From an optimization exercise on the open Yosys and OpenROAD flow, aimed at small area; shortcuts taken in it are not production practice. The RTL was checked by simulation tests, not by an equivalence proof against the original design. The series may have gaps, and a smaller design here may also do less where the tests do not look.

==> design.v <==
module counter  (input RESET,
					input CLK,
					input enable,
					input [31:0] max,
					input [31:0] multi,
					output logic [31:0] sec
);
logic [31:0] count;
always_ff @(posedge CLK)
begin
	if (RESET)
		begin
			sec <= 0;
			count <= 0;
		end
	else if ((!enable) && (count < (1 * multi)))
		begin
			count <= 0;
		end
	else if ((enable == 1) && (count < (1 * multi)))
		begin
			count <= count + 1;
		end
	else if ((count >= (1 * multi)) && (sec < max+1))
		begin
			sec <= sec + 1;
			count <= 0;
		end
end
endmodule
module char_controller(input [7:0] keycode0, keycode1,
							  input CLK,
							  input [31:0] j_count, space_count, arc_count, fall_count,
							  input left_collide, right_collide, bottom_collide, side_collide, ts_collide, bs_collide,
							  input reset,
							  input Char_Size,
							  output logic count_reset,
							  output logic [9:0] Char_X_Motion, Char_Y_Motion, Char_X_Pos, Char_Y_Pos,
							  output logic space_en, jump_en, arc_en, fall_en,
							  output logic [3:0] HEXstate
);
enum logic [3:0] {A,  
						B,  
						C,  
						D,  
						E,  
						F,  
						G,  
						H,  
						I,  
						J,  
						K,  
						L,  
						M,  
						N,  
						O, 
						P 
						}	state, next_state;	
always_ff @ (posedge CLK)
	begin
		if (reset)
			state <= A;  
		else
			state <= next_state;
	end
always_ff @ (posedge CLK)
	begin
		if (state == A)
			begin
				Char_X_Pos <= 320;
				Char_Y_Pos <= 410;				
			end
		else if (ts_collide)
			begin
				Char_X_Pos <= Char_X_Pos;
				Char_Y_Pos <= 436;
			end
		else if (bs_collide)
			begin
				Char_X_Pos <= Char_X_Pos;
				Char_Y_Pos <= 40;
			end
		else
			begin
				Char_X_Pos <= (Char_X_Pos + Char_X_Motion);
				Char_Y_Pos <= (Char_Y_Pos + Char_Y_Motion);				
			end
	end
always_comb
begin
next_state = state;
Char_X_Motion = 0;
Char_Y_Motion = 0;
space_en = 0;
jump_en = 0;
count_reset = 0;
arc_en = 0;
fall_en = 0;
HEXstate = 4'b0000;
	case (state)
		A:  
			next_state = B;  
		B:  
			begin
				if (reset)
					next_state = A;  
				else if ((keycode0 == 8'h2C) || 
							((keycode0 == 8'h07) && (keycode1 == 8'h2C)) || 
							((keycode0 == 8'h2C) && (keycode1 == 8'h07)) || 
							((keycode0 == 8'h04) && (keycode1 == 8'h2C)) || 
							((keycode0 == 8'h2C) && (keycode1 == 8'h04))) 
					next_state = E;  
				else if ((keycode0 == 8'h07) && (!left_collide) && (!bottom_collide))  
					next_state = M;  
				else if ((keycode0 == 8'h04) && (!left_collide) && (!bottom_collide))  
					next_state = N;  
				else if ((keycode0 == 8'h04) && (!left_collide) && (bottom_collide)) 
					next_state = D;  
				else if ((keycode0 == 8'h07) && (!right_collide) && (bottom_collide)) 
					next_state = C;  
				else
					next_state = B;  
			end
		C:  
			begin
				if ((keycode0 == 8'h07) & (!right_collide) && (bottom_collide))
					next_state = C;  
				else if (((keycode0 == 8'h07) && (keycode1 == 8'h2C))||((keycode0 == 8'h2C) && (keycode1 == 8'h07))) 
					next_state = E;  
				else if ((keycode0 == 8'h00) || (right_collide))
					next_state = B;  
				else if ((keycode0 == 8'h07) && (!left_collide) && (!bottom_collide))  
					next_state = M;  
			end
		D:  
			begin
				if ((keycode0 == 8'h04) && (!left_collide) && (bottom_collide))
					next_state = D;  
				else if (((keycode0 == 8'h04) && (keycode1 == 8'h2C))||((keycode0 == 8'h2C) && (keycode1 == 8'h04))) 
					next_state = E;  
				else if ((keycode0 == 8'h00) || (left_collide))
					next_state = B;  
				else if ((keycode0 == 8'h04) && (!left_collide) && (!bottom_collide))  
					next_state = N;  
			end
		E:  
			begin
				if (reset)
					next_state = A;  
				else if (keycode0 == 8'h2C) 
					next_state = E;
				else if ((keycode0 == 8'h00) && (keycode1 == 8'h00))  
					next_state = F;
				else if (keycode0 == 8'h04) 
					next_state = H;  
				else if (keycode0 == 8'h07)  
					next_state = J;
				else	
					next_state = E;
			end
		F:  
			begin
				if (reset)
					next_state = A;  
				else if (j_count >= space_count)
					next_state = G;  
			end
		G:  
			begin
				if (reset)
					next_state = A;  
				else if (bottom_collide)  
					next_state = B;  
			end
		H:  
			begin
				if (reset)
					next_state = A;  
				else if (left_collide) 
					next_state = J;
				else if (j_count >= space_count)
					next_state = I;  
			end
		I:  
			begin
				if (reset)
					next_state = A;  
				else if (left_collide)  
					next_state = K;
				else if (bottom_collide)  
					next_state = B;  
			end
		J:  
			begin
				if (reset)
					next_state = A;  
				else if (right_collide) 
					next_state = H;
				else if (j_count >= space_count)
					next_state = K;  
			end
		K:  
			begin
				if (reset)
					next_state = A;  
				else if (right_collide) 
					next_state = I;
				else if (bottom_collide)  
					next_state = B;  
			end
		M:  
			begin
				if (reset)
					next_state = A;  
				else if (bottom_collide)  
					next_state = B;  
			end
		N:  
			begin
				if (reset)
					next_state = A;  
				else if (bottom_collide)  
					next_state = B;  
			end
	endcase
	case (state)
		A:  
			begin
				Char_X_Motion = 0;
				Char_Y_Motion = 0;
				space_en = 0;
				jump_en = 0;
				arc_en = 0;
				fall_en = 0;
				count_reset = 1;
				HEXstate = 4'b0000;  
			end
		B:  
			begin
				Char_X_Motion = 0;
				Char_Y_Motion = 0;
				space_en = 0;
				jump_en = 0;
				arc_en = 0;
				fall_en = 0;
				count_reset = 1;
				HEXstate = 4'b0001;  
			end
		C:  
			begin
				Char_X_Motion = 2;
				Char_Y_Motion = 0;
				space_en = 0;
				jump_en = 0;
				arc_en = 0;
				fall_en = 0;
				count_reset = 1;
				HEXstate = 4'b0010;  
			end
		D:  
			begin
				Char_X_Motion = -2;
				Char_Y_Motion = 0;
				space_en = 0;
				jump_en = 0;
				arc_en = 0;
				fall_en = 0;
				count_reset = 1;
				HEXstate = 4'b0011;  
			end
		E:  
			begin
				Char_X_Motion = 0;
				Char_Y_Motion = 0;
				space_en = 1;
				jump_en = 0;
				arc_en = 0;
				fall_en = 0;
				count_reset = 0;
				HEXstate = 4'b0100;  
			end
		F:  
			begin
				Char_X_Motion = 0;
				Char_Y_Motion = -3;
				space_en = 0;
				jump_en = 1;
				arc_en = 0;
				fall_en = 0;
				count_reset = 0;
				HEXstate = 4'b0101;  
			end
		G:  
			begin
				Char_X_Motion = 0;
				Char_Y_Motion = -3 + arc_count;
				space_en = 0;
				jump_en = 0;
				arc_en = 1;
				fall_en = 0;
				count_reset = 0;
				HEXstate = 4'b0110;  
			end			
		H:  
			begin
				Char_X_Motion = -1;
				Char_Y_Motion = -3;
				space_en = 0;
				jump_en = 1;
				arc_en = 0;
				fall_en = 0;
				count_reset = 0;
				HEXstate = 4'b0111;  
			end
		I:  
			begin
				Char_X_Motion = -1;
				Char_Y_Motion = -3 + arc_count;
				space_en = 0;
				jump_en = 0;
				arc_en = 1;
				fall_en = 0;
				count_reset = 0;
				HEXstate = 4'b1000;  
			end	
		J:  
			begin
				Char_X_Motion = 1;
				Char_Y_Motion = -3;
				space_en = 0;
				jump_en = 1;
				arc_en = 0;
				fall_en = 0;
				count_reset = 0;
				HEXstate = 4'b1001;  
			end
		K:  
			begin
				Char_X_Motion = 1;
				Char_Y_Motion = -3 + arc_count;
				space_en = 0;
				jump_en = 0;
				arc_en = 1;
				fall_en = 0;
				count_reset = 0;
				HEXstate = 4'b1010;  
			end	
		L:  
			begin
				Char_X_Motion = 0;
				Char_Y_Motion = 1 + fall_count;
				space_en = 0;
				jump_en = 0;
				arc_en = 1;
				fall_en = 1;
				count_reset = 0;
				HEXstate = 4'b1011;  
			end
		M:  
			begin
				Char_X_Motion = 1;
				Char_Y_Motion = 1 + fall_count;
				space_en = 0;
				jump_en = 0;
				arc_en = 1;
				fall_en = 1;
				count_reset = 0;
				HEXstate = 4'b1011;  
			end
		N:  
			begin
				Char_X_Motion = -1;
				Char_Y_Motion = 1 + fall_count;
				space_en = 0;
				jump_en = 0;
				arc_en = 1;
				fall_en = 1;
				count_reset = 0;
				HEXstate = 4'b1100;  
			end
	endcase
end
endmodule
module touch_tb(input logic [9:0] Char_X_Pos, Char_Y_Pos, Char_Size, Char_X_Motion, Char_Y_Motion,
					 output logic ts_collide, bs_collide
);
always_comb
	begin
		if ((Char_Y_Pos - Char_Size - 5) <= 3)  
			begin
				ts_collide = 1;
			end
		else
			begin
				ts_collide = 0;
			end
	end
always_comb
	begin
		if ((Char_Y_Pos + Char_Size + 5) >= 476)  
			begin
				bs_collide = 1;
			end
		else
			begin
				bs_collide = 0;
			end
	end
endmodule
module first_screen(input logic [9:0] Char_X_Pos, Char_Y_Pos, Char_Size, Char_X_Motion, Char_Y_Motion,
						  output logic top_collide, bottom_collide, right_collide, left_collide
);
always_comb 
	begin
		if (((Char_Y_Pos + Char_Size + 5) >= 407) ||  
			(((Char_Y_Pos + Char_Size + 5) >= 240) &&  
			((Char_X_Pos + Char_Size) > 110) &&
			((Char_X_Pos - Char_Size) < 210)) ||
			(((Char_Y_Pos + Char_Size + 5) >= 240) &&  
			((Char_X_Pos + Char_Size) > 432) && 
			((Char_X_Pos - Char_Size) < 532)) ||
			(((Char_Y_Pos + Char_Size + 5) >= 80) &&  
			((Char_Y_Pos - Char_Size - 5) <= 105) &&
			((Char_X_Pos + Char_Size) > 265) && 
			((Char_X_Pos - Char_Size) < 378)))
			begin
				bottom_collide = 1;
			end
		else
			begin
				bottom_collide = 0;
			end
	end
always_comb  
	begin
		if (((Char_Y_Pos - Char_Size - 5) <= 130) &&  
			((Char_Y_Pos + Char_Size + 5) > 106) &&
			((Char_X_Pos + Char_Size) > 265) &&
			((Char_X_Pos - Char_Size) < 378))
			begin
				top_collide = 1;
			end
		else
			begin
				top_collide = 0;
			end
	end
always_comb
	begin
		if (((Char_X_Pos - Char_Size -2) <= 210) && 
			((Char_Y_Pos + Char_Size) > 240) && 
			((Char_Y_Pos - Char_Size) < 407) ||
			((Char_X_Pos - Char_Size ) <= 110) ||
			((Char_X_Pos - Char_Size - 2) <= 378) && 
			((Char_X_Pos + Char_Size - 2) >= 321) &&
			((Char_Y_Pos + Char_Size) > 80) && 
			((Char_Y_Pos - Char_Size) < 130))
			 begin
				left_collide = 1;
			 end
		else
			begin
				left_collide = 0;
			end
	end
always_comb 
	begin
		if (((Char_X_Pos + Char_Size + 2) >= 432) && 
			((Char_Y_Pos + Char_Size) > 240) && 
			((Char_Y_Pos - Char_Size) < 407)||
			((Char_X_Pos + Char_Size) >= 533) ||
			((Char_X_Pos + Char_Size + 2) >= 265) && 
			((Char_X_Pos - Char_Size + 2) <=320) &&
			((Char_Y_Pos + Char_Size) > 80) && 
			((Char_Y_Pos - Char_Size) < 130))
			 begin
				right_collide = 1;
			 end
		else
			begin
				right_collide = 0;
			end
	end
endmodule
module second_screen(input logic [9:0] Char_X_Pos, Char_Y_Pos, Char_Size, Char_X_Motion, Char_Y_Motion,
						  output logic top_collide, bottom_collide, right_collide, left_collide
);
always_comb 
	begin
		if ((((Char_Y_Pos + Char_Size + 5) >= 370) &&  
			((Char_Y_Pos - Char_Size - 5) <= 398) &&
			((Char_X_Pos + Char_Size) > 375) &&
			((Char_X_Pos - Char_Size) < 473)) ||
			(((Char_Y_Pos + Char_Size + 5) >= 260) &&  
			((Char_Y_Pos - Char_Size - 5) <= 280) &&
			((Char_X_Pos + Char_Size) > 490) && 
			((Char_X_Pos - Char_Size) < 533)) ||
			(((Char_Y_Pos + Char_Size + 5) >= 260) &&  
			((Char_Y_Pos - Char_Size - 5) <= 280) &&
			((Char_X_Pos + Char_Size) > 338) && 
			((Char_X_Pos - Char_Size) < 410)) ||
			(((Char_Y_Pos + Char_Size + 5) >= 152) &&  
			((Char_Y_Pos - Char_Size - 5) <= 190) &&
			((Char_X_Pos + Char_Size) > 200) && 
			((Char_X_Pos - Char_Size) < 275)) ||
			(((Char_Y_Pos + Char_Size + 5) >= 128) &&  
			((Char_Y_Pos - Char_Size - 5) <= 175) &&
			((Char_X_Pos + Char_Size) > 110) && 
			((Char_X_Pos - Char_Size) < 170)))
			begin
				bottom_collide = 1;
			end
		else
			begin
				bottom_collide = 0;
			end
	end
always_comb  
	begin
		if ((((Char_Y_Pos - Char_Size - 5) <= 406) &&  
			((Char_Y_Pos + Char_Size + 5) > 399) &&
			((Char_X_Pos + Char_Size) > 375) &&
			((Char_X_Pos - Char_Size) < 473)) ||
			(((Char_Y_Pos - Char_Size - 5) <= 303) &&  
			((Char_Y_Pos + Char_Size + 5) > 281) &&
			((Char_X_Pos + Char_Size) > 490) &&
			((Char_X_Pos - Char_Size) < 533)) ||
			(((Char_Y_Pos - Char_Size - 5) <= 300) &&  
			((Char_Y_Pos + Char_Size + 5) > 281) &&
			((Char_X_Pos + Char_Size) > 336) &&
			((Char_X_Pos - Char_Size) < 410)) ||
			(((Char_Y_Pos - Char_Size - 5) <= 227) &&  
			((Char_Y_Pos + Char_Size + 5) > 191) &&
			((Char_X_Pos + Char_Size) > 200) &&
			((Char_X_Pos - Char_Size) < 275)) ||
			(((Char_Y_Pos - Char_Size - 5) <= 224) &&  
			((Char_Y_Pos + Char_Size + 5) > 176) &&
			((Char_X_Pos + Char_Size) > 110) &&
			((Char_X_Pos - Char_Size) < 170)))
			begin
				top_collide = 1;
			end
		else
			begin
				top_collide = 0;
			end
	end
always_comb
	begin
		if (((Char_X_Pos - Char_Size ) <= 110) ||  
			(((Char_X_Pos - Char_Size - 2) <= 406) &&  
			((Char_X_Pos + Char_Size - 2) >= 398) &&
			((Char_Y_Pos + Char_Size) > 375) && 
			((Char_Y_Pos - Char_Size) < 473)) ||
			(((Char_X_Pos - Char_Size - 2) <= 533) &&  
			((Char_X_Pos + Char_Size - 2) >= 508) &&
			((Char_Y_Pos + Char_Size) > 260) && 
			((Char_Y_Pos - Char_Size) < 303)) ||
			(((Char_X_Pos - Char_Size - 2) <= 410) &&  
			((Char_X_Pos + Char_Size - 2) >= 377) &&
			((Char_Y_Pos + Char_Size) > 260) && 
			((Char_Y_Pos - Char_Size) < 300)) ||
			(((Char_X_Pos - Char_Size - 2) <= 275) &&  
			((Char_X_Pos + Char_Size - 2) >= 240) &&
			((Char_Y_Pos + Char_Size) > 152) && 
			((Char_Y_Pos - Char_Size) < 227)) ||
			(((Char_X_Pos - Char_Size - 2) <= 170) &&  
			((Char_X_Pos + Char_Size - 2) >= 142) &&
			((Char_Y_Pos + Char_Size) > 128) && 
			((Char_Y_Pos - Char_Size) < 224)))
			 begin
				left_collide = 1;
			 end
		else
			begin
				left_collide = 0;
			end
	end
always_comb 
	begin
		if (((Char_X_Pos + Char_Size) >= 533) ||  
			(((Char_X_Pos + Char_Size + 2) >= 375) &&  
			((Char_X_Pos - Char_Size + 2) <=423) &&
			((Char_Y_Pos + Char_Size) > 370) && 
			((Char_Y_Pos - Char_Size) < 406)) ||
			(((Char_X_Pos + Char_Size + 2) >= 490) &&  
			((Char_X_Pos - Char_Size + 2) <=508) &&
			((Char_Y_Pos + Char_Size) > 260) && 
			((Char_Y_Pos - Char_Size) < 303)) ||
			(((Char_X_Pos + Char_Size + 2) >= 338) &&  
			((Char_X_Pos - Char_Size + 2) <=377) &&
			((Char_Y_Pos + Char_Size) > 260) && 
			((Char_Y_Pos - Char_Size) < 300)) ||
			(((Char_X_Pos + Char_Size + 2) >= 200) &&  
			((Char_X_Pos - Char_Size + 2) <=240) &&
			((Char_Y_Pos + Char_Size) > 152) && 
			((Char_Y_Pos - Char_Size) < 227)))
			 begin
				right_collide = 1;
			 end
		else
			begin
				right_collide = 0;
			end
	end
endmodule
module third_screen(input logic [9:0] Char_X_Pos, Char_Y_Pos, Char_Size, Char_X_Motion, Char_Y_Motion,
						  output logic top_collide, bottom_collide, right_collide, left_collide
);
always_comb 
	begin
		if ((((Char_Y_Pos + Char_Size + 5) >= 380) &&  
			((Char_Y_Pos - Char_Size - 5) <= 390) &&
			((Char_X_Pos + Char_Size) > 290) &&
			((Char_X_Pos - Char_Size) < 335)) ||
			(((Char_Y_Pos + Char_Size + 5) >= 380) &&  
			((Char_Y_Pos - Char_Size - 5) <= 390) &&
			((Char_X_Pos + Char_Size) > 403) && 
			((Char_X_Pos - Char_Size) < 457)) ||
			(((Char_Y_Pos + Char_Size + 5) >= 330) &&  
			((Char_Y_Pos - Char_Size - 5) <= 335) &&
			((Char_X_Pos + Char_Size) > 504) && 
			((Char_X_Pos - Char_Size) < 533)) ||
			(((Char_Y_Pos + Char_Size + 5) >= 266) &&  
			((Char_Y_Pos - Char_Size - 5) <= 295) &&
			((Char_X_Pos + Char_Size) > 370) && 
			((Char_X_Pos - Char_Size) < 415)) ||
			(((Char_Y_Pos + Char_Size + 5) >= 289) &&  
			((Char_Y_Pos - Char_Size - 5) <= 306) &&
			((Char_X_Pos + Char_Size) > 270) && 
			((Char_X_Pos - Char_Size) < 370)) ||
			(((Char_Y_Pos + Char_Size + 5) >= 170) &&  
			((Char_Y_Pos - Char_Size - 5) <= 197) &&
			((Char_X_Pos + Char_Size) > 240) && 
			((Char_X_Pos - Char_Size) < 298)) ||
			(((Char_Y_Pos + Char_Size + 5) >= 148) &&  
			((Char_Y_Pos - Char_Size - 5) <= 168) &&
			((Char_X_Pos + Char_Size) > 110) && 
			((Char_X_Pos - Char_Size) < 148)))
			begin
				bottom_collide = 1;
			end
		else
			begin
				bottom_collide = 0;
			end
	end
always_comb  
	begin
		if ((((Char_Y_Pos - Char_Size - 5) <= 398) &&  
			((Char_Y_Pos + Char_Size + 5) > 290) &&
			((Char_X_Pos + Char_Size) > 290) &&
			((Char_X_Pos - Char_Size) < 225)) ||
			(((Char_Y_Pos - Char_Size - 5) <= 398) &&  
			((Char_Y_Pos + Char_Size + 5) > 290) &&
			((Char_X_Pos + Char_Size) > 403) &&
			((Char_X_Pos - Char_Size) < 457)) ||
			(((Char_Y_Pos - Char_Size - 5) <= 342) &&  
			((Char_Y_Pos + Char_Size + 5) > 336) &&
			((Char_X_Pos + Char_Size) > 504) &&
			((Char_X_Pos - Char_Size) < 533)) ||
			(((Char_Y_Pos - Char_Size - 5) <= 324) &&  
			((Char_Y_Pos + Char_Size + 5) > 306) &&
			((Char_X_Pos + Char_Size) > 270) &&
			((Char_X_Pos - Char_Size) < 324)) ||
			(((Char_Y_Pos - Char_Size - 5) <= 225) &&  
			((Char_Y_Pos + Char_Size + 5) > 198) &&
			((Char_X_Pos + Char_Size) > 240) &&
			((Char_X_Pos - Char_Size) < 298)) ||
			(((Char_Y_Pos - Char_Size - 5) <= 168) &&  
			((Char_Y_Pos + Char_Size + 5) > 158) &&
			((Char_X_Pos + Char_Size) > 110) &&
			((Char_X_Pos - Char_Size) < 151)) ||
			(((Char_Y_Pos - Char_Size - 5) <= 56) &&  
			((Char_Y_Pos + Char_Size + 5) > 0) &&
			((Char_X_Pos + Char_Size) > 210) &&
			((Char_X_Pos - Char_Size) < 288)))
			begin
				top_collide = 1;
			end
		else
			begin
				top_collide = 0;
			end
	end
always_comb
	begin
		if (((Char_X_Pos - Char_Size ) <= 110) ||  
			(((Char_X_Pos - Char_Size - 2) <= 335) &&  
			((Char_X_Pos + Char_Size - 2) >= 312) &&
			((Char_Y_Pos + Char_Size) > 380) && 
			((Char_Y_Pos - Char_Size) < 398)) ||
			(((Char_X_Pos - Char_Size - 2) <= 457) &&  
			((Char_X_Pos + Char_Size - 2) >= 430) &&
			((Char_Y_Pos + Char_Size) > 380) && 
			((Char_Y_Pos - Char_Size) < 398)) ||
			(((Char_X_Pos - Char_Size - 2) <= 415) &&  
			((Char_X_Pos + Char_Size - 2) >= 390) &&
			((Char_Y_Pos + Char_Size) > 266) && 
			((Char_Y_Pos - Char_Size) < 324)) ||
			(((Char_X_Pos - Char_Size - 2) <= 298) &&  
			((Char_X_Pos + Char_Size - 2) >= 269) &&
			((Char_Y_Pos + Char_Size) > 170) && 
			((Char_Y_Pos - Char_Size) < 225)) ||
			(((Char_X_Pos - Char_Size - 2) <= 151) &&  
			((Char_X_Pos + Char_Size - 2) >= 110) &&
			((Char_Y_Pos + Char_Size) > 148) && 
			((Char_Y_Pos - Char_Size) < 168)) ||
			(((Char_X_Pos - Char_Size - 2) <= 288) &&  
			((Char_X_Pos + Char_Size - 2) >= 253) &&
			((Char_Y_Pos + Char_Size) > 32) && 
			((Char_Y_Pos - Char_Size) < 56)))
			 begin
				left_collide = 1;
			 end
		else
			begin
				left_collide = 0;
			end
	end
always_comb 
	begin
		if (((Char_X_Pos + Char_Size) >= 533) ||  
			(((Char_X_Pos + Char_Size + 2) >= 290) &&  
			((Char_X_Pos - Char_Size + 2) <= 312) &&
			((Char_Y_Pos + Char_Size) > 380) && 
			((Char_Y_Pos - Char_Size) < 398)) ||
			(((Char_X_Pos + Char_Size + 2) >= 403) &&  
			((Char_X_Pos - Char_Size + 2) <= 430) &&
			((Char_Y_Pos + Char_Size) > 380) && 
			((Char_Y_Pos - Char_Size) < 398)) ||
			(((Char_X_Pos + Char_Size + 2) >= 504) &&  
			((Char_X_Pos - Char_Size + 2) <= 533) &&
			((Char_Y_Pos + Char_Size) > 330) && 
			((Char_Y_Pos - Char_Size) < 342)) ||
			(((Char_X_Pos + Char_Size + 2) >= 365) &&  
			((Char_X_Pos - Char_Size + 2) <= 390) &&
			((Char_Y_Pos + Char_Size) > 266) && 
			((Char_Y_Pos - Char_Size) < 289)) ||
			(((Char_X_Pos + Char_Size + 2) >= 270) &&  
			((Char_X_Pos - Char_Size + 2) <= 320) &&
			((Char_Y_Pos + Char_Size) > 289) && 
			((Char_Y_Pos - Char_Size) < 324)) ||
			(((Char_X_Pos + Char_Size + 2) >= 240) &&  
			((Char_X_Pos - Char_Size + 2) <= 269) &&
			((Char_Y_Pos + Char_Size) > 170) && 
			((Char_Y_Pos - Char_Size) < 225)) ||
			(((Char_X_Pos + Char_Size + 2) >= 218) &&  
			((Char_X_Pos - Char_Size + 2) <= 253) &&
			((Char_Y_Pos + Char_Size) > 32) && 
			((Char_Y_Pos - Char_Size) < 56)))
			 begin
				right_collide = 1;
			 end
		else
			begin
				right_collide = 0;
			end
	end
endmodule
module fourth_screen(input logic [9:0] Char_X_Pos, Char_Y_Pos, Char_Size, Char_X_Motion, Char_Y_Motion,
						  output logic top_collide, bottom_collide, right_collide, left_collide
);
always_comb 
	begin
		if ((((Char_Y_Pos + Char_Size + 5) >= 400) &&  
			((Char_Y_Pos - Char_Size - 5) <= 480) &&
			((Char_X_Pos + Char_Size) > 215) &&
			((Char_X_Pos - Char_Size) < 288)) ||
			(((Char_Y_Pos + Char_Size + 5) >= 280) &&  
			((Char_Y_Pos - Char_Size - 5) <= 295) &&
			((Char_X_Pos + Char_Size) > 110) && 
			((Char_X_Pos - Char_Size) < 170)) ||
			(((Char_Y_Pos + Char_Size + 5) >= 280) &&  
			((Char_Y_Pos - Char_Size - 5) <= 295) &&
			((Char_X_Pos + Char_Size) > 220) && 
			((Char_X_Pos - Char_Size) < 300)) ||
			(((Char_Y_Pos + Char_Size + 5) >= 200) &&  
			((Char_Y_Pos - Char_Size - 5) <= 245) &&
			((Char_X_Pos + Char_Size) > 380) && 
			((Char_X_Pos - Char_Size) < 410)) ||
			(((Char_Y_Pos + Char_Size + 5) >= 150) &&  
			((Char_Y_Pos - Char_Size - 5) <= 220) &&
			((Char_X_Pos + Char_Size) > 410) && 
			((Char_X_Pos - Char_Size) < 430)) ||
			(((Char_Y_Pos + Char_Size + 5) >= 130) &&  
			((Char_Y_Pos - Char_Size - 5) <= 178) &&
			((Char_X_Pos + Char_Size) > 240) && 
			((Char_X_Pos - Char_Size) < 270)) ||
			(((Char_Y_Pos + Char_Size + 5) >= 180) &&  
			((Char_Y_Pos - Char_Size - 5) <= 190) &&
			((Char_X_Pos + Char_Size) > 500) && 
			((Char_X_Pos - Char_Size) < 533)))
			begin
				bottom_collide = 1;
			end
		else
			begin
				bottom_collide = 0;
			end
	end
always_comb  
	begin
		if ((((Char_Y_Pos - Char_Size - 5) <= 310) &&  
			((Char_Y_Pos + Char_Size + 5) > 245) &&
			((Char_X_Pos + Char_Size) > 110) &&
			((Char_X_Pos - Char_Size) < 170)) ||
			(((Char_Y_Pos - Char_Size - 5) <= 310) &&  
			((Char_Y_Pos + Char_Size + 5) > 245) &&
			((Char_X_Pos + Char_Size) > 220) &&
			((Char_X_Pos - Char_Size) < 300)) ||
			(((Char_Y_Pos - Char_Size - 5) <= 290) &&  
			((Char_Y_Pos + Char_Size + 5) > 245) &&
			((Char_X_Pos + Char_Size) > 380) &&
			((Char_X_Pos - Char_Size) < 290)) ||
			(((Char_Y_Pos - Char_Size - 5) <= 227) &&  
			((Char_Y_Pos + Char_Size + 5) > 178) &&
			((Char_X_Pos + Char_Size) > 220) &&
			((Char_X_Pos - Char_Size) < 240)) ||
			(((Char_Y_Pos - Char_Size - 5) <= 200) &&  
			((Char_Y_Pos + Char_Size + 5) > 190) &&
			((Char_X_Pos + Char_Size) > 500) &&
			((Char_X_Pos - Char_Size) < 533)) ||
			(((Char_Y_Pos - Char_Size - 5) <= 80) &&  
			((Char_Y_Pos + Char_Size + 5) > 32) &&
			((Char_X_Pos + Char_Size) > 410) &&
			((Char_X_Pos - Char_Size) < 430)))
			begin
				top_collide = 1;
			end
		else
			begin
				top_collide = 0;
			end
	end
always_comb
	begin
		if (((Char_X_Pos - Char_Size ) <= 110) ||  
			(((Char_X_Pos - Char_Size - 2) <= 288) &&  
			((Char_X_Pos + Char_Size - 2) >= 251) &&
			((Char_Y_Pos + Char_Size) > 400) && 
			((Char_Y_Pos - Char_Size) < 480)) ||
			(((Char_X_Pos - Char_Size - 2) <= 170) &&  
			((Char_X_Pos + Char_Size - 2) >= 110) &&
			((Char_Y_Pos + Char_Size) > 280) && 
			((Char_Y_Pos - Char_Size) < 310)) ||
			(((Char_X_Pos - Char_Size - 2) <= 300) &&  
			((Char_X_Pos + Char_Size - 2) >= 260) &&
			((Char_Y_Pos + Char_Size) > 280) && 
			((Char_Y_Pos - Char_Size) < 310)) ||
			(((Char_X_Pos - Char_Size - 2) <= 430) &&  
			((Char_X_Pos + Char_Size - 2) >= 420) &&
			((Char_Y_Pos + Char_Size) > 150) && 
			((Char_Y_Pos - Char_Size) < 298)) ||
			(((Char_X_Pos - Char_Size - 2) <= 270) &&  
			((Char_X_Pos + Char_Size - 2) >= 255) &&
			((Char_Y_Pos + Char_Size) > 130) && 
			((Char_Y_Pos - Char_Size) < 227)) ||
			(((Char_X_Pos - Char_Size - 2) <= 240) &&  
			((Char_X_Pos + Char_Size - 2) >= 230) &&
			((Char_Y_Pos + Char_Size) > 32) && 
			((Char_Y_Pos - Char_Size) < 227)) ||
			(((Char_X_Pos - Char_Size - 2) <= 430) &&  
			((Char_X_Pos + Char_Size - 2) >= 420) &&
			((Char_Y_Pos + Char_Size) > 32) && 
			((Char_Y_Pos - Char_Size) < 80)))
			 begin
				left_collide = 1;
			 end
		else
			begin
				left_collide = 0;
			end
	end
always_comb 
	begin
		if (((Char_X_Pos + Char_Size) >= 533) ||  
			(((Char_X_Pos + Char_Size + 2) >= 215) &&  
			((Char_X_Pos - Char_Size + 2) <=503) &&
			((Char_Y_Pos + Char_Size) > 400) && 
			((Char_Y_Pos - Char_Size) < 480)) ||
			(((Char_X_Pos + Char_Size + 2) >= 220) &&  
			((Char_X_Pos - Char_Size + 2) <=260) &&
			((Char_Y_Pos + Char_Size) > 280) && 
			((Char_Y_Pos - Char_Size) < 310)) ||
			(((Char_X_Pos + Char_Size + 2) >= 380) &&  
			((Char_X_Pos - Char_Size + 2) <=395) &&
			((Char_Y_Pos + Char_Size) > 200) && 
			((Char_Y_Pos - Char_Size) < 290)) ||
			(((Char_X_Pos + Char_Size + 2) >= 410) &&  
			((Char_X_Pos - Char_Size + 2) <=420) &&
			((Char_Y_Pos + Char_Size) > 150) && 
			((Char_Y_Pos - Char_Size) < 290)) ||
			(((Char_X_Pos + Char_Size + 2) >= 220) &&  
			((Char_X_Pos - Char_Size + 2) <=230) &&
			((Char_Y_Pos + Char_Size) > 32) && 
			((Char_Y_Pos - Char_Size) < 227)) ||
			(((Char_X_Pos + Char_Size + 2) >= 410) &&  
			((Char_X_Pos - Char_Size + 2) <=420) &&
			((Char_Y_Pos + Char_Size) > 32) && 
			((Char_Y_Pos - Char_Size) < 80)) ||
			(((Char_X_Pos + Char_Size + 2) >= 500) &&  
			((Char_X_Pos - Char_Size + 2) <=533) &&
			((Char_Y_Pos + Char_Size) > 180) && 
			((Char_Y_Pos - Char_Size) < 200)))
			 begin
				right_collide = 1;
			 end
		else
			begin
				right_collide = 0;
			end
	end
endmodule
module fifth_screen(input logic [9:0] Char_X_Pos, Char_Y_Pos, Char_Size, Char_X_Motion, Char_Y_Motion,
						  output logic top_collide, bottom_collide, right_collide, left_collide
);
always_comb 
	begin
		if ((((Char_Y_Pos + Char_Size + 5) >= 390) &&  
			((Char_Y_Pos - Char_Size - 5) <= 480) &&
			((Char_X_Pos + Char_Size) > 200) &&
			((Char_X_Pos - Char_Size) < 240)) ||
			(((Char_Y_Pos + Char_Size + 5) >= 390) &&  
			((Char_Y_Pos - Char_Size - 5) <= 480) &&
			((Char_X_Pos + Char_Size) > 410) && 
			((Char_X_Pos - Char_Size) < 450)) ||
			(((Char_Y_Pos + Char_Size + 5) >= 310) &&  
			((Char_Y_Pos - Char_Size - 5) <= 320) &&
			((Char_X_Pos + Char_Size) > 410) && 
			((Char_X_Pos - Char_Size) < 450)) ||
			(((Char_Y_Pos + Char_Size + 5) >= 330) &&  
			((Char_Y_Pos - Char_Size - 5) <= 345) &&
			((Char_X_Pos + Char_Size) > 110) && 
			((Char_X_Pos - Char_Size) < 140)) ||
			(((Char_Y_Pos + Char_Size + 5) >= 220) &&  
			((Char_Y_Pos - Char_Size - 5) <= 235) &&
			((Char_X_Pos + Char_Size) > 513) && 
			((Char_X_Pos - Char_Size) < 533)) ||
			(((Char_Y_Pos + Char_Size + 5) >= 133) &&  
			((Char_Y_Pos - Char_Size - 5) <= 148) &&
			((Char_X_Pos + Char_Size) > 373) && 
			((Char_X_Pos - Char_Size) < 406)) ||
			(((Char_Y_Pos + Char_Size + 5) >= 112) &&  
			((Char_Y_Pos - Char_Size - 5) <= 127) &&
			((Char_X_Pos + Char_Size) > 303) && 
			((Char_X_Pos - Char_Size) < 336)) ||
			(((Char_Y_Pos + Char_Size + 5) >= 100) &&  
			((Char_Y_Pos - Char_Size - 5) <= 115) &&
			((Char_X_Pos + Char_Size) > 242) && 
			((Char_X_Pos - Char_Size) < 275)) ||
			(((Char_Y_Pos + Char_Size + 5) >= 130) &&  
			((Char_Y_Pos - Char_Size - 5) <= 145) &&
			((Char_X_Pos + Char_Size) > 120) && 
			((Char_X_Pos - Char_Size) < 160)))
			begin
				bottom_collide = 1;
			end
		else
			begin
				bottom_collide = 0;
			end
	end
always_comb  
	begin
		if ((((Char_Y_Pos - Char_Size - 5) <= 330) &&  
			((Char_Y_Pos + Char_Size + 5) > 320) &&
			((Char_X_Pos + Char_Size) > 410) &&
			((Char_X_Pos - Char_Size) < 450)) ||
			(((Char_Y_Pos - Char_Size - 5) <= 360) &&  
			((Char_Y_Pos + Char_Size + 5) > 345) &&
			((Char_X_Pos + Char_Size) > 110) &&
			((Char_X_Pos - Char_Size) < 140)) ||
			(((Char_Y_Pos - Char_Size - 5) <= 250) &&  
			((Char_Y_Pos + Char_Size + 5) > 235) &&
			((Char_X_Pos + Char_Size) > 513) &&
			((Char_X_Pos - Char_Size) < 533)) ||
			(((Char_Y_Pos - Char_Size - 5) <= 163) &&  
			((Char_Y_Pos + Char_Size + 5) > 148) &&
			((Char_X_Pos + Char_Size) > 373) &&
			((Char_X_Pos - Char_Size) < 406)) ||
			(((Char_Y_Pos - Char_Size - 5) <= 142) &&  
			((Char_Y_Pos + Char_Size + 5) > 127) &&
			((Char_X_Pos + Char_Size) > 303) &&
			((Char_X_Pos - Char_Size) < 336)) ||
			(((Char_Y_Pos - Char_Size - 5) <= 130) &&  
			((Char_Y_Pos + Char_Size + 5) > 115) &&
			((Char_X_Pos + Char_Size) > 242) &&
			((Char_X_Pos - Char_Size) < 275)) ||
			(((Char_Y_Pos - Char_Size - 5) <= 160) &&  
			((Char_Y_Pos + Char_Size + 5) > 145) &&
			((Char_X_Pos + Char_Size) > 120) &&
			((Char_X_Pos - Char_Size) < 160)) ||
			(((Char_Y_Pos - Char_Size - 5) <= 56) &&  
			((Char_Y_Pos + Char_Size + 5) > 32) &&
			((Char_X_Pos + Char_Size) > 230) &&
			((Char_X_Pos - Char_Size) < 440)))
			begin
				top_collide = 1;
			end
		else
			begin
				top_collide = 0;
			end
	end
always_comb
	begin
		if (((Char_X_Pos - Char_Size ) <= 110) ||  
			(((Char_X_Pos - Char_Size - 2) <= 240) &&  
			((Char_X_Pos + Char_Size - 2) >= 220) &&
			((Char_Y_Pos + Char_Size) > 390) && 
			((Char_Y_Pos - Char_Size) < 480)) ||
			(((Char_X_Pos - Char_Size - 2) <= 450) &&  
			((Char_X_Pos + Char_Size - 2) >= 430) &&
			((Char_Y_Pos + Char_Size) > 390) && 
			((Char_Y_Pos - Char_Size) < 480)) ||
			(((Char_X_Pos - Char_Size - 2) <= 310) &&  
			((Char_X_Pos + Char_Size - 2) >= 430) &&
			((Char_Y_Pos + Char_Size) > 310) && 
			((Char_Y_Pos - Char_Size) < 330)) ||
			(((Char_X_Pos - Char_Size - 2) <= 406) &&  
			((Char_X_Pos + Char_Size - 2) >= 390) &&
			((Char_Y_Pos + Char_Size) > 133) && 
			((Char_Y_Pos - Char_Size) < 163)) ||
			(((Char_X_Pos - Char_Size - 2) <= 336) &&  
			((Char_X_Pos + Char_Size - 2) >= 320) &&
			((Char_Y_Pos + Char_Size) > 112) && 
			((Char_Y_Pos - Char_Size) < 142)) ||
			(((Char_X_Pos - Char_Size - 2) <= 275) &&  
			((Char_X_Pos + Char_Size - 2) >= 259) &&
			((Char_Y_Pos + Char_Size) > 100) && 
			((Char_Y_Pos - Char_Size) < 130)) ||
			(((Char_X_Pos - Char_Size - 2) <= 160) &&  
			((Char_X_Pos + Char_Size - 2) >= 140) &&
			((Char_Y_Pos + Char_Size) > 130) && 
			((Char_Y_Pos - Char_Size) < 160)) ||
			(((Char_X_Pos - Char_Size - 2) <= 140) &&  
			((Char_X_Pos + Char_Size - 2) >= 125) &&
			((Char_Y_Pos + Char_Size) > 330) && 
			((Char_Y_Pos - Char_Size) < 360)) ||
			(((Char_X_Pos - Char_Size - 2) <= 440) &&  
			((Char_X_Pos + Char_Size - 2) >= 335) &&
			((Char_Y_Pos + Char_Size) > 32) && 
			((Char_Y_Pos - Char_Size) < 56)))
			 begin
				left_collide = 1;
			 end
		else
			begin
				left_collide = 0;
			end
	end
always_comb 
	begin
		if (((Char_X_Pos + Char_Size) >= 533) ||  
			(((Char_X_Pos + Char_Size + 2) >= 200) &&  
			((Char_X_Pos - Char_Size + 2) <=220) &&
			((Char_Y_Pos + Char_Size) > 390) && 
			((Char_Y_Pos - Char_Size) < 480)) ||
			(((Char_X_Pos + Char_Size + 2) >= 410) &&  
			((Char_X_Pos - Char_Size + 2) <=430) &&
			((Char_Y_Pos + Char_Size) > 390) && 
			((Char_Y_Pos - Char_Size) < 480)) ||
			(((Char_X_Pos + Char_Size + 2) >= 410) &&  
			((Char_X_Pos - Char_Size + 2) <=430) &&
			((Char_Y_Pos + Char_Size) > 310) && 
			((Char_Y_Pos - Char_Size) < 330)) ||
			(((Char_X_Pos + Char_Size + 2) >= 513) &&  
			((Char_X_Pos - Char_Size + 2) <=533) &&
			((Char_Y_Pos + Char_Size) > 220) && 
			((Char_Y_Pos - Char_Size) < 250)) ||
			(((Char_X_Pos + Char_Size + 2) >= 373) &&  
			((Char_X_Pos - Char_Size + 2) <=389) &&
			((Char_Y_Pos + Char_Size) > 133) && 
			((Char_Y_Pos - Char_Size) < 163)) ||
			(((Char_X_Pos + Char_Size + 2) >= 303) &&  
			((Char_X_Pos - Char_Size + 2) <=319) &&
			((Char_Y_Pos + Char_Size) > 112) && 
			((Char_Y_Pos - Char_Size) < 142)) ||
			(((Char_X_Pos + Char_Size + 2) >= 242) &&  
			((Char_X_Pos - Char_Size + 2) <=258) &&
			((Char_Y_Pos + Char_Size) > 100) && 
			((Char_Y_Pos - Char_Size) < 130)) ||
			(((Char_X_Pos + Char_Size + 2) >= 120) &&  
			((Char_X_Pos - Char_Size + 2) <=140) &&
			((Char_Y_Pos + Char_Size) > 130) && 
			((Char_Y_Pos - Char_Size) < 160)) || 
			(((Char_X_Pos + Char_Size + 2) >= 230) &&  
			((Char_X_Pos - Char_Size + 2) <=335) &&
			((Char_Y_Pos + Char_Size) > 32) && 
			((Char_Y_Pos - Char_Size) < 56)))
			 begin
				right_collide = 1;
			 end
		else
			begin
				right_collide = 0;
			end
	end
endmodule 
module sixth_screen(input logic [9:0] Char_X_Pos, Char_Y_Pos, Char_Size, Char_X_Motion, Char_Y_Motion,
						  output logic top_collide, bottom_collide, right_collide, left_collide
);
always_comb 
	begin
		if ((((Char_Y_Pos + Char_Size + 5) >= 420) &&  
			((Char_Y_Pos - Char_Size - 5) <= 480) &&
			((Char_X_Pos + Char_Size) > 230) &&
			((Char_X_Pos - Char_Size) < 400)))
			begin
				bottom_collide = 1;
			end
		else
			begin
				bottom_collide = 0;
			end
	end
always_comb
	begin
		if (((Char_X_Pos - Char_Size ) <= 110) ||  
			(((Char_X_Pos - Char_Size - 2) <= 400) &&  
			((Char_X_Pos + Char_Size - 2) >= 315) &&
			((Char_Y_Pos + Char_Size) > 420) && 
			((Char_Y_Pos - Char_Size) < 480)))
			 begin
				left_collide = 1;
			 end
		else
			begin
				left_collide = 0;
			end
	end
always_comb 
	begin
		if (((Char_X_Pos + Char_Size) >= 533) ||  
			(((Char_X_Pos + Char_Size + 2) >= 230) &&  
			((Char_X_Pos - Char_Size + 2) <=315) &&
			((Char_Y_Pos + Char_Size) > 420) && 
			((Char_Y_Pos - Char_Size) < 480)))
			 begin
				right_collide = 1;
			 end
		else
			begin
				right_collide = 0;
			end
	end
endmodule 
module  character ( input Reset, frame_clk, CLK,
					input [3:0] tracker,
					input [7:0] keycode0, keycode1,
					output ts_collide, bs_collide,
               output [9:0]  CharX, CharY, CharS,
					output logic [3:0] test0, test1, test2, test3);
	 logic [31:0] space_count,j_count, arc_count, fall_count;
    logic [9:0] Char_X_Pos, Char_X_Motion, Char_Y_Pos, Char_Y_Motion, Char_Size;
	 logic space_reset,space_en,jump_reset,jump_en, arc_reset, arc_en, fall_en;
	 logic right_collide , left_collide, top_collide, bottom_collide, diagonal_collide;
	 logic right_collide1 , left_collide1, top_collide1, bottom_collide1, diagonal_collide1;
	 logic right_collide2 , left_collide2, top_collide2, bottom_collide2, diagonal_collide2;
	 logic right_collide3 , left_collide3, top_collide3, bottom_collide3, diagonal_collide3;
	 logic right_collide4 , left_collide4, top_collide4, bottom_collide4, diagonal_collide4;
	 logic right_collide5 , left_collide5, top_collide5, bottom_collide5, diagonal_collide5;
	 logic right_collide6 , left_collide6, top_collide6, bottom_collide6, diagonal_collide6;
	 logic [3:0] screen_tracker, HEXstate;
	 logic count_reset;
    parameter [9:0] Char_X_Start=320;   
    parameter [9:0] Char_Y_Start=410;   
	 assign Char_Size = 7;   
    parameter [9:0] Char_X_Min=110;        
    parameter [9:0] Char_X_Max=432;      
    parameter [9:0] Char_Y_Min=0;        
    parameter [9:0] Char_Y_Max=479;      
    parameter [9:0] Char_X_Step=1;       
    parameter [9:0] Char_Y_Step=1;       
	counter space_counter(.RESET(count_reset), .CLK(frame_clk), .enable (space_en), .max(15), .multi(3), .sec(space_count));
	counter jump_counter(.RESET(count_reset), .CLK(frame_clk), .enable(jump_en), .max(15), .multi(1), .sec(j_count));	 
	counter arc(.RESET(count_reset), .CLK(frame_clk), .enable(arc_en), .max(6), .multi(15), .sec(arc_count));
	counter fall_arc(.RESET(count_reset), .CLK(frame_clk), .enable(fall_en), .max(3), .multi(15), .sec(fall_count));
	always_comb
		begin
			if (tracker == 1)
				begin
					left_collide <= left_collide1;
					right_collide <= right_collide1;
					top_collide <= top_collide1;
					bottom_collide <= bottom_collide1;
				end
			else if(tracker == 2)
				begin
					left_collide <= left_collide2;
					right_collide <= right_collide2;
					top_collide <= top_collide2;
					bottom_collide <= bottom_collide2;
				end
			else if(tracker == 3)
				begin
					left_collide <= left_collide3;
					right_collide <= right_collide3;
					top_collide <= top_collide3;
					bottom_collide <= bottom_collide3;
				end
			else if(tracker == 4)
				begin
					left_collide <= left_collide4;
					right_collide <= right_collide4;
					top_collide <= top_collide4;
					bottom_collide <= bottom_collide4;
				end
			else if(tracker == 5)
				begin
					left_collide <= left_collide5;
					right_collide <= right_collide5;
					top_collide <= top_collide5;
					bottom_collide <= bottom_collide5;
				end
			else if(tracker == 6)
				begin
					left_collide <= left_collide6;
					right_collide <= right_collide6;
					top_collide <= top_collide6;
					bottom_collide <= bottom_collide6;
				end
			else
				begin
					left_collide <= 0;
					right_collide <= 0;
					top_collide <= 0;
					bottom_collide <= 1;
				end
		end
	first_screen screen1(.Char_X_Pos(Char_X_Pos),
								.Char_Y_Pos(Char_Y_Pos),
								.Char_Size(Char_Size),
								.Char_X_Motion(Char_X_Motion), 
								.Char_Y_Motion(Char_Y_Motion),
								.left_collide(left_collide1),
								.right_collide(right_collide1),
								.bottom_collide(bottom_collide1),
								.top_collide(top_collide1));
	second_screen screen2(.Char_X_Pos(Char_X_Pos),
								.Char_Y_Pos(Char_Y_Pos),
								.Char_Size(Char_Size),
								.Char_X_Motion(Char_X_Motion), 
								.Char_Y_Motion(Char_Y_Motion),
								.left_collide(left_collide2),
								.right_collide(right_collide2),
								.bottom_collide(bottom_collide2),
								.top_collide(top_collide2));
	third_screen screen3(.Char_X_Pos(Char_X_Pos),
								.Char_Y_Pos(Char_Y_Pos),
								.Char_Size(Char_Size),
								.Char_X_Motion(Char_X_Motion), 
								.Char_Y_Motion(Char_Y_Motion),
								.left_collide(left_collide3),
								.right_collide(right_collide3),
								.bottom_collide(bottom_collide3),
								.top_collide(top_collide3));
	fourth_screen screen4(.Char_X_Pos(Char_X_Pos),
								.Char_Y_Pos(Char_Y_Pos),
								.Char_Size(Char_Size),
								.Char_X_Motion(Char_X_Motion), 
								.Char_Y_Motion(Char_Y_Motion),
								.left_collide(left_collide4),
								.right_collide(right_collide4),
								.bottom_collide(bottom_collide4),
								.top_collide(top_collide4));
	fifth_screen screen5(.Char_X_Pos(Char_X_Pos),
								.Char_Y_Pos(Char_Y_Pos),
								.Char_Size(Char_Size),
								.Char_X_Motion(Char_X_Motion), 
								.Char_Y_Motion(Char_Y_Motion),
								.left_collide(left_collide5),
								.right_collide(right_collide5),
								.bottom_collide(bottom_collide5),
								.top_collide(top_collide5));
	sixth_screen screen6(.Char_X_Pos(Char_X_Pos),
								.Char_Y_Pos(Char_Y_Pos),
								.Char_Size(Char_Size),
								.Char_X_Motion(Char_X_Motion), 
								.Char_Y_Motion(Char_Y_Motion),
								.left_collide(left_collide6),
								.right_collide(right_collide6),
								.bottom_collide(bottom_collide6),
								.top_collide(top_collide6));
	touch_tb edges(.Char_X_Pos(Char_X_Pos),
						.Char_Y_Pos(Char_Y_Pos),
						.Char_Size(Char_Size),
						.Char_X_Motion(Char_X_Motion), 
						.Char_Y_Motion(Char_Y_Motion),
						.ts_collide(ts_collide),
						.bs_collide(bs_collide)
						);
	always_comb
	begin
		test0 <= left_collide;
		test1 <= right_collide;
		test2 <= bottom_collide;
		test3 <= HEXstate;
	end
	char_controller state_machine(.keycode0(keycode0),
											.keycode1(keycode1),
											.CLK(frame_clk),
											.space_count(space_count),
											.j_count(j_count),
											.arc_count(arc_count),
											.fall_count(fall_count),
											.left_collide(left_collide),
											.right_collide(right_collide),
											.bottom_collide(bottom_collide),
											.ts_collide(ts_collide),
											.bs_collide(bs_collide),
											.reset(Reset),
											.Char_Size(Char_Size),
											.count_reset(count_reset),
											.Char_X_Motion(Char_X_Motion), 
											.Char_Y_Motion(Char_Y_Motion),
											.Char_X_Pos(Char_X_Pos),
											.Char_Y_Pos(Char_Y_Pos),
											.space_en(space_en), 
											.jump_en(jump_en),
											.arc_en(arc_en),
											.fall_en(fall_en),
											.HEXstate(HEXstate)
											);  
	assign CharX = Char_X_Pos;
	assign CharY = Char_Y_Pos;
	assign CharS = Char_Size;
endmodule
module back_controller(input [7:0] keycode0, keycode1,
							  input CLK,
							  input reset, ts_colide, bs_collide,
							  output logic [3:0] tracker, tracker2,
							  output logic [10:0] background_number,  
							  output logic [3:0] HEXstate
);
		enum logic [5:0] {StartScreen,
							Green1,
							Green2,
							Green3,
							Leaf1,
							Leaf2, 
							Leaf3,
							EndScreen
							}	state, next_state;
		always_ff @ (posedge CLK)
		begin
				if (reset)
					tracker <= 0;
				else if(background_number == 10'b00_0000_0000)
						tracker <= 0; 
				else if (ts_colide)
					tracker <= tracker + 1; 
				else if(bs_collide)
					tracker <= tracker -1;
				else 
					tracker <= tracker;
		end
		always_ff @ (posedge CLK)
		begin
				if (reset)
					state <= StartScreen;  
				else
					state <= next_state;
		end
			always_comb
		begin 
				next_state = state;
				background_number = 10'h0;
			case(state)
			StartScreen:	
				if((keycode0 == 8'h2C))  
					next_state = Green1;		
				else
					next_state = StartScreen;	
			Green1:
				if((tracker == 1) || (keycode0 == 8'h1e))	 
					next_state = Green2;					
				else					
					next_state = Green1;
			Green2:
				if((tracker == 2) || (keycode0 == 8'h1f))  
					next_state = Green3;
				else if((tracker == 1))
					next_state = Green1;
				else
					next_state = Green2;
			Green3:
				if((tracker == 3) || (keycode0 == 8'h20))  
					next_state = Leaf1;
				else if((tracker == 2))
					next_state = Green2;
				else
					next_state = Green3;		
			Leaf1:
				if((tracker == 4) || (keycode0 == 8'h21))   
					next_state = Leaf2;
				else if((tracker == 3))
					next_state = Green3;
				else
					next_state = Leaf1;
			Leaf2:
				if((tracker == 5) || (keycode0 == 8'h22))  
					next_state = Leaf3;
				else if((tracker == 4))
					next_state = Leaf1;
				else
					next_state = Leaf2;
			Leaf3:
				if((tracker == 6) || (keycode0 == 8'h23))   
					next_state = EndScreen;
				else if((tracker == 5))
					next_state = Leaf2;
				else
					next_state = Leaf3;					
			EndScreen:	
				if((keycode0 == 8'h15))  
						next_state = StartScreen;			
				else
					next_state = EndScreen;
			endcase
			case(state)
			StartScreen:
				begin
					background_number[0] = 1'b1;  
					HEXstate = 4'b0000;  
					tracker2 = 0;
				end
			Green1:
				begin
					background_number[1] = 1'b1;  
					HEXstate = 4'b0001;  
					tracker2 = 1;
				end
			Green2:
				begin
					background_number[2] = 1'b1;  
					HEXstate = 4'b0010;  
					tracker2 = 2;
				end
			Green3:
				begin
					background_number[3] = 1'b1;  
					HEXstate = 4'b0011;  
					tracker2 = 3;
				end	
			Leaf1:		
				begin
					background_number[4] = 1'b1;  
					HEXstate = 4'b0010;  
					tracker2 = 4;
				end
			Leaf2:		
				begin
					background_number[5] = 1'h1;  
					HEXstate = 4'b0101;  
					tracker2 = 5;
				end
			Leaf3:		
				begin
					background_number[6] = 1'h1;  
					HEXstate = 4'b0110;  
					tracker2 = 6;
				end
			EndScreen:		
				begin
					background_number[7] = 1'h1;  
					HEXstate = 4'b0111;  
					tracker2 = 7;
				end
			default :
				begin
					background_number = 10'h0; 
					HEXstate = 4'b1010;  
					tracker2 = 0;
				end	
			endcase		
		end
	endmodule
module game_core (
    input  logic        clk,
    input  logic        reset,
    input  logic [7:0]  keycode0,
    input  logic [7:0]  keycode1,
    output logic [9:0]  char_x,
    output logic [9:0]  char_y,
    output logic        ts_collide,
    output logic        bs_collide,
    output logic        left_collide,
    output logic        right_collide,
    output logic        bottom_collide,
    output logic [3:0]  char_state,
    output logic [3:0]  screen,
    output logic [10:0] background_number,
    output logic [3:0]  screen_state
);
    logic [9:0] char_s;
    logic [3:0] test0, test1, test2, test3;
    logic [3:0] tracker_unused;
    character char (
        .CLK        (1'b0),
        .Reset      (reset),
        .frame_clk  (clk),
        .keycode0   (keycode0),
        .keycode1   (keycode1),
        .CharX      (char_x),
        .CharY      (char_y),
        .CharS      (char_s),
        .test0      (test0),
        .test1      (test1),
        .test2      (test2),
        .test3      (test3),
        .ts_collide (ts_collide),
        .bs_collide (bs_collide),
        .tracker    (screen)
    );
    back_controller bak (
        .keycode0          (keycode0),
        .keycode1          (keycode1),
        .CLK               (clk),
        .reset             (reset),
        .background_number (background_number),
        .HEXstate          (screen_state),
        .tracker           (tracker_unused),
        .tracker2          (screen),
        .ts_colide         (ts_collide),
        .bs_collide        (bs_collide)
    );
    assign left_collide   = test0[0];
    assign right_collide  = test1[0];
    assign bottom_collide = test2[0];
    assign char_state     = test3;
endmodule
==> run.sh <==
#!/bin/bash
# synth_recipe.tcl (not shown) runs the flow's synth.tcl, then flattens the netlist and writes it again
# the make line also repeats each setting of config.mk as NAME=value (left out here)
make -C /OpenROAD-flow-scripts/flow DESIGN_CONFIG=/design/flow/config.mk WORK_HOME=/design/flow/orfs CLKGATE_MAP_FILE= SYNTH_SCRIPT=/design/flow/synth_recipe.tcl finish
==> config.mk <==
export PLATFORM = sky130hd
export DESIGN_NAME = game_core
export DESIGN_NICKNAME = game_core
export VERILOG_FILES = /design/flow/design.v
export SDC_FILE = /design/flow/constraint.sdc
export NUM_CORES = 4
export LEC_CHECK = 0
export CAP_MARGIN = 20
export CORE_MARGIN = 2
export CORE_UTILIZATION = 40
export SLEW_MARGIN = 20
==> constraint.sdc <==
create_clock -name core_clock -period 12.0 [get_ports {clk}]
set_input_delay 2.4000 -clock core_clock [delete_from_list [all_inputs] [get_ports {clk}]]
set_output_delay 2.4000 -clock core_clock [all_outputs]
set_load 0.01 [all_outputs]
Figure 1. Met1 routing (run 1).
Scale bar: 100 microns. Supply wires on this layer in gray. Cells faint in the background.
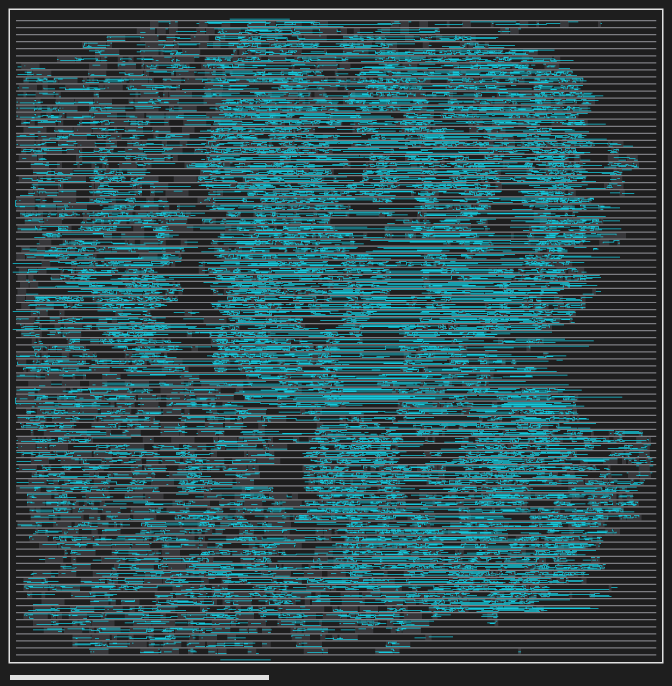
main direction: horizontal
longest straight run: 70.8 microns
wire length on this layer: 43.9 mm
share of all routed wire: 41%
nets with wire on the layer: 3,218

Figure 2. M2 wires (run 1).
Cells faint in the background.
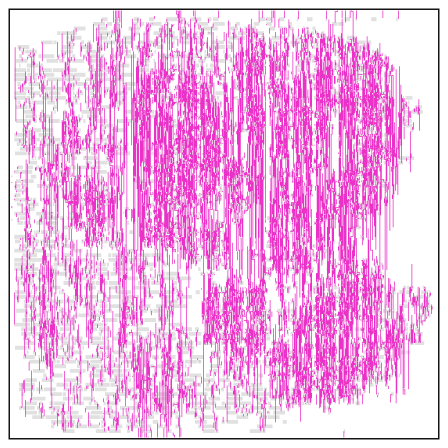
share of all routed wire: 43%
wire length on this layer: 45.3 mm
longest straight run: 91.8 microns

==> flow_summary_export.csv, run 1 <==
group,metric,value,unit
outcome,status,"finished clean",
layout,fin_cells,4049,
route,first_iter_violations,3898,
min_path,min_delay_worst_endpoint,"char.fall_arc.count[4]$_SDFFE_PP0P_",
yosys,syn_area_per_cell,7.44,sq um
worst_setup_path,cp-end-kind,"primary output",
layout,fin_area,0.0268,sq mm
route,drc,0,
route,routedWlPerCell,26.2,microns
route,dr.pass1.iters,8,
worst_setup_path,endpoint,"right_collide",
clock_network,clk_pin_slew,60,ps
worst_setup_path,crit_type,"reg -> out",
worst_setup_path,crit_slowest_cell,"dfxtp_1",
die,dieArea,0.0633,sq mm
clock_network,cts_tree,"built",
layout,final_util,44.3,%
sta,timing_hold_violations_final,0,
route,ant_nets,0,
layout,fill_cells,6148,
yosys,synth_area_leaders,"dfxtp_1 (24%), and2_1 (5.5%), ha_1 (5.5%), a21oi_1 (4.3%), nor2_1 (4.2%)",
yosys,syn_area,0.0245,sq mm
sta,finalSetupTns,0,ps
global_routing,antenna_found_initial,0,
layout,multi_input_area,0.0173,sq mm
global_routing,grt_pass1_vias,24803,
run,maxCapViolations,0,
sta,slew_violations,0,
clock_network,cts-htree-levels,1,
route,drt-vias-per-instance,6.66,
layout,diodes,0,
worst_setup_path,r2r_cells,22,
placed_design,dp_hpwl,80.3,mm
sta,fin_skew,61.6,ps
yosys,synth.top_cell.area_share,24.5,%
die,initial_core_util,40.5,%
global_routing,grt_pass1_wl,159,mm
clock_network,clock_sinks,300,
sta,fmax,89.0,MHz
worst_setup_path,cp-startpoint,"char.state_machine.Char_X_Pos[1]$_SDFFE_PP0P_",
yosys,synth_ff_type,"dfxtp_1",
clock_network,cts_buffers,30,
placed_design,pre_cts_slack,1470,ps
clock_network,postCtsSetupRepairBufs,0,
yosys,yosys.area.top_type,"dfxtp_1",
layout,areaGrowthSynthToFinish,9.36,%
sta,min_period,11240,ps
route,vias,26969,
placed_design,dpl_cell_area,0.0258,sq mm
placed_design,gp_congestion,1.08,
sta,worstMarginPinSlew,1190,ps
yosys,synth_edf_count,0,
die,fp.dieW,252,microns
sta,relSlewSlack,19.8,%
sta,rsz0062_at_grt,"no",
die,die_y,252,microns
worst_setup_path,r2r_end,"char.state_machine.state[2]$_SDFFE_PP0P_",
worst_setup_path,cpPeakStageDelay,990,ps
clock_network,root_buffer,"clkbuf_16",
worst_setup_path,r2r-start,"char.state_machine.Char_X_Pos[1]$_SDFFE_PP0P_",
die,io_pins,66,
global_routing,gr-total-overflow,0,
clock_network,clk_latency,610,ps
layout,register_area,0.00601,sq mm
worst_setup_path,cp-start-kind,"flop",
min_path,worstHoldPathType,"reg -> reg",
yosys,yosys_warnings,12,
worst_setup_path,path_cells,"inv_1 > ha_1 > nor4bb_1 > a31o_2 > nand3_1 > nor3_1 > nand2_1 > ha_1 > or4_1 > nor4_1 > nand3_1 > inv_1 > o311ai_1 > or4_1 > a311oi_1 > a211o_1 > or3_1 > a41o_1 > nand2_2 > inv_2 > clkdlybuf4s50_1",
clock_network,cts_resized,0,
yosys,synth_cells,3296,
clock_network,cts_hold_buf,0,
global_routing,grt_start_max_net_pins,86,
clock_network,clockBufferDepth,3,
yosys,ys_seq_area_share,24.5,%
sta,timing.final.crit_share,93.7,%
route,wl,106,mm
global_routing,track_usage,32.3,%
placed_design,portBuffers,60,
min_path,hold_start,"char.fall_arc.count[4]$_SDFFE_PP0P_",
sta,fin_ws,759,ps
yosys,ys_ff_latch,300,
yosys,async_flop_share,0,%
layout,layout.nets,3373,
worst_setup_path,arrival,8840,ps
die,rows,90,
sta,final-setup-viol-count,0,
die,core_area,0.0605,sq mm
layout,drive_gt1_share,7.28,%
worst_setup_path,reg2reg_slack,2800,ps
min_path,whs_path_depth,2,
worst_setup_path,cp_max_fo,28,
yosys,synth_cell_type_count,112,
worst_setup_path,cp.required,9600,ps
placed_design,placedCellCount,3995,
sta,finalHoldWorstSlack,450,ps
Figure 3. Metal 3 (run 1).
Scale bar: 100 microns. Cells faint in the background.
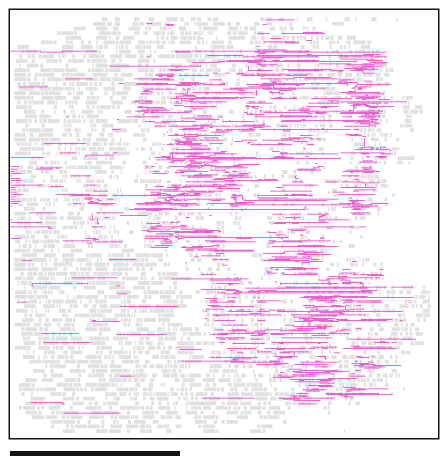
share of all routed wire: 9.5%
longest straight run: 103 microns
main direction: horizontal
nets with wire on the layer: 546
wire length on this layer: 10,100 microns

## run 1: cell families after synthesis
family	count (synthesis)	share of synthesized area (%)
AND/OR/NAND/NOR	1434	30.8
AO/OA/AOI/OAI	989	28.2
other	1	0.0153
buffers and inverters	323	5.43
multiplexers	23	0.954
adder cells (fa/ha/maj)	110	5.67
flip-flops	300	24.5
XOR/XNOR	116	4.35
## run 1: state kept, by name, summed over array words and instances (netlist names)
name,count
char.state_machine.Char_Y_Pos,10
screen_state,2
char.jump_counter.sec,32
char.space_counter.sec,32
char.fall_arc.count,32
char.space_counter.count,32
char.fall_arc.sec,32
char.state_machine.Char_X_Pos,10
char.arc.sec,32
char.arc.count,32
bak.tracker,4
bak.state,3
char.tracker,3
bak.background_number,8
char.jump_counter.count,32
char.state_machine.state,4
## run 1: critical path: cells and delay by family, from the launching register on
kind / cells / cell delay (ps)
DFF: 1 / 990
and+or+nand+nor: 10 / 3570
adders and majority gates: 2 / 1180
AOI/OAI and AO/OA: 5 / 1400
buffers and inverters: 4 / 1150
## run 1: layout make-up
class                      count  share of cell area (%)
multi-input combinational   2677                    64.4
sequential                   300                    22.4
timing repair buffer         145                    4.62
tap                          782                    3.65
clock buffer                  40                    3.16
inverter                      91                    1.27
clock inverter                14                   0.499
## run 1: cells in the final DEF, fill, tap and decap left out, drive strengths merged, types with 86 or more instances in the layout
| cell type | instances |
|---|---|
| dfxtp | 300 |
| nor2 | 275 |
| nand2 | 259 |
| and2 | 219 |
| a21oi | 214 |
| o21ai | 187 |
| nor3 | 145 |
| nand3 | 128 |
| nor4 | 120 |
| ha | 108 |
| xnor2 | 86 |
## run 1: synth_stat cells, drive strengths merged (16+ instances only)
library cell / count
a211oi: 44
nand3: 128
or3: 32
or2: 16
o21ai: 187
a21o: 34
ha: 108
nor2b: 23
a211o: 16
mux2i: 20
a22oi: 16
o211ai: 56
and2: 219
o221ai: 18
or4: 30
xnor2: 86
nand2b: 27
nor4: 120
o2111ai: 27
a21oi: 214
o22ai: 28
nand4: 74
o21bai: 17
nand2: 259
nor3: 145
inv: 84
dfxtp: 300
clkbuf: 165
a31o: 17
and3: 27
xor2: 28
a2111oi: 34
buf: 67
nor2: 275
a31oi: 56
o31ai: 34
## run 1: layer usage
layer / part of all wire, % / track usage, %
met1: 41 / 43.2
met2: 43 / 49.9
met3: 9.5 / 5.56
met4: 6.4 / 16.4
met5: 0 / 0
## Run 2: files that changed since run 1, shown whole
==> design.v <==
module char_controller (
    input  logic       clk,
    input  logic       reset,
    input  logic [7:0] keycode0,
    input  logic [7:0] keycode1,
    input  logic       lc,
    input  logic       rc,
    input  logic       bc,
    input  logic       ts,
    input  logic       bs,
    output logic [3:0] state,
    output logic [9:0] xpos,
    output logic [9:0] ypos
);
    localparam logic [3:0] A = 4'd0,   
                           B = 4'd1,   
                           C = 4'd2,   
                           D = 4'd3,   
                           E = 4'd4,   
                           F = 4'd5,   
                           G = 4'd6,   
                           H = 4'd7,   
                           I = 4'd8,   
                           J = 4'd9,   
                           K = 4'd10,  
                           M = 4'd11,  
                           N = 4'd12;  
    logic [3:0] next_state;
    logic [6:0] cnt, cnt_inc, cnt_sat;
    logic       k0_sp, k0_d, k0_a, k0_0, k1_sp, k1_d, k1_a, k1_0;
    logic       jump_done, to_jump, to_arc;
    logic [9:0] xm, ym;
    assign k0_sp = (keycode0 == 8'h2C);
    assign k0_d  = (keycode0 == 8'h07);
    assign k0_a  = (keycode0 == 8'h04);
    assign k0_0  = (keycode0 == 8'h00);
    assign k1_sp = (keycode1 == 8'h2C);
    assign k1_d  = (keycode1 == 8'h07);
    assign k1_a  = (keycode1 == 8'h04);
    assign k1_0  = (keycode1 == 8'h00);
    assign jump_done = (cnt[6:1] == 6'd0);
    always_comb begin
        next_state = state;
        case (state)
            A: next_state = B;
            B: if (k0_sp || ((k0_d || k0_a) && k1_sp))  next_state = E;
               else if (k0_d && !lc && !bc)              next_state = M;
               else if (k0_a && !lc && !bc)              next_state = N;
               else if (k0_a && !lc && bc)               next_state = D;
               else if (k0_d && !rc && bc)               next_state = C;
            C: if (k0_d && !rc && bc)                    next_state = C;
               else if ((k0_d && k1_sp) || (k0_sp && k1_d)) next_state = E;
               else if (k0_0 || rc)                      next_state = B;
               else if (k0_d && !lc && !bc)              next_state = M;
            D: if (k0_a && !lc && bc)                    next_state = D;
               else if ((k0_a && k1_sp) || (k0_sp && k1_a)) next_state = E;
               else if (k0_0 || lc)                      next_state = B;
               else if (k0_a && !lc && !bc)              next_state = N;
            E: if (k0_sp)                                next_state = E;
               else if (k0_0 && k1_0)                    next_state = F;
               else if (k0_a)                            next_state = H;
               else if (k0_d)                            next_state = J;
            F: if (jump_done)                            next_state = G;
            G: if (bc)                                   next_state = B;
            H: if (lc)                                   next_state = J;
               else if (jump_done)                       next_state = I;
            I: if (lc)                                   next_state = K;
               else if (bc)                              next_state = B;
            J: if (rc)                                   next_state = H;
               else if (jump_done)                       next_state = K;
            K: if (rc)                                   next_state = I;
               else if (bc)                              next_state = B;
            M: if (bc)                                   next_state = B;
            N: if (bc)                                   next_state = B;
            default: next_state = A;
        endcase
    end
    always_ff @(posedge clk) begin
        if (reset)
            state <= A;
        else
            state <= next_state;
    end
    assign to_jump = (next_state == F) || (next_state == H) || (next_state == J);
    assign to_arc  = (next_state == G) || (next_state == I) || (next_state == K);
    assign cnt_inc = cnt + 7'd1;
    assign cnt_sat = (cnt == 7'd67) ? cnt : cnt_inc;
    always_ff @(posedge clk) begin
        case (state)
            E: begin
                if (to_jump)
                    cnt <= {cnt_sat[6:2], 1'b0, cnt_sat[1] & cnt_sat[0] & ~cnt_sat[6]};
                else
                    cnt <= cnt_sat;
            end
            F, H, J: begin
                if (to_arc)
                    cnt <= 7'd0;
                else if (cnt[0])
                    cnt <= {cnt[6:2], 2'b10};
                else if (!jump_done)
                    cnt <= {cnt[6:1] - 6'd1, 1'b0};
            end
            G, I, K: if (cnt != 7'd127) cnt <= cnt_inc;
            M, N:    if (cnt != 7'd79)  cnt <= cnt_inc;
            default: cnt <= 7'd0;
        endcase
    end
    always_comb begin
        xm = 10'd0;
        ym = 10'd0;
        case (state)
            C:       xm = 10'd2;
            D:       xm = -10'd2;
            H, I, N: xm = -10'd1;
            J, K, M: xm = 10'd1;
            default: xm = 10'd0;
        endcase
        case (state)
            F, H, J: ym = -10'd3;
            G, I, K: ym = {7'd0, cnt[6:4]} - 10'd3;
            M, N:    ym = {7'd0, cnt[6:4]} + 10'd1;
            default: ym = 10'd0;
        endcase
    end
    always_ff @(posedge clk) begin
        if (state == A) begin
            xpos <= 10'd320;
            ypos <= 10'd410;
        end else if (ts) begin
            ypos <= 10'd436;
        end else if (bs) begin
            ypos <= 10'd40;
        end else begin
            xpos <= xpos + xm;
            ypos <= ypos + ym;
        end
    end
endmodule
module collide (
    input  logic [9:0] x,
    input  logic [9:0] y,
    input  logic [2:0] scr,
    output logic       l,
    output logic       r,
    output logic       b,
    output logic       ts,
    output logic       bs
);
    logic [8:0] yy;
    assign yy = y[8:0];
    assign ts = ~|yy[8:4];
    assign bs = yy[8] & yy[7] & yy[6] & yy[4];
    logic b1;
    assign b1 = ((yy >= 9'd395))
        | ((x >= 10'd104) & (x < 10'd217) & (yy >= 9'd228))
        | ((x >= 10'd426) & (x < 10'd539) & (yy >= 9'd228))
        | ((x >= 10'd259) & (x < 10'd385) & (yy >= 9'd68) & (yy < 9'd118));
    logic l1;
    assign l1 = ((x >= 10'd7) & (x < 10'd118))
        | ((x >= 10'd7) & (x < 10'd220) & (yy >= 9'd234) & (yy < 9'd414))
        | ((x >= 10'd316) & (x < 10'd388) & (yy >= 9'd74) & (yy < 9'd137));
    logic r1;
    assign r1 = ((x >= 10'd526))
        | ((x >= 10'd423) & (yy >= 9'd234) & (yy < 9'd414))
        | ((x >= 10'd256) & (x < 10'd326) & (yy >= 9'd74) & (yy < 9'd137));
    logic b2;
    assign b2 = ((x >= 10'd104) & (x < 10'd177) & (yy >= 9'd116) & (yy < 9'd188))
        | ((x >= 10'd194) & (x < 10'd282) & (yy >= 9'd140) & (yy < 9'd203))
        | ((x >= 10'd332) & (x < 10'd417) & (yy >= 9'd248) & (yy < 9'd293))
        | ((x >= 10'd369) & (x < 10'd480) & (yy >= 9'd358) & (yy < 9'd411))
        | ((x >= 10'd484) & (x < 10'd540) & (yy >= 9'd248) & (yy < 9'd293));
    logic l2;
    assign l2 = ((x >= 10'd7) & (x < 10'd118))
        | ((x >= 10'd372) & (x < 10'd420) & (yy >= 9'd254) & (yy < 9'd307))
        | ((x >= 10'd137) & (x < 10'd180) & (yy >= 9'd122) & (yy < 9'd231))
        | ((x >= 10'd235) & (x < 10'd285) & (yy >= 9'd146) & (yy < 9'd234))
        | ((x >= 10'd503) & (x < 10'd543) & (yy >= 9'd254) & (yy < 9'd310))
        | ((x >= 10'd393) & (x < 10'd416) & (yy >= 9'd369));
    logic r2;
    assign r2 = ((x >= 10'd526))
        | ((x >= 10'd329) & (x < 10'd383) & (yy >= 9'd254) & (yy < 9'd307))
        | ((x >= 10'd366) & (x < 10'd429) & (yy >= 9'd364) & (yy < 9'd413))
        | ((x >= 10'd481) & (x < 10'd514) & (yy >= 9'd254) & (yy < 9'd310))
        | ((x >= 10'd191) & (x < 10'd246) & (yy >= 9'd146) & (yy < 9'd234));
    logic b3;
    assign b3 = ((x >= 10'd264) & (x < 10'd377) & (yy >= 9'd277) & (yy < 9'd319))
        | ((x >= 10'd234) & (x < 10'd305) & (yy >= 9'd158) & (yy < 9'd210))
        | ((x >= 10'd364) & (x < 10'd422) & (yy >= 9'd254) & (yy < 9'd308))
        | ((x >= 10'd104) & (x < 10'd155) & (yy >= 9'd136) & (yy < 9'd181))
        | ((x >= 10'd284) & (x < 10'd342) & (yy >= 9'd368) & (yy < 9'd403))
        | ((x >= 10'd397) & (x < 10'd464) & (yy >= 9'd368) & (yy < 9'd403))
        | ((x >= 10'd498) & (x < 10'd540) & (yy >= 9'd318) & (yy < 9'd348));
    logic l3;
    assign l3 = ((x >= 10'd7) & (x < 10'd118))
        | ((x >= 10'd264) & (x < 10'd308) & (yy >= 9'd164) & (yy < 9'd232))
        | ((x >= 10'd7) & (x < 10'd161) & (yy >= 9'd142) & (yy < 9'd175))
        | ((x >= 10'd248) & (x < 10'd298) & (yy >= 9'd26) & (yy < 9'd63))
        | ((x >= 10'd307) & (x < 10'd345) & (yy >= 9'd374) & (yy < 9'd405))
        | ((x >= 10'd385) & (x < 10'd425) & (yy >= 9'd260) & (yy < 9'd331))
        | ((x >= 10'd425) & (x < 10'd467) & (yy >= 9'd374) & (yy < 9'd405));
    logic r3;
    assign r3 = ((x >= 10'd526))
        | ((x >= 10'd261) & (x < 10'd326) & (yy >= 9'd283) & (yy < 9'd331))
        | ((x >= 10'd356) & (x < 10'd396) & (yy >= 9'd260) & (yy < 9'd296))
        | ((x >= 10'd231) & (x < 10'd275) & (yy >= 9'd164) & (yy < 9'd232))
        | ((x >= 10'd495) & (yy >= 9'd324) & (yy < 9'd349))
        | ((x >= 10'd209) & (x < 10'd259) & (yy >= 9'd26) & (yy < 9'd63))
        | ((x >= 10'd394) & (x < 10'd436) & (yy >= 9'd374) & (yy < 9'd405))
        | ((x >= 10'd281) & (x < 10'd318) & (yy >= 9'd374) & (yy < 9'd405));
    logic b4;
    assign b4 = ((x >= 10'd404) & (x < 10'd437) & (yy >= 9'd138) & (yy < 9'd233))
        | ((x >= 10'd209) & (x < 10'd295) & (yy >= 9'd388))
        | ((x >= 10'd374) & (x < 10'd417) & (yy >= 9'd188) & (yy < 9'd258))
        | ((x >= 10'd214) & (x < 10'd307) & (yy >= 9'd268) & (yy < 9'd308))
        | ((x >= 10'd234) & (x < 10'd277) & (yy >= 9'd118) & (yy < 9'd191))
        | ((x >= 10'd494) & (x < 10'd540) & (yy >= 9'd168) & (yy < 9'd203))
        | ((x >= 10'd104) & (x < 10'd177) & (yy >= 9'd268) & (yy < 9'd308));
    logic l4;
    assign l4 = ((x >= 10'd7) & (x < 10'd118))
        | ((x >= 10'd225) & (x < 10'd250) & (yy >= 9'd26) & (yy < 9'd234))
        | ((x >= 10'd255) & (x < 10'd310) & (yy >= 9'd274) & (yy < 9'd317))
        | ((x >= 10'd246) & (x < 10'd298) & (yy >= 9'd394))
        | ((x >= 10'd225) & (x < 10'd280) & (yy >= 9'd124) & (yy < 9'd234))
        | ((x >= 10'd415) & (x < 10'd440) & (yy >= 9'd144) & (yy < 9'd305))
        | ((x >= 10'd7) & (x < 10'd180) & (yy >= 9'd274) & (yy < 9'd317))
        | ((x >= 10'd415) & (x < 10'd440) & (yy >= 9'd26) & (yy < 9'd87));
    logic r4;
    assign r4 = ((x >= 10'd526))
        | ((x >= 10'd206) & (x < 10'd509) & (yy >= 9'd394))
        | ((x >= 10'd371) & (x < 10'd426) & (yy >= 9'd194) & (yy < 9'd297))
        | ((x >= 10'd211) & (x < 10'd236) & (yy >= 9'd26) & (yy < 9'd234))
        | ((x >= 10'd491) & (yy >= 9'd174) & (yy < 9'd207))
        | ((x >= 10'd211) & (x < 10'd266) & (yy >= 9'd274) & (yy < 9'd317))
        | ((x >= 10'd401) & (x < 10'd426) & (yy >= 9'd144) & (yy < 9'd297))
        | ((x >= 10'd401) & (x < 10'd426) & (yy >= 9'd26) & (yy < 9'd87));
    logic b5;
    assign b5 = ((x >= 10'd114) & (x < 10'd167) & (yy >= 9'd118) & (yy < 9'd158))
        | ((x >= 10'd236) & (x < 10'd282) & (yy >= 9'd88) & (yy < 9'd128))
        | ((x >= 10'd367) & (x < 10'd413) & (yy >= 9'd121) & (yy < 9'd161))
        | ((x >= 10'd104) & (x < 10'd147) & (yy >= 9'd318) & (yy < 9'd358))
        | ((x >= 10'd297) & (x < 10'd343) & (yy >= 9'd100) & (yy < 9'd140))
        | ((x >= 10'd404) & (x < 10'd457) & (yy >= 9'd298) & (yy < 9'd333))
        | ((x >= 10'd194) & (x < 10'd247) & (yy >= 9'd378))
        | ((x >= 10'd404) & (x < 10'd457) & (yy >= 9'd378))
        | ((x >= 10'd507) & (x < 10'd540) & (yy >= 9'd208) & (yy < 9'd248));
    logic l5;
    assign l5 = ((x >= 10'd7) & (x < 10'd118))
        | ((x >= 10'd135) & (x < 10'd170) & (yy >= 9'd124) & (yy < 9'd167))
        | ((x >= 10'd315) & (x < 10'd346) & (yy >= 9'd106) & (yy < 9'd149))
        | ((x >= 10'd330) & (x < 10'd450) & (yy >= 9'd26) & (yy < 9'd63))
        | ((x >= 10'd254) & (x < 10'd285) & (yy >= 9'd94) & (yy < 9'd137))
        | ((x >= 10'd385) & (x < 10'd416) & (yy >= 9'd127) & (yy < 9'd170))
        | ((x >= 10'd425) & (x < 10'd460) & (yy >= 9'd384))
        | ((x >= 10'd120) & (x < 10'd150) & (yy >= 9'd324) & (yy < 9'd367))
        | ((x >= 10'd215) & (x < 10'd250) & (yy >= 9'd384));
    logic r5;
    assign r5 = ((x >= 10'd526))
        | ((x >= 10'd221) & (x < 10'd341) & (yy >= 9'd26) & (yy < 9'd63))
        | ((x >= 10'd111) & (x < 10'd146) & (yy >= 9'd124) & (yy < 9'd167))
        | ((x >= 10'd233) & (x < 10'd264) & (yy >= 9'd94) & (yy < 9'd137))
        | ((x >= 10'd294) & (x < 10'd325) & (yy >= 9'd106) & (yy < 9'd149))
        | ((x >= 10'd364) & (x < 10'd395) & (yy >= 9'd127) & (yy < 9'd170))
        | ((x >= 10'd191) & (x < 10'd226) & (yy >= 9'd384))
        | ((x >= 10'd401) & (x < 10'd436) & (yy >= 9'd384))
        | ((x >= 10'd504) & (yy >= 9'd214) & (yy < 9'd257))
        | ((x >= 10'd401) & (x < 10'd436) & (yy >= 9'd304) & (yy < 9'd337));
    logic b6;
    assign b6 = ((x >= 10'd224) & (x < 10'd407) & (yy >= 9'd408));
    logic l6;
    assign l6 = ((x >= 10'd7) & (x < 10'd118))
        | ((x >= 10'd310) & (x < 10'd410) & (yy >= 9'd414));
    logic r6;
    assign r6 = ((x >= 10'd526))
        | ((x >= 10'd221) & (x < 10'd321) & (yy >= 9'd414));
    always_comb begin
        case (scr)
            3'd1: begin l = l1; r = r1; b = b1; end
            3'd2: begin l = l2; r = r2; b = b2; end
            3'd3: begin l = l3; r = r3; b = b3; end
            3'd4: begin l = l4; r = r4; b = b4; end
            3'd5: begin l = l5; r = r5; b = b5; end
            3'd6: begin l = l6; r = r6; b = b6; end
            default: begin l = 1'b0; r = 1'b0; b = 1'b1; end
        endcase
    end
endmodule
module character (
    input  logic       clk,
    input  logic       reset,
    input  logic [7:0] keycode0,
    input  logic [7:0] keycode1,
    input  logic [2:0] scr,
    output logic [9:0] char_x,
    output logic [9:0] char_y,
    output logic       ts_collide,
    output logic       bs_collide,
    output logic       left_collide,
    output logic       right_collide,
    output logic       bottom_collide,
    output logic [3:0] char_state
);
    collide coll (
        .x   (char_x),
        .y   (char_y),
        .scr (scr),
        .l   (left_collide),
        .r   (right_collide),
        .b   (bottom_collide),
        .ts  (ts_collide),
        .bs  (bs_collide)
    );
    char_controller ctl (
        .clk      (clk),
        .reset    (reset),
        .keycode0 (keycode0),
        .keycode1 (keycode1),
        .lc       (left_collide),
        .rc       (right_collide),
        .bc       (bottom_collide),
        .ts       (ts_collide),
        .bs       (bs_collide),
        .state    (char_state),
        .xpos     (char_x),
        .ypos     (char_y)
    );
endmodule
module back_controller (
    input  logic        clk,
    input  logic        reset,
    input  logic [7:0]  keycode0,
    input  logic        ts_collide,
    input  logic        bs_collide,
    output logic [2:0]  scr,
    output logic [3:0]  screen,
    output logic [10:0] background_number,
    output logic [3:0]  screen_state
);
    logic [2:0] st, nst;
    logic [3:0] tracker;
    always_ff @(posedge clk) begin
        if (reset) begin
            st      <= 3'd0;
            tracker <= 4'd0;
        end else begin
            st <= nst;
            if (ts_collide)
                tracker <= tracker + 4'd1;
            else if (bs_collide)
                tracker <= tracker - 4'd1;
        end
    end
    always_comb begin
        nst = st;
        case (st)
            3'd0: if (keycode0 == 8'h2C) nst = 3'd1;
            3'd1: if ((tracker == 4'd1) || (keycode0 == 8'h1E)) nst = 3'd2;
            3'd2: if ((tracker == 4'd2) || (keycode0 == 8'h1F)) nst = 3'd3;
                  else if (tracker == 4'd1) nst = 3'd1;
            3'd3: if ((tracker == 4'd3) || (keycode0 == 8'h20)) nst = 3'd4;
                  else if (tracker == 4'd2) nst = 3'd2;
            3'd4: if ((tracker == 4'd4) || (keycode0 == 8'h21)) nst = 3'd5;
                  else if (tracker == 4'd3) nst = 3'd3;
            3'd5: if ((tracker == 4'd5) || (keycode0 == 8'h22)) nst = 3'd6;
                  else if (tracker == 4'd4) nst = 3'd4;
            3'd6: if ((tracker == 4'd6) || (keycode0 == 8'h23)) nst = 3'd7;
                  else if (tracker == 4'd5) nst = 3'd5;
            3'd7: if (keycode0 == 8'h15) nst = 3'd0;
        endcase
    end
    assign scr               = st;
    assign screen            = {1'b0, st};
    assign background_number = {3'b000, 8'b0000_0001 << st};
    assign screen_state      = {1'b0, st[2] & (st[1] | st[0]), st[1] | (st[2] & ~st[0]), st[0]};
endmodule
module game_core (
    input  logic        clk,
    input  logic        reset,
    input  logic [7:0]  keycode0,
    input  logic [7:0]  keycode1,
    output logic [9:0]  char_x,
    output logic [9:0]  char_y,
    output logic        ts_collide,
    output logic        bs_collide,
    output logic        left_collide,
    output logic        right_collide,
    output logic        bottom_collide,
    output logic [3:0]  char_state,
    output logic [3:0]  screen,
    output logic [10:0] background_number,
    output logic [3:0]  screen_state
);
    logic [2:0] scr;
    character char (
        .clk        (clk),
        .reset      (reset),
        .keycode0   (keycode0),
        .keycode1   (keycode1),
        .scr        (scr),
        .char_x     (char_x),
        .char_y     (char_y),
        .ts_collide (ts_collide),
        .bs_collide (bs_collide),
        .left_collide  (left_collide),
        .right_collide (right_collide),
        .bottom_collide(bottom_collide),
        .char_state (char_state)
    );
    back_controller bak (
        .clk               (clk),
        .reset             (reset),
        .keycode0          (keycode0),
        .ts_collide        (ts_collide),
        .bs_collide        (bs_collide),
        .scr               (scr),
        .screen            (screen),
        .background_number (background_number),
        .screen_state      (screen_state)
    );
endmodule
Figure 4. Critical path on the layout (run 2).
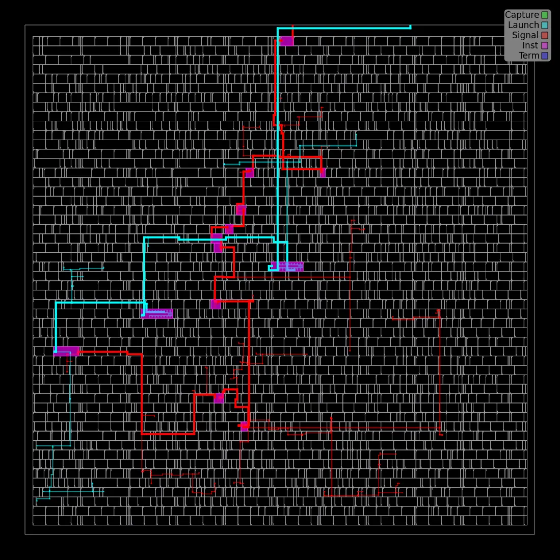
Final Non-Filler Cells: 1,473
total negative slack: 0 ps
final worst slack: 5010 ps

==> run 2 against run 1 <==
Net effect:
- routed wire length down 60%
- sequential share of layout area decreased by 12 points
- global-route usage up 5.1 points
- cell area fell by 67%
- flip-flop and latch count fell by 259
- critical path type unchanged
==> flow_summary_export.csv, run 2 <==
group,metric,value,unit
outcome,status,"finished clean",
yosys,synth_commonest_cells,"nand2_1 (125), nor2_1 (108), a21oi_1 (103), o21ai_0 (80), nand3_1 (48)",
clock_network,cts_buffers,5,
die,rows,52,
sta,min_period,6990,ps
die,die_y,147,microns
route,drt-vias-per-instance,7.24,
yosys,syn_area_per_cell,6.80,sq um
global_routing,track_usage,37.4,%
route,first_iter_violations,1843,
sta,slew_violations,0,
layout,final_util,43.8,%
yosys,yosysMostFrequentCell,"nand2_1",
yosys,synth_edf_count,7,
sta,finalHoldWorstSlack,499,ps
yosys,yosys.area.top_type,"dfxtp_1",
placed_design,placedCellCount,1465,
clock_network,clock_sinks,41,
clock_network,clk_latency,300,ps
global_routing,grt_pass1_wl,62.5,mm
placed_design,portBuffers,60,
min_path,worstHoldPathType,"reg -> reg",
sta,fin_skew,11.8,ps
sta,relSlewSlack,8.83,%
clock_network,cts_tree,"built",
worst_setup_path,cp_max_fo,20,
layout,multi_input_area,0.00650,sq mm
layout,fill_cells,2149,
die,io_pins,66,
layout,fin_area,0.00886,sq mm
clock_network,cts-htree-levels,2,
worst_setup_path,reg2reg_slack,6120,ps
die,core_area,0.0202,sq mm
layout,diodes,0,
global_routing,antenna_found_initial,1,
run,maxCapViolations,0,
route,routedWlPerCell,28.5,microns
layout,areaGrowthSynthToFinish,7.54,%
yosys,synth_ff_type,"dfxtp_1",
clock_network,cts_resized,0,
clock_network,clockBufferDepth,2,
sta,fmax,143,MHz
route,dr.pass1.iters,9,
route,wl,42.0,mm
placed_design,gp_congestion,1.11,
clock_network,root_buffer,"clkbuf_16",
die,fp.dieW,147,microns
route,drc,0,
worst_setup_path,arrival,4590,ps
layout,register_area,891,sq um
sta,worstMarginPinSlew,1360,ps
die,initial_core_util,40.7,%
clock_network,clk_pin_slew,70,ps
layout,layout.nets,1253,
global_routing,grt_pass1_vias,9798,
yosys,ys_seq_area_share,10.8,%
global_routing,grt_start_max_net_pins,46,
yosys,synth_cells,1211,
yosys,synth.top_cell.area_share,8.26,%
die,dieArea,0.0218,sq mm
sta,timing_hold_violations_final,0,
yosys,synth_area_leaders,"dfxtp_1 (8.3%), a21oi_1 (6.3%), nand2_1 (5.7%), nor2_1 (4.9%), o21ai_0 (4.9%)",
clock_network,cts_hold_buf,0,
yosys,synth_cell_type_count,114,
worst_setup_path,cp-end-kind,"primary output",
sta,rsz0062_at_grt,"no",
yosys,ys_ff_latch,41,
placed_design,pre_cts_slack,5340,ps
layout,final_cell_mix,"nand2_1 (125), nor2_1 (108), a21oi_1 (103)",
yosys,async_flop_share,0,%
clock_network,postCtsSetupRepairBufs,0,
worst_setup_path,cp.required,9600,ps
sta,final-setup-viol-count,0,
yosys,syn_area,0.00824,sq mm
sta,timing.final.crit_share,58.2,%
layout,layout_commonest_cell,"nand2_1",
placed_design,dpl_cell_area,0.00869,sq mm
layout,reg_top3,"char.ctl.xpos (10), char.ctl.ypos (10), char.ctl.cnt (7)",
layout,drive_gt1_share,6.73,%
worst_setup_path,crit_type,"reg -> out",
global_routing,gr-total-overflow,0,
route,ant_nets,0,
yosys,yosys_warnings,3,
worst_setup_path,cp-start-kind,"flop",
placed_design,dp_hpwl,31.7,mm
route,vias,10665,
Figure 5. Metal 3 (run 2).
Scale bar: 50 microns. Cells faint in the background.
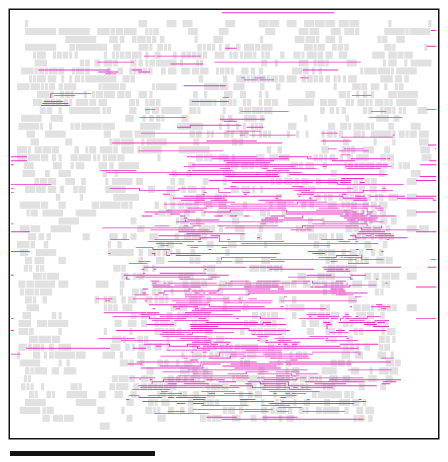
main direction: horizontal
nets with wire on the layer: 283
share of all routed wire: 14%

[run 2: changes by cell type after synthesis, moves of 94 or more]
| cell | change |
|---|---|
| and2_1 | -206 |
| a21oi_1 | -109 |
| o21ai_0 | -97 |
| dfxtp_1 | -266 |
| nand2_1 | -133 |
| nor4_1 | -94 |
| nor2_1 | -166 |
| nor3_1 | -103 |
| clkbuf_1 | -135 |
[run 2: worst paths after layout]
check             cells after the start                          start                            end
hold / removal                        2  char.ctl.xpos[7]$_SDFFE_PP0P_  char.ctl.xpos[7]$_SDFFE_PP0P_
hold reg to reg                       2  char.ctl.xpos[7]$_SDFFE_PP0P_  char.ctl.xpos[7]$_SDFFE_PP0P_
setup reg to reg                     14  char.ctl.xpos[6]$_SDFFE_PP1P_      char.ctl.cnt[2]$_DFFE_PP_
setup / recovery                     10  char.ctl.xpos[6]$_SDFFE_PP1P_                  right_collide
[run 2: area by class of cell]
type | count | area share, %
clock buffers | 6 | 1.46
clock inverters | 2 | 0.438
inverters | 47 | 2.02
multi-input cells | 1023 | 73.4
flip-flops and latches | 41 | 10.1
well taps | 270 | 3.81
repair buffers | 84 | 8.82
[run 2: cells by family (layout without fill, tap and decap cells)]
kind of cell / count (synthesis) / count (layout) / synth area share [%]
and+or+nand+nor: 506 / 506 / 32.4
AOI/OAI and AO/OA: 449 / 449 / 37.8
buffers and inverters: 151 / 139 / 10.5
DFF: 41 / 41 / 10.8
adders and majority gates: 33 / 33 / 5.20
xor gates and xnor gates: 28 / 28 / 2.98
muxes: 2 / 2 / 0.258
other: 1 / 5 / 0.0455
[run 2: critical path: stages (launching register included)]
cell and delay (ps):
dfxtp_1 510, buf_4 330, nor3_1 1090, a21boi_1 520
a31oi_1 290, o31a_1 160, nand4_1 100, a22oi_1 300
and3_1 350, inv_2 130, clkdlybuf4s50_1 490
[run 2: layer usage]
layer	track usage, %	vias to the layer above	wire, microns
met5	0	-	41
met2	53.2	851	16900
met1	50.6	5010	16800
met3	12.4	186	5760
li1	-	4616	-
met4	18.3	2	2450
==> run 3: a larger rewrite; changed files in full <==
removed: run.sh
==> design.v <==
module char_controller (
    input  logic       clk,
    input  logic       reset,
    input  logic [7:0] keycode0,
    input  logic [7:0] keycode1,
    input  logic       lc,
    input  logic       rc,
    input  logic       bc,
    input  logic       ts,
    input  logic       bs,
    output logic [3:0] state,
    output logic [9:0] xpos,
    output logic [9:0] ypos
);
    localparam logic [3:0] A = 4'd0,   
                           B = 4'd1,   
                           C = 4'd2,   
                           D = 4'd3,   
                           E = 4'd4,   
                           F = 4'd5,   
                           G = 4'd6,   
                           H = 4'd7,   
                           I = 4'd8,   
                           J = 4'd9,   
                           K = 4'd10,  
                           M = 4'd11,  
                           N = 4'd12;  
    logic [3:0] next_state;
    logic [6:0] cnt, cnt_inc, cnt_sat;
    logic       k0_sp, k0_d, k0_a, k0_0, k1_sp, k1_d, k1_a, k1_0;
    logic       jump_done, to_jump, to_arc;
    assign k0_sp = (keycode0 == 8'h2C);
    assign k0_d  = (keycode0 == 8'h07);
    assign k0_a  = (keycode0 == 8'h04);
    assign k0_0  = (keycode0 == 8'h00);
    assign k1_sp = (keycode1 == 8'h2C);
    assign k1_d  = (keycode1 == 8'h07);
    assign k1_a  = (keycode1 == 8'h04);
    assign k1_0  = (keycode1 == 8'h00);
    assign jump_done = (cnt[6:1] == 6'd0);
    always_comb begin
        next_state = state;
        case (state)
            A: next_state = B;
            B: if (k0_sp || ((k0_d || k0_a) && k1_sp))  next_state = E;
               else if (k0_d && !lc && !bc)              next_state = M;
               else if (k0_a && !lc && !bc)              next_state = N;
               else if (k0_a && !lc && bc)               next_state = D;
               else if (k0_d && !rc && bc)               next_state = C;
            C: if (k0_d && !rc && bc)                    next_state = C;
               else if ((k0_d && k1_sp) || (k0_sp && k1_d)) next_state = E;
               else if (k0_0 || rc)                      next_state = B;
               else if (k0_d && !lc && !bc)              next_state = M;
            D: if (k0_a && !lc && bc)                    next_state = D;
               else if ((k0_a && k1_sp) || (k0_sp && k1_a)) next_state = E;
               else if (k0_0 || lc)                      next_state = B;
               else if (k0_a && !lc && !bc)              next_state = N;
            E: if (k0_sp)                                next_state = E;
               else if (k0_0 && k1_0)                    next_state = F;
               else if (k0_a)                            next_state = H;
               else if (k0_d)                            next_state = J;
            F: if (jump_done)                            next_state = G;
            G: if (bc)                                   next_state = B;
            H: if (lc)                                   next_state = J;
               else if (jump_done)                       next_state = I;
            I: if (lc)                                   next_state = K;
               else if (bc)                              next_state = B;
            J: if (rc)                                   next_state = H;
               else if (jump_done)                       next_state = K;
            K: if (rc)                                   next_state = I;
               else if (bc)                              next_state = B;
            M: if (bc)                                   next_state = B;
            N: if (bc)                                   next_state = B;
            default: next_state = A;
        endcase
    end
    always_ff @(posedge clk) begin
        if (reset)
            state <= A;
        else
            state <= next_state;
    end
    assign to_jump = (next_state == F) || (next_state == H) || (next_state == J);
    assign to_arc  = (next_state == G) || (next_state == I) || (next_state == K);
    logic [5:0] cnt_dec;
    always_comb begin
        logic c;
        c = 1'b1;
        for (int i = 0; i < 7; i++) begin
            cnt_inc[i] = cnt[i] ^ c;
            c = c & cnt[i];
        end
        c = 1'b1;
        for (int i = 0; i < 6; i++) begin
            cnt_dec[i] = cnt[i+1] ^ c;
            c = c & ~cnt[i+1];
        end
    end
    assign cnt_sat = (cnt == 7'd67) ? cnt : cnt_inc;
    always_ff @(posedge clk) begin
        case (state)
            E: begin
                if (to_jump)
                    cnt <= {cnt_sat[6:2], 1'b0, cnt_sat[1] & cnt_sat[0] & ~cnt_sat[6]};
                else
                    cnt <= cnt_sat;
            end
            F, H, J: begin
                if (to_arc)
                    cnt <= 7'd0;
                else if (cnt[0])
                    cnt <= {cnt[6:2], 2'b10};
                else if (!jump_done)
                    cnt <= {cnt_dec, 1'b0};
            end
            G, I, K: if (cnt != 7'd127) cnt <= cnt_inc;
            M, N:    if (cnt != 7'd79)  cnt <= cnt_inc;
            default: cnt <= 7'd0;
        endcase
    end
    logic xodd, xup, xdn;        
    logic [3:0] dy;              
    logic [9:0] xs;
    logic [8:0] ys;
    always_comb begin
        logic p1, n1, p2, n2;
        p1 = (state == J) || (state == K) || (state == M);
        n1 = (state == H) || (state == I) || (state == N);
        p2 = (state == C);
        n2 = (state == D);
        xodd = p1 | n1;
        xup  = p2 | (p1 & xpos[0]);
        xdn  = n2 | (n1 & ~xpos[0]);
        case (state)
            F, H, J: dy = 4'b1101;
            G, I, K: dy = {~cnt[6] & ~(cnt[5] & cnt[4]), ~(cnt[6] ^ (cnt[5] & cnt[4])),
                           cnt[5] ^ cnt[4], ~cnt[4]};
            M, N:    dy = {1'b0, cnt[6] ^ (cnt[5] & cnt[4]), cnt[5] ^ cnt[4], ~cnt[4]};
            default: dy = 4'd0;
        endcase
    end
    always_comb begin
        logic a, b, c, up, dn;
        xs[0] = xpos[0] ^ xodd;
        a = 1'b1;
        b = 1'b1;
        for (int i = 1; i < 10; i++) begin
            xs[i] = xpos[i] ^ ((xup & a) | (xdn & b));
            a = a & xpos[i];
            b = b & ~xpos[i];
        end
        c = 1'b0;
        for (int i = 0; i < 4; i++) begin
            ys[i] = ypos[i] ^ dy[i] ^ c;
            c = (ypos[i] & dy[i]) | (c & (ypos[i] ^ dy[i]));
        end
        up = c & ~dy[3];
        dn = ~c & dy[3];
        a = 1'b1;
        b = 1'b1;
        for (int i = 4; i < 9; i++) begin
            ys[i] = ypos[i] ^ ((up & a) | (dn & b));
            a = a & ypos[i];
            b = b & ~ypos[i];
        end
    end
    logic [8:0] yreg;
    assign ypos = {1'b0, yreg};
    always_ff @(posedge clk) begin
        if (state == A) begin
            xpos <= 10'd320;
            yreg <= 9'd410;
        end else if (ts) begin
            yreg <= 9'd436;
        end else if (bs) begin
            yreg <= 9'd40;
        end else begin
            xpos <= xs;
            yreg <= ys;
        end
    end
endmodule
module collide (
    input  logic [9:0] x,
    input  logic [9:0] y,
    input  logic [2:0] scr,
    output logic       l,
    output logic       r,
    output logic       b,
    output logic       ts,
    output logic       bs
);
wire new_n29, new_n30, new_n31, new_n32, new_n33, new_n34, new_n35,
    new_n36, new_n37, new_n38, new_n39, new_n40, new_n41, new_n42, new_n43,
    new_n44, new_n45, new_n46, new_n47, new_n48, new_n49, new_n50, new_n51,
    new_n52, new_n53, new_n54, new_n55, new_n56, new_n57, new_n58, new_n59,
    new_n60, new_n61, new_n62, new_n63, new_n64, new_n65, new_n66, new_n67,
    new_n68, new_n69, new_n70, new_n71, new_n72, new_n73, new_n74, new_n75,
    new_n76, new_n77, new_n78, new_n79, new_n80, new_n81, new_n82, new_n83,
    new_n84, new_n85, new_n86, new_n87, new_n88, new_n89, new_n90, new_n91,
    new_n92, new_n93, new_n94, new_n95, new_n96, new_n97, new_n98, new_n99,
    new_n100, new_n101, new_n102, new_n103, new_n104, new_n105, new_n106,
    new_n107, new_n108, new_n109, new_n110, new_n111, new_n112, new_n113,
    new_n114, new_n115, new_n116, new_n117, new_n118, new_n119, new_n120,
    new_n121, new_n122, new_n123, new_n124, new_n125, new_n126, new_n127,
    new_n128, new_n129, new_n130, new_n131, new_n132, new_n133, new_n134,
    new_n135, new_n136, new_n137, new_n138, new_n139, new_n140, new_n141,
    new_n142, new_n143, new_n144, new_n145, new_n146, new_n147, new_n148,
    new_n149, new_n150, new_n151, new_n152, new_n153, new_n154, new_n155,
    new_n156, new_n157, new_n158, new_n159, new_n160, new_n161, new_n162,
    new_n163, new_n164, new_n165, new_n166, new_n167, new_n168, new_n169,
    new_n170, new_n171, new_n172, new_n173, new_n174, new_n175, new_n176,
    new_n177, new_n178, new_n179, new_n180, new_n181, new_n182, new_n183,
    new_n184, new_n185, new_n186, new_n187, new_n188, new_n189, new_n190,
    new_n191, new_n192, new_n193, new_n194, new_n195, new_n196, new_n197,
    new_n198, new_n199, new_n200, new_n201, new_n202, new_n203, new_n204,
    new_n205, new_n206, new_n207, new_n208, new_n209, new_n210, new_n211,
    new_n212, new_n213, new_n214, new_n215, new_n216, new_n217, new_n218,
    new_n219, new_n220, new_n221, new_n222, new_n223, new_n224, new_n225,
    new_n226, new_n227, new_n228, new_n229, new_n230, new_n231, new_n232,
    new_n233, new_n234, new_n235, new_n236, new_n237, new_n238, new_n239,
    new_n240, new_n241, new_n242, new_n243, new_n244, new_n245, new_n246,
    new_n247, new_n248, new_n249, new_n250, new_n251, new_n252, new_n253,
    new_n254, new_n255, new_n256, new_n257, new_n258, new_n259, new_n260,
    new_n261, new_n262, new_n263, new_n264, new_n265, new_n266, new_n267,
    new_n268, new_n269, new_n270, new_n271, new_n272, new_n273, new_n274,
    new_n275, new_n276, new_n277, new_n278, new_n279, new_n280, new_n281,
    new_n282, new_n283, new_n284, new_n285, new_n286, new_n287, new_n288,
    new_n289, new_n290, new_n291, new_n292, new_n293, new_n294, new_n295,
    new_n296, new_n297, new_n298, new_n299, new_n300, new_n301, new_n302,
    new_n303, new_n304, new_n305, new_n306, new_n307, new_n308, new_n309,
    new_n310, new_n311, new_n312, new_n313, new_n314, new_n315, new_n316,
    new_n317, new_n318, new_n319, new_n320, new_n321, new_n322, new_n323,
    new_n324, new_n325, new_n326, new_n327, new_n328, new_n329, new_n330,
    new_n331, new_n332, new_n333, new_n334, new_n335, new_n336, new_n337,
    new_n338, new_n339, new_n340, new_n341, new_n342, new_n343, new_n344,
    new_n345, new_n346, new_n347, new_n348, new_n349, new_n350, new_n351,
    new_n352, new_n353, new_n354, new_n355, new_n356, new_n357, new_n358,
    new_n359, new_n360, new_n361, new_n362, new_n363, new_n364, new_n365,
    new_n366, new_n367, new_n368, new_n369, new_n370, new_n371, new_n372,
    new_n373, new_n374, new_n375, new_n376, new_n377, new_n378, new_n379,
    new_n380, new_n381, new_n382, new_n383, new_n384, new_n385, new_n386,
    new_n387, new_n388, new_n389, new_n390, new_n391, new_n392, new_n393,
    new_n394, new_n395, new_n396, new_n397, new_n398, new_n399, new_n400,
    new_n401, new_n402, new_n403, new_n404, new_n405, new_n406, new_n407,
    new_n408, new_n409, new_n410, new_n411, new_n412, new_n413, new_n414,
    new_n415, new_n416, new_n417, new_n418, new_n419, new_n420, new_n421,
    new_n422, new_n423, new_n425, new_n426, new_n427, new_n428, new_n429,
    new_n430, new_n431, new_n432, new_n433, new_n434, new_n435, new_n436,
    new_n437, new_n438, new_n439, new_n440, new_n441, new_n442, new_n443,
    new_n444, new_n445, new_n446, new_n447, new_n448, new_n449, new_n450,
    new_n451, new_n452, new_n453, new_n454, new_n455, new_n456, new_n457,
    new_n458, new_n459, new_n460, new_n461, new_n462, new_n463, new_n464,
    new_n465, new_n466, new_n467, new_n468, new_n469, new_n470, new_n471,
    new_n472, new_n473, new_n474, new_n475, new_n476, new_n477, new_n478,
    new_n479, new_n480, new_n481, new_n482, new_n483, new_n484, new_n485,
    new_n486, new_n487, new_n488, new_n489, new_n490, new_n491, new_n492,
    new_n493, new_n494, new_n495, new_n496, new_n497, new_n498, new_n499,
    new_n500, new_n501, new_n502, new_n503, new_n504, new_n505, new_n506,
    new_n507, new_n508, new_n509, new_n510, new_n511, new_n512, new_n513,
    new_n514, new_n515, new_n516, new_n517, new_n518, new_n519, new_n520,
    new_n521, new_n522, new_n523, new_n524, new_n525, new_n526, new_n527,
    new_n528, new_n529, new_n530, new_n531, new_n532, new_n533, new_n534,
    new_n535, new_n536, new_n537, new_n538, new_n539, new_n540, new_n541,
    new_n542, new_n543, new_n544, new_n545, new_n546, new_n547, new_n548,
    new_n549, new_n550, new_n551, new_n552, new_n553, new_n554, new_n555,
    new_n556, new_n557, new_n558, new_n559, new_n560, new_n561, new_n562,
    new_n563, new_n564, new_n565, new_n566, new_n567, new_n568, new_n569,
    new_n570, new_n571, new_n572, new_n573, new_n574, new_n575, new_n576,
    new_n577, new_n578, new_n579, new_n580, new_n581, new_n582, new_n583,
    new_n584, new_n585, new_n586, new_n587, new_n588, new_n589, new_n590,
    new_n591, new_n592, new_n593, new_n594, new_n595, new_n596, new_n597,
    new_n598, new_n599, new_n600, new_n601, new_n602, new_n603, new_n604,
    new_n605, new_n606, new_n607, new_n608, new_n609, new_n610, new_n611,
    new_n612, new_n613, new_n614, new_n615, new_n616, new_n617, new_n618,
    new_n619, new_n620, new_n621, new_n622, new_n623, new_n624, new_n625,
    new_n626, new_n627, new_n628, new_n629, new_n630, new_n631, new_n632,
    new_n633, new_n634, new_n635, new_n636, new_n637, new_n638, new_n639,
    new_n640, new_n641, new_n642, new_n643, new_n644, new_n646, new_n647,
    new_n648, new_n649, new_n650, new_n651, new_n652, new_n653, new_n654,
    new_n655, new_n656, new_n657, new_n658, new_n659, new_n660, new_n661,
    new_n662, new_n663, new_n664, new_n665, new_n666, new_n667, new_n668,
    new_n669, new_n670, new_n671, new_n672, new_n673, new_n674, new_n675,
    new_n676, new_n677, new_n678, new_n679, new_n680, new_n681, new_n682,
    new_n683, new_n684, new_n685, new_n686, new_n687, new_n688, new_n689,
    new_n690, new_n691, new_n692, new_n693, new_n694, new_n695, new_n696,
    new_n697, new_n698, new_n699, new_n700, new_n701, new_n702, new_n703,
    new_n704, new_n705, new_n706, new_n707, new_n708, new_n709, new_n710,
    new_n711, new_n712, new_n713, new_n714, new_n715, new_n716, new_n717,
    new_n718, new_n719, new_n720, new_n721, new_n722, new_n723, new_n724,
    new_n725, new_n726, new_n727, new_n728, new_n729, new_n730, new_n731,
    new_n732, new_n733, new_n734, new_n735, new_n736, new_n737, new_n738,
    new_n739, new_n740, new_n741, new_n742, new_n743, new_n744, new_n745,
    new_n746, new_n747, new_n748, new_n749, new_n750, new_n751, new_n752,
    new_n753, new_n754, new_n755, new_n756, new_n757, new_n758, new_n759,
    new_n760, new_n761, new_n762, new_n763, new_n764, new_n765, new_n766,
    new_n767, new_n768, new_n769, new_n770, new_n771, new_n772, new_n773,
    new_n774, new_n775, new_n776, new_n777, new_n778, new_n779, new_n780,
    new_n781, new_n782, new_n783, new_n784, new_n785, new_n786, new_n787,
    new_n788, new_n789, new_n790, new_n791, new_n792, new_n793, new_n794,
    new_n795, new_n796, new_n797, new_n798, new_n799, new_n800, new_n801,
    new_n802, new_n803, new_n804, new_n805, new_n806, new_n807, new_n808,
    new_n809, new_n810, new_n811, new_n812, new_n813, new_n814, new_n815,
    new_n816, new_n817, new_n818, new_n819, new_n820, new_n821, new_n822,
    new_n823, new_n824, new_n825, new_n826, new_n827, new_n828, new_n829,
    new_n830, new_n831, new_n832, new_n833, new_n834, new_n835, new_n836,
    new_n837, new_n838, new_n839, new_n840, new_n841, new_n842, new_n843,
    new_n844, new_n845, new_n846, new_n847, new_n848, new_n849, new_n850,
    new_n851, new_n852, new_n853, new_n854, new_n855, new_n856, new_n857,
    new_n858, new_n859, new_n860;
  assign new_n29 = ~x[8] & ~x[9];
  assign new_n30 = ~x[3] & ~x[4];
  assign new_n31 = ~x[5] & ~x[6];
  assign new_n32 = new_n30 & new_n31;
  assign new_n33 = ~x[7] & new_n32;
  assign new_n34 = x[0] & x[1];
  assign new_n35 = x[2] & new_n34;
  assign new_n36 = new_n33 & ~new_n35;
  assign new_n37 = new_n29 & ~new_n36;
  assign new_n38 = x[1] & x[2];
  assign new_n39 = ~x[3] & ~new_n38;
  assign new_n40 = x[4] & ~new_n39;
  assign new_n41 = x[5] & x[6];
  assign new_n42 = new_n40 & new_n41;
  assign new_n43 = ~x[7] & ~new_n42;
  assign new_n44 = new_n37 & new_n43;
  assign new_n45 = ~scr[1] & scr[2];
  assign new_n46 = y[6] & y[7];
  assign new_n47 = ~y[2] & ~y[3];
  assign new_n48 = ~y[4] & new_n47;
  assign new_n49 = y[5] & ~new_n48;
  assign new_n50 = ~y[6] & new_n49;
  assign new_n51 = ~y[3] & ~y[4];
  assign new_n52 = y[5] & ~new_n51;
  assign new_n53 = y[6] & ~new_n52;
  assign new_n54 = ~new_n50 & ~new_n53;
  assign new_n55 = ~y[1] & ~y[2];
  assign new_n56 = y[3] & ~new_n55;
  assign new_n57 = ~y[4] & ~new_n56;
  assign new_n58 = y[5] & ~new_n57;
  assign new_n59 = y[3] & y[4];
  assign new_n60 = ~y[5] & ~new_n59;
  assign new_n61 = y[4] & ~new_n55;
  assign new_n62 = new_n60 & ~new_n61;
  assign new_n63 = ~new_n58 & ~new_n62;
  assign new_n64 = new_n54 & ~new_n63;
  assign new_n65 = new_n46 & new_n64;
  assign new_n66 = ~y[8] & ~new_n65;
  assign new_n67 = ~y[5] & ~y[6];
  assign new_n68 = ~new_n55 & new_n59;
  assign new_n69 = new_n67 & ~new_n68;
  assign new_n70 = ~y[7] & new_n69;
  assign new_n71 = new_n66 & ~new_n70;
  assign new_n72 = y[4] & y[5];
  assign new_n73 = y[2] & y[3];
  assign new_n74 = y[0] & y[1];
  assign new_n75 = new_n73 & new_n74;
  assign new_n76 = new_n72 & new_n75;
  assign new_n77 = ~y[6] & ~y[7];
  assign new_n78 = ~new_n76 & new_n77;
  assign new_n79 = new_n71 & new_n78;
  assign new_n80 = ~x[1] & ~x[2];
  assign new_n81 = x[3] & ~new_n80;
  assign new_n82 = ~x[4] & ~new_n81;
  assign new_n83 = ~x[5] & new_n82;
  assign new_n84 = x[6] & ~new_n83;
  assign new_n85 = ~x[7] & ~new_n84;
  assign new_n86 = x[8] & ~x[9];
  assign new_n87 = x[6] & x[7];
  assign new_n88 = ~x[4] & ~x[5];
  assign new_n89 = ~x[3] & new_n80;
  assign new_n90 = new_n88 & new_n89;
  assign new_n91 = new_n87 & ~new_n90;
  assign new_n92 = new_n86 & ~new_n91;
  assign new_n93 = ~new_n85 & new_n92;
  assign new_n94 = new_n79 & new_n93;
  assign new_n95 = y[7] & y[8];
  assign new_n96 = x[2] & x[3];
  assign new_n97 = ~x[4] & ~new_n96;
  assign new_n98 = ~x[0] & ~x[1];
  assign new_n99 = x[3] & ~new_n98;
  assign new_n100 = new_n97 & ~new_n99;
  assign new_n101 = ~x[6] & ~new_n100;
  assign new_n102 = ~x[5] & new_n97;
  assign new_n103 = ~new_n101 & ~new_n102;
  assign new_n104 = x[7] & new_n86;
  assign new_n105 = ~new_n31 & new_n104;
  assign new_n106 = ~new_n103 & new_n105;
  assign new_n107 = x[3] & x[4];
  assign new_n108 = x[2] & new_n107;
  assign new_n109 = new_n34 & new_n108;
  assign new_n110 = x[5] & new_n109;
  assign new_n111 = ~x[6] & ~new_n110;
  assign new_n112 = x[7] & new_n29;
  assign new_n113 = ~new_n111 & new_n112;
  assign new_n114 = ~x[3] & ~new_n35;
  assign new_n115 = x[4] & ~new_n114;
  assign new_n116 = ~x[5] & ~new_n115;
  assign new_n117 = ~new_n80 & new_n107;
  assign new_n118 = x[5] & new_n117;
  assign new_n119 = ~new_n116 & ~new_n118;
  assign new_n120 = new_n113 & new_n119;
  assign new_n121 = ~new_n106 & ~new_n120;
  assign new_n122 = new_n95 & ~new_n121;
  assign new_n123 = y[7] & ~y[8];
  assign new_n124 = ~y[6] & new_n123;
  assign new_n125 = ~y[0] & ~y[1];
  assign new_n126 = y[2] & ~new_n125;
  assign new_n127 = ~y[3] & ~new_n126;
  assign new_n128 = y[4] & ~new_n127;
  assign new_n129 = ~y[5] & ~new_n128;
  assign new_n130 = new_n124 & new_n129;
  assign new_n131 = ~y[7] & ~y[8];
  assign new_n132 = y[6] & new_n131;
  assign new_n133 = new_n58 & new_n132;
  assign new_n134 = ~new_n130 & ~new_n133;
  assign new_n135 = x[6] & ~x[7];
  assign new_n136 = new_n86 & new_n135;
  assign new_n137 = ~x[5] & new_n136;
  assign new_n138 = ~new_n117 & new_n137;
  assign new_n139 = ~x[6] & ~x[7];
  assign new_n140 = new_n86 & new_n139;
  assign new_n141 = x[5] & new_n140;
  assign new_n142 = ~x[2] & ~new_n34;
  assign new_n143 = x[3] & ~new_n142;
  assign new_n144 = x[4] & new_n143;
  assign new_n145 = new_n141 & new_n144;
  assign new_n146 = ~new_n138 & ~new_n145;
  assign new_n147 = ~new_n134 & ~new_n146;
  assign new_n148 = ~new_n47 & new_n72;
  assign new_n149 = new_n132 & new_n148;
  assign new_n150 = y[4] & new_n73;
  assign new_n151 = y[5] & new_n150;
  assign new_n152 = new_n124 & ~new_n151;
  assign new_n153 = ~new_n149 & ~new_n152;
  assign new_n154 = new_n58 & ~new_n76;
  assign new_n155 = ~new_n153 & ~new_n154;
  assign new_n156 = ~x[2] & new_n98;
  assign new_n157 = new_n30 & new_n156;
  assign new_n158 = new_n31 & new_n104;
  assign new_n159 = ~new_n157 & new_n158;
  assign new_n160 = new_n155 & new_n159;
  assign new_n161 = x[3] & ~x[7];
  assign new_n162 = ~x[6] & x[7];
  assign new_n163 = ~x[5] & new_n162;
  assign new_n164 = ~new_n40 & new_n163;
  assign new_n165 = ~new_n161 & ~new_n164;
  assign new_n166 = ~y[4] & ~new_n75;
  assign new_n167 = y[5] & ~new_n166;
  assign new_n168 = ~y[7] & y[8];
  assign new_n169 = ~y[4] & ~y[5];
  assign new_n170 = new_n47 & new_n169;
  assign new_n171 = new_n168 & ~new_n170;
  assign new_n172 = new_n29 & ~new_n77;
  assign new_n173 = new_n171 & new_n172;
  assign new_n174 = ~new_n167 & new_n173;
  assign new_n175 = ~new_n165 & new_n174;
  assign new_n176 = scr[0] & ~new_n175;
  assign new_n177 = ~new_n160 & new_n176;
  assign new_n178 = y[1] & y[2];
  assign new_n179 = ~y[3] & ~new_n178;
  assign new_n180 = new_n72 & ~new_n179;
  assign new_n181 = new_n132 & new_n180;
  assign new_n182 = ~new_n124 & ~new_n181;
  assign new_n183 = y[2] & new_n74;
  assign new_n184 = ~y[3] & ~new_n183;
  assign new_n185 = y[5] & y[7];
  assign new_n186 = ~new_n184 & new_n185;
  assign new_n187 = new_n72 & ~new_n73;
  assign new_n188 = new_n29 & ~new_n187;
  assign new_n189 = ~new_n186 & new_n188;
  assign new_n190 = ~new_n182 & new_n189;
  assign new_n191 = new_n88 & new_n114;
  assign new_n192 = x[5] & ~new_n82;
  assign new_n193 = ~x[6] & ~new_n192;
  assign new_n194 = ~new_n191 & new_n193;
  assign new_n195 = new_n190 & new_n194;
  assign new_n196 = ~new_n73 & new_n169;
  assign new_n197 = new_n124 & new_n196;
  assign new_n198 = y[3] & ~new_n125;
  assign new_n199 = new_n197 & ~new_n198;
  assign new_n200 = ~new_n132 & ~new_n199;
  assign new_n201 = x[5] & new_n87;
  assign new_n202 = ~x[8] & ~new_n201;
  assign new_n203 = ~y[5] & ~y[7];
  assign new_n204 = new_n59 & new_n178;
  assign new_n205 = new_n203 & ~new_n204;
  assign new_n206 = ~new_n202 & ~new_n205;
  assign new_n207 = ~new_n200 & new_n206;
  assign new_n208 = new_n38 & new_n107;
  assign new_n209 = x[5] & ~new_n208;
  assign new_n210 = x[8] & ~new_n139;
  assign new_n211 = ~x[9] & ~new_n210;
  assign new_n212 = x[5] & x[8];
  assign new_n213 = new_n211 & ~new_n212;
  assign new_n214 = x[2] & ~new_n98;
  assign new_n215 = new_n107 & new_n214;
  assign new_n216 = new_n86 & new_n215;
  assign new_n217 = new_n213 & ~new_n216;
  assign new_n218 = ~new_n209 & new_n217;
  assign new_n219 = new_n207 & new_n218;
  assign new_n220 = ~new_n195 & ~new_n219;
  assign new_n221 = new_n177 & new_n220;
  assign new_n222 = ~new_n147 & new_n221;
  assign new_n223 = ~new_n122 & new_n222;
  assign new_n224 = ~new_n94 & new_n223;
  assign new_n225 = y[4] & y[6];
  assign new_n226 = ~new_n184 & new_n225;
  assign new_n227 = y[5] & y[6];
  assign new_n228 = ~y[6] & new_n169;
  assign new_n229 = ~new_n227 & ~new_n228;
  assign new_n230 = ~new_n226 & new_n229;
  assign new_n231 = new_n71 & new_n230;
  assign new_n232 = ~y[6] & new_n168;
  assign new_n233 = new_n47 & new_n125;
  assign new_n234 = new_n72 & ~new_n233;
  assign new_n235 = new_n232 & ~new_n234;
  assign new_n236 = y[6] & new_n123;
  assign new_n237 = ~new_n235 & ~new_n236;
  assign new_n238 = ~new_n231 & new_n237;
  assign new_n239 = ~x[5] & ~new_n109;
  assign new_n240 = x[5] & new_n107;
  assign new_n241 = new_n86 & new_n162;
  assign new_n242 = ~new_n240 & new_n241;
  assign new_n243 = ~new_n239 & new_n242;
  assign new_n244 = ~new_n238 & new_n243;
  assign new_n245 = ~new_n157 & new_n201;
  assign new_n246 = ~new_n29 & ~new_n107;
  assign new_n247 = ~new_n245 & ~new_n246;
  assign new_n248 = new_n150 & new_n227;
  assign new_n249 = ~y[7] & ~new_n248;
  assign new_n250 = new_n213 & ~new_n249;
  assign new_n251 = new_n29 & ~new_n117;
  assign new_n252 = ~new_n69 & new_n251;
  assign new_n253 = ~new_n250 & ~new_n252;
  assign new_n254 = ~new_n247 & ~new_n253;
  assign new_n255 = new_n66 & new_n254;
  assign new_n256 = ~x[2] & ~x[3];
  assign new_n257 = x[4] & ~new_n256;
  assign new_n258 = x[5] & new_n257;
  assign new_n259 = new_n162 & ~new_n258;
  assign new_n260 = x[7] & ~new_n259;
  assign new_n261 = new_n37 & ~new_n260;
  assign new_n262 = new_n40 & new_n212;
  assign new_n263 = new_n211 & ~new_n262;
  assign new_n264 = ~x[8] & ~new_n41;
  assign new_n265 = new_n41 & ~new_n109;
  assign new_n266 = ~new_n264 & ~new_n265;
  assign new_n267 = new_n263 & new_n266;
  assign new_n268 = ~new_n261 & ~new_n267;
  assign new_n269 = ~new_n125 & new_n151;
  assign new_n270 = ~new_n62 & new_n232;
  assign new_n271 = ~new_n269 & new_n270;
  assign new_n272 = ~new_n268 & new_n271;
  assign new_n273 = ~x[9] & new_n95;
  assign new_n274 = new_n57 & new_n67;
  assign new_n275 = new_n273 & ~new_n274;
  assign new_n276 = new_n140 & ~new_n192;
  assign new_n277 = new_n40 & new_n87;
  assign new_n278 = x[5] & ~x[8];
  assign new_n279 = new_n277 & new_n278;
  assign new_n280 = ~new_n276 & ~new_n279;
  assign new_n281 = new_n275 & ~new_n280;
  assign new_n282 = ~scr[0] & ~new_n281;
  assign new_n283 = ~new_n272 & new_n282;
  assign new_n284 = ~new_n255 & new_n283;
  assign new_n285 = ~new_n244 & new_n284;
  assign new_n286 = ~new_n224 & ~new_n285;
  assign new_n287 = new_n45 & ~new_n286;
  assign new_n288 = new_n107 & new_n201;
  assign new_n289 = new_n213 & new_n288;
  assign new_n290 = ~new_n276 & ~new_n289;
  assign new_n291 = new_n79 & ~new_n290;
  assign new_n292 = ~x[3] & new_n142;
  assign new_n293 = x[4] & ~new_n292;
  assign new_n294 = x[7] & new_n293;
  assign new_n295 = new_n107 & ~new_n156;
  assign new_n296 = ~x[5] & ~new_n295;
  assign new_n297 = x[6] & new_n86;
  assign new_n298 = new_n296 & new_n297;
  assign new_n299 = ~new_n294 & new_n298;
  assign new_n300 = new_n141 & new_n293;
  assign new_n301 = ~new_n106 & ~new_n300;
  assign new_n302 = ~new_n299 & new_n301;
  assign new_n303 = ~y[2] & ~new_n74;
  assign new_n304 = y[3] & ~new_n303;
  assign new_n305 = new_n169 & ~new_n304;
  assign new_n306 = y[6] & ~new_n305;
  assign new_n307 = new_n168 & ~new_n306;
  assign new_n308 = ~x[0] & new_n90;
  assign new_n309 = new_n241 & ~new_n308;
  assign new_n310 = ~y[6] & new_n170;
  assign new_n311 = new_n309 & ~new_n310;
  assign new_n312 = new_n307 & new_n311;
  assign new_n313 = new_n302 & new_n312;
  assign new_n314 = y[7] & new_n67;
  assign new_n315 = ~new_n128 & new_n314;
  assign new_n316 = ~y[7] & new_n227;
  assign new_n317 = y[4] & new_n316;
  assign new_n318 = ~new_n179 & new_n317;
  assign new_n319 = ~new_n315 & ~new_n318;
  assign new_n320 = y[8] & ~new_n319;
  assign new_n321 = ~new_n302 & new_n320;
  assign new_n322 = x[5] & ~x[6];
  assign new_n323 = ~new_n157 & new_n322;
  assign new_n324 = ~new_n87 & ~new_n323;
  assign new_n325 = new_n169 & ~new_n178;
  assign new_n326 = ~y[3] & new_n169;
  assign new_n327 = new_n124 & ~new_n326;
  assign new_n328 = ~new_n325 & new_n327;
  assign new_n329 = ~new_n167 & new_n328;
  assign new_n330 = new_n37 & new_n329;
  assign new_n331 = new_n324 & new_n330;
  assign new_n332 = ~new_n54 & new_n123;
  assign new_n333 = ~new_n32 & new_n140;
  assign new_n334 = ~new_n258 & new_n333;
  assign new_n335 = new_n332 & new_n334;
  assign new_n336 = scr[0] & scr[1];
  assign new_n337 = ~new_n335 & new_n336;
  assign new_n338 = ~new_n331 & new_n337;
  assign new_n339 = ~new_n321 & new_n338;
  assign new_n340 = ~new_n313 & new_n339;
  assign new_n341 = ~new_n291 & new_n340;
  assign new_n342 = y[6] & ~new_n68;
  assign new_n343 = new_n58 & ~new_n342;
  assign new_n344 = ~y[7] & ~new_n343;
  assign new_n345 = new_n172 & ~new_n344;
  assign new_n346 = y[6] & new_n186;
  assign new_n347 = ~x[5] & new_n100;
  assign new_n348 = ~new_n346 & ~new_n347;
  assign new_n349 = new_n345 & new_n348;
  assign new_n350 = new_n66 & new_n349;
  assign new_n351 = y[6] & new_n234;
  assign new_n352 = ~y[7] & ~new_n351;
  assign new_n353 = y[8] & new_n86;
  assign new_n354 = ~x[5] & new_n353;
  assign new_n355 = ~new_n100 & new_n354;
  assign new_n356 = ~new_n352 & new_n355;
  assign new_n357 = ~new_n350 & ~new_n356;
  assign new_n358 = new_n259 & ~new_n357;
  assign new_n359 = ~new_n180 & new_n232;
  assign new_n360 = y[5] & new_n204;
  assign new_n361 = new_n236 & new_n360;
  assign new_n362 = ~new_n359 & ~new_n361;
  assign new_n363 = ~x[2] & new_n30;
  assign new_n364 = x[5] & ~new_n363;
  assign new_n365 = new_n162 & ~new_n364;
  assign new_n366 = ~x[7] & new_n41;
  assign new_n367 = new_n257 & new_n366;
  assign new_n368 = ~new_n365 & ~new_n367;
  assign new_n369 = new_n72 & ~new_n178;
  assign new_n370 = ~new_n303 & new_n369;
  assign new_n371 = ~new_n368 & ~new_n370;
  assign new_n372 = new_n115 & new_n201;
  assign new_n373 = ~new_n371 & ~new_n372;
  assign new_n374 = new_n86 & ~new_n373;
  assign new_n375 = ~x[7] & ~x[8];
  assign new_n376 = new_n31 & new_n375;
  assign new_n377 = x[9] & new_n376;
  assign new_n378 = ~new_n109 & new_n377;
  assign new_n379 = ~new_n374 & ~new_n378;
  assign new_n380 = ~new_n362 & ~new_n379;
  assign new_n381 = ~new_n64 & new_n123;
  assign new_n382 = ~x[4] & ~new_n143;
  assign new_n383 = new_n201 & ~new_n382;
  assign new_n384 = ~x[8] & ~new_n383;
  assign new_n385 = new_n217 & ~new_n384;
  assign new_n386 = new_n381 & new_n385;
  assign new_n387 = ~scr[0] & ~scr[2];
  assign new_n388 = ~new_n386 & new_n387;
  assign new_n389 = ~new_n380 & new_n388;
  assign new_n390 = ~new_n358 & new_n389;
  assign new_n391 = ~new_n341 & ~new_n390;
  assign new_n392 = ~new_n287 & new_n391;
  assign new_n393 = ~new_n44 & ~new_n392;
  assign new_n394 = new_n67 & ~new_n204;
  assign new_n395 = y[7] & ~new_n394;
  assign new_n396 = y[8] & new_n395;
  assign new_n397 = ~new_n66 & ~new_n396;
  assign new_n398 = ~x[5] & ~new_n108;
  assign new_n399 = new_n87 & ~new_n398;
  assign new_n400 = new_n37 & ~new_n399;
  assign new_n401 = new_n397 & new_n400;
  assign new_n402 = new_n57 & new_n203;
  assign new_n403 = ~new_n200 & ~new_n402;
  assign new_n404 = new_n108 & new_n141;
  assign new_n405 = new_n158 & new_n363;
  assign new_n406 = ~new_n136 & ~new_n405;
  assign new_n407 = ~new_n404 & new_n406;
  assign new_n408 = new_n403 & ~new_n407;
  assign new_n409 = ~scr[1] & ~new_n44;
  assign new_n410 = ~new_n408 & new_n409;
  assign new_n411 = ~new_n401 & new_n410;
  assign new_n412 = new_n273 & ~new_n394;
  assign new_n413 = new_n31 & ~new_n117;
  assign new_n414 = x[7] & ~new_n413;
  assign new_n415 = new_n412 & ~new_n414;
  assign new_n416 = ~new_n263 & new_n415;
  assign new_n417 = ~new_n44 & ~new_n416;
  assign new_n418 = ~scr[0] & ~new_n417;
  assign new_n419 = scr[2] & ~new_n418;
  assign new_n420 = ~scr[0] & ~scr[1];
  assign new_n421 = ~new_n419 & ~new_n420;
  assign new_n422 = ~new_n411 & new_n421;
  assign new_n423 = ~new_n45 & ~new_n422;
  assign l = ~new_n393 & ~new_n423;
  assign new_n425 = x[8] & new_n293;
  assign new_n426 = new_n366 & new_n425;
  assign new_n427 = x[7] & x[8];
  assign new_n428 = new_n193 & new_n427;
  assign new_n429 = ~new_n426 & ~new_n428;
  assign new_n430 = ~x[3] & new_n156;
  assign new_n431 = x[4] & ~new_n430;
  assign new_n432 = new_n31 & ~new_n431;
  assign new_n433 = ~new_n31 & new_n431;
  assign new_n434 = ~new_n432 & ~new_n433;
  assign new_n435 = new_n231 & new_n434;
  assign new_n436 = ~y[1] & new_n170;
  assign new_n437 = new_n46 & ~new_n436;
  assign new_n438 = new_n57 & ~new_n198;
  assign new_n439 = y[5] & ~new_n438;
  assign new_n440 = new_n232 & ~new_n439;
  assign new_n441 = ~new_n437 & ~new_n440;
  assign new_n442 = ~new_n435 & new_n441;
  assign new_n443 = ~new_n429 & ~new_n442;
  assign new_n444 = ~new_n97 & new_n201;
  assign new_n445 = new_n29 & ~new_n444;
  assign new_n446 = new_n71 & new_n445;
  assign new_n447 = x[8] & ~new_n83;
  assign new_n448 = new_n211 & new_n271;
  assign new_n449 = ~new_n447 & new_n448;
  assign new_n450 = ~new_n446 & ~new_n449;
  assign new_n451 = new_n87 & new_n293;
  assign new_n452 = new_n202 & ~new_n451;
  assign new_n453 = ~new_n450 & ~new_n452;
  assign new_n454 = x[3] & new_n38;
  assign new_n455 = ~x[4] & ~new_n454;
  assign new_n456 = new_n87 & ~new_n455;
  assign new_n457 = new_n202 & ~new_n456;
  assign new_n458 = new_n86 & new_n201;
  assign new_n459 = new_n215 & new_n458;
  assign new_n460 = new_n275 & ~new_n459;
  assign new_n461 = ~new_n457 & new_n460;
  assign new_n462 = ~x[9] & ~new_n383;
  assign new_n463 = ~y[5] & y[6];
  assign new_n464 = new_n166 & new_n463;
  assign new_n465 = ~y[4] & ~new_n178;
  assign new_n466 = ~y[6] & new_n52;
  assign new_n467 = ~new_n465 & new_n466;
  assign new_n468 = ~new_n464 & ~new_n467;
  assign new_n469 = ~new_n29 & new_n123;
  assign new_n470 = ~new_n468 & new_n469;
  assign new_n471 = ~new_n462 & new_n470;
  assign new_n472 = ~new_n461 & ~new_n471;
  assign new_n473 = ~new_n453 & new_n472;
  assign new_n474 = ~new_n443 & new_n473;
  assign new_n475 = ~scr[1] & ~new_n474;
  assign new_n476 = x[9] & new_n89;
  assign new_n477 = new_n135 & ~new_n370;
  assign new_n478 = ~new_n110 & new_n477;
  assign new_n479 = ~new_n347 & new_n478;
  assign new_n480 = ~new_n245 & ~new_n479;
  assign new_n481 = x[8] & ~new_n480;
  assign new_n482 = ~new_n476 & ~new_n481;
  assign new_n483 = ~new_n362 & ~new_n482;
  assign new_n484 = x[3] & new_n214;
  assign new_n485 = ~x[4] & ~new_n484;
  assign new_n486 = x[5] & ~new_n485;
  assign new_n487 = new_n162 & ~new_n486;
  assign new_n488 = new_n366 & ~new_n455;
  assign new_n489 = ~new_n487 & ~new_n488;
  assign new_n490 = y[5] & ~new_n73;
  assign new_n491 = ~new_n125 & new_n150;
  assign new_n492 = ~new_n490 & ~new_n491;
  assign new_n493 = ~new_n72 & ~new_n492;
  assign new_n494 = ~new_n314 & ~new_n316;
  assign new_n495 = new_n353 & ~new_n494;
  assign new_n496 = ~new_n493 & new_n495;
  assign new_n497 = ~new_n489 & new_n496;
  assign new_n498 = ~new_n42 & new_n113;
  assign new_n499 = new_n381 & new_n498;
  assign new_n500 = ~new_n497 & ~new_n499;
  assign new_n501 = ~new_n483 & new_n500;
  assign new_n502 = ~scr[2] & ~new_n501;
  assign new_n503 = ~x[5] & ~new_n431;
  assign new_n504 = new_n87 & ~new_n503;
  assign new_n505 = new_n29 & ~new_n504;
  assign new_n506 = new_n202 & ~new_n484;
  assign new_n507 = ~new_n505 & ~new_n506;
  assign new_n508 = ~x[7] & new_n308;
  assign new_n509 = new_n210 & ~new_n508;
  assign new_n510 = scr[2] & new_n412;
  assign new_n511 = ~new_n509 & new_n510;
  assign new_n512 = new_n507 & new_n511;
  assign new_n513 = new_n376 & new_n455;
  assign new_n514 = x[9] & ~new_n513;
  assign new_n515 = ~scr[0] & ~new_n514;
  assign new_n516 = ~new_n512 & new_n515;
  assign new_n517 = ~new_n502 & new_n516;
  assign new_n518 = ~new_n475 & new_n517;
  assign new_n519 = ~new_n34 & new_n363;
  assign new_n520 = x[8] & ~new_n519;
  assign new_n521 = new_n213 & ~new_n520;
  assign new_n522 = ~new_n505 & new_n521;
  assign new_n523 = new_n79 & new_n522;
  assign new_n524 = ~x[7] & new_n364;
  assign new_n525 = new_n102 & new_n162;
  assign new_n526 = ~new_n524 & ~new_n525;
  assign new_n527 = ~y[6] & ~new_n52;
  assign new_n528 = new_n210 & new_n527;
  assign new_n529 = ~new_n526 & new_n528;
  assign new_n530 = x[3] & new_n35;
  assign new_n531 = ~x[4] & ~new_n530;
  assign new_n532 = new_n41 & ~new_n531;
  assign new_n533 = new_n427 & new_n532;
  assign new_n534 = ~x[9] & ~new_n533;
  assign new_n535 = new_n463 & ~new_n491;
  assign new_n536 = ~new_n534 & new_n535;
  assign new_n537 = ~new_n529 & ~new_n536;
  assign new_n538 = new_n171 & ~new_n537;
  assign new_n539 = new_n63 & new_n304;
  assign new_n540 = new_n67 & ~new_n539;
  assign new_n541 = new_n30 & ~new_n38;
  assign new_n542 = x[6] & ~new_n541;
  assign new_n543 = x[8] & ~new_n542;
  assign new_n544 = new_n85 & new_n543;
  assign new_n545 = new_n32 & ~new_n214;
  assign new_n546 = new_n307 & ~new_n545;
  assign new_n547 = new_n544 & new_n546;
  assign new_n548 = ~new_n540 & new_n547;
  assign new_n549 = new_n259 & new_n447;
  assign new_n550 = x[5] & new_n208;
  assign new_n551 = new_n140 & ~new_n550;
  assign new_n552 = ~new_n296 & new_n551;
  assign new_n553 = ~new_n549 & ~new_n552;
  assign new_n554 = new_n320 & ~new_n553;
  assign new_n555 = ~new_n202 & new_n213;
  assign new_n556 = new_n30 & ~new_n35;
  assign new_n557 = ~x[8] & new_n556;
  assign new_n558 = ~new_n425 & ~new_n557;
  assign new_n559 = new_n555 & new_n558;
  assign new_n560 = new_n332 & new_n559;
  assign new_n561 = scr[1] & ~new_n514;
  assign new_n562 = ~new_n560 & new_n561;
  assign new_n563 = ~new_n554 & new_n562;
  assign new_n564 = ~new_n548 & new_n563;
  assign new_n565 = ~new_n538 & new_n564;
  assign new_n566 = ~new_n523 & new_n565;
  assign new_n567 = x[5] & ~new_n556;
  assign new_n568 = ~x[6] & ~new_n567;
  assign new_n569 = x[7] & ~new_n568;
  assign new_n570 = ~x[9] & ~new_n569;
  assign new_n571 = new_n397 & ~new_n570;
  assign new_n572 = new_n403 & new_n544;
  assign new_n573 = ~new_n571 & ~new_n572;
  assign new_n574 = ~new_n29 & ~new_n573;
  assign new_n575 = ~scr[1] & ~new_n514;
  assign new_n576 = ~new_n574 & new_n575;
  assign new_n577 = scr[0] & ~scr[2];
  assign new_n578 = ~new_n576 & new_n577;
  assign new_n579 = ~new_n566 & new_n578;
  assign new_n580 = ~x[8] & ~new_n100;
  assign new_n581 = ~new_n33 & ~new_n580;
  assign new_n582 = new_n207 & ~new_n581;
  assign new_n583 = ~x[3] & ~new_n214;
  assign new_n584 = new_n425 & ~new_n583;
  assign new_n585 = ~new_n212 & ~new_n584;
  assign new_n586 = x[6] & ~new_n585;
  assign new_n587 = ~new_n104 & new_n507;
  assign new_n588 = ~new_n586 & new_n587;
  assign new_n589 = new_n79 & new_n588;
  assign new_n590 = ~new_n582 & ~new_n589;
  assign new_n591 = ~x[9] & ~new_n590;
  assign new_n592 = x[5] & ~new_n541;
  assign new_n593 = new_n140 & new_n592;
  assign new_n594 = ~new_n140 & ~new_n214;
  assign new_n595 = new_n544 & new_n594;
  assign new_n596 = ~new_n593 & ~new_n595;
  assign new_n597 = ~new_n134 & ~new_n596;
  assign new_n598 = ~x[7] & ~new_n532;
  assign new_n599 = x[4] & ~new_n89;
  assign new_n600 = new_n31 & ~new_n599;
  assign new_n601 = x[7] & ~new_n600;
  assign new_n602 = new_n190 & ~new_n601;
  assign new_n603 = new_n30 & new_n80;
  assign new_n604 = new_n41 & ~new_n603;
  assign new_n605 = new_n95 & ~new_n604;
  assign new_n606 = new_n113 & new_n605;
  assign new_n607 = ~new_n602 & ~new_n606;
  assign new_n608 = ~new_n598 & ~new_n607;
  assign new_n609 = new_n31 & new_n382;
  assign new_n610 = new_n104 & ~new_n609;
  assign new_n611 = ~new_n97 & new_n366;
  assign new_n612 = new_n162 & ~new_n592;
  assign new_n613 = ~new_n611 & ~new_n612;
  assign new_n614 = x[8] & ~new_n613;
  assign new_n615 = new_n155 & new_n614;
  assign new_n616 = ~new_n514 & ~new_n615;
  assign new_n617 = ~new_n610 & ~new_n616;
  assign new_n618 = y[4] & ~new_n233;
  assign new_n619 = new_n463 & ~new_n618;
  assign new_n620 = ~y[6] & new_n72;
  assign new_n621 = ~y[7] & ~new_n620;
  assign new_n622 = ~new_n619 & new_n621;
  assign new_n623 = new_n259 & new_n353;
  assign new_n624 = ~new_n503 & new_n623;
  assign new_n625 = ~new_n622 & new_n624;
  assign new_n626 = x[8] & new_n288;
  assign new_n627 = ~x[9] & ~new_n626;
  assign new_n628 = ~y[5] & new_n179;
  assign new_n629 = ~new_n169 & new_n236;
  assign new_n630 = ~new_n628 & new_n629;
  assign new_n631 = new_n232 & new_n436;
  assign new_n632 = ~y[0] & new_n631;
  assign new_n633 = ~new_n630 & ~new_n632;
  assign new_n634 = ~new_n627 & ~new_n633;
  assign new_n635 = scr[0] & ~new_n634;
  assign new_n636 = ~new_n625 & new_n635;
  assign new_n637 = ~new_n617 & new_n636;
  assign new_n638 = ~new_n608 & new_n637;
  assign new_n639 = ~new_n597 & new_n638;
  assign new_n640 = ~new_n591 & new_n639;
  assign new_n641 = ~scr[1] & ~scr[2];
  assign new_n642 = ~new_n336 & ~new_n641;
  assign new_n643 = ~new_n640 & new_n642;
  assign new_n644 = ~new_n579 & ~new_n643;
  assign r = ~new_n518 & ~new_n644;
  assign new_n646 = x[7] & ~new_n485;
  assign new_n647 = new_n398 & ~new_n646;
  assign new_n648 = x[6] & ~new_n88;
  assign new_n649 = ~new_n647 & ~new_n648;
  assign new_n650 = x[6] & ~new_n40;
  assign new_n651 = new_n647 & new_n650;
  assign new_n652 = ~new_n649 & ~new_n651;
  assign new_n653 = new_n47 & ~new_n74;
  assign new_n654 = y[4] & ~new_n653;
  assign new_n655 = new_n314 & ~new_n654;
  assign new_n656 = ~new_n317 & ~new_n655;
  assign new_n657 = y[8] & ~new_n656;
  assign new_n658 = ~new_n652 & new_n657;
  assign new_n659 = ~new_n148 & new_n232;
  assign new_n660 = ~new_n361 & ~new_n659;
  assign new_n661 = ~new_n613 & ~new_n660;
  assign new_n662 = new_n41 & new_n295;
  assign new_n663 = ~x[7] & ~new_n32;
  assign new_n664 = new_n232 & new_n663;
  assign new_n665 = ~new_n76 & new_n664;
  assign new_n666 = ~new_n662 & new_n665;
  assign new_n667 = ~new_n129 & new_n666;
  assign new_n668 = ~new_n661 & ~new_n667;
  assign new_n669 = ~new_n658 & new_n668;
  assign new_n670 = new_n86 & ~new_n669;
  assign new_n671 = ~x[8] & new_n82;
  assign new_n672 = new_n555 & ~new_n671;
  assign new_n673 = ~new_n140 & ~new_n672;
  assign new_n674 = new_n212 & new_n431;
  assign new_n675 = y[6] & ~new_n62;
  assign new_n676 = ~y[8] & new_n395;
  assign new_n677 = ~new_n675 & new_n676;
  assign new_n678 = ~new_n674 & new_n677;
  assign new_n679 = ~new_n673 & new_n678;
  assign new_n680 = ~new_n30 & new_n366;
  assign new_n681 = ~new_n163 & ~new_n680;
  assign new_n682 = new_n29 & ~new_n681;
  assign new_n683 = new_n327 & new_n682;
  assign new_n684 = y[5] & new_n128;
  assign new_n685 = ~x[6] & new_n144;
  assign new_n686 = ~new_n684 & ~new_n685;
  assign new_n687 = new_n683 & new_n686;
  assign new_n688 = ~new_n108 & new_n377;
  assign new_n689 = new_n458 & new_n599;
  assign new_n690 = ~new_n688 & ~new_n689;
  assign new_n691 = y[6] & ~new_n150;
  assign new_n692 = ~new_n360 & ~new_n691;
  assign new_n693 = new_n168 & ~new_n227;
  assign new_n694 = ~new_n692 & new_n693;
  assign new_n695 = ~new_n690 & new_n694;
  assign new_n696 = ~scr[2] & new_n336;
  assign new_n697 = ~new_n695 & new_n696;
  assign new_n698 = ~new_n687 & new_n697;
  assign new_n699 = ~new_n679 & new_n698;
  assign new_n700 = ~new_n670 & new_n699;
  assign new_n701 = new_n104 & new_n364;
  assign new_n702 = ~new_n136 & ~new_n701;
  assign new_n703 = ~new_n102 & ~new_n702;
  assign new_n704 = ~new_n241 & ~new_n688;
  assign new_n705 = ~new_n703 & new_n704;
  assign new_n706 = y[5] & new_n59;
  assign new_n707 = new_n236 & new_n706;
  assign new_n708 = ~y[4] & new_n127;
  assign new_n709 = y[5] & ~new_n708;
  assign new_n710 = new_n232 & ~new_n709;
  assign new_n711 = ~new_n707 & ~new_n710;
  assign new_n712 = ~new_n323 & ~new_n711;
  assign new_n713 = ~new_n705 & new_n712;
  assign new_n714 = new_n123 & ~new_n306;
  assign new_n715 = ~x[8] & ~new_n91;
  assign new_n716 = x[8] & ~new_n413;
  assign new_n717 = new_n211 & ~new_n716;
  assign new_n718 = ~new_n197 & new_n717;
  assign new_n719 = ~new_n715 & new_n718;
  assign new_n720 = new_n714 & new_n719;
  assign new_n721 = x[7] & ~new_n41;
  assign new_n722 = new_n366 & new_n431;
  assign new_n723 = ~new_n721 & ~new_n722;
  assign new_n724 = ~new_n53 & ~new_n360;
  assign new_n725 = new_n178 & new_n227;
  assign new_n726 = ~new_n724 & ~new_n725;
  assign new_n727 = new_n495 & ~new_n726;
  assign new_n728 = ~new_n539 & new_n727;
  assign new_n729 = ~new_n723 & new_n728;
  assign new_n730 = ~new_n162 & ~new_n680;
  assign new_n731 = new_n29 & ~new_n730;
  assign new_n732 = new_n431 & new_n681;
  assign new_n733 = new_n731 & ~new_n732;
  assign new_n734 = ~new_n153 & new_n733;
  assign new_n735 = scr[1] & ~new_n734;
  assign new_n736 = ~new_n729 & new_n735;
  assign new_n737 = ~new_n720 & new_n736;
  assign new_n738 = ~new_n713 & new_n737;
  assign new_n739 = new_n46 & new_n49;
  assign new_n740 = ~y[8] & ~new_n739;
  assign new_n741 = new_n104 & ~new_n193;
  assign new_n742 = new_n112 & new_n296;
  assign new_n743 = ~new_n144 & new_n377;
  assign new_n744 = ~new_n731 & ~new_n743;
  assign new_n745 = ~new_n742 & new_n744;
  assign new_n746 = ~new_n741 & new_n745;
  assign new_n747 = ~new_n740 & ~new_n746;
  assign new_n748 = ~x[9] & ~new_n87;
  assign new_n749 = new_n132 & new_n748;
  assign new_n750 = ~new_n170 & new_n749;
  assign new_n751 = ~new_n180 & new_n750;
  assign new_n752 = ~new_n309 & new_n751;
  assign new_n753 = ~new_n521 & new_n752;
  assign new_n754 = new_n228 & ~new_n304;
  assign new_n755 = new_n95 & ~new_n754;
  assign new_n756 = scr[0] & ~new_n755;
  assign new_n757 = ~new_n753 & new_n756;
  assign new_n758 = ~new_n747 & new_n757;
  assign new_n759 = ~scr[2] & ~new_n758;
  assign new_n760 = ~new_n738 & new_n759;
  assign new_n761 = ~new_n336 & ~new_n760;
  assign new_n762 = ~new_n700 & ~new_n761;
  assign new_n763 = ~new_n59 & new_n67;
  assign new_n764 = scr[1] & scr[2];
  assign new_n765 = ~new_n763 & new_n764;
  assign new_n766 = ~new_n202 & new_n765;
  assign new_n767 = new_n31 & ~new_n115;
  assign new_n768 = new_n766 & new_n767;
  assign new_n769 = new_n427 & ~new_n768;
  assign new_n770 = new_n273 & ~new_n769;
  assign new_n771 = new_n227 & ~new_n438;
  assign new_n772 = ~x[5] & ~new_n257;
  assign new_n773 = new_n241 & ~new_n772;
  assign new_n774 = new_n123 & new_n420;
  assign new_n775 = ~new_n274 & new_n774;
  assign new_n776 = new_n773 & new_n775;
  assign new_n777 = ~new_n771 & new_n776;
  assign new_n778 = ~new_n770 & ~new_n777;
  assign new_n779 = x[8] & ~new_n568;
  assign new_n780 = ~new_n310 & new_n420;
  assign new_n781 = ~new_n779 & new_n780;
  assign new_n782 = ~new_n505 & new_n781;
  assign new_n783 = ~new_n584 & new_n773;
  assign new_n784 = ~new_n766 & ~new_n783;
  assign new_n785 = ~new_n782 & new_n784;
  assign new_n786 = ~new_n778 & ~new_n785;
  assign new_n787 = ~new_n99 & new_n106;
  assign new_n788 = ~new_n773 & ~new_n787;
  assign new_n789 = y[3] & new_n126;
  assign new_n790 = ~y[4] & new_n463;
  assign new_n791 = ~new_n789 & new_n790;
  assign new_n792 = new_n344 & ~new_n791;
  assign new_n793 = ~new_n788 & ~new_n792;
  assign new_n794 = new_n91 & ~new_n372;
  assign new_n795 = new_n345 & new_n794;
  assign new_n796 = ~new_n793 & ~new_n795;
  assign new_n797 = y[8] & ~new_n796;
  assign new_n798 = new_n163 & ~new_n215;
  assign new_n799 = ~new_n532 & ~new_n798;
  assign new_n800 = ~new_n198 & new_n490;
  assign new_n801 = ~new_n185 & ~new_n800;
  assign new_n802 = ~y[4] & new_n233;
  assign new_n803 = ~new_n801 & ~new_n802;
  assign new_n804 = ~new_n799 & ~new_n803;
  assign new_n805 = x[8] & ~new_n804;
  assign new_n806 = new_n41 & new_n599;
  assign new_n807 = ~x[7] & ~new_n806;
  assign new_n808 = ~new_n395 & ~new_n807;
  assign new_n809 = ~x[8] & ~new_n808;
  assign new_n810 = ~new_n182 & new_n570;
  assign new_n811 = ~new_n809 & new_n810;
  assign new_n812 = ~new_n805 & new_n811;
  assign new_n813 = new_n49 & new_n132;
  assign new_n814 = ~new_n197 & ~new_n813;
  assign new_n815 = ~new_n100 & new_n141;
  assign new_n816 = ~new_n115 & new_n137;
  assign new_n817 = ~new_n815 & ~new_n816;
  assign new_n818 = ~new_n814 & ~new_n817;
  assign new_n819 = ~new_n60 & new_n132;
  assign new_n820 = ~new_n445 & new_n819;
  assign new_n821 = new_n717 & new_n820;
  assign new_n822 = scr[0] & ~new_n821;
  assign new_n823 = ~new_n818 & new_n822;
  assign new_n824 = new_n144 & new_n458;
  assign new_n825 = ~new_n688 & ~new_n824;
  assign new_n826 = new_n629 & ~new_n706;
  assign new_n827 = ~new_n825 & new_n826;
  assign new_n828 = new_n168 & ~new_n294;
  assign new_n829 = new_n682 & new_n726;
  assign new_n830 = new_n828 & new_n829;
  assign new_n831 = ~new_n827 & ~new_n830;
  assign new_n832 = new_n823 & new_n831;
  assign new_n833 = ~new_n812 & new_n832;
  assign new_n834 = ~new_n797 & new_n833;
  assign new_n835 = new_n202 & ~new_n277;
  assign new_n836 = new_n211 & ~new_n300;
  assign new_n837 = ~new_n835 & new_n836;
  assign new_n838 = ~new_n733 & ~new_n837;
  assign new_n839 = ~new_n196 & new_n659;
  assign new_n840 = ~new_n838 & new_n839;
  assign new_n841 = new_n123 & new_n153;
  assign new_n842 = ~new_n631 & ~new_n841;
  assign new_n843 = ~new_n43 & new_n86;
  assign new_n844 = new_n324 & new_n843;
  assign new_n845 = ~new_n842 & new_n844;
  assign new_n846 = new_n76 & ~new_n132;
  assign new_n847 = ~new_n182 & ~new_n846;
  assign new_n848 = ~new_n584 & new_n847;
  assign new_n849 = new_n672 & new_n848;
  assign new_n850 = ~new_n455 & new_n458;
  assign new_n851 = ~new_n688 & ~new_n850;
  assign new_n852 = ~new_n527 & ~new_n851;
  assign new_n853 = new_n714 & new_n852;
  assign new_n854 = ~scr[0] & ~new_n853;
  assign new_n855 = ~new_n849 & new_n854;
  assign new_n856 = ~new_n845 & new_n855;
  assign new_n857 = ~new_n840 & new_n856;
  assign new_n858 = new_n45 & ~new_n857;
  assign new_n859 = ~new_n834 & new_n858;
  assign new_n860 = ~new_n786 & ~new_n859;
  assign b = new_n762 | ~new_n860;
  assign ts = new_n131 & new_n228;
  assign bs = new_n95 & new_n225;
endmodule
module character (
    input  logic       clk,
    input  logic       reset,
    input  logic [7:0] keycode0,
    input  logic [7:0] keycode1,
    input  logic [2:0] scr,
    output logic [9:0] char_x,
    output logic [9:0] char_y,
    output logic       ts_collide,
    output logic       bs_collide,
    output logic       left_collide,
    output logic       right_collide,
    output logic       bottom_collide,
    output logic [3:0] char_state
);
    collide coll (
        .x   (char_x),
        .y   (char_y),
        .scr (scr),
        .l   (left_collide),
        .r   (right_collide),
        .b   (bottom_collide),
        .ts  (ts_collide),
        .bs  (bs_collide)
    );
    char_controller ctl (
        .clk      (clk),
        .reset    (reset),
        .keycode0 (keycode0),
        .keycode1 (keycode1),
        .lc       (left_collide),
        .rc       (right_collide),
        .bc       (bottom_collide),
        .ts       (ts_collide),
        .bs       (bs_collide),
        .state    (char_state),
        .xpos     (char_x),
        .ypos     (char_y)
    );
endmodule
module back_controller (
    input  logic        clk,
    input  logic        reset,
    input  logic [7:0]  keycode0,
    input  logic        ts_collide,
    input  logic        bs_collide,
    output logic [2:0]  scr,
    output logic [3:0]  screen,
    output logic [10:0] background_number,
    output logic [3:0]  screen_state
);
    logic [2:0] st, nst;
    logic [3:0] tracker;
    always_ff @(posedge clk) begin
        if (reset) begin
            st      <= 3'd0;
            tracker <= 4'd0;
        end else begin
            st <= nst;
            tracker <= tr_next;
        end
    end
    logic [3:0] tr_next;
    always_comb begin
        logic a, b;
        a = 1'b1;
        b = 1'b1;
        for (int i = 0; i < 4; i++) begin
            tr_next[i] = tracker[i] ^ ((ts_collide & a) | (~ts_collide & bs_collide & b));
            a = a & tracker[i];
            b = b & ~tracker[i];
        end
    end
    always_comb begin
        nst = st;
        case (st)
            3'd0: if (keycode0 == 8'h2C) nst = 3'd1;
            3'd1: if ((tracker == 4'd1) || (keycode0 == 8'h1E)) nst = 3'd2;
            3'd2: if ((tracker == 4'd2) || (keycode0 == 8'h1F)) nst = 3'd3;
                  else if (tracker == 4'd1) nst = 3'd1;
            3'd3: if ((tracker == 4'd3) || (keycode0 == 8'h20)) nst = 3'd4;
                  else if (tracker == 4'd2) nst = 3'd2;
            3'd4: if ((tracker == 4'd4) || (keycode0 == 8'h21)) nst = 3'd5;
                  else if (tracker == 4'd3) nst = 3'd3;
            3'd5: if ((tracker == 4'd5) || (keycode0 == 8'h22)) nst = 3'd6;
                  else if (tracker == 4'd4) nst = 3'd4;
            3'd6: if ((tracker == 4'd6) || (keycode0 == 8'h23)) nst = 3'd7;
                  else if (tracker == 4'd5) nst = 3'd5;
            3'd7: if (keycode0 == 8'h15) nst = 3'd0;
        endcase
    end
    assign scr               = st;
    assign screen            = {1'b0, st};
    assign background_number = {3'b000, 8'b0000_0001 << st};
    assign screen_state      = {1'b0, st[2] & (st[1] | st[0]), st[1] | (st[2] & ~st[0]), st[0]};
endmodule
module game_core (
    input  logic        clk,
    input  logic        reset,
    input  logic [7:0]  keycode0,
    input  logic [7:0]  keycode1,
    output logic [9:0]  char_x,
    output logic [9:0]  char_y,
    output logic        ts_collide,
    output logic        bs_collide,
    output logic        left_collide,
    output logic        right_collide,
    output logic        bottom_collide,
    output logic [3:0]  char_state,
    output logic [3:0]  screen,
    output logic [10:0] background_number,
    output logic [3:0]  screen_state
);
    logic [2:0] scr;
    character char (
        .clk        (clk),
        .reset      (reset),
        .keycode0   (keycode0),
        .keycode1   (keycode1),
        .scr        (scr),
        .char_x     (char_x),
        .char_y     (char_y),
        .ts_collide (ts_collide),
        .bs_collide (bs_collide),
        .left_collide  (left_collide),
        .right_collide (right_collide),
        .bottom_collide(bottom_collide),
        .char_state (char_state)
    );
    back_controller bak (
        .clk               (clk),
        .reset             (reset),
        .keycode0          (keycode0),
        .ts_collide        (ts_collide),
        .bs_collide        (bs_collide),
        .scr               (scr),
        .screen            (screen),
        .background_number (background_number),
        .screen_state      (screen_state)
    );
endmodule
==> flow/run.sh <==
#!/bin/bash
# Own layout flow: the standard synthesis, then the combinational logic
# re-mapped for area by yosys/ABC (every flip-flop instance kept exactly as the
# standard synthesis made it), then the standard layout steps.
set -euo pipefail
W=$(pwd)
R=$W/orfs/results/${FLOW_PLATFORM}/game_core/base
LIB=$FLOW_HOME/platforms/${FLOW_PLATFORM}/lib/sky130_fd_sc_hd__tt_025C_1v80.lib
YOSYS=$(command -v yosys || true)
[[ -n "$YOSYS" ]] || YOSYS=$FLOW_HOME/../tools/install/yosys/bin/yosys

# 1. standard synthesis
bash standard.sh synth > "$W/flow_synth.log" 2>&1
cp "$R/1_2_yosys.v" "$W/std_1_2_yosys.v"

# 2. re-map the combinational logic for area
IN="$W/std_1_2_yosys.v" OUT="$W/remap.v" LIB="$LIB" TOP="$FLOW_TOP" \
  ABC_SCRIPT="$W/flow/remap.abc" "$YOSYS" -c "$W/flow/remap.tcl" > "$W/flow_remap.log" 2>&1

# 3. the rest of the standard layout, from the re-mapped netlist
cp "$W/remap.v" "$R/1_2_yosys.v"
rm -f "$R/1_synth.odb" "$R/1_synth.sdc"
bash standard.sh finish > "$W/flow_layout.log" 2>&1
==> flow/remap.abc <==
strash
&get -n
&deepsyn -T 30
&put
dch -f
amap
topo
==> flow/remap.tcl <==
# remap.tcl: re-map the combinational logic of a mapped netlist for area,
# keeping every flip-flop instance (name, cell type, connections) as it is.
# env: LIB, IN, OUT, ABC_SCRIPT
yosys read_liberty -ignore_miss_func $::env(LIB)
yosys blackbox {sky130_fd_sc_hd__*df*} {sky130_fd_sc_hd__*dl*} {sky130_fd_sc_hd__*sdf*}
yosys read_verilog $::env(IN)
yosys hierarchy -top $::env(TOP)
yosys flatten
yosys rename -hide {w:_*}
yosys hierarchy -top $::env(TOP)
yosys opt_clean -purge
yosys abc -liberty $::env(LIB) -dont_use {*probe*} -dont_use {*lpflow*} -script $::env(ABC_SCRIPT)
yosys opt_clean -purge
yosys hilomap -hicell sky130_fd_sc_hd__conb_1 HI -locell sky130_fd_sc_hd__conb_1 LO
yosys opt_clean -purge
yosys insbuf -buf sky130_fd_sc_hd__buf_1 A X
yosys splitnets
yosys opt_clean -purge
yosys tee -o $::env(OUT).stat stat -liberty $::env(LIB)
yosys write_verilog -noattr -nohex -nodec $::env(OUT)
==> standard.sh <==
#!/bin/bash
# synth_recipe.tcl (not shown) runs the flow's synth.tcl, then flattens the netlist and writes it again
# the make line also repeats each setting of config.mk as NAME=value (left out here)
make -C /OpenROAD-flow-scripts/flow DESIGN_CONFIG=/design/flow/config.mk WORK_HOME=/design/flow/orfs CLKGATE_MAP_FILE= SYNTH_SCRIPT=/design/flow/synth_recipe.tcl "${@:-finish}"
Figure 6. Met1 routing (run 3).
Scale bar: 20 microns. Supply wires on this layer in gray. Cells faint in the background.
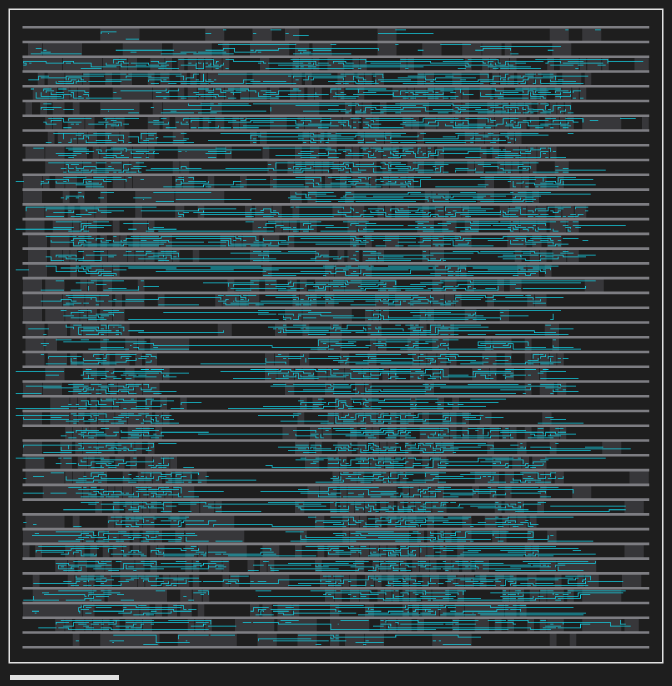
longest straight run: 34.5 microns
nets with wire on the layer: 998

==> run 3 against run 2 <==
Net effect:
- final cell count fell by 17%
- area after synthesis is 35% lower
- cell area down 27%
- critical path depth increased by 5
- clock skew decreased by 5.1 ps
- highest routed layer is now met4
==> flow_summary_export.csv, run 3 <==
group,metric,value,unit
layout,largest_reg_flops,10,
route,wl,29.7,mm
sta,finalSetupTns,0,ps
sta,timing.final.crit_share,66.8,%
sta,timing_hold_violations_final,0,
route,drc,0,
global_routing,grt_pass1_wl,44.5,mm
layout,fill_cells,1419,
die,dieArea,0.0144,sq mm
sta,fin_skew,6.70,ps
min_path,hold_start,"bak.tracker[2]$_SDFF_PP0_",
sta,min_period,8020,ps
min_path,whs_path_depth,1,
worst_setup_path,cp-start-kind,"flop",
worst_setup_path,r2r_cells,23,
run,maxCapViolations,0,
sta,worstMarginPinSlew,1040,ps
worst_setup_path,r2r-start,"char.ctl.xpos[7]$_SDFFE_PP0P_",
worst_setup_path,r2r_end,"char.ctl.cnt[5]$_DFFE_PP_",
die,core_area,0.0132,sq mm
layout,areaGrowthSynthToFinish,19.6,%
sta,slew_violations,0,
clock_network,clk_latency,300,ps
clock_network,cts_buffers,5,
global_routing,gr-total-overflow,0,
clock_network,cts_tree,"built",
yosys,syn_area_per_cell,5.56,sq um
route,dr.pass1.iters,14,
die,rows,42,
die,die_y,120,microns
route,first_iter_violations,1386,
placed_design,dp_hpwl,22.7,mm
layout,layout.nets,1064,
min_path,min_delay_worst_endpoint,"bak.tracker[2]$_SDFF_PP0_",
global_routing,track_usage,40.8,%
route,vias,8333,
placed_design,portBuffers,59,
layout,reg_top3,"char.ctl.xpos (10), char.ctl.yreg (9), char.ctl.cnt (7)",
clock_network,clockBufferDepth,2,
yosys,syn_area,0.00539,sq mm
worst_setup_path,cp-end-kind,"primary output",
worst_setup_path,reg2reg_slack,5070,ps
die,io_pins,66,
clock_network,postCtsSetupRepairBufs,0,
route,drt-vias-per-instance,6.81,
global_routing,grt_pass1_vias,7494,
worst_setup_path,crit_type,"reg -> out",
clock_network,cts_resized,0,
worst_setup_path,cp.required,9600,ps
sta,relSlewSlack,30.0,%
sta,rsz0062_at_grt,"no",
die,initial_core_util,40.9,%
layout,final_cell_mix,"nor2_1 (270), clkinv_1 (140), o21ai_0 (87)",
placed_design,gp_congestion,1.14,
yosys,synth_cells,971,
placed_design,pre_cts_slack,4630,ps
clock_network,cts_hold_buf,0,
clock_network,cts-htree-levels,2,
route,routedWlPerCell,24.3,microns
sta,fmax,125,MHz
min_path,worstHoldPathType,"reg -> reg",
layout,diodes,0,
layout,layout_commonest_cell,"nor2_1",
clock_network,clock_sinks,37,
worst_setup_path,cp_max_fo,16,
clock_network,root_buffer,"clkbuf_16",
sta,fin_ws,3980,ps
yosys,yosys_warnings,2,
global_routing,antenna_found_initial,0,
clock_network,clk_pin_slew,70,ps
layout,largest-register,"char.ctl.xpos",
outcome,status,"finished clean",
die,fp.dieW,120,microns
sta,final-setup-viol-count,0,
layout,drive_gt1_share,1.72,%
worst_setup_path,arrival,5620,ps
route,ant_nets,0,
global_routing,grt_start_max_net_pins,24,
Figure 7. M2 wires (run 3).
Cells faint in the background.
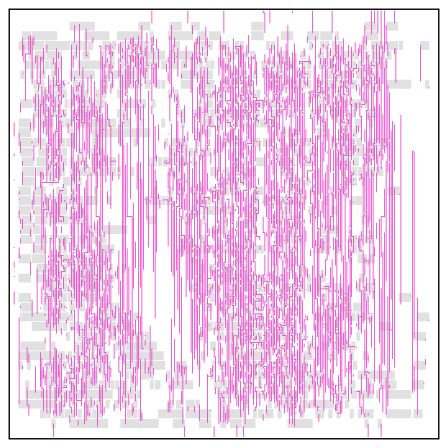
nets with wire on the layer: 927
wire length on this layer: 12,200 microns
longest straight run: 74.1 microns
share of all routed wire: 41%

-- run 3: routing by layer --
| layer | global-route usage (%) | up-vias | part of all wire [%] |
|---|---|---|---|
| met3 | 14.4 | 220 | 15 |
| met2 | 60.7 | 818 | 41 |
| li1 | - | 3644 | - |
| met1 | 49.4 | 3651 | 35 |
| met4 | 27.1 | 0 | 8.4 |
| met5 | 0 | - | 0 |
-- run 3: worst max path at each step --
stage / start / end / slack, ps / depth (start not counted)
after global routing: char.ctl.xpos[7]$_SDFFE_PP0P_ / left_collide / 3800 / 14
final: char.ctl.xpos[7]$_SDFFE_PP0P_ / left_collide / 3980 / 15
after CTS: char.ctl.xpos[7]$_SDFFE_PP0P_ / left_collide / 4270 / 15
after detailed placement: char.ctl.xpos[7]$_SDFFE_PP0P_ / left_collide / 4630 / 15
after floorplan: char.ctl.xpos[5]$_SDFFE_PP0P_ / left_collide / 6280 / 14
after global placement: char.ctl.xpos[7]$_SDFFE_PP0P_ / left_collide / 4570 / 15
-- run 3: per-stage QoR --
stage	util, %	hold WS [ps]	std cells	cell area, sq um
floorplan	-	463	971	5390
global placement	47.6	488	1215	6280
detailed placement	47.6	509	1215	6280
global route	48.9	549	1223	6450
finish	48.9	513	1223	6450
CTS	48.9	518	1223	6440
-- run 3: critical path, stage by stage, from the launching register on --
cell and delay, ps:
dfxtp_1 670, clkinv_1 630, nor2_1 670, clkinv_1 350, nor2_1 370, nor2_1 220, a211oi_1 330, o21ai_0 160
o32ai_1 160, nor4_1 100, a31oi_1 160, o221ai_1 130, a211oi_1 190, a21oi_1 80, nor2_1 430, clkdlybuf4s50_1 640
-- run 3: area by class of cell --
cell class / count / area (sq um) / area share [%]
sequential: 37 / 811 / 12.6
tap: 176 / 220 / 3.41
clock inverter: 2 / 38.8 / 0.601
inverter: 140 / 526 / 8.15
multi-input combinational: 793 / 4060 / 62.9
timing repair buffer: 69 / 666 / 10.3
clock buffer: 6 / 129 / 2.00
## Run 4: what changed since run 3
==> run.sh (new file) <==
#!/bin/bash
# synth_recipe.tcl (not shown) runs the flow's synth.tcl, then flattens the netlist and writes it again
# the make line also repeats each setting of config.mk as NAME=value (left out here)
make -C /OpenROAD-flow-scripts/flow DESIGN_CONFIG=/design/flow/config.mk WORK_HOME=/design/flow/orfs CLKGATE_MAP_FILE= SYNTH_SCRIPT=/design/flow/synth_recipe.tcl finish
removed: flow/run.sh
removed: flow/remap.abc
removed: flow/remap.tcl
removed: standard.sh
Figure 8. Critical path on the layout (run 4).
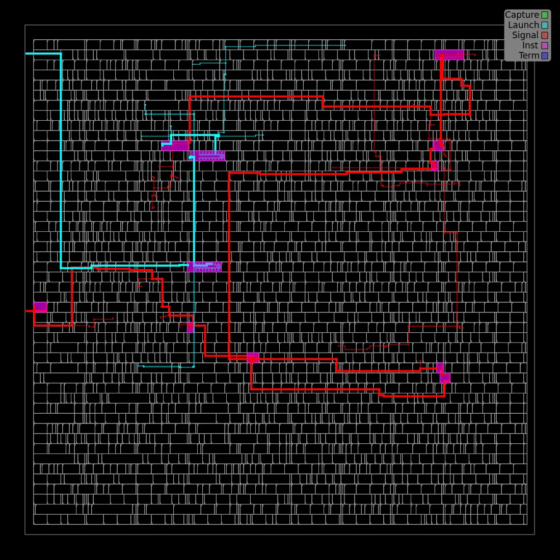
final worst slack: 5000 ps
Finished Core Util: 45.0%
Final Non-Filler Cells: 1,305
Tmin final: 7000 ps

==> run 4 against run 3 <==
Net effect:
- still clean
- final cell count up 6.7%
- setup slack better by 1000 ps
- fmax up 15%
- via count up 12%
- critical endpoint is now bottom_collide
- largest cell class unchanged
==> flow_summary_export.csv, run 4 <==
group,metric,value,unit
yosys,yosys.area.top_type,"dfxtp_1",
layout,largest-register,"char.ctl.xpos",
die,initial_core_util,40.9,%
clock_network,clk_pin_slew,60,ps
sta,relSlewSlack,27.1,%
min_path,worstHoldPathType,"reg -> reg",
route,first_iter_violations,1501,
sta,fin_skew,6.72,ps
die,core_area,0.0174,sq mm
die,die_y,137,microns
clock_network,cts-htree-levels,2,
worst_setup_path,cp-end-kind,"primary output",
worst_setup_path,cp-start-kind,"flop",
layout,multi_input_area,0.00565,sq mm
yosys,syn_area_per_cell,6.56,sq um
route,dr.pass1.iters,9,
global_routing,grt_pass1_vias,8470,
route,vias,9343,
route,drt-vias-per-instance,7.16,
clock_network,cts_tree,"built",
clock_network,cts_resized,0,
yosys,ys_ff_latch,37,
die,io_pins,66,
sta,fmax,143,MHz
yosys,synth_cells,1083,
worst_setup_path,arrival,4600,ps
yosys,yosys_warnings,2,
layout,layout.nets,1117,
die,fp.dieW,137,microns
clock_network,cts_buffers,5,
clock_network,root_buffer,"clkbuf_16",
worst_setup_path,cp_max_fo,25,
sta,slew_violations,0,
placed_design,portBuffers,59,
layout,reg_top3,"char.ctl.xpos (10), char.ctl.yreg (9), char.ctl.cnt (7)",
sta,final-setup-viol-count,0,
yosys,synth_area_leaders,"dfxtp_1 (8.5%), o21ai_0 (6.1%), nand2_1 (5.6%), a21oi_1 (5.6%), nor2_1 (5.5%)",
clock_network,clockBufferDepth,2,
global_routing,track_usage,38.4,%
yosys,synth_ff_type,"dfxtp_1",
yosys,async_flop_share,0,%
placed_design,gp_congestion,1.11,
worst_setup_path,cp.required,9600,ps
yosys,synth_cell_type_count,99,
yosys,synth_edf_count,7,
route,routedWlPerCell,27.8,microns
route,wl,36.2,mm
layout,areaGrowthSynthToFinish,9.97,%
route,drc,0,
run,maxCapViolations,0,
outcome,status,"finished clean",
clock_network,postCtsSetupRepairBufs,0,
clock_network,clk_latency,290,ps
yosys,synth.top_cell.area_share,8.46,%
layout,diodes,0,
clock_network,cts_hold_buf,0,
sta,worstMarginPinSlew,1080,ps
global_routing,grt_pass1_wl,53.8,mm
global_routing,antenna_found_initial,0,
sta,timing_hold_violations_final,0,
yosys,syn_area,0.00710,sq mm
yosys,ys_seq_area_share,11.4,%
route,ant_nets,0,
sta,rsz0062_at_grt,"no",
worst_setup_path,crit_type,"reg -> out",
placed_design,dp_hpwl,26.9,mm
placed_design,pre_cts_slack,5870,ps
clock_network,clock_sinks,37,
layout,drive_gt1_share,6.48,%
layout,register_area,811,sq um
yosys,yosysMostFrequentCell,"nand2_1",
layout,largest_reg_flops,10,
yosys,synth_commonest_cells,"nand2_1 (106), nor2_1 (105), o21ai_0 (86), a21oi_1 (79)",
layout,layout_commonest_cell,"nand2_1",
global_routing,gr-total-overflow,0,
die,rows,48,
layout,fill_cells,1861,
layout,final_cell_mix,"nand2_1 (106), nor2_1 (105), o21ai_0 (86)",
global_routing,grt_start_max_net_pins,46,
die,dieArea,0.0188,sq mm
sta,finalSetupTns,0,ps
sta,timing.final.crit_share,58.3,%
Figure 9. Metal 3 (run 4).
Scale bar: 50 microns. Cells faint in the background.
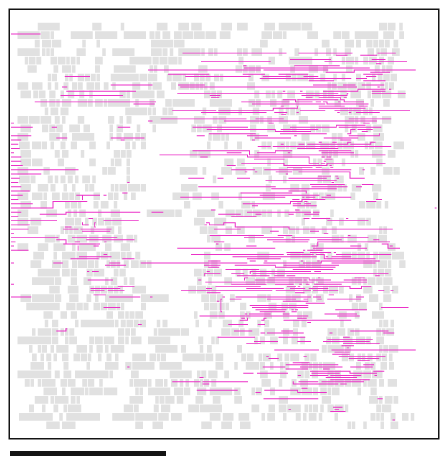
longest straight run: 56.4 microns
share of all routed wire: 11%

run 4: final cells by class:
cell class	count	share of cell area, %
inverter	40	1.92
clock inverter	2	0.128
tap	225	3.60
timing repair buffer	84	9.96
sequential	37	10.4
clock buffer	6	1.65
multi-input combinational	911	72.3
run 4: through the flow:
stage / util [%] / hold slack (ps) / instance area (sq um) / cells
after detailed placement: 44.2 / 565 / 7670 / 1297
after CTS: 45.0 / 572 / 7810 / 1305
after global routing: 45.0 / 598 / 7810 / 1305
after global placement: 44.2 / 555 / 7670 / 1297
after floorplan: - / 534 / 7120 / 1088
final: 45.0 / 567 / 7810 / 1305
run 4: logic make-up after synthesis:
logic type | after synthesis | share of synthesized area (%)
and+or+nand+nor | 475 | 35.0
AOI/OAI and AO/OA | 388 | 37.5
buffers and inverters | 140 | 9.37
DFF | 37 | 11.4
adders and majority gates | 20 | 3.84
xor gates and xnor gates | 17 | 2.10
muxes | 5 | 0.705
other | 1 | 0.0528
run 4: critical path, stage by stage, from the launching register on:
cell,delay [ps]
dfxtp_1,1000
nor4_4,220
o21a_1,250
o21ai_0,830
o21ai_0,200
or4_1,630
o311ai_1,180
nand3_1,390
clkdlybuf4s50_1,600
run 4: worst paths after layout:
kind	from	endpoint	slack, ps	cells after the start
setup / recovery	char.ctl.xpos[0]$_SDFFE_PP0P_	bottom_collide	5000	8
hold reg to reg	char.ctl.xpos[6]$_SDFFE_PP1P_	char.ctl.xpos[6]$_SDFFE_PP1P_	570	2
setup reg to reg	char.ctl.xpos[0]$_SDFFE_PP0P_	char.ctl.cnt[5]$_DFFE_PP_	6260	14
hold / removal	char.ctl.xpos[6]$_SDFFE_PP1P_	char.ctl.xpos[6]$_SDFFE_PP1P_	570	2
run 4: metal layers:
| layer | track usage [%] | vias up | part of all wire, % | wire (microns) |
|---|---|---|---|---|
| met3 | 10.1 | 195 | 11 | 3970 |
| met5 | 0 | - | 0 | 0 |
| li1 | - | 4075 | - | - |
| met4 | 23.2 | 0 | 7.4 | 2690 |
| met1 | 47.4 | 4323 | 37 | 13600 |
| met2 | 59.6 | 750 | 44 | 16000 |
## Run 5: what changed since run 4
--- a/design.v
+++ b/design.v
@@ -26,7 +26,7 @@
                            M = 4'd11,  
                            N = 4'd12;  
     logic [3:0] next_state;
-    logic [6:0] cnt, cnt_inc, cnt_sat;
+    logic [6:0] cnt, cnt_inc, cnt_jmp;
     logic       k0_sp, k0_d, k0_a, k0_0, k1_sp, k1_d, k1_a, k1_0;
     logic       jump_done, to_jump, to_arc;
     assign k0_sp = (keycode0 == 8'h2C);
@@ -80,44 +80,47 @@
         else
             state <= next_state;
     end
+    logic cls_clr, cls_e, cls_jump, cls_arc, cls_fall;
+    assign cls_clr  = (state[3:2] == 2'b00) || (state[3:2] == 2'b11 && state[1:0] != 2'b00);
+    assign cls_e    = (state == E);
+    assign cls_jump = (state == F) || (state == H) || (state == J);
+    assign cls_arc  = (state == G) || (state == I) || (state == K);
+    assign cls_fall = (state == M) || (state == N);
     assign to_jump = (next_state == F) || (next_state == H) || (next_state == J);
     assign to_arc  = (next_state == G) || (next_state == I) || (next_state == K);
-    logic [5:0] cnt_dec;
+    logic       inc_en, dec_en, p;
+    logic [6:0] cnt_next;
     always_comb begin
         logic c;
-        c = 1'b1;
+        inc_en = (cls_e    & ~(cnt[6] & cnt[1] & cnt[0]))
+               | (cls_arc  & ~(&cnt))
+               | (cls_fall & ~(cnt[6] & (&cnt[3:0])));
+        c = inc_en;
         for (int i = 0; i < 7; i++) begin
             cnt_inc[i] = cnt[i] ^ c;
             c = c & cnt[i];
         end
-        c = 1'b1;
-        for (int i = 0; i < 6; i++) begin
-            cnt_dec[i] = cnt[i+1] ^ c;
-            c = c & ~cnt[i+1];
+        dec_en = ~cnt[0] & ~jump_done;
+        c = dec_en;
+        cnt_jmp[0] = cnt[0] ^ cnt[0];
+        cnt_jmp[1] = cnt[1] ^ (cnt[0] | c);
+        c = c & ~cnt[1];
+        for (int i = 2; i < 7; i++) begin
+            cnt_jmp[i] = cnt[i] ^ c;
+            c = c & ~cnt[i];
         end
+        p = cnt_inc[1] & cnt_inc[0] & ~cnt_inc[6];
+        if (cls_clr || (cls_jump && to_arc))
+            cnt_next = 7'd0;
+        else if (cls_jump)
+            cnt_next = cnt_jmp;
+        else if (cls_e && to_jump)
+            cnt_next = {cnt_inc[6:2], 1'b0, p};
+        else
+            cnt_next = cnt_inc;
     end
-    assign cnt_sat = (cnt == 7'd67) ? cnt : cnt_inc;
-    always_ff @(posedge clk) begin
-        case (state)
-            E: begin
-                if (to_jump)
-                    cnt <= {cnt_sat[6:2], 1'b0, cnt_sat[1] & cnt_sat[0] & ~cnt_sat[6]};
-                else
-                    cnt <= cnt_sat;
-            end
-            F, H, J: begin
-                if (to_arc)
-                    cnt <= 7'd0;
-                else if (cnt[0])
-                    cnt <= {cnt[6:2], 2'b10};
-                else if (!jump_done)
-                    cnt <= {cnt_dec, 1'b0};
-            end
-            G, I, K: if (cnt != 7'd127) cnt <= cnt_inc;
-            M, N:    if (cnt != 7'd79)  cnt <= cnt_inc;
-            default: cnt <= 7'd0;
-        endcase
-    end
+    always_ff @(posedge clk)
+        cnt <= cnt_next;
     logic xodd, xup, xdn;        
     logic [3:0] dy;              
     logic [9:0] xs;
@@ -128,9 +131,9 @@
         n1 = (state == H) || (state == I) || (state == N);
         p2 = (state == C);
         n2 = (state == D);
-        xodd = p1 | n1;
-        xup  = p2 | (p1 & xpos[0]);
-        xdn  = n2 | (n1 & ~xpos[0]);
+        xodd = (p1 | n1) & ~ts & ~bs;
+        xup  = (p2 | (p1 & xpos[0])) & ~ts & ~bs;
+        xdn  = (n2 | (n1 & ~xpos[0])) & ~ts & ~bs;
         case (state)
             F, H, J: dy = 4'b1101;
             G, I, K: dy = {~cnt[6] & ~(cnt[5] & cnt[4]), ~(cnt[6] ^ (cnt[5] & cnt[4])),
@@ -170,13 +173,14 @@
         if (state == A) begin
             xpos <= 10'd320;
             yreg <= 9'd410;
-        end else if (ts) begin
-            yreg <= 9'd436;
-        end else if (bs) begin
-            yreg <= 9'd40;
         end else begin
             xpos <= xs;
-            yreg <= ys;
+            if (ts)
+                yreg <= 9'd436;
+            else if (bs)
+                yreg <= 9'd40;
+            else
+                yreg <= ys;
         end
     end
 endmodule
@@ -1195,45 +1199,55 @@
     output logic [10:0] background_number,
     output logic [3:0]  screen_state
 );
-    logic [2:0] st, nst;
-    logic [3:0] tracker;
-    always_ff @(posedge clk) begin
-        if (reset) begin
-            st      <= 3'd0;
-            tracker <= 4'd0;
-        end else begin
-            st <= nst;
-            tracker <= tr_next;
-        end
-    end
-    logic [3:0] tr_next;
+    logic [2:0] st, st_next;
+    logic [3:0] tracker, tr_next, tr_inc;
+    logic [7:0] k3;
+    logic       lvl, kmatch, adv, ret;
     always_comb begin
         logic a, b;
         a = 1'b1;
         b = 1'b1;
         for (int i = 0; i < 4; i++) begin
             tr_next[i] = tracker[i] ^ ((ts_collide & a) | (~ts_collide & bs_collide & b));
+            tr_inc[i]  = tracker[i] ^ a;
             a = a & tracker[i];
             b = b & ~tracker[i];
         end
     end
     always_comb begin
-        nst = st;
-        case (st)
-            3'd0: if (keycode0 == 8'h2C) nst = 3'd1;
-            3'd1: if ((tracker == 4'd1) || (keycode0 == 8'h1E)) nst = 3'd2;
-            3'd2: if ((tracker == 4'd2) || (keycode0 == 8'h1F)) nst = 3'd3;
-                  else if (tracker == 4'd1) nst = 3'd1;
-            3'd3: if ((tracker == 4'd3) || (keycode0 == 8'h20)) nst = 3'd4;
-                  else if (tracker == 4'd2) nst = 3'd2;
-            3'd4: if ((tracker == 4'd4) || (keycode0 == 8'h21)) nst = 3'd5;
-                  else if (tracker == 4'd3) nst = 3'd3;
-            3'd5: if ((tracker == 4'd5) || (keycode0 == 8'h22)) nst = 3'd6;
-                  else if (tracker == 4'd4) nst = 3'd4;
-            3'd6: if ((tracker == 4'd6) || (keycode0 == 8'h23)) nst = 3'd7;
-                  else if (tracker == 4'd5) nst = 3'd5;
-            3'd7: if (keycode0 == 8'h15) nst = 3'd0;
-        endcase
+        logic c;
+        k3[0] = ~keycode0[0];
+        k3[1] = ~(keycode0[1] ^ keycode0[0]);
+        c = keycode0[1] | keycode0[0];
+        for (int i = 2; i < 8; i++) begin
+            k3[i] = keycode0[i] ^ c;
+            c = keycode0[i] & c;
+        end
+    end
+    assign lvl    = (st != 3'd0) && (st != 3'd7);
+    assign kmatch = (k3[7:3] == 5'b00100) && (k3[2:0] == st);
+    assign adv = (lvl && ((tracker == {1'b0, st}) || kmatch))
+               || (st == 3'd0 && keycode0 == 8'h2C)
+               || (st == 3'd7 && keycode0 == 8'h15);
+    assign ret = lvl && (st != 3'd1) && (tr_inc == {1'b0, st});
+    always_comb begin
+        logic a, b;
+        a = 1'b1;
+        b = 1'b1;
+        for (int i = 0; i < 3; i++) begin
+            st_next[i] = st[i] ^ ((adv & a) | (~adv & ret & b));
+            a = a & st[i];
+            b = b & ~st[i];
+        end
+    end
+    always_ff @(posedge clk) begin
+        if (reset) begin
+            st      <= 3'd0;
+            tracker <= 4'd0;
+        end else begin
+            st      <= st_next;
+            tracker <= tr_next;
+        end
     end
     assign scr               = st;
     assign screen            = {1'b0, st};
==> flow/run.sh (new file) <==
#!/bin/bash
# Own layout flow: the standard synthesis, then the combinational logic
# re-mapped for area by yosys/ABC (every flip-flop instance kept exactly as the
# standard synthesis made it), then the standard layout steps.
set -euo pipefail
W=$(pwd)
R=$W/orfs/results/${FLOW_PLATFORM}/game_core/base
LIB=$FLOW_HOME/platforms/${FLOW_PLATFORM}/lib/sky130_fd_sc_hd__tt_025C_1v80.lib
YOSYS=$(command -v yosys || true)
[[ -n "$YOSYS" ]] || YOSYS=$FLOW_HOME/../tools/install/yosys/bin/yosys

# 1. standard synthesis
bash standard.sh synth > "$W/flow_synth.log" 2>&1
cp "$R/1_2_yosys.v" "$W/std_1_2_yosys.v"

# 2. re-map the combinational logic for area
IN="$W/std_1_2_yosys.v" OUT="$W/remap.v" LIB="$LIB" TOP="$FLOW_TOP" \
  ABC_SCRIPT="$W/flow/remap.abc" "$YOSYS" -c "$W/flow/remap.tcl" > "$W/flow_remap.log" 2>&1

# 3. the rest of the standard layout, from the re-mapped netlist
cp "$W/remap.v" "$R/1_2_yosys.v"
rm -f "$R/1_synth.odb" "$R/1_synth.sdc"
# port buffers: the smallest buffer; clock tree: clkbuf_8, no dummy loads
bash standard.sh BUFFER_PORTS_ARGS="-buffer_cell sky130_fd_sc_hd__buf_1" \
  CTS_ARGS="-sink_clustering_enable -repair_clock_nets -buf_list sky130_fd_sc_hd__clkbuf_8 -dont_use_dummy_load" \
  finish > "$W/flow_layout.log" 2>&1
==> flow/remap.abc (new file) <==
strash
&get -n
&deepsyn -T 30
&put
dch -f
amap
topo
==> flow/remap.tcl (new file) <==
# remap.tcl: re-map the combinational logic of a mapped netlist for area,
# keeping every flip-flop instance (name, cell type, connections) as it is.
# env: LIB, IN, OUT, ABC_SCRIPT
yosys read_liberty -ignore_miss_func $::env(LIB)
yosys blackbox {sky130_fd_sc_hd__*df*} {sky130_fd_sc_hd__*dl*} {sky130_fd_sc_hd__*sdf*}
yosys read_verilog $::env(IN)
yosys hierarchy -top $::env(TOP)
yosys flatten
yosys rename -hide {w:_*}
yosys hierarchy -top $::env(TOP)
yosys opt_clean -purge
yosys abc -liberty $::env(LIB) -dont_use {*probe*} -dont_use {*lpflow*} -script $::env(ABC_SCRIPT)
yosys opt_clean -purge
yosys hilomap -hicell sky130_fd_sc_hd__conb_1 HI -locell sky130_fd_sc_hd__conb_1 LO
yosys opt_clean -purge
yosys insbuf -buf sky130_fd_sc_hd__buf_1 A X
yosys splitnets
yosys opt_clean -purge
yosys tee -o $::env(OUT).stat stat -liberty $::env(LIB)
yosys write_verilog -noattr -nohex -nodec $::env(OUT)
==> standard.sh (new file) <==
#!/bin/bash
# synth_recipe.tcl (not shown) runs the flow's synth.tcl, then flattens the netlist and writes it again
# the make line also repeats each setting of config.mk as NAME=value (left out here)
make -C /OpenROAD-flow-scripts/flow DESIGN_CONFIG=/design/flow/config.mk WORK_HOME=/design/flow/orfs CLKGATE_MAP_FILE= SYNTH_SCRIPT=/design/flow/synth_recipe.tcl "${@:-finish}"
--- a/config.mk
+++ b/config.mk
@@ -7,5 +7,6 @@
 export LEC_CHECK = 0
 export CAP_MARGIN = 20
 export CORE_MARGIN = 2
-export CORE_UTILIZATION = 40
+export CORE_UTILIZATION = 25
+export GPL_TIMING_DRIVEN = 0
 export SLEW_MARGIN = 20
removed: run.sh
Figure 10. M2 wires (run 5).
Cells faint in the background.
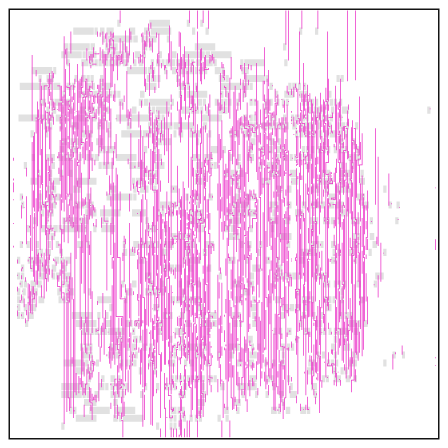
longest straight run: 80.4 microns
main direction: vertical

==> run 5 against run 4 <==
Net effect:
- flip-flop and latch count is the same
- highest routed layer is now met5
- clock-buffer cell count shrank 1
- critical path depth is 5 higher
==> flow_summary_export.csv, run 5 <==
group,metric,value,unit
global_routing,gr-total-overflow,0,
layout,final_cell_mix,"nor2_1 (255), clkinv_1 (126), nand2_1 (77)",
clock_network,cts_resized,0,
min_path,min_delay_worst_endpoint,"bak.tracker[3]$_SDFF_PP0_",
layout,reg_top3,"char.ctl.xpos (10), char.ctl.yreg (9), char.ctl.cnt (7)",
yosys,syn_area_per_cell,5.51,sq um
route,drc,0,
worst_setup_path,arrival,6270,ps
min_path,whs_path_depth,2,
die,die_y,147,microns
clock_network,cts-htree-levels,2,
global_routing,grt_start_max_net_pins,26,
clock_network,cts_tree,"built",
sta,worstMarginPinSlew,1090,ps
layout,largest_reg_flops,10,
placed_design,placedCellCount,1264,
die,dieArea,0.0217,sq mm
die,core_area,0.0202,sq mm
placed_design,portBuffers,59,
route,wl,32.0,mm
sta,finalSetupTns,0,ps
global_routing,met2_usage,45.3,%
layout,largest-register,"char.ctl.xpos",
route,first_iter_violations,1007,
die,initial_core_util,25.5,%
placed_design,dp_hpwl,25.6,mm
sta,timing_hold_violations_final,0,
clock_network,postCtsSetupRepairBufs,0,
sta,timing.final.crit_share,72.2,%
global_routing,globalRouteMet1Util,36.3,%
outcome,status,"finished clean",
yosys,syn_area,0.00514,sq mm
sta,rsz0062_at_grt,"no",
die,rows,52,
worst_setup_path,reg2reg_slack,4630,ps
sta,final-setup-viol-count,0,
sta,finalHoldWorstSlack,477,ps
placed_design,gp_congestion,1.05,
min_path,worstHoldPathType,"reg -> reg",
route,vias,7809,
worst_setup_path,r2r_end,"char.ctl.state[1]$_SDFF_PP0_",
sta,fin_skew,23.8,ps
global_routing,grt_pass1_vias,7334,
sta,fmax,115,MHz
worst_setup_path,r2r_cells,20,
clock_network,cts_hold_buf,0,
yosys,yosys_warnings,2,
die,io_pins,66,
clock_network,clk_pin_slew,70,ps
die,fp.dieW,147,microns
clock_network,root_buffer,"clkbuf_8",
layout,fin_cells,1269,
clock_network,clockBufferDepth,2,
worst_setup_path,cp-end-kind,"primary output",
layout,drive_gt1_share,0.801,%
route,dr.pass1.iters,6,
worst_setup_path,r2r-start,"char.ctl.xpos[6]$_SDFF_PP1_",
worst_setup_path,crit_type,"reg -> out",
worst_setup_path,cp-start-kind,"flop",
layout,layout_commonest_cell,"nor2_1",
clock_network,clock_sinks,37,
layout,diodes,0,
route,drt-vias-per-instance,6.15,
route,routedWlPerCell,25.2,microns
clock_network,cts_buffers,5,
layout,layout.nets,1019,
global_routing,grt.met3_usage,7.17,%
sta,min_period,8670,ps
global_routing,grt-busiest-layer,"met2",
clock_network,clk_latency,300,ps
route,ant_nets,0,
min_path,hold_start,"bak.tracker[3]$_SDFF_PP0_",
global_routing,grt_pass1_wl,46.9,mm
global_routing,track_usage,28.7,%
sta,slew_violations,0,
yosys,synth_cells,933,
layout,areaGrowthSynthToFinish,12.7,%
sta,relSlewSlack,26.8,%
worst_setup_path,cp.required,9600,ps
worst_setup_path,cp_max_fo,16,
run,maxCapViolations,0,
global_routing,antenna_found_initial,1,
Figure 11. M4 wires (run 5).
Supply wires on this layer in gray.
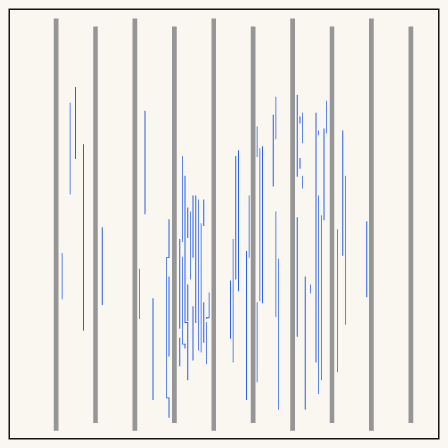
share of all routed wire: 5.8%
longest straight run: 85.7 microns
main direction: vertical
wire length on this layer: 1,840 microns

==> run 5: final cells by class <==
cell class	count	area (sq um)
Fill cell	2432	14400
Multi-Input combinational cell	769	3930
Sequential cell	37	741
Inverter	126	473
Tap cell	270	338
Timing Repair Buffer	61	239
Clock buffer	5	68.8
Buffer	1	3.75
==> run 5: stage by stage <==
stage | instance area, sq um | utilization (%) | worst slack [ps]
global placement | 5700 | 28.2 | 3690
detailed placement | 5720 | 28.4 | 4050
floorplan | 5140 | - | 6340
global route | 5790 | 28.7 | 3140
CTS | 5790 | 28.7 | 3700
finish | 5790 | 28.7 | 3330
==> run 5: worst max path at each step <==
| stage | startpoint | endpoint | slack, ps | cells past startpoint |
|---|---|---|---|---|
| 2_1_floorplan | char.ctl.xpos[5]$_SDFF_PP0_ | left_collide | 6340 | 12 |
| 3_3_place_gp | char.ctl.xpos[8]$_SDFF_PP1_ | bottom_collide | 3690 | 13 |
| 3_5_place_dp | char.ctl.xpos[8]$_SDFF_PP1_ | bottom_collide | 4050 | 13 |
| 4_1_cts | char.ctl.xpos[8]$_SDFF_PP1_ | bottom_collide | 3700 | 13 |
| 5_1_grt | char.ctl.xpos[8]$_SDFF_PP1_ | bottom_collide | 3140 | 13 |
| 6_report | char.ctl.xpos[8]$_SDFF_PP1_ | bottom_collide | 3330 | 13 |
==> run 5: routing by layer <==
layer  wire [microns]  vias to the layer above
met5               13                        -
met4             1840                        2
met3             3460                      126
met2            13900                      547
met1            12800                     3627
li1                 -                     3507
==> run 5: critical path, stage by stage, from the launching register on <==
cell      delay (ps)
dfxtp_1          910
clkinv_1         830
nor2_1           880
clkinv_1         470
nor2_1           380
o21ai_0          260
nand4_1          190
nor2_1            50
or4_1            450
o21ai_0           80
nor3_1           110
nor3_1           800
clkinv_1         340
buf_1            210
## Run 6: what changed since run 5
==> flow/run.sh (replaced) <==
#!/bin/bash
# Own layout flow: the standard synthesis, then the combinational logic
# re-mapped for area by yosys/ABC (every flip-flop instance kept exactly as the
# standard synthesis made it), then the standard layout steps with the
# smallest port buffers and a clock tree without dummy loads.
set -euo pipefail
W=$(pwd)
R=$W/orfs/results/${FLOW_PLATFORM}/game_core/base
LIB=$FLOW_HOME/platforms/${FLOW_PLATFORM}/lib/sky130_fd_sc_hd__tt_025C_1v80.lib
YOSYS=$(command -v yosys || true)
[[ -n "$YOSYS" ]] || YOSYS=$FLOW_HOME/../tools/install/yosys/bin/yosys

# 1. standard synthesis
bash standard.sh synth > "$W/flow_synth.log" 2>&1
cp "$R/1_2_yosys.v" "$W/std_1_2_yosys.v"

# 2. re-map the combinational logic for area: four ABC runs with different
#    seeds, keep the smallest
for s in 1 2 3 4; do
  printf 'strash\ndc2\n&get -n\n&deepsyn -T 60 -S %s\n&put\ndch -f\namap\ntopo\n' "$s" > "$W/remap_$s.abc"
  IN="$W/std_1_2_yosys.v" OUT="$W/remap_$s.v" LIB="$LIB" TOP="$FLOW_TOP" \
    ABC_SCRIPT="$W/remap_$s.abc" "$YOSYS" -c "$W/flow/remap.tcl" > "$W/flow_remap_$s.log" 2>&1 &
done
wait
best=""
best_area=""
for s in 1 2 3 4; do
  a=$(awk '/Chip area/ {print $NF}' "$W/remap_$s.v.stat")
  echo "remap $s: $a" >> "$W/flow_remap.log"
  if [[ -z "$best" ]] || awk -v a="$a" -v b="$best_area" 'BEGIN {exit !(a < b)}'; then
    best=$s
    best_area=$a
  fi
done
echo "kept remap $best ($best_area)" >> "$W/flow_remap.log"

# 3. the rest of the standard layout, from the re-mapped netlist
cp "$W/remap_$best.v" "$R/1_2_yosys.v"
rm -f "$R/1_synth.odb" "$R/1_synth.sdc"
bash standard.sh BUFFER_PORTS_ARGS="-buffer_cell sky130_fd_sc_hd__buf_1" \
  CTS_ARGS="-sink_clustering_enable -sink_clustering_size 40 -sink_clustering_max_diameter 300 -repair_clock_nets -buf_list sky130_fd_sc_hd__clkbuf_8 -dont_use_dummy_load" \
  finish > "$W/flow_layout.log" 2>&1
removed: flow/remap.abc
Figure 12. M4 wires (run 6).
Supply wires on this layer in gray.
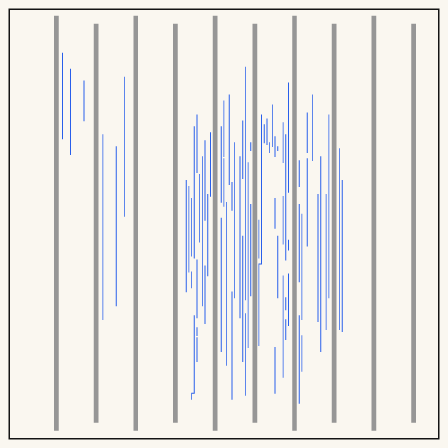
wire length on this layer: 2,110 microns
main direction: vertical
share of all routed wire: 7.0%
longest straight run: 79.6 microns

==> run 6 against run 5 <==
Net effect:
- area after synthesis shrank 1.4%
- largest cell class unchanged
- final cell count shrank 2.6%
- fmax grew 8.3%
- die area shrank 1.3%
- synthesized cell count shrank 3.4%
- hold slack is essentially flat
- flip-flop and latch count is the same
- still clean on timing, DRC and antenna
- register-to-register slack gained 860 ps
==> flow_summary_export.csv, run 6 <==
group,metric,value,unit
sta,rsz0062_at_grt,"no",
sta,fin_ws,4000,ps
sta,worstMarginPinSlew,1110,ps
worst_setup_path,reg2reg_slack,5490,ps
die,rows,52,
worst_setup_path,r2r_cells,19,
worst_setup_path,arrival,5600,ps
route,highest_layer,"met4",
worst_setup_path,crit_type,"reg -> out",
route,drc,0,
layout,layout.nets,986,
yosys,syn_area_per_cell,5.62,sq um
sta,finalSetupTns,0,ps
layout,fill_cells,2392,
yosys,yosys_warnings,2,
clock_network,root_buffer,"clkbuf_8",
sta,relSlewSlack,24.9,%
route,drt-vias-per-instance,6.30,
worst_setup_path,path_common_cell,"clkinv_1",
clock_network,cts_tree,"built",
layout,layout_commonest_cell,"nor2_1",
placed_design,pre_cts_slack,4660,ps
route,met2WireLength,13.1,mm
sta,fmax,125,MHz
sta,timing.final.crit_share,66.7,%
clock_network,clk_latency,300,ps
min_path,whs_path_depth,2,
worst_setup_path,cp_max_fo,19,
sta,timing_hold_violations_final,0,
sta,slew_violations,0,
clock_network,cts_hold_buf,0,
global_routing,grt_pass1_vias,7052,
clock_network,cts_resized,0,
worst_setup_path,cp-end-kind,"primary output",
clock_network,postCtsSetupRepairBufs,0,
die,core_area,0.0200,sq mm
worst_setup_path,cpPeakStageDelay,740,ps
clock_network,clock_sinks,37,
layout,largest-register,"char.ctl.xpos",
clock_network,clk_pin_slew,80,ps
layout,areaGrowthSynthToFinish,12.6,%
die,initial_core_util,25.3,%
placed_design,portBuffers,59,
sta,fin_skew,16.0,ps
yosys,syn_area,0.00507,sq mm
layout,drive_gt1_share,0.725,%
worst_setup_path,cp-start-kind,"flop",
route,dr.pass1.iters,10,
worst_setup_path,path_cells,"clkinv_1 > nor2_1 > clkinv_1 > nor2_1 > or3_1 > o32a_1 > nor3_1 > a2111oi_0 > nor3_1 > a22oi_1 > clkinv_1 > buf_1",
worst_setup_path,r2r-start,"char.ctl.yreg[5]$_SDFF_PP0_",
die,io_pins,66,
global_routing,grt_pass1_wl,44.2,mm
die,fp.dieW,146,microns
outcome,status,"finished clean",
sta,min_period,8000,ps
sta,final-setup-viol-count,0,
layout,largest_reg_flops,10,
yosys,synth_cells,901,
clock_network,clockBufferDepth,2,
worst_setup_path,cp.required,9600,ps
min_path,hold_start,"bak.tracker[3]$_SDFF_PP0_",
die,die_y,146,microns
clock_network,cts-htree-levels,2,
route,wl,30.0,mm
layout,diodes,0,
layout,final_cell_mix,"nor2_1 (252), clkinv_1 (120), o21ai_0 (84)",
layout,final_util,28.5,%
route,ant_nets,0,
placed_design,dp_hpwl,23.8,mm
placed_design,gp_congestion,1.10,
global_routing,gr-total-overflow,0,
route,vias,7792,
route,wl_met3,3.21,mm
route,met1_length,11.6,mm
die,dieArea,0.0214,sq mm
global_routing,antenna_found_initial,1,
min_path,min_delay_worst_endpoint,"bak.tracker[3]$_SDFF_PP0_",
worst_setup_path,crit_slowest_cell,"a2111oi_0",
worst_setup_path,r2r_end,"char.ctl.state[3]$_SDFF_PP0_",
clock_network,cts_buffers,5,
route,first_iter_violations,1267,
global_routing,grt_start_max_net_pins,27,
global_routing,track_usage,27.0,%
route,routedWlPerCell,24.3,microns
min_path,worstHoldPathType,"reg -> reg",
worst_setup_path,cp-startpoint,"char.ctl.yreg[5]$_SDFF_PP0_",
layout,reg_top3,"char.ctl.xpos (10), char.ctl.yreg (9), char.ctl.cnt (7)",
Figure 13. M2 wires (run 6).
Cells faint in the background.
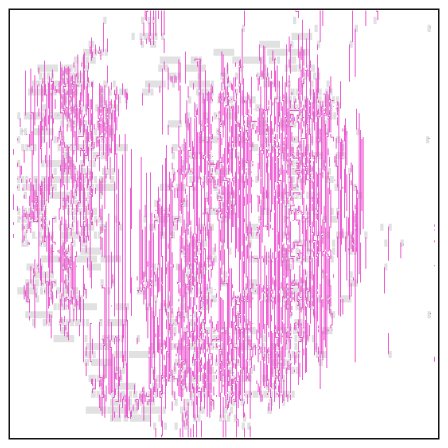
nets with wire on the layer: 861
share of all routed wire: 44%
main direction: vertical

[run 6: critical path: cells and delay by family (launching register included)]
| kind | cells | cell delay (ps) |
|---|---|---|
| buffers and inverters | 4 | 1530 |
| DFF | 1 | 690 |
| and+or+nand+nor | 5 | 1540 |
| AOI/OAI and AO/OA | 3 | 1520 |
[run 6: worst max-delay path by stage]
stage,endpoint
global route,left_collide
finish,left_collide
global placement,bottom_collide
CTS,left_collide
floorplan,bottom_collide
detailed placement,left_collide
[run 6: layout make-up]
type	instances	area, sq um	share of cell area, %
sequential	37	741	13.0
timing repair buffer	60	226	3.97
buffer	1	3.75	0.0658
clock buffer	5	68.8	1.21
tap	270	338	5.92
multi-input combinational	743	3870	67.9
inverter	120	450	7.90
[run 6: routing by layer]
metal / GRT usage, % / up-vias
met5: 0 / -
met4: 15.3 / 0
met3: 4.59 / 152
met2: 42.5 / 669
met1: 35.1 / 3565
li1: - / 3406
[run 6: stage by stage]
step,std cells,hold WS (ps),instance area (sq um)
5_1_grt,1236,513,5700
3_3_place_gp,1230,463,5630
6_report,1236,477,5700
4_1_cts,1236,480,5700
2_1_floorplan,901,441,5070
3_5_place_dp,1231,470,5630
## Run 7: what changed since run 6
--- a/flow/run.sh
+++ b/flow/run.sh
@@ -14,17 +14,23 @@
 bash standard.sh synth > "$W/flow_synth.log" 2>&1
 cp "$R/1_2_yosys.v" "$W/std_1_2_yosys.v"
 
-# 2. re-map the combinational logic for area: four ABC runs with different
-#    seeds, keep the smallest
-for s in 1 2 3 4; do
-  printf 'strash\ndc2\n&get -n\n&deepsyn -T 60 -S %s\n&put\ndch -f\namap\ntopo\n' "$s" > "$W/remap_$s.abc"
-  IN="$W/std_1_2_yosys.v" OUT="$W/remap_$s.v" LIB="$LIB" TOP="$FLOW_TOP" \
-    ABC_SCRIPT="$W/remap_$s.abc" "$YOSYS" -c "$W/flow/remap.tcl" > "$W/flow_remap_$s.log" 2>&1 &
+# 2. re-map the combinational logic for area: eight ABC runs (different
+#    seeds, with and without dc2 first), four at a time; keep the smallest
+remap() {
+  IN="$W/std_1_2_yosys.v" OUT="$W/remap_$1.v" LIB="$LIB" TOP="$FLOW_TOP" \
+    ABC_SCRIPT="$W/remap_$1.abc" "$YOSYS" -c "$W/flow/remap.tcl" > "$W/flow_remap_$1.log" 2>&1
+}
+for s in 1 2 3 4 5 6 7 8; do
+  if (( s % 2 )); then pre='dc2\n'; else pre=''; fi
+  printf "strash\n${pre}&get -n\n&deepsyn -T 60 -S %s\n&put\ndch -f\namap\ntopo\n" "$s" > "$W/remap_$s.abc"
 done
+for s in 1 2 3 4; do remap $s & done
+wait
+for s in 5 6 7 8; do remap $s & done
 wait
 best=""
 best_area=""
-for s in 1 2 3 4; do
+for s in 1 2 3 4 5 6 7 8; do
   a=$(awk '/Chip area/ {print $NF}' "$W/remap_$s.v.stat")
   echo "remap $s: $a" >> "$W/flow_remap.log"
   if [[ -z "$best" ]] || awk -v a="$a" -v b="$best_area" 'BEGIN {exit !(a < b)}'; then
@@ -38,5 +44,5 @@
 cp "$W/remap_$best.v" "$R/1_2_yosys.v"
 rm -f "$R/1_synth.odb" "$R/1_synth.sdc"
 bash standard.sh BUFFER_PORTS_ARGS="-buffer_cell sky130_fd_sc_hd__buf_1" \
-  CTS_ARGS="-sink_clustering_enable -sink_clustering_size 40 -sink_clustering_max_diameter 300 -repair_clock_nets -buf_list sky130_fd_sc_hd__clkbuf_8 -dont_use_dummy_load" \
+  CTS_ARGS="-sink_clustering_enable -sink_clustering_size 40 -sink_clustering_max_diameter 300 -repair_clock_nets -buf_list sky130_fd_sc_hd__clkbuf_16 -dont_use_dummy_load" \
   finish > "$W/flow_layout.log" 2>&1
Figure 14. Met1 routing (run 7).
Scale bar: 50 microns. Supply wires on this layer in gray. Cells faint in the background.
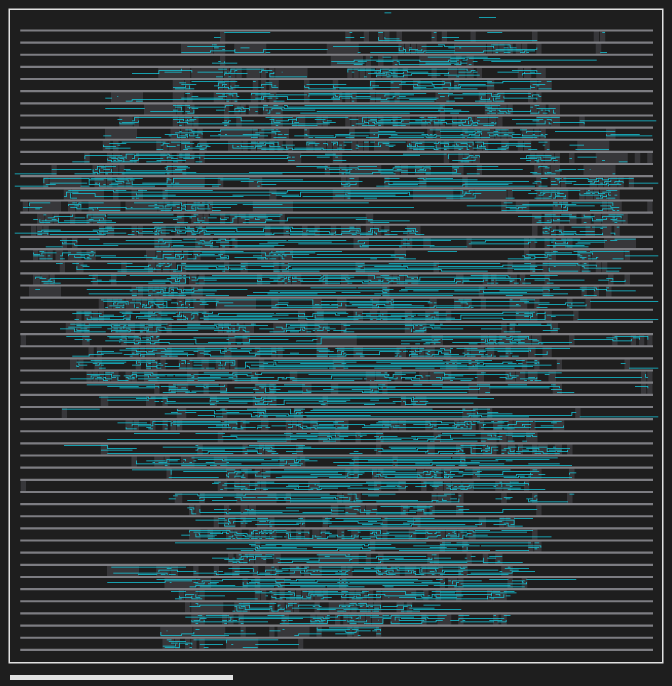
share of all routed wire: 44%
wire length on this layer: 13,900 microns
nets with wire on the layer: 950
main direction: horizontal

==> run 7 against run 6 <==
Net effect:
- register-to-register slack got worse by 140 ps
- global-route usage up 2.1 points
- hold slack better by 20 ps
- critical endpoint is now bottom_collide
- still clean on timing, DRC and antenna
- setup slack worse by 190 ps
- clock-buffer cell count is the same
- critical path depth grew 1
- non-clock buffer count fell by 1
==> flow_summary_export.csv, run 7 <==
group,metric,value,unit
outcome,status,"finished clean",
die,dieArea,0.0213,sq mm
route,drc,0,
worst_setup_path,crit_type,"reg -> out",
sta,fmax,122,MHz
sta,timing.final.crit_share,68.2,%
clock_network,clk_pin_slew,60,ps
layout,final_cell_mix,"nor2_1 (259), clkinv_1 (121), o21ai_0 (89)",
clock_network,cts-htree-levels,2,
route,drt-vias-per-instance,6.17,
layout,largest_reg_flops,10,
sta,relSlewSlack,23.8,%
worst_setup_path,path_common_cell,"clkinv_1",
yosys,syn_area_per_cell,5.49,sq um
sta,rsz0062_at_grt,"no",
placed_design,dp_hpwl,25.9,mm
worst_setup_path,cp_max_fo,18,
sta,fin_skew,11.6,ps
global_routing,grt_start_max_net_pins,26,
route,wl,32.0,mm
sta,final-setup-viol-count,0,
layout,layout.nets,1003,
die,fp.dieW,146,microns
min_path,worstHoldPathType,"reg -> reg",
sta,slew_violations,0,
clock_network,cts_resized,0,
clock_network,clk_latency,300,ps
worst_setup_path,crit_slowest_cell,"dfxtp_1",
die,core_area,0.0197,sq mm
route,dr.pass1.iters,6,
clock_network,clockBufferDepth,2,
worst_setup_path,cp.required,9600,ps
layout,fin_cells,1249,
sta,timing_hold_violations_final,0,
global_routing,grt_pass1_wl,46.9,mm
route,ant_nets,0,
layout,register_area,742,sq um
clock_network,root_buffer,"clkbuf_16",
die,rows,51,
die,io_pins,66,
yosys,synth_cells,919,
layout,areaGrowthSynthToFinish,13.6,%
global_routing,track_usage,29.2,%
placed_design,pre_cts_slack,4340,ps
yosys,yosys_warnings,2,
global_routing,antenna_found_initial,0,
worst_setup_path,path_cells,"clkinv_1 > nor2_1 > clkinv_1 > nor2_1 > clkinv_1 > o21ai_0 > o21ai_0 > o2111a_1 > nor3_1 > nor3_1 > nor3_1 > clkinv_1 > buf_1",
layout,drive_gt1_share,0.712,%
sta,finalSetupTns,0,ps
die,die_y,146,microns
placed_design,gp_congestion,1.07,
worst_setup_path,cp-start-kind,"flop",
yosys,syn_area,0.00504,sq mm
route,routedWlPerCell,25.6,microns
route,vias,7705,
global_routing,grt_pass1_vias,7081,
sta,worstMarginPinSlew,1140,ps
placed_design,portBuffers,59,
global_routing,gr-total-overflow,0,
layout,largest-register,"char.ctl.xpos",
clock_network,postCtsSetupRepairBufs,0,
placed_design,placedCellCount,1243,
die,initial_core_util,25.7,%
layout,multi_input_area,0.00385,sq mm
worst_setup_path,arrival,5790,ps
route,first_iter_violations,1019,
sta,min_period,8190,ps
layout,reg_top3,"char.ctl.xpos (10), char.ctl.yreg (9), char.ctl.cnt (7)",
clock_network,cts_hold_buf,0,
clock_network,clock_sinks,37,
run,maxCapViolations,0,
sta,fin_ws,3810,ps
clock_network,cts_buffers,5,
worst_setup_path,cpPeakStageDelay,880,ps
clock_network,cts_tree,"built",
layout,layout_commonest_cell,"nor2_1",
worst_setup_path,cp-end-kind,"primary output",
layout,fill_cells,2343,
Figure 15. M2 wires (run 7).
Cells faint in the background.
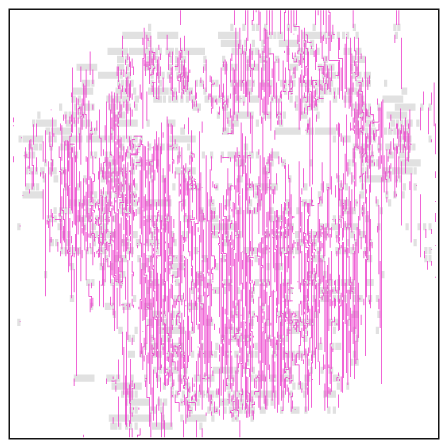
nets with wire on the layer: 861
longest straight run: 94.9 microns
share of all routed wire: 40%
wire length on this layer: 12,700 microns

[run 7: through the flow]
step | hold slack (ps) | utilization [%] | instance area (sq um)
floorplan | 449 | - | 5040
global placement | 464 | 28.5 | 5600
detailed placement | 485 | 28.5 | 5600
CTS | 496 | 29.1 | 5730
global route | 520 | 29.1 | 5730
finish | 497 | 29.2 | 5730
[run 7: path summary, 6_finish.rpt]
| path | slack, ps | depth (start not counted) | from | endpoint |
|---|---|---|---|---|
| max | 3810 | 13 | char.ctl.xpos[6]$_SDFF_PP1_ | bottom_collide |
| min | 500 | 2 | bak.tracker[3]$_SDFF_PP0_ | bak.tracker[3]$_SDFF_PP0_ |
| max reg2reg | 5350 | 16 | char.ctl.xpos[6]$_SDFF_PP1_ | char.ctl.cnt[1]$_SDFF_PP0_ |
| min reg2reg | 500 | 2 | bak.tracker[3]$_SDFF_PP0_ | bak.tracker[3]$_SDFF_PP0_ |
[run 7: critical path: cells and delay by family, from the launching register on]
kind	cells	cell delay [ps]
buf+inv	5	1890
simple gates	5	1830
flops	1	880
compound gates	3	870
[run 7: per-layer routing]
layer | vias up | track usage [%] | wire length, microns
met5 | - | 0 | 0
met4 | 0 | 13.4 | 1720
met3 | 93 | 6.72 | 3610
met2 | 561 | 41.0 | 12700
met1 | 3599 | 41.9 | 13900
li1 | 3452 | - | -
[run 7: final cells by class]
cell class | count | share of cell area, %
diodes | 1 | 0.0437
plain buffers | 1 | 0.0655
clock buffers | 5 | 2.18
inverters | 121 | 7.93
multi-input cells | 760 | 67.2
flip-flops and latches | 37 | 13.0
well taps | 265 | 5.79
repair buffers | 59 | 3.87
## Run 8: what changed since run 7
--- a/flow/run.sh
+++ b/flow/run.sh
@@ -44,5 +44,5 @@
 cp "$W/remap_$best.v" "$R/1_2_yosys.v"
 rm -f "$R/1_synth.odb" "$R/1_synth.sdc"
 bash standard.sh BUFFER_PORTS_ARGS="-buffer_cell sky130_fd_sc_hd__buf_1" \
-  CTS_ARGS="-sink_clustering_enable -sink_clustering_size 40 -sink_clustering_max_diameter 300 -repair_clock_nets -buf_list sky130_fd_sc_hd__clkbuf_16 -dont_use_dummy_load" \
+  CTS_ARGS="-repair_clock_nets -buf_list sky130_fd_sc_hd__clkbuf_8 -dont_use_dummy_load" \
   finish > "$W/flow_layout.log" 2>&1
Figure 16. M2 wires (run 8).
Cells faint in the background.
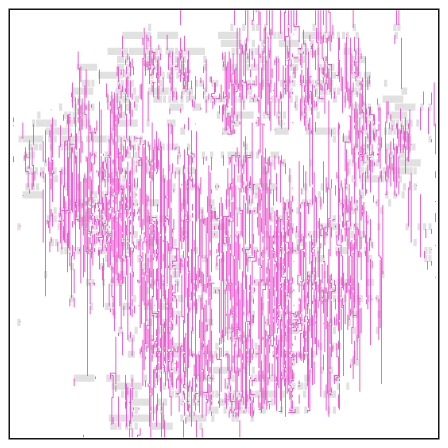
share of all routed wire: 39%
wire length on this layer: 12,600 microns

==> run 8 against run 7 <==
Net effect:
- clock-buffer cell count stayed put
- hold slack better by 3.1 ps
- routed wire length increased by 0.38%
- area after synthesis stayed put
- setup slack worse by 160 ps
- global-route usage hardly changed
- first-iteration DRC count shrank 7.6%
- die area did not move
- highest routed layer unchanged
- cell area decreased by 1.0%
==> flow_summary_export.csv, run 8 <==
group,metric,value,unit
layout,layout.nets,1003,
worst_setup_path,crit_slowest_cell,"dfxtp_1",
global_routing,grt-busiest-layer,"met1",
worst_setup_path,cp_num_buf_inv,5,
placed_design,dp_hpwl,25.9,mm
route,vias,7737,
clock_network,cts_hold_buf,0,
layout,largest_reg_flops,10,
global_routing,grt_pass1_wl,46.9,mm
worst_setup_path,path_cells,"clkinv_1 > nor2_1 > clkinv_1 > nor2_1 > clkinv_1 > o21ai_0 > o21ai_0 > o2111a_1 > nor3_1 > nor3_1 > nor3_1 > clkinv_1 > buf_1",
global_routing,track_usage,29.2,%
placed_design,gp_congestion,1.07,
route,wl,32.1,mm
sta,relSlewSlack,26.1,%
die,dieArea,0.0213,sq mm
route,ant_nets,0,
route,first_iter_violations,942,
worst_setup_path,critPathTopFamily,"simple AND/OR/NAND/NOR gates",
global_routing,grt.met3_usage,6.94,%
worst_setup_path,cp-start-kind,"flop",
sta,finalHoldWorstSlack,500,ps
layout,diodes,0,
die,die_y,146,microns
clock_network,cts_tree,"built",
die,io_pins,66,
placed_design,dpl_cell_area,0.00560,sq mm
route,drc,0,
global_routing,antenna_found_initial,0,
clock_network,clk_latency,330,ps
clock_network,clockBufferDepth,2,
yosys,syn_area_per_cell,5.49,sq um
worst_setup_path,cp-end-kind,"primary output",
clock_network,cts_resized,0,
min_path,worstHoldPathType,"reg -> reg",
route,drt-vias-per-instance,6.20,
global_routing,grt_pass1_vias,7089,
sta,final-setup-viol-count,0,
clock_network,postCtsSetupRepairBufs,0,
yosys,yosys_warnings,2,
route,dr.pass1.iters,6,
clock_network,clk_pin_slew,90,ps
layout,fin_area,0.00567,sq mm
placed_design,portBuffers,59,
die,fp.dieW,146,microns
worst_setup_path,cp.required,9600,ps
worst_setup_path,cp_max_fo,18,
worst_setup_path,path_common_cell,"clkinv_1",
worst_setup_path,arrival,5940,ps
outcome,status,"finished clean",
worst_setup_path,cp-startpoint,"char.ctl.xpos[6]$_SDFF_PP1_",
yosys,synth_cells,919,
sta,timing.final.crit_share,69.5,%
min_path,hold_start,"bak.tracker[3]$_SDFF_PP0_",
die,initial_core_util,25.7,%
clock_network,cts-htree-levels,2,
sta,timing_hold_violations_final,0,
clock_network,cts_buffers,5,
layout,largest-register,"char.ctl.xpos",
sta,slew_violations,0,
global_routing,met2_usage,40.4,%
global_routing,grt_start_max_net_pins,26,
sta,fin_skew,14.8,ps
worst_setup_path,r2r-start,"char.ctl.xpos[6]$_SDFF_PP1_",
die,rows,51,
sta,rsz0062_at_grt,"no",
clock_network,clock_sinks,37,
clock_network,root_buffer,"clkbuf_8",
worst_setup_path,crit_type,"reg -> out",
route,routedWlPerCell,25.7,microns
worst_setup_path,cpPeakStageDelay,910,ps
layout,areaGrowthSynthToFinish,12.5,%
layout,drive_gt1_share,0.712,%
die,core_area,0.0197,sq mm
run,maxCapViolations,0,
global_routing,gr-total-overflow,0,
global_routing,globalRouteMet1Util,42.2,%
layout,reg_top3,"char.ctl.xpos (10), char.ctl.yreg (9), char.ctl.cnt (7)",
sta,fmax,120,MHz
layout,layout_commonest_cell,"nor2_1",
layout,final_cell_mix,"nor2_1 (259), clkinv_1 (121), o21ai_0 (89)",
yosys,syn_area,0.00504,sq mm
sta,finalSetupTns,0,ps
sta,worstMarginPinSlew,1110,ps
Figure 17. Critical path on the layout (run 8).
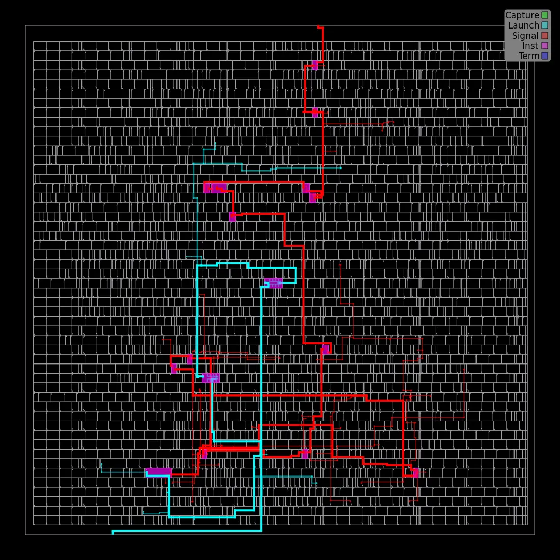
Final Non-Filler Cells: 1,248
Tmin final: 8340 ps
Finished Core Util: 28.9%
final worst slack: 3660 ps

## run 8: cell type report
class | count | area (sq um)
Tap cell | 265 | 332
Fill cell | 2344 | 14000
Multi-Input combinational cell | 760 | 3850
Inverter | 121 | 454
Clock buffer | 5 | 68.8
Sequential cell | 37 | 742
Timing Repair Buffer | 59 | 221
Buffer | 1 | 3.75
## run 8: final timing paths
check	to	slack [ps]	cells after the start
worst max-delay path	bottom_collide	3660	13
worst min-delay path	bak.tracker[3]$_SDFF_PP0_	500	2
worst min register to register	bak.tracker[3]$_SDFF_PP0_	500	2
worst max register to register	char.ctl.cnt[1]$_SDFF_PP0_	5210	16
## run 8: worst min-delay path: cells and delay by family, from the launching register on
family	cells	cell delay, ps
AOI/OAI and AO/OA	1	70
buffers and inverters	1	70
DFF	1	320
## run 8: metal layers
layer | up-vias | share of wire [%] | wire length [microns]
li1 | 3441 | - | -
met1 | 3623 | 44 | 14000
met2 | 577 | 39 | 12600
met3 | 96 | 12 | 3770
met4 | 0 | 5.3 | 1690
met5 | - | 0 | 0
## run 8: through the flow
stage / setup slack [ps] / std cells
2_1_floorplan: 6600 / 919
3_3_place_gp: 4010 / 1243
3_5_place_dp: 4340 / 1243
4_1_cts: 4010 / 1248
5_1_grt: 3540 / 1248
6_report: 3660 / 1248
## Run 9: what changed since run 8
--- a/flow/run.sh
+++ b/flow/run.sh
@@ -44,5 +44,5 @@
 cp "$W/remap_$best.v" "$R/1_2_yosys.v"
 rm -f "$R/1_synth.odb" "$R/1_synth.sdc"
 bash standard.sh BUFFER_PORTS_ARGS="-buffer_cell sky130_fd_sc_hd__buf_1" \
-  CTS_ARGS="-repair_clock_nets -buf_list sky130_fd_sc_hd__clkbuf_8 -dont_use_dummy_load" \
+  CTS_ARGS="-sink_clustering_enable -sink_clustering_size 40 -sink_clustering_max_diameter 300 -repair_clock_nets -root_buf sky130_fd_sc_hd__clkbuf_8 -buf_list sky130_fd_sc_hd__clkbuf_4 -dont_use_dummy_load" \
   finish > "$W/flow_layout.log" 2>&1
Figure 18. Metal 3 (run 9).
Scale bar: 50 microns. Cells faint in the background.
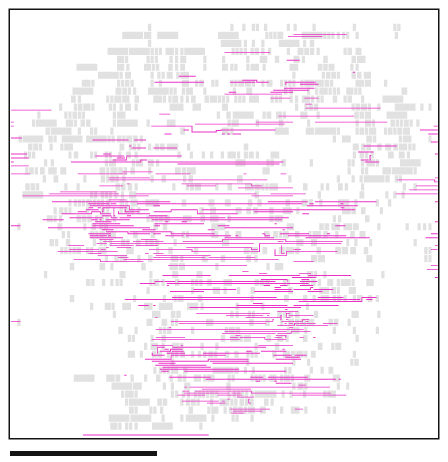
nets with wire on the layer: 231
wire length on this layer: 3,770 microns
main direction: horizontal

==> run 9 against run 8 <==
Net effect:
- utilization unchanged
- clock-buffer cell count unchanged
- critical endpoint unchanged
- still clean
- largest cell class unchanged
- die area unchanged
- non-clock buffer count unchanged
==> flow_summary_export.csv, run 9 <==
group,metric,value,unit
placed_design,placedCellCount,1243,
sta,final-setup-viol-count,0,
layout,final_cell_mix,"nor2_1 (259), clkinv_1 (121), o21ai_0 (89)",
sta,timing.final.crit_share,69.5,%
layout,register_area,742,sq um
clock_network,cts-htree-levels,2,
yosys,syn_area,0.00504,sq mm
worst_setup_path,cp.required,9600,ps
clock_network,cts_buffers,5,
sta,min_period,8340,ps
yosys,yosys_warnings,2,
yosys,syn_area_per_cell,5.49,sq um
placed_design,dpl_cell_area,0.00560,sq mm
die,io_pins,66,
route,drt-vias-per-instance,6.20,
worst_setup_path,cp-end-kind,"primary output",
placed_design,gp_congestion,1.07,
clock_network,cts_hold_buf,0,
layout,diodes,0,
placed_design,portBuffers,59,
layout,reg_top3,"char.ctl.xpos (10), char.ctl.yreg (9), char.ctl.cnt (7)",
global_routing,grt_pass1_vias,7089,
worst_setup_path,endpoint,"bottom_collide",
global_routing,gr-total-overflow,0,
global_routing,grt_start_max_net_pins,26,
clock_network,clk_pin_slew,90,ps
sta,timing_hold_violations_final,0,
layout,largest_reg_flops,10,
clock_network,root_buffer,"clkbuf_8",
layout,largest-register,"char.ctl.xpos",
sta,rsz0062_at_grt,"no",
layout,multi_input_area,0.00385,sq mm
clock_network,clockBufferDepth,2,
die,rows,51,
worst_setup_path,cp-start-kind,"flop",
worst_setup_path,crit_type,"reg -> out",
route,drc,0,
route,first_iter_violations,942,
clock_network,postCtsSetupRepairBufs,0,
sta,finalHoldWorstSlack,500,ps
outcome,status,"finished clean",
layout,layout.nets,1003,
sta,fin_skew,14.8,ps
sta,relSlewSlack,26.1,%
route,dr.pass1.iters,6,
global_routing,grt_pass1_wl,46.9,mm
global_routing,track_usage,29.2,%
layout,fin_cells,1248,
worst_setup_path,cp-startpoint,"char.ctl.xpos[6]$_SDFF_PP1_",
die,core_area,0.0197,sq mm
die,die_y,146,microns
route,vias,7737,
die,fp.dieW,146,microns
placed_design,dp_hpwl,25.9,mm
worst_setup_path,r2r_end,"char.ctl.cnt[1]$_SDFF_PP0_",
sta,fmax,120,MHz
die,initial_core_util,25.7,%
sta,worstMarginPinSlew,1110,ps
route,wl,32.1,mm
layout,drive_gt1_share,0.712,%
layout,fin_area,0.00567,sq mm
layout,areaGrowthSynthToFinish,12.5,%
sta,finalSetupTns,0,ps
die,dieArea,0.0213,sq mm
worst_setup_path,arrival,5940,ps
route,routedWlPerCell,25.7,microns
worst_setup_path,cp_max_fo,18,
route,ant_nets,0,
worst_setup_path,reg2reg_slack,5210,ps
clock_network,cts_resized,0,
clock_network,clock_sinks,37,
run,maxCapViolations,0,
min_path,worstHoldPathType,"reg -> reg",
clock_network,clk_latency,330,ps
yosys,synth_cells,919,
layout,layout_commonest_cell,"nor2_1",
clock_network,cts_tree,"built",
sta,slew_violations,0,
layout,fill_cells,2344,
worst_setup_path,r2r-start,"char.ctl.xpos[6]$_SDFF_PP1_",
worst_setup_path,r2r_cells,16,
global_routing,antenna_found_initial,0,
Figure 19. Met1 routing (run 9).
Scale bar: 50 microns. Supply wires on this layer in gray. Cells faint in the background.
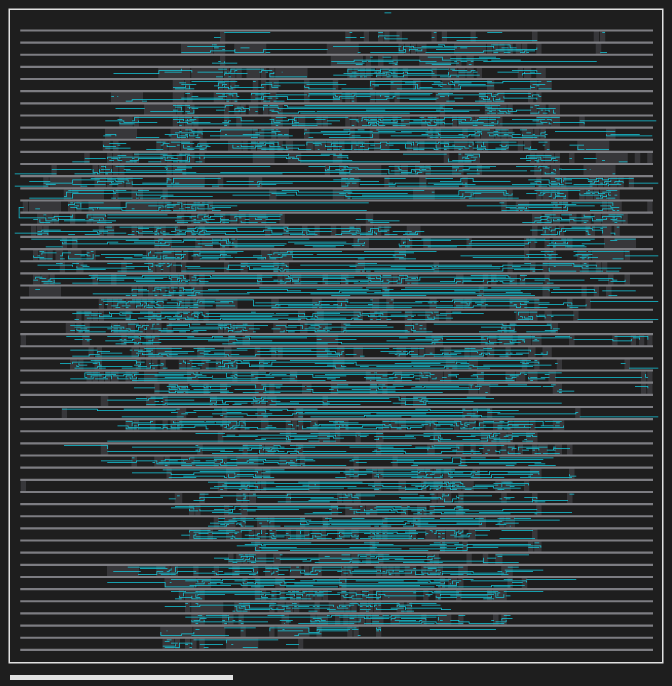
main direction: horizontal
nets with wire on the layer: 949
longest straight run: 64.8 microns
share of all routed wire: 44%
wire length on this layer: 14,000 microns

## run 9: layer usage
layer / global-route usage (%) / up-vias / wire length, microns
li1: - / 3441 / -
met3: 6.94 / 96 / 3770
met2: 40.4 / 577 / 12600
met4: 13.8 / 0 / 1690
met5: 0 / - / 0
met1: 42.2 / 3623 / 14000
## run 9: stage by stage
step	setup WS [ps]	util (%)
2_1_floorplan	6600	-
3_3_place_gp	4010	28.5
3_5_place_dp	4340	28.5
4_1_cts	4010	28.8
5_1_grt	3540	28.9
6_report	3660	28.9
## run 9: worst min path at each step
stage	from	endpoint	depth (start not counted)
CTS	bak.tracker[3]$_SDFF_PP0_	bak.tracker[3]$_SDFF_PP0_	2
global placement	bak.tracker[3]$_SDFF_PP0_	bak.tracker[3]$_SDFF_PP0_	2
floorplan	bak.tracker[3]$_SDFF_PP0_	bak.tracker[3]$_SDFF_PP0_	2
finish	bak.tracker[3]$_SDFF_PP0_	bak.tracker[3]$_SDFF_PP0_	2
global route	bak.tracker[3]$_SDFF_PP0_	bak.tracker[3]$_SDFF_PP0_	2
detailed placement	bak.tracker[3]$_SDFF_PP0_	bak.tracker[3]$_SDFF_PP0_	2
## run 9: critical path, stage by stage, from the launching register on
cell	delay [ps]
dfxtp_1	910
clkinv_1	650
nor2_1	360
clkinv_1	340
nor2_1	600
clkinv_1	440
o21ai_0	540
o21ai_0	170
o2111a_1	140
nor3_1	280
nor3_1	90
nor3_1	580
clkinv_1	290
buf_1	190
## run 9: cell type report
class                      count  share of cell area [%]
buffer                         1                  0.0662
clock buffer                   5                    1.21
inverter                     121                    8.01
multi-input combinational    760                    67.9
sequential                    37                    13.1
tap                          265                    5.85
timing repair buffer          59                    3.91
## Run 10: what changed since run 9
--- a/flow/run.sh
+++ b/flow/run.sh
@@ -44,5 +44,5 @@
 cp "$W/remap_$best.v" "$R/1_2_yosys.v"
 rm -f "$R/1_synth.odb" "$R/1_synth.sdc"
 bash standard.sh BUFFER_PORTS_ARGS="-buffer_cell sky130_fd_sc_hd__buf_1" \
-  CTS_ARGS="-sink_clustering_enable -sink_clustering_size 40 -sink_clustering_max_diameter 300 -repair_clock_nets -root_buf sky130_fd_sc_hd__clkbuf_8 -buf_list sky130_fd_sc_hd__clkbuf_4 -dont_use_dummy_load" \
+  CTS_ARGS="-sink_clustering_enable -sink_clustering_size 40 -sink_clustering_max_diameter 300 -repair_clock_nets -buf_list sky130_fd_sc_hd__clkbuf_8 -dont_use_dummy_load" \
   finish > "$W/flow_layout.log" 2>&1
Figure 20. M4 wires (run 10).
Supply wires on this layer in gray.
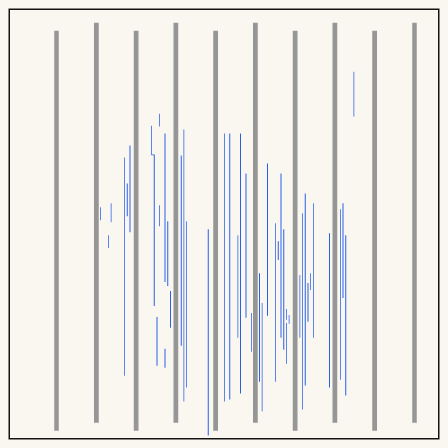
nets with wire on the layer: 44
wire length on this layer: 1,690 microns
longest straight run: 92.5 microns

==> run 10 against run 9 <==
Net effect:
- area after synthesis unchanged
- global-route usage unchanged
- register-to-register slack about the same
- largest cell class unchanged
- cell area unchanged
- first-iteration DRC count unchanged
- setup slack unchanged
- sequential share of layout area unchanged
==> flow_summary_export.csv, run 10 <==
group,metric,value,unit
layout,layout_commonest_cell,"nor2_1",
yosys,syn_area_per_cell,5.49,sq um
run,maxCapViolations,0,
sta,slew_violations,0,
route,vias,7737,
worst_setup_path,cpPeakStageDelay,910,ps
worst_setup_path,arrival,5940,ps
yosys,yosys_warnings,2,
global_routing,grt.met3_usage,6.94,%
layout,largest_reg_flops,10,
clock_network,cts_tree,"built",
route,ant_nets,0,
min_path,worstHoldPathType,"reg -> reg",
clock_network,clk_latency,330,ps
outcome,status,"finished clean",
sta,timing.final.crit_share,69.5,%
die,io_pins,66,
worst_setup_path,path_common_cell,"clkinv_1",
worst_setup_path,cp-start-kind,"flop",
global_routing,track_usage,29.2,%
clock_network,cts_hold_buf,0,
worst_setup_path,crit_slowest_cell,"dfxtp_1",
worst_setup_path,path_cells,"clkinv_1 > nor2_1 > clkinv_1 > nor2_1 > clkinv_1 > o21ai_0 > o21ai_0 > o2111a_1 > nor3_1 > nor3_1 > nor3_1 > clkinv_1 > buf_1",
sta,worstMarginPinSlew,1110,ps
sta,relSlewSlack,26.1,%
worst_setup_path,cp-startpoint,"char.ctl.xpos[6]$_SDFF_PP1_",
global_routing,globalRouteMet1Util,42.2,%
sta,rsz0062_at_grt,"no",
route,drt-vias-per-instance,6.20,
global_routing,grt_start_max_net_pins,26,
placed_design,portBuffers,59,
layout,diodes,0,
clock_network,clk_pin_slew,90,ps
worst_setup_path,r2r_end,"char.ctl.cnt[1]$_SDFF_PP0_",
worst_setup_path,r2r_cells,16,
clock_network,postCtsSetupRepairBufs,0,
layout,layout.nets,1003,
global_routing,grt-busiest-layer,"met1",
clock_network,clockBufferDepth,2,
sta,timing_hold_violations_final,0,
route,drc,0,
min_path,hold_start,"bak.tracker[3]$_SDFF_PP0_",
die,core_area,0.0197,sq mm
yosys,synth_cells,919,
sta,min_period,8340,ps
clock_network,cts-htree-levels,2,
global_routing,met2_usage,40.4,%
worst_setup_path,cp_max_fo,18,
route,routedWlPerCell,25.7,microns
global_routing,gr-total-overflow,0,
layout,reg_top3,"char.ctl.xpos (10), char.ctl.yreg (9), char.ctl.cnt (7)",
layout,largest-register,"char.ctl.xpos",
global_routing,antenna_found_initial,0,
die,initial_core_util,25.7,%
layout,final_util,28.9,%
die,rows,51,
worst_setup_path,cp.required,9600,ps
worst_setup_path,crit_type,"reg -> out",
layout,final_cell_mix,"nor2_1 (259), clkinv_1 (121), o21ai_0 (89)",
worst_setup_path,r2r-start,"char.ctl.xpos[6]$_SDFF_PP1_",
yosys,syn_area,0.00504,sq mm
global_routing,grt_pass1_wl,46.9,mm
clock_network,cts_buffers,5,
clock_network,cts_resized,0,
die,dieArea,0.0213,sq mm
sta,fin_skew,14.8,ps
worst_setup_path,cp-end-kind,"primary output",
die,die_y,146,microns
worst_setup_path,reg2reg_slack,5210,ps
global_routing,grt_pass1_vias,7089,
route,dr.pass1.iters,6,
sta,fmax,120,MHz
clock_network,root_buffer,"clkbuf_8",
sta,finalSetupTns,0,ps
placed_design,gp_congestion,1.07,
clock_network,clock_sinks,37,
layout,drive_gt1_share,0.712,%
die,fp.dieW,146,microns
placed_design,dp_hpwl,25.9,mm
sta,final-setup-viol-count,0,
route,wl,32.1,mm
worst_setup_path,endpoint,"bottom_collide",
route,first_iter_violations,942,
layout,areaGrowthSynthToFinish,12.5,%
## run 10: cell counts in the layout (fill, tap and decap cells not counted)
Identical to the previous run, type by type.
## run 10: final cells by class
cell class,instances,area [sq um]
Sequential cell,37,742
Fill cell,2344,14000
Buffer,1,3.75
Timing Repair Buffer,59,221
Inverter,121,454
Multi-Input combinational cell,760,3850
Clock buffer,5,68.8
Tap cell,265,332
## run 10: through the flow
step / hold WS [ps] / instance area [sq um] / worst slack, ps / cells
2_1_floorplan: 449 / 5040 / 6600 / 919
3_3_place_gp: 464 / 5600 / 4010 / 1243
3_5_place_dp: 485 / 5600 / 4340 / 1243
4_1_cts: 500 / 5670 / 4010 / 1248
5_1_grt: 524 / 5670 / 3540 / 1248
6_report: 500 / 5670 / 3660 / 1248
## run 10: routing by layer
layer | wire, microns | up-vias | part of all wire (%)
met5 | 0 | - | 0
met4 | 1690 | 0 | 5.3
met3 | 3770 | 96 | 12
met2 | 12600 | 577 | 39
met1 | 14000 | 3623 | 44
li1 | - | 3441 | -
## run 10: worst max-delay path, delay by kind of cell (launching register included)
kind | cells | cell delay, ps
AND/OR/NAND/NOR | 5 | 1910
buffers and inverters | 5 | 1910
flip-flops | 1 | 910
AO/OA/AOI/OAI | 3 | 850
## run 10: worst min-delay path by stage
stage                                end  slack (ps)  depth (start not counted)
2_1_floorplan  bak.tracker[3]$_SDFF_PP0_         450                          2
3_3_place_gp   bak.tracker[3]$_SDFF_PP0_         460                          2
3_5_place_dp   bak.tracker[3]$_SDFF_PP0_         490                          2
4_1_cts        bak.tracker[3]$_SDFF_PP0_         500                          2
5_1_grt        bak.tracker[3]$_SDFF_PP0_         520                          2
6_report       bak.tracker[3]$_SDFF_PP0_         500                          2
## Run 11: what changed since run 10
--- a/design.v
+++ b/design.v
@@ -81,11 +81,11 @@
             state <= next_state;
     end
     logic cls_clr, cls_e, cls_jump, cls_arc, cls_fall;
-    assign cls_clr  = (state[3:2] == 2'b00) || (state[3:2] == 2'b11 && state[1:0] != 2'b00);
+    assign cls_clr  = (state[3:2] == 2'b00);
     assign cls_e    = (state == E);
     assign cls_jump = (state == F) || (state == H) || (state == J);
     assign cls_arc  = (state == G) || (state == I) || (state == K);
-    assign cls_fall = (state == M) || (state == N);
+    assign cls_fall = state[3] & (state[2] | (state[1] & state[0]));
     assign to_jump = (next_state == F) || (next_state == H) || (next_state == J);
     assign to_arc  = (next_state == G) || (next_state == I) || (next_state == K);
     logic       inc_en, dec_en, p;
Figure 21. M2 wires (run 11).
Cells faint in the background.
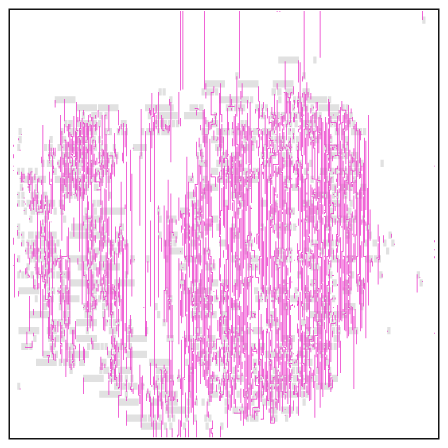
longest straight run: 96.2 microns
nets with wire on the layer: 846
share of all routed wire: 42%
main direction: vertical

==> run 11 against run 10 <==
Net effect:
- critical path depth shrank 4
- clock-buffer cell count is the same
- synthesized cell count down 2.5%
==> flow_summary_export.csv, run 11 <==
group,metric,value,unit
outcome,status,"finished clean",
sta,worstMarginPinSlew,1120,ps
die,die_y,146,microns
placed_design,portBuffers,59,
clock_network,root_buffer,"clkbuf_8",
layout,largest-register,"char.ctl.xpos",
layout,multi_input_area,0.00388,sq mm
worst_setup_path,cp-start-kind,"flop",
die,fp.dieW,146,microns
run,maxCapViolations,0,
clock_network,clk_pin_slew,80,ps
yosys,synth_cells,896,
clock_network,cts_resized,0,
worst_setup_path,crit_slowest_cell,"nor2_1",
sta,relSlewSlack,24.3,%
sta,fmax,124,MHz
yosys,yosys_warnings,2,
layout,diodes,0,
route,wl,28.3,mm
sta,timing_hold_violations_final,0,
placed_design,placedCellCount,1225,
layout,areaGrowthSynthToFinish,12.4,%
die,dieArea,0.0214,sq mm
placed_design,dp_hpwl,22.5,mm
worst_setup_path,arrival,5660,ps
layout,reg_top3,"char.ctl.xpos (10), char.ctl.yreg (9), char.ctl.cnt (7)",
min_path,whs_path_depth,2,
clock_network,clk_latency,320,ps
clock_network,cts_buffers,5,
global_routing,track_usage,25.6,%
clock_network,cts-htree-levels,2,
worst_setup_path,r2r_end,"char.ctl.cnt[1]$_SDFF_PP0_",
sta,final-setup-viol-count,0,
global_routing,grt_pass1_wl,42.3,mm
global_routing,antenna_found_initial,0,
worst_setup_path,path_common_cell,"clkinv_1",
clock_network,clock_sinks,37,
worst_setup_path,r2r-start,"char.ctl.xpos[7]$_SDFF_PP0_",
clock_network,cts_tree,"built",
min_path,worstHoldPathType,"reg -> reg",
route,ant_nets,0,
worst_setup_path,crit_type,"reg -> out",
sta,slew_violations,0,
clock_network,clockBufferDepth,2,
route,first_iter_violations,1306,
route,drc,0,
route,dr.pass1.iters,12,
sta,timing.final.crit_share,67.2,%
layout,drive_gt1_share,0.521,%
worst_setup_path,r2r_cells,15,
global_routing,grt_pass1_vias,7088,
yosys,syn_area_per_cell,5.65,sq um
sta,rsz0062_at_grt,"no",
sta,finalSetupTns,0,ps
placed_design,gp_congestion,1.02,
worst_setup_path,cp.required,9600,ps
route,vias,7653,
min_path,min_delay_worst_endpoint,"bak.tracker[3]$_SDFF_PP0_",
die,rows,52,
worst_setup_path,cpPeakStageDelay,880,ps
sta,fin_skew,19.0,ps
route,drt-vias-per-instance,6.22,
route,routedWlPerCell,23.0,microns
global_routing,grt_start_max_net_pins,25,
yosys,syn_area,0.00506,sq mm
die,io_pins,66,
worst_setup_path,cp-end-kind,"primary output",
clock_network,postCtsSetupRepairBufs,0,
clock_network,cts_hold_buf,0,
layout,largest_reg_flops,10,
Figure 22. Critical path on the layout (run 11).
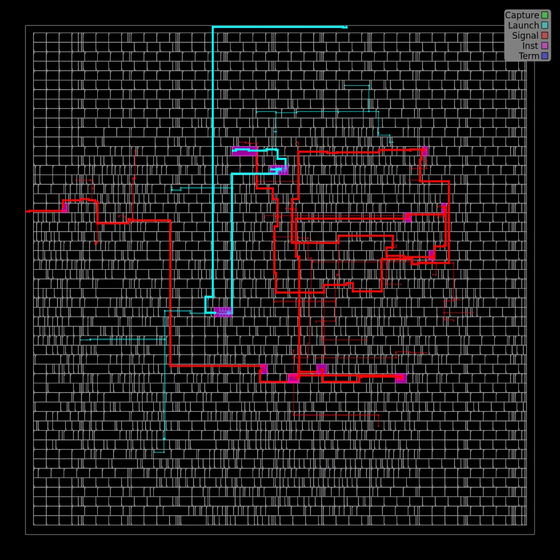
final worst slack: 3940 ps
Tmin final: 8060 ps
Final Non-Filler Cells: 1,230

==> run 11: area by class of cell <==
class	count	area share, %
buffer	1	0.0660
sequential	37	13.0
tap	270	5.94
inverter	116	7.65
clock buffer	5	1.21
timing repair buffer	59	3.89
multi-input combinational	742	68.2
==> run 11: worst max-delay path: cells and delay by family, from the launching register on <==
| family | cells | cell delay [ps] |
|---|---|---|
| compound gates | 4 | 1720 |
| buf+inv | 3 | 1440 |
| flops | 1 | 810 |
| simple gates | 2 | 1360 |
==> run 11: routing by layer <==
layer | GRT usage [%] | share of wire [%]
met1 | 33.2 | 39
met4 | 15.8 | 7.7
met5 | 0 | 0
met2 | 38.8 | 42
met3 | 5.56 | 12
==> run 11: worst max-delay path by stage <==
stage                           startpoint  depth (start not counted)  slack [ps]        endpoint
2_1_floorplan  char.ctl.yreg[7]$_SDFF_PP1_                         15        6600    left_collide
3_3_place_gp   char.ctl.xpos[7]$_SDFF_PP0_                          9        4030  bottom_collide
3_5_place_dp   char.ctl.xpos[7]$_SDFF_PP0_                         12        4610    left_collide
4_1_cts        char.ctl.xpos[7]$_SDFF_PP0_                         12        4250    left_collide
5_1_grt        char.ctl.yreg[7]$_SDFF_PP1_                         16        3850    left_collide
6_report       char.ctl.xpos[7]$_SDFF_PP0_                          9        3940  bottom_collide
==> run 11: metrics by stage <==
stage / hold WS, ps / utilization, % / instance area (sq um) / setup WS [ps]
finish: 485 / 28.4 / 5690 / 3940
global route: 513 / 28.4 / 5690 / 3850
CTS: 489 / 28.4 / 5690 / 4250
detailed placement: 473 / 28.0 / 5620 / 4610
global placement: 462 / 28.0 / 5620 / 4030
floorplan: 447 / - / 5060 / 6600
## Run 12: large edit since run 11, in outline
design.v: 1301 -> 1246 lines; modules unchanged: 4
  collide: edited, 964 -> 909 lines
==> flow/run.sh (replaced) <==
#!/bin/bash
# Own layout flow: the standard synthesis, then the combinational logic
# re-mapped for area by yosys/ABC (every flip-flop instance kept exactly as the
# standard synthesis made it), then the standard layout steps with the
# smallest port buffers and a clock tree without dummy loads.
set -euo pipefail
W=$(pwd)
R=$W/orfs/results/${FLOW_PLATFORM}/game_core/base
LIB=$FLOW_HOME/platforms/${FLOW_PLATFORM}/lib/sky130_fd_sc_hd__tt_025C_1v80.lib
YOSYS=$(command -v yosys || true)
[[ -n "$YOSYS" ]] || YOSYS=$FLOW_HOME/../tools/install/yosys/bin/yosys

# 1. standard synthesis
bash standard.sh synth > "$W/flow_synth.log" 2>&1
cp "$R/1_2_yosys.v" "$W/std_1_2_yosys.v"

# 2. re-map the combinational logic for area: three rounds of four ABC runs
#    (different seeds) in parallel; each round starts from the smallest
#    netlist so far
remap() {  # remap IN TAG
  IN="$1" OUT="$W/remap_$2.v" LIB="$LIB" TOP="$FLOW_TOP" \
    ABC_SCRIPT="$W/remap_$2.abc" "$YOSYS" -c "$W/flow/remap.tcl" > "$W/flow_remap_$2.log" 2>&1
}
area() { awk '/Chip area/ {print $NF}' "$W/remap_$1.v.stat"; }
best_in="$W/std_1_2_yosys.v"
best_area=""
seed=0
for round in 1 2 3; do
  tags=""
  for k in 1 2 3 4; do
    seed=$((seed + 1))
    tag="${round}_${k}"
    if (( round == 1 && k % 2 )); then pre='dc2\n'; else pre=''; fi
    printf "strash\n${pre}&get -n\n&deepsyn -T 60 -S %s\n&put\ndch -f\namap\ntopo\n" "$seed" > "$W/remap_$tag.abc"
    remap "$best_in" "$tag" &
    tags="$tags $tag"
  done
  wait
  for tag in $tags; do
    a=$(area "$tag")
    echo "remap $tag: $a" >> "$W/flow_remap.log"
    if [[ -z "$best_area" ]] || awk -v a="$a" -v b="$best_area" 'BEGIN {exit !(a < b)}'; then
      best_in="$W/remap_$tag.v"
      best_area=$a
    fi
  done
done
echo "kept $best_in ($best_area)" >> "$W/flow_remap.log"

# 3. the rest of the standard layout, from the re-mapped netlist
cp "$best_in" "$R/1_2_yosys.v"
rm -f "$R/1_synth.odb" "$R/1_synth.sdc"
bash standard.sh BUFFER_PORTS_ARGS="-buffer_cell sky130_fd_sc_hd__buf_1" \
  CTS_ARGS="-sink_clustering_enable -sink_clustering_size 40 -sink_clustering_max_diameter 300 -repair_clock_nets -buf_list sky130_fd_sc_hd__clkbuf_8 -dont_use_dummy_load" \
  finish > "$W/flow_layout.log" 2>&1
Figure 23. Metal 3 (run 12).
Scale bar: 50 microns. Cells faint in the background.
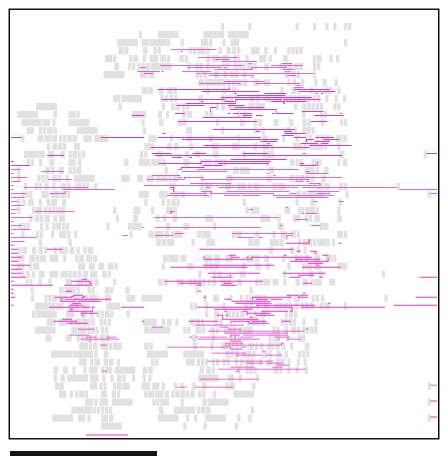
nets with wire on the layer: 228
wire length on this layer: 2,900 microns
longest straight run: 63.5 microns
main direction: horizontal

==> run 12 against run 11 <==
Net effect:
- sequential share of layout area grew 0.098 points
- area after synthesis decreased by 0.74%
- flip-flop and latch count stayed put
- fmax shrank 0.42%
- final cell count increased by 0.33%
- synthesized cell count is 1.0% higher
- via count is 1.9% lower
- utilization increased by 0.43 points
==> flow_summary_export.csv, run 12 <==
group,metric,value,unit
placed_design,dp_hpwl,22.7,mm
outcome,status,"finished clean",
route,drc,0,
sta,finalSetupTns,0,ps
yosys,syn_area,0.00502,sq mm
route,routedWlPerCell,23.0,microns
clock_network,cts_buffers,5,
layout,fill_cells,2295,
placed_design,placedCellCount,1229,
sta,relSlewSlack,28.9,%
worst_setup_path,crit_slowest_cell,"clkinv_1",
layout,diodes,0,
layout,final_cell_mix,"nor2_1 (239), clkinv_1 (129), nand2_1 (84)",
layout,largest-register,"char.ctl.xpos",
placed_design,portBuffers,59,
sta,fmax,124,MHz
sta,finalHoldWorstSlack,466,ps
worst_setup_path,cpPeakStageDelay,920,ps
placed_design,dpl_cell_area,0.00558,sq mm
die,die_y,146,microns
global_routing,grt_pass1_wl,42.0,mm
sta,worstMarginPinSlew,1060,ps
sta,rsz0062_at_grt,"no",
die,core_area,0.0196,sq mm
layout,largest_reg_flops,10,
route,drt-vias-per-instance,6.08,
die,io_pins,66,
min_path,worstHoldPathType,"reg -> reg",
worst_setup_path,crit_type,"reg -> out",
yosys,syn_area_per_cell,5.55,sq um
yosys,synth_cells,905,
layout,layout.nets,989,
worst_setup_path,cp-end-kind,"primary output",
layout,final_util,28.8,%
placed_design,pre_cts_slack,4490,ps
sta,slew_violations,0,
layout,areaGrowthSynthToFinish,12.4,%
layout,fin_cells,1234,
sta,timing.final.crit_share,67.5,%
worst_setup_path,path_cells,"clkinv_1 > nor2_1 > clkinv_1 > nor2_1 > nor2_1 > o21ai_0 > nor3_1 > o21ai_0 > a31oi_1 > a311o_1 > nor3_1 > clkinv_1 > buf_1",
sta,min_period,8100,ps
placed_design,gp_congestion,1.03,
clock_network,cts_resized,0,
clock_network,cts-htree-levels,2,
route,ant_nets,0,
global_routing,antenna_found_initial,0,
sta,timing_hold_violations_final,0,
layout,drive_gt1_share,0.619,%
clock_network,clock_sinks,37,
worst_setup_path,cp_max_fo,23,
clock_network,root_buffer,"clkbuf_8",
worst_setup_path,arrival,5700,ps
global_routing,grt_start_max_net_pins,24,
global_routing,track_usage,25.7,%
route,dr.pass1.iters,6,
layout,layout_commonest_cell,"nor2_1",
worst_setup_path,cp.required,9600,ps
sta,fin_skew,11.7,ps
sta,final-setup-viol-count,0,
layout,register_area,741,sq um
die,fp.dieW,146,microns
global_routing,gr-total-overflow,0,
route,wl,28.4,mm
layout,multi_input_area,0.00380,sq mm
die,dieArea,0.0212,sq mm
clock_network,cts_hold_buf,0,
clock_network,clk_latency,300,ps
yosys,yosys_warnings,2,
clock_network,clockBufferDepth,2,
run,maxCapViolations,0,
global_routing,grt_pass1_vias,6920,
layout,reg_top3,"char.ctl.xpos (10), char.ctl.yreg (9), char.ctl.cnt (7)",
Figure 24. M2 wires (run 12).
Cells faint in the background.
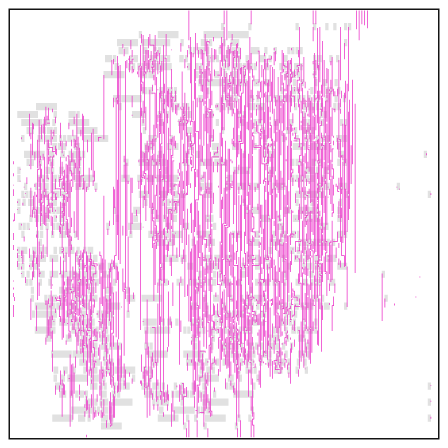
longest straight run: 89.2 microns
wire length on this layer: 12,200 microns
share of all routed wire: 43%

## run 12: worst paths after layout
check | slack (ps) | cells after the start | startpoint | end
setup / recovery | 3900 | 13 | char.ctl.xpos[5]$_SDFF_PP0_ | bottom_collide
hold reg to reg | 470 | 2 | bak.tracker[3]$_SDFF_PP0_ | bak.tracker[3]$_SDFF_PP0_
hold / removal | 470 | 2 | bak.tracker[3]$_SDFF_PP0_ | bak.tracker[3]$_SDFF_PP0_
setup reg to reg | 5750 | 20 | char.ctl.xpos[5]$_SDFF_PP0_ | char.ctl.cnt[1]$_SDFF_PP0_
## run 12: per-layer routing
metal	up-vias	share of wire (%)	track usage [%]
li1	3398	-	-
met5	-	0	0
met2	526	43	40.1
met4	0	7.3	16.7
met3	132	10	3.54
met1	3451	39	33.2
## run 12: critical path, delay by kind of cell, from the launching register on
family                 cells  cell delay [ps]
AOI/OAI and AO/OA          4             1280
buffers and inverters      4             1690
DFF                        1              870
and+or+nand+nor            5             1540
## run 12: area by class of cell
class	instances	area share, %
plain buffers	1	0.0665
clock buffers	5	1.22
inverters	129	8.57
multi-input cells	738	67.2
flip-flops and latches	37	13.1
well taps	265	5.87
repair buffers	59	3.92
## Run 13: what changed since run 12
--- a/flow/run.sh
+++ b/flow/run.sh
@@ -14,9 +14,10 @@
 bash standard.sh synth > "$W/flow_synth.log" 2>&1
 cp "$R/1_2_yosys.v" "$W/std_1_2_yosys.v"
 
-# 2. re-map the combinational logic for area: three rounds of four ABC runs
+# 2. re-map the combinational logic for area: twelve rounds of four ABC runs
 #    (different seeds) in parallel; each round starts from the smallest
-#    netlist so far
+#    netlist so far. deepsyn stops after 30 steps without improvement (no
+#    time limit), so the result does not depend on the machine's load.
 remap() {  # remap IN TAG
   IN="$1" OUT="$W/remap_$2.v" LIB="$LIB" TOP="$FLOW_TOP" \
     ABC_SCRIPT="$W/remap_$2.abc" "$YOSYS" -c "$W/flow/remap.tcl" > "$W/flow_remap_$2.log" 2>&1
@@ -25,13 +26,13 @@
 best_in="$W/std_1_2_yosys.v"
 best_area=""
 seed=0
-for round in 1 2 3; do
+for round in 1 2 3 4 5 6 7 8 9 10 11 12; do
   tags=""
   for k in 1 2 3 4; do
     seed=$((seed + 1))
     tag="${round}_${k}"
     if (( round == 1 && k % 2 )); then pre='dc2\n'; else pre=''; fi
-    printf "strash\n${pre}&get -n\n&deepsyn -T 60 -S %s\n&put\ndch -f\namap\ntopo\n" "$seed" > "$W/remap_$tag.abc"
+    printf "strash\n${pre}&get -n\n&deepsyn -J 30 -S %s\n&put\ndch -f\namap\ntopo\n" "$seed" > "$W/remap_$tag.abc"
     remap "$best_in" "$tag" &
     tags="$tags $tag"
   done
Figure 25. Met1 routing (run 13).
Scale bar: 50 microns. Supply wires on this layer in gray. Cells faint in the background.
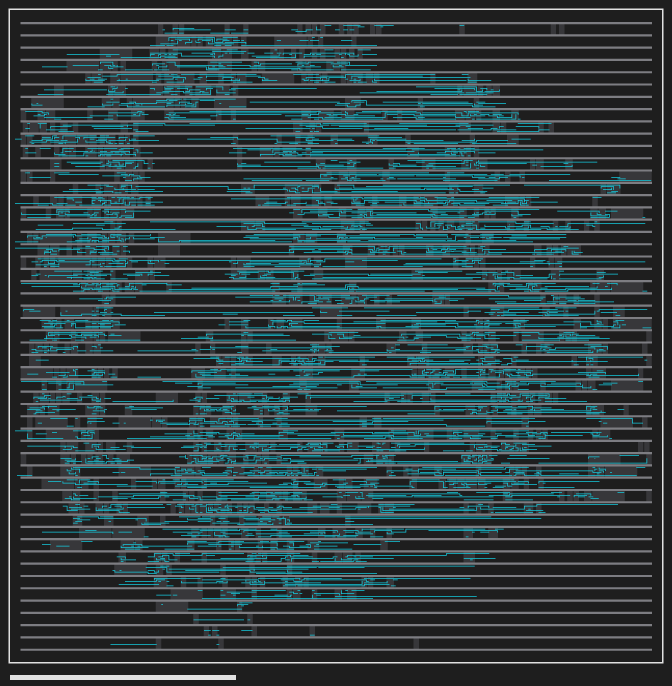
wire length on this layer: 12,400 microns
share of all routed wire: 40%
main direction: horizontal
nets with wire on the layer: 907
longest straight run: 46.9 microns

==> run 13 against run 12 <==
Net effect:
- die area is 1.9% lower
- largest cell class unchanged
- non-clock buffer count stayed put
- critical path type unchanged
- highest routed layer unchanged
- sequential share of layout area is 0.23 points higher
- still clean on timing, DRC and antenna
==> flow_summary_export.csv, run 13 <==
group,metric,value,unit
worst_setup_path,reg2reg_slack,5070,ps
route,vias,7331,
worst_setup_path,r2r-start,"char.ctl.xpos[8]$_SDFF_PP1_",
layout,layout.nets,964,
layout,drive_gt1_share,0.636,%
sta,fmax,118,MHz
layout,largest-register,"char.ctl.xpos",
layout,largest_reg_flops,10,
route,drc,0,
outcome,status,"finished clean",
placed_design,portBuffers,59,
placed_design,gp_congestion,1.07,
route,wl,30.6,mm
worst_setup_path,crit_type,"reg -> out",
min_path,min_delay_worst_endpoint,"char.ctl.cnt[6]$_SDFF_PP0_",
die,dieArea,0.0208,sq mm
clock_network,postCtsSetupRepairBufs,0,
route,dr.pass1.iters,6,
route,routedWlPerCell,25.3,microns
layout,layout_commonest_cell,"nor2_1",
worst_setup_path,r2r_cells,19,
global_routing,grt_pass1_vias,6773,
layout,areaGrowthSynthToFinish,12.7,%
worst_setup_path,critPathTopFamily,"buffers and inverters",
sta,timing.final.crit_share,70.8,%
sta,final-setup-viol-count,0,
run,maxCapViolations,0,
worst_setup_path,crit_slowest_cell,"dfxtp_1",
layout,final_cell_mix,"nor2_1 (232), clkinv_1 (119), o21ai_0 (87)",
route,drt-vias-per-instance,6.06,
route,first_iter_violations,985,
worst_setup_path,cp_num_buf_inv,5,
clock_network,clk_pin_slew,90,ps
sta,relSlewSlack,27.6,%
worst_setup_path,cp.required,9600,ps
worst_setup_path,cp_max_fo,17,
sta,finalSetupTns,0,ps
clock_network,clock_sinks,37,
sta,timing_hold_violations_final,0,
clock_network,root_buffer,"clkbuf_8",
global_routing,gr-total-overflow,0,
sta,worstMarginPinSlew,1080,ps
worst_setup_path,cpPeakStageDelay,800,ps
die,die_y,144,microns
placed_design,dp_hpwl,24.6,mm
sta,fin_skew,22.7,ps
route,ant_nets,0,
die,initial_core_util,25.4,%
die,rows,51,
layout,reg_top3,"char.ctl.xpos (10), char.ctl.yreg (9), char.ctl.cnt (7)",
worst_setup_path,cp-end-kind,"primary output",
sta,rsz0062_at_grt,"no",
sta,slew_violations,0,
yosys,yosys_warnings,2,
layout,diodes,0,
die,core_area,0.0194,sq mm
global_routing,grt_start_max_net_pins,24,
sta,finalHoldWorstSlack,470,ps
sta,min_period,8500,ps
worst_setup_path,r2r_end,"char.ctl.state[2]$_SDFF_PP0_",
Figure 26. M2 wires (run 13).
Cells faint in the background.
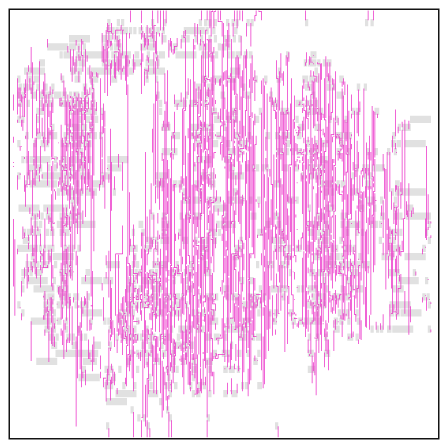
main direction: vertical
wire length on this layer: 13,200 microns
longest straight run: 75.5 microns
share of all routed wire: 43%

## run 13: how the worst max path moves through the flow
stage | startpoint | endpoint | slack, ps | cells past startpoint
after floorplan | char.ctl.xpos[5]$_SDFF_PP0_ | left_collide | 6420 | 10
after global routing | char.ctl.xpos[8]$_SDFF_PP1_ | left_collide | 3330 | 14
after global placement | char.ctl.xpos[8]$_SDFF_PP1_ | left_collide | 3850 | 14
after CTS | char.ctl.xpos[8]$_SDFF_PP1_ | left_collide | 3760 | 14
after detailed placement | char.ctl.xpos[8]$_SDFF_PP1_ | left_collide | 4140 | 14
final | char.ctl.xpos[8]$_SDFF_PP1_ | left_collide | 3500 | 14
## run 13: cell type report
class	count	area [sq um]
fillers	2322	13800
multi-input cells	723	3740
flip-flops and latches	37	741
inverters	119	447
well taps	265	332
repair buffers	59	221
clock buffers	5	68.8
plain buffers	1	3.75
## run 13: through the flow
step / instance area, sq um / util [%] / setup slack [ps]
floorplan: 4920 / - / 6420
global placement: 5480 / 28.2 / 3850
detailed placement: 5480 / 28.3 / 4140
CTS: 5550 / 28.6 / 3760
global route: 5550 / 28.6 / 3330
finish: 5550 / 28.6 / 3500
## run 13: tightest hold or removal path, stage by stage (launching register included)
cell,delay (ps)
dfxtp_1,320
nand2_1,50
a21oi_1,60
## run 13: metal layers
| metal | part of all wire, % | track usage, % | vias to the layer above |
|---|---|---|---|
| met5 | 0 | 0 | - |
| met4 | 8.2 | 18.9 | 0 |
| met3 | 8.3 | 5.17 | 146 |
| met2 | 43 | 45.6 | 508 |
| met1 | 40 | 37.0 | 3362 |
| li1 | - | - | 3315 |
## Run 14: what changed since run 13
--- a/flow/run.sh
+++ b/flow/run.sh
@@ -14,7 +14,7 @@
 bash standard.sh synth > "$W/flow_synth.log" 2>&1
 cp "$R/1_2_yosys.v" "$W/std_1_2_yosys.v"
 
-# 2. re-map the combinational logic for area: twelve rounds of four ABC runs
+# 2. re-map the combinational logic for area: five rounds of four ABC runs
 #    (different seeds) in parallel; each round starts from the smallest
 #    netlist so far. deepsyn stops after 30 steps without improvement (no
 #    time limit), so the result does not depend on the machine's load.
@@ -26,7 +26,7 @@
 best_in="$W/std_1_2_yosys.v"
 best_area=""
 seed=0
-for round in 1 2 3 4 5 6 7 8 9 10 11 12; do
+for round in 1 2 3 4 5; do
   tags=""
   for k in 1 2 3 4; do
     seed=$((seed + 1))
Figure 27. Critical path on the layout (run 14).
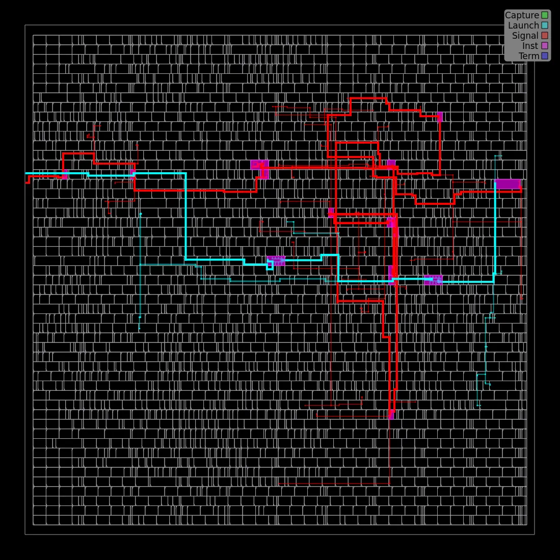
Tmin final: 8500 ps
Final Non-Filler Cells: 1,209
Finished Core Util: 28.6%

==> run 14 against run 13 <==
Net effect:
- still clean
- via count did not move
- hold slack did not move
- area after synthesis did not move
- routed wire length did not move
- final cell count did not move
- synthesized cell count did not move
- sequential share of layout area did not move
- critical endpoint unchanged
- largest cell class unchanged
==> flow_summary_export.csv, run 14 <==
group,metric,value,unit
worst_setup_path,cp-end-kind,"primary output",
sta,finalSetupTns,0,ps
route,ant_nets,0,
worst_setup_path,crit_type,"reg -> out",
worst_setup_path,cp.required,9600,ps
clock_network,cts_hold_buf,0,
route,met1_length,12.4,mm
layout,largest-register,"char.ctl.xpos",
layout,drive_gt1_share,0.636,%
route,drt-vias-per-instance,6.06,
layout,fill_cells,2322,
layout,diodes,0,
clock_network,clock_sinks,37,
sta,worstMarginPinSlew,1080,ps
worst_setup_path,cp-start-kind,"flop",
die,core_area,0.0194,sq mm
sta,fin_skew,22.7,ps
global_routing,grt_pass1_vias,6773,
layout,reg_top3,"char.ctl.xpos (10), char.ctl.yreg (9), char.ctl.cnt (7)",
clock_network,clk_latency,330,ps
route,drc,0,
route,first_iter_violations,985,
global_routing,gr-total-overflow,0,
placed_design,gp_congestion,1.07,
yosys,syn_area_per_cell,5.59,sq um
clock_network,cts-htree-levels,2,
die,fp.dieW,144,microns
placed_design,dp_hpwl,24.6,mm
sta,timing_hold_violations_final,0,
clock_network,cts_buffers,5,
worst_setup_path,arrival,6100,ps
clock_network,postCtsSetupRepairBufs,0,
die,rows,51,
sta,rsz0062_at_grt,"no",
sta,fmax,118,MHz
die,io_pins,66,
yosys,syn_area,0.00492,sq mm
sta,timing.final.crit_share,70.8,%
route,met2WireLength,13.2,mm
run,maxCapViolations,0,
layout,areaGrowthSynthToFinish,12.7,%
layout,multi_input_area,0.00374,sq mm
min_path,worstHoldPathType,"reg -> reg",
clock_network,cts_resized,0,
layout,layout.nets,964,
route,wl,30.6,mm
layout,final_cell_mix,"nor2_1 (232), clkinv_1 (119), o21ai_0 (87)",
route,routedWlPerCell,25.3,microns
worst_setup_path,cp_max_fo,17,
clock_network,clk_pin_slew,90,ps
route,wl_met3,2.55,mm
die,die_y,144,microns
route,vias,7331,
global_routing,antenna_found_initial,0,
sta,final-setup-viol-count,0,
die,initial_core_util,25.4,%
clock_network,clockBufferDepth,2,
die,dieArea,0.0208,sq mm
outcome,status,"finished clean",
sta,relSlewSlack,27.6,%
layout,layout_commonest_cell,"nor2_1",
clock_network,cts_tree,"built",
global_routing,grt_start_max_net_pins,24,
clock_network,root_buffer,"clkbuf_8",
global_routing,grt_pass1_wl,44.4,mm
global_routing,track_usage,29.2,%
placed_design,dpl_cell_area,0.00548,sq mm
layout,largest_reg_flops,10,
placed_design,portBuffers,59,
yosys,yosys_warnings,2,
layout,fin_area,0.00555,sq mm
route,highest_layer,"met4",
yosys,synth_cells,880,
layout,register_area,741,sq um
sta,slew_violations,0,
route,dr.pass1.iters,6,
Figure 28. M4 wires (run 14).
Supply wires on this layer in gray.
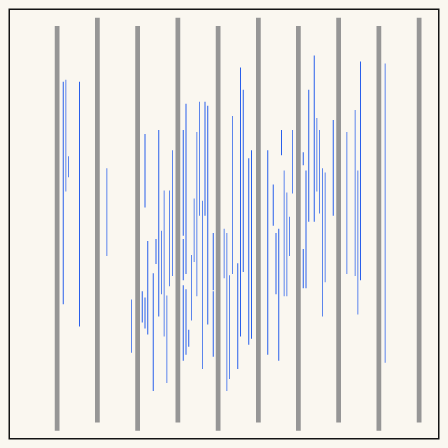
longest straight run: 101 microns
share of all routed wire: 8.2%
wire length on this layer: 2,500 microns
nets with wire on the layer: 62
main direction: vertical

-- run 14: metrics by stage --
stage	hold slack [ps]	setup slack (ps)	cells
floorplan	440	6420	880
global placement	456	3850	1204
detailed placement	449	4140	1204
CTS	466	3760	1209
global route	518	3330	1209
finish	470	3500	1209
-- run 14: final timing paths --
path | from | endpoint | slack [ps] | cells past startpoint
worst max-delay path | char.ctl.xpos[8]$_SDFF_PP1_ | left_collide | 3500 | 14
worst min-delay path | char.ctl.cnt[2]$_SDFF_PP0_ | char.ctl.cnt[6]$_SDFF_PP0_ | 470 | 2
worst max register to register | char.ctl.xpos[8]$_SDFF_PP1_ | char.ctl.state[2]$_SDFF_PP0_ | 5070 | 19
worst min register to register | char.ctl.cnt[2]$_SDFF_PP0_ | char.ctl.cnt[6]$_SDFF_PP0_ | 470 | 2
-- run 14: layout make-up --
type	count	area share (%)
multi-input cells	723	67.3
flip-flops and latches	37	13.3
inverters	119	8.05
well taps	265	5.98
repair buffers	59	3.99
clock buffers	5	1.24
plain buffers	1	0.0676
-- run 14: critical path: stages, from the launching register on --
cell and delay [ps]:
dfxtp_1 800, clkinv_1 780, nor2_1 780, clkinv_1 510, nor2_1 250, clkinv_1 250, nor2_1 200, o21ai_0 150
o21ai_0 290, o22ai_1 220, a2111oi_0 430, a21oi_1 70, a31oi_1 520, clkinv_1 310, buf_1 200
-- run 14: layer usage --
metal / track usage [%] / vias to the layer above
met5: 0 / -
met4: 18.9 / 0
met3: 5.17 / 146
met2: 45.6 / 508
met1: 37.0 / 3362
li1: - / 3315

==> screenshots <==
M4 wires.
Supply wires on this layer in gray.
image #1
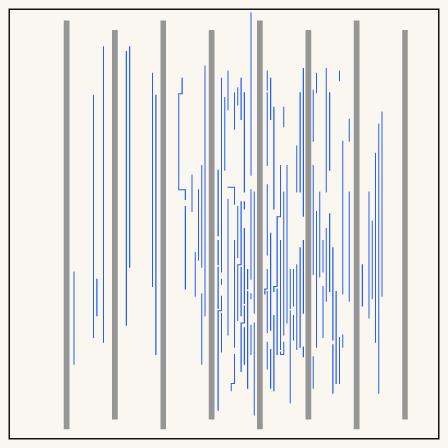
image #2
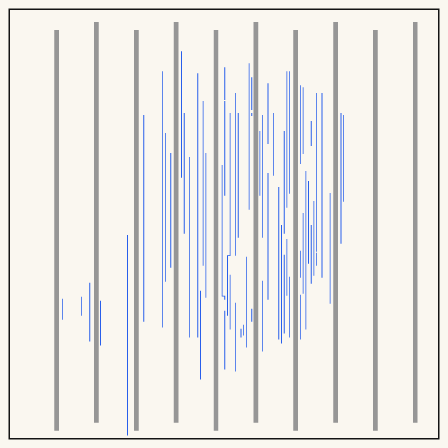
image #3
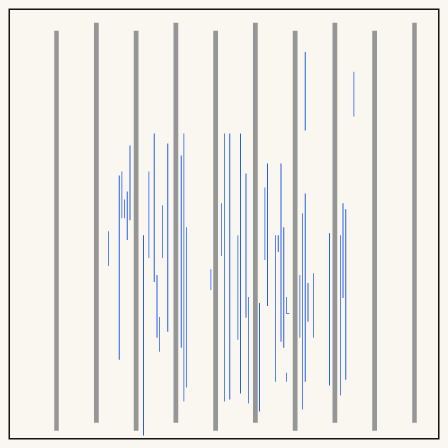
image #4
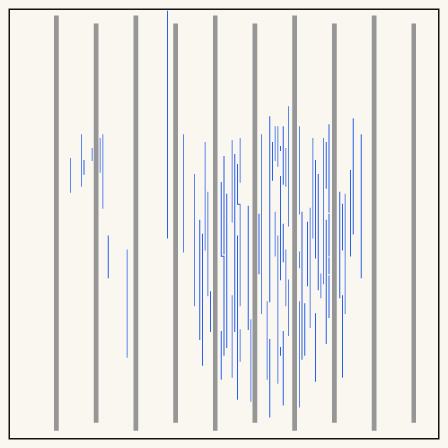
image #5
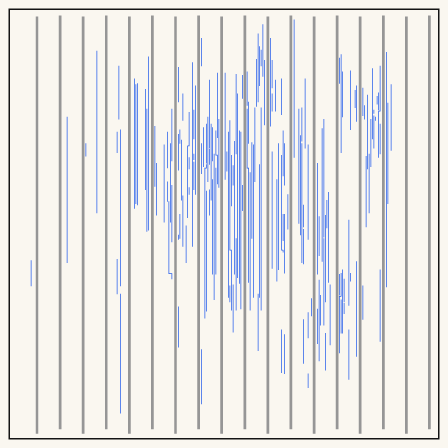
image #6
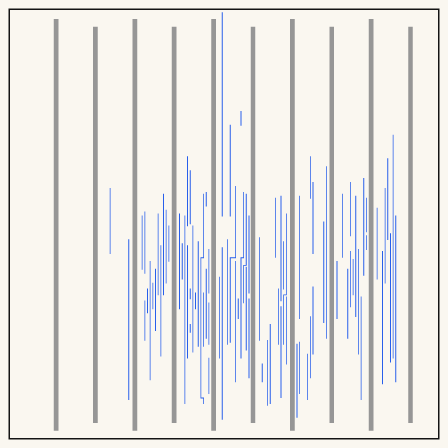
run 11 -> image #4
run 7 -> image #3
run 12 -> image #2
run 1 -> image #5
run 3 -> image #1
run 2 -> image #6


==> gallery <==
Metal 3.
panel A
Scale bar: 50 microns. Cells faint in the background.
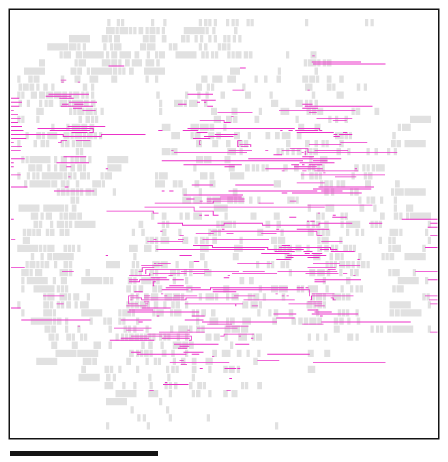
panel B
Scale bar: 50 microns. Cells faint in the background.
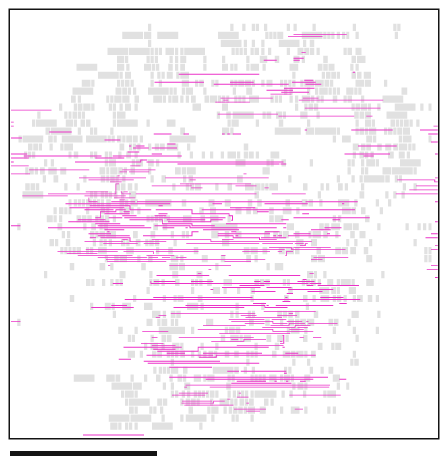
panel C
Scale bar: 50 microns. Cells faint in the background.
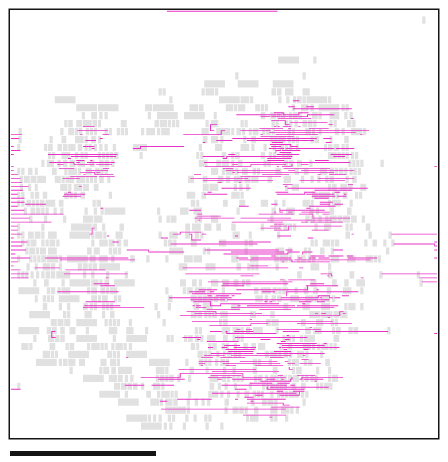
panel D
Scale bar: 20 microns. Cells faint in the background.
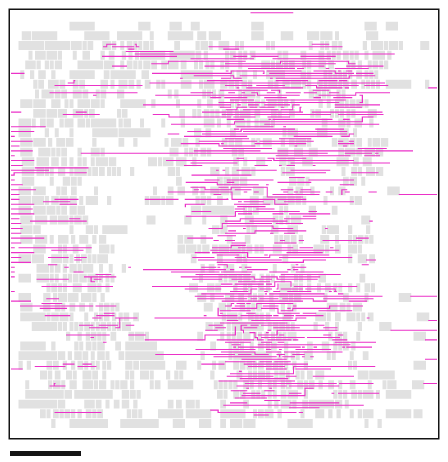
For run 7, see panel B.
For run 3, see panel D.
For run 11, see panel C.
For run 13, see panel A.
The one with the smallest die is panel D.

Key to panel D:
share of all routed wire: 15%
nets with wire on the layer: 310

static timing again, ports no longer ideal:
The flow's constraints put no driver on any port. The routed layouts listed below were extracted and timed again, unchanged, in two steps. Step 1 assumes that a clkbuf_16 drives the clock port and a buf_2 every other input. Step 2 also shifts input and output timing later by t, the mid clock arrival at the registers, as if the neighbouring blocks saw the same clock. Slacks: no drivers / after step 1 / after step 2; pairs: no drivers / after step 1.
run	t (ns)	slack for setup (ns)	pins driven straight from the clock port
run 1	0.626	0.759 / 0.707 / 1.333	1
run 2	0.341	5.011 / 4.968 / 5.255	1
run 3	0.337	3.981 / 3.941 / 4.278	1
run 4	0.326	5.001 / 4.961 / 5.286	1
run 5	0.325	3.332 / 3.300 / 3.625	1
run 6	0.328	4.000 / 3.966 / 4.294	1
run 7	0.340	3.813 / 3.769 / 4.109	1
run 8	0.362	3.657 / 3.620 / 3.983	1
run 9	0.362	3.657 / 3.620 / 3.983	1
run 10	0.362	3.657 / 3.620 / 3.983	1
run 11	0.341	3.937 / 3.902 / 4.243	1
run 12	0.326	3.903 / 3.873 / 4.198	1
run 13	0.359	3.501 / 3.465 / 3.824	1
run 14	0.359	3.501 / 3.465 / 3.824	1
After both steps setup and hold are still met in every run listed.
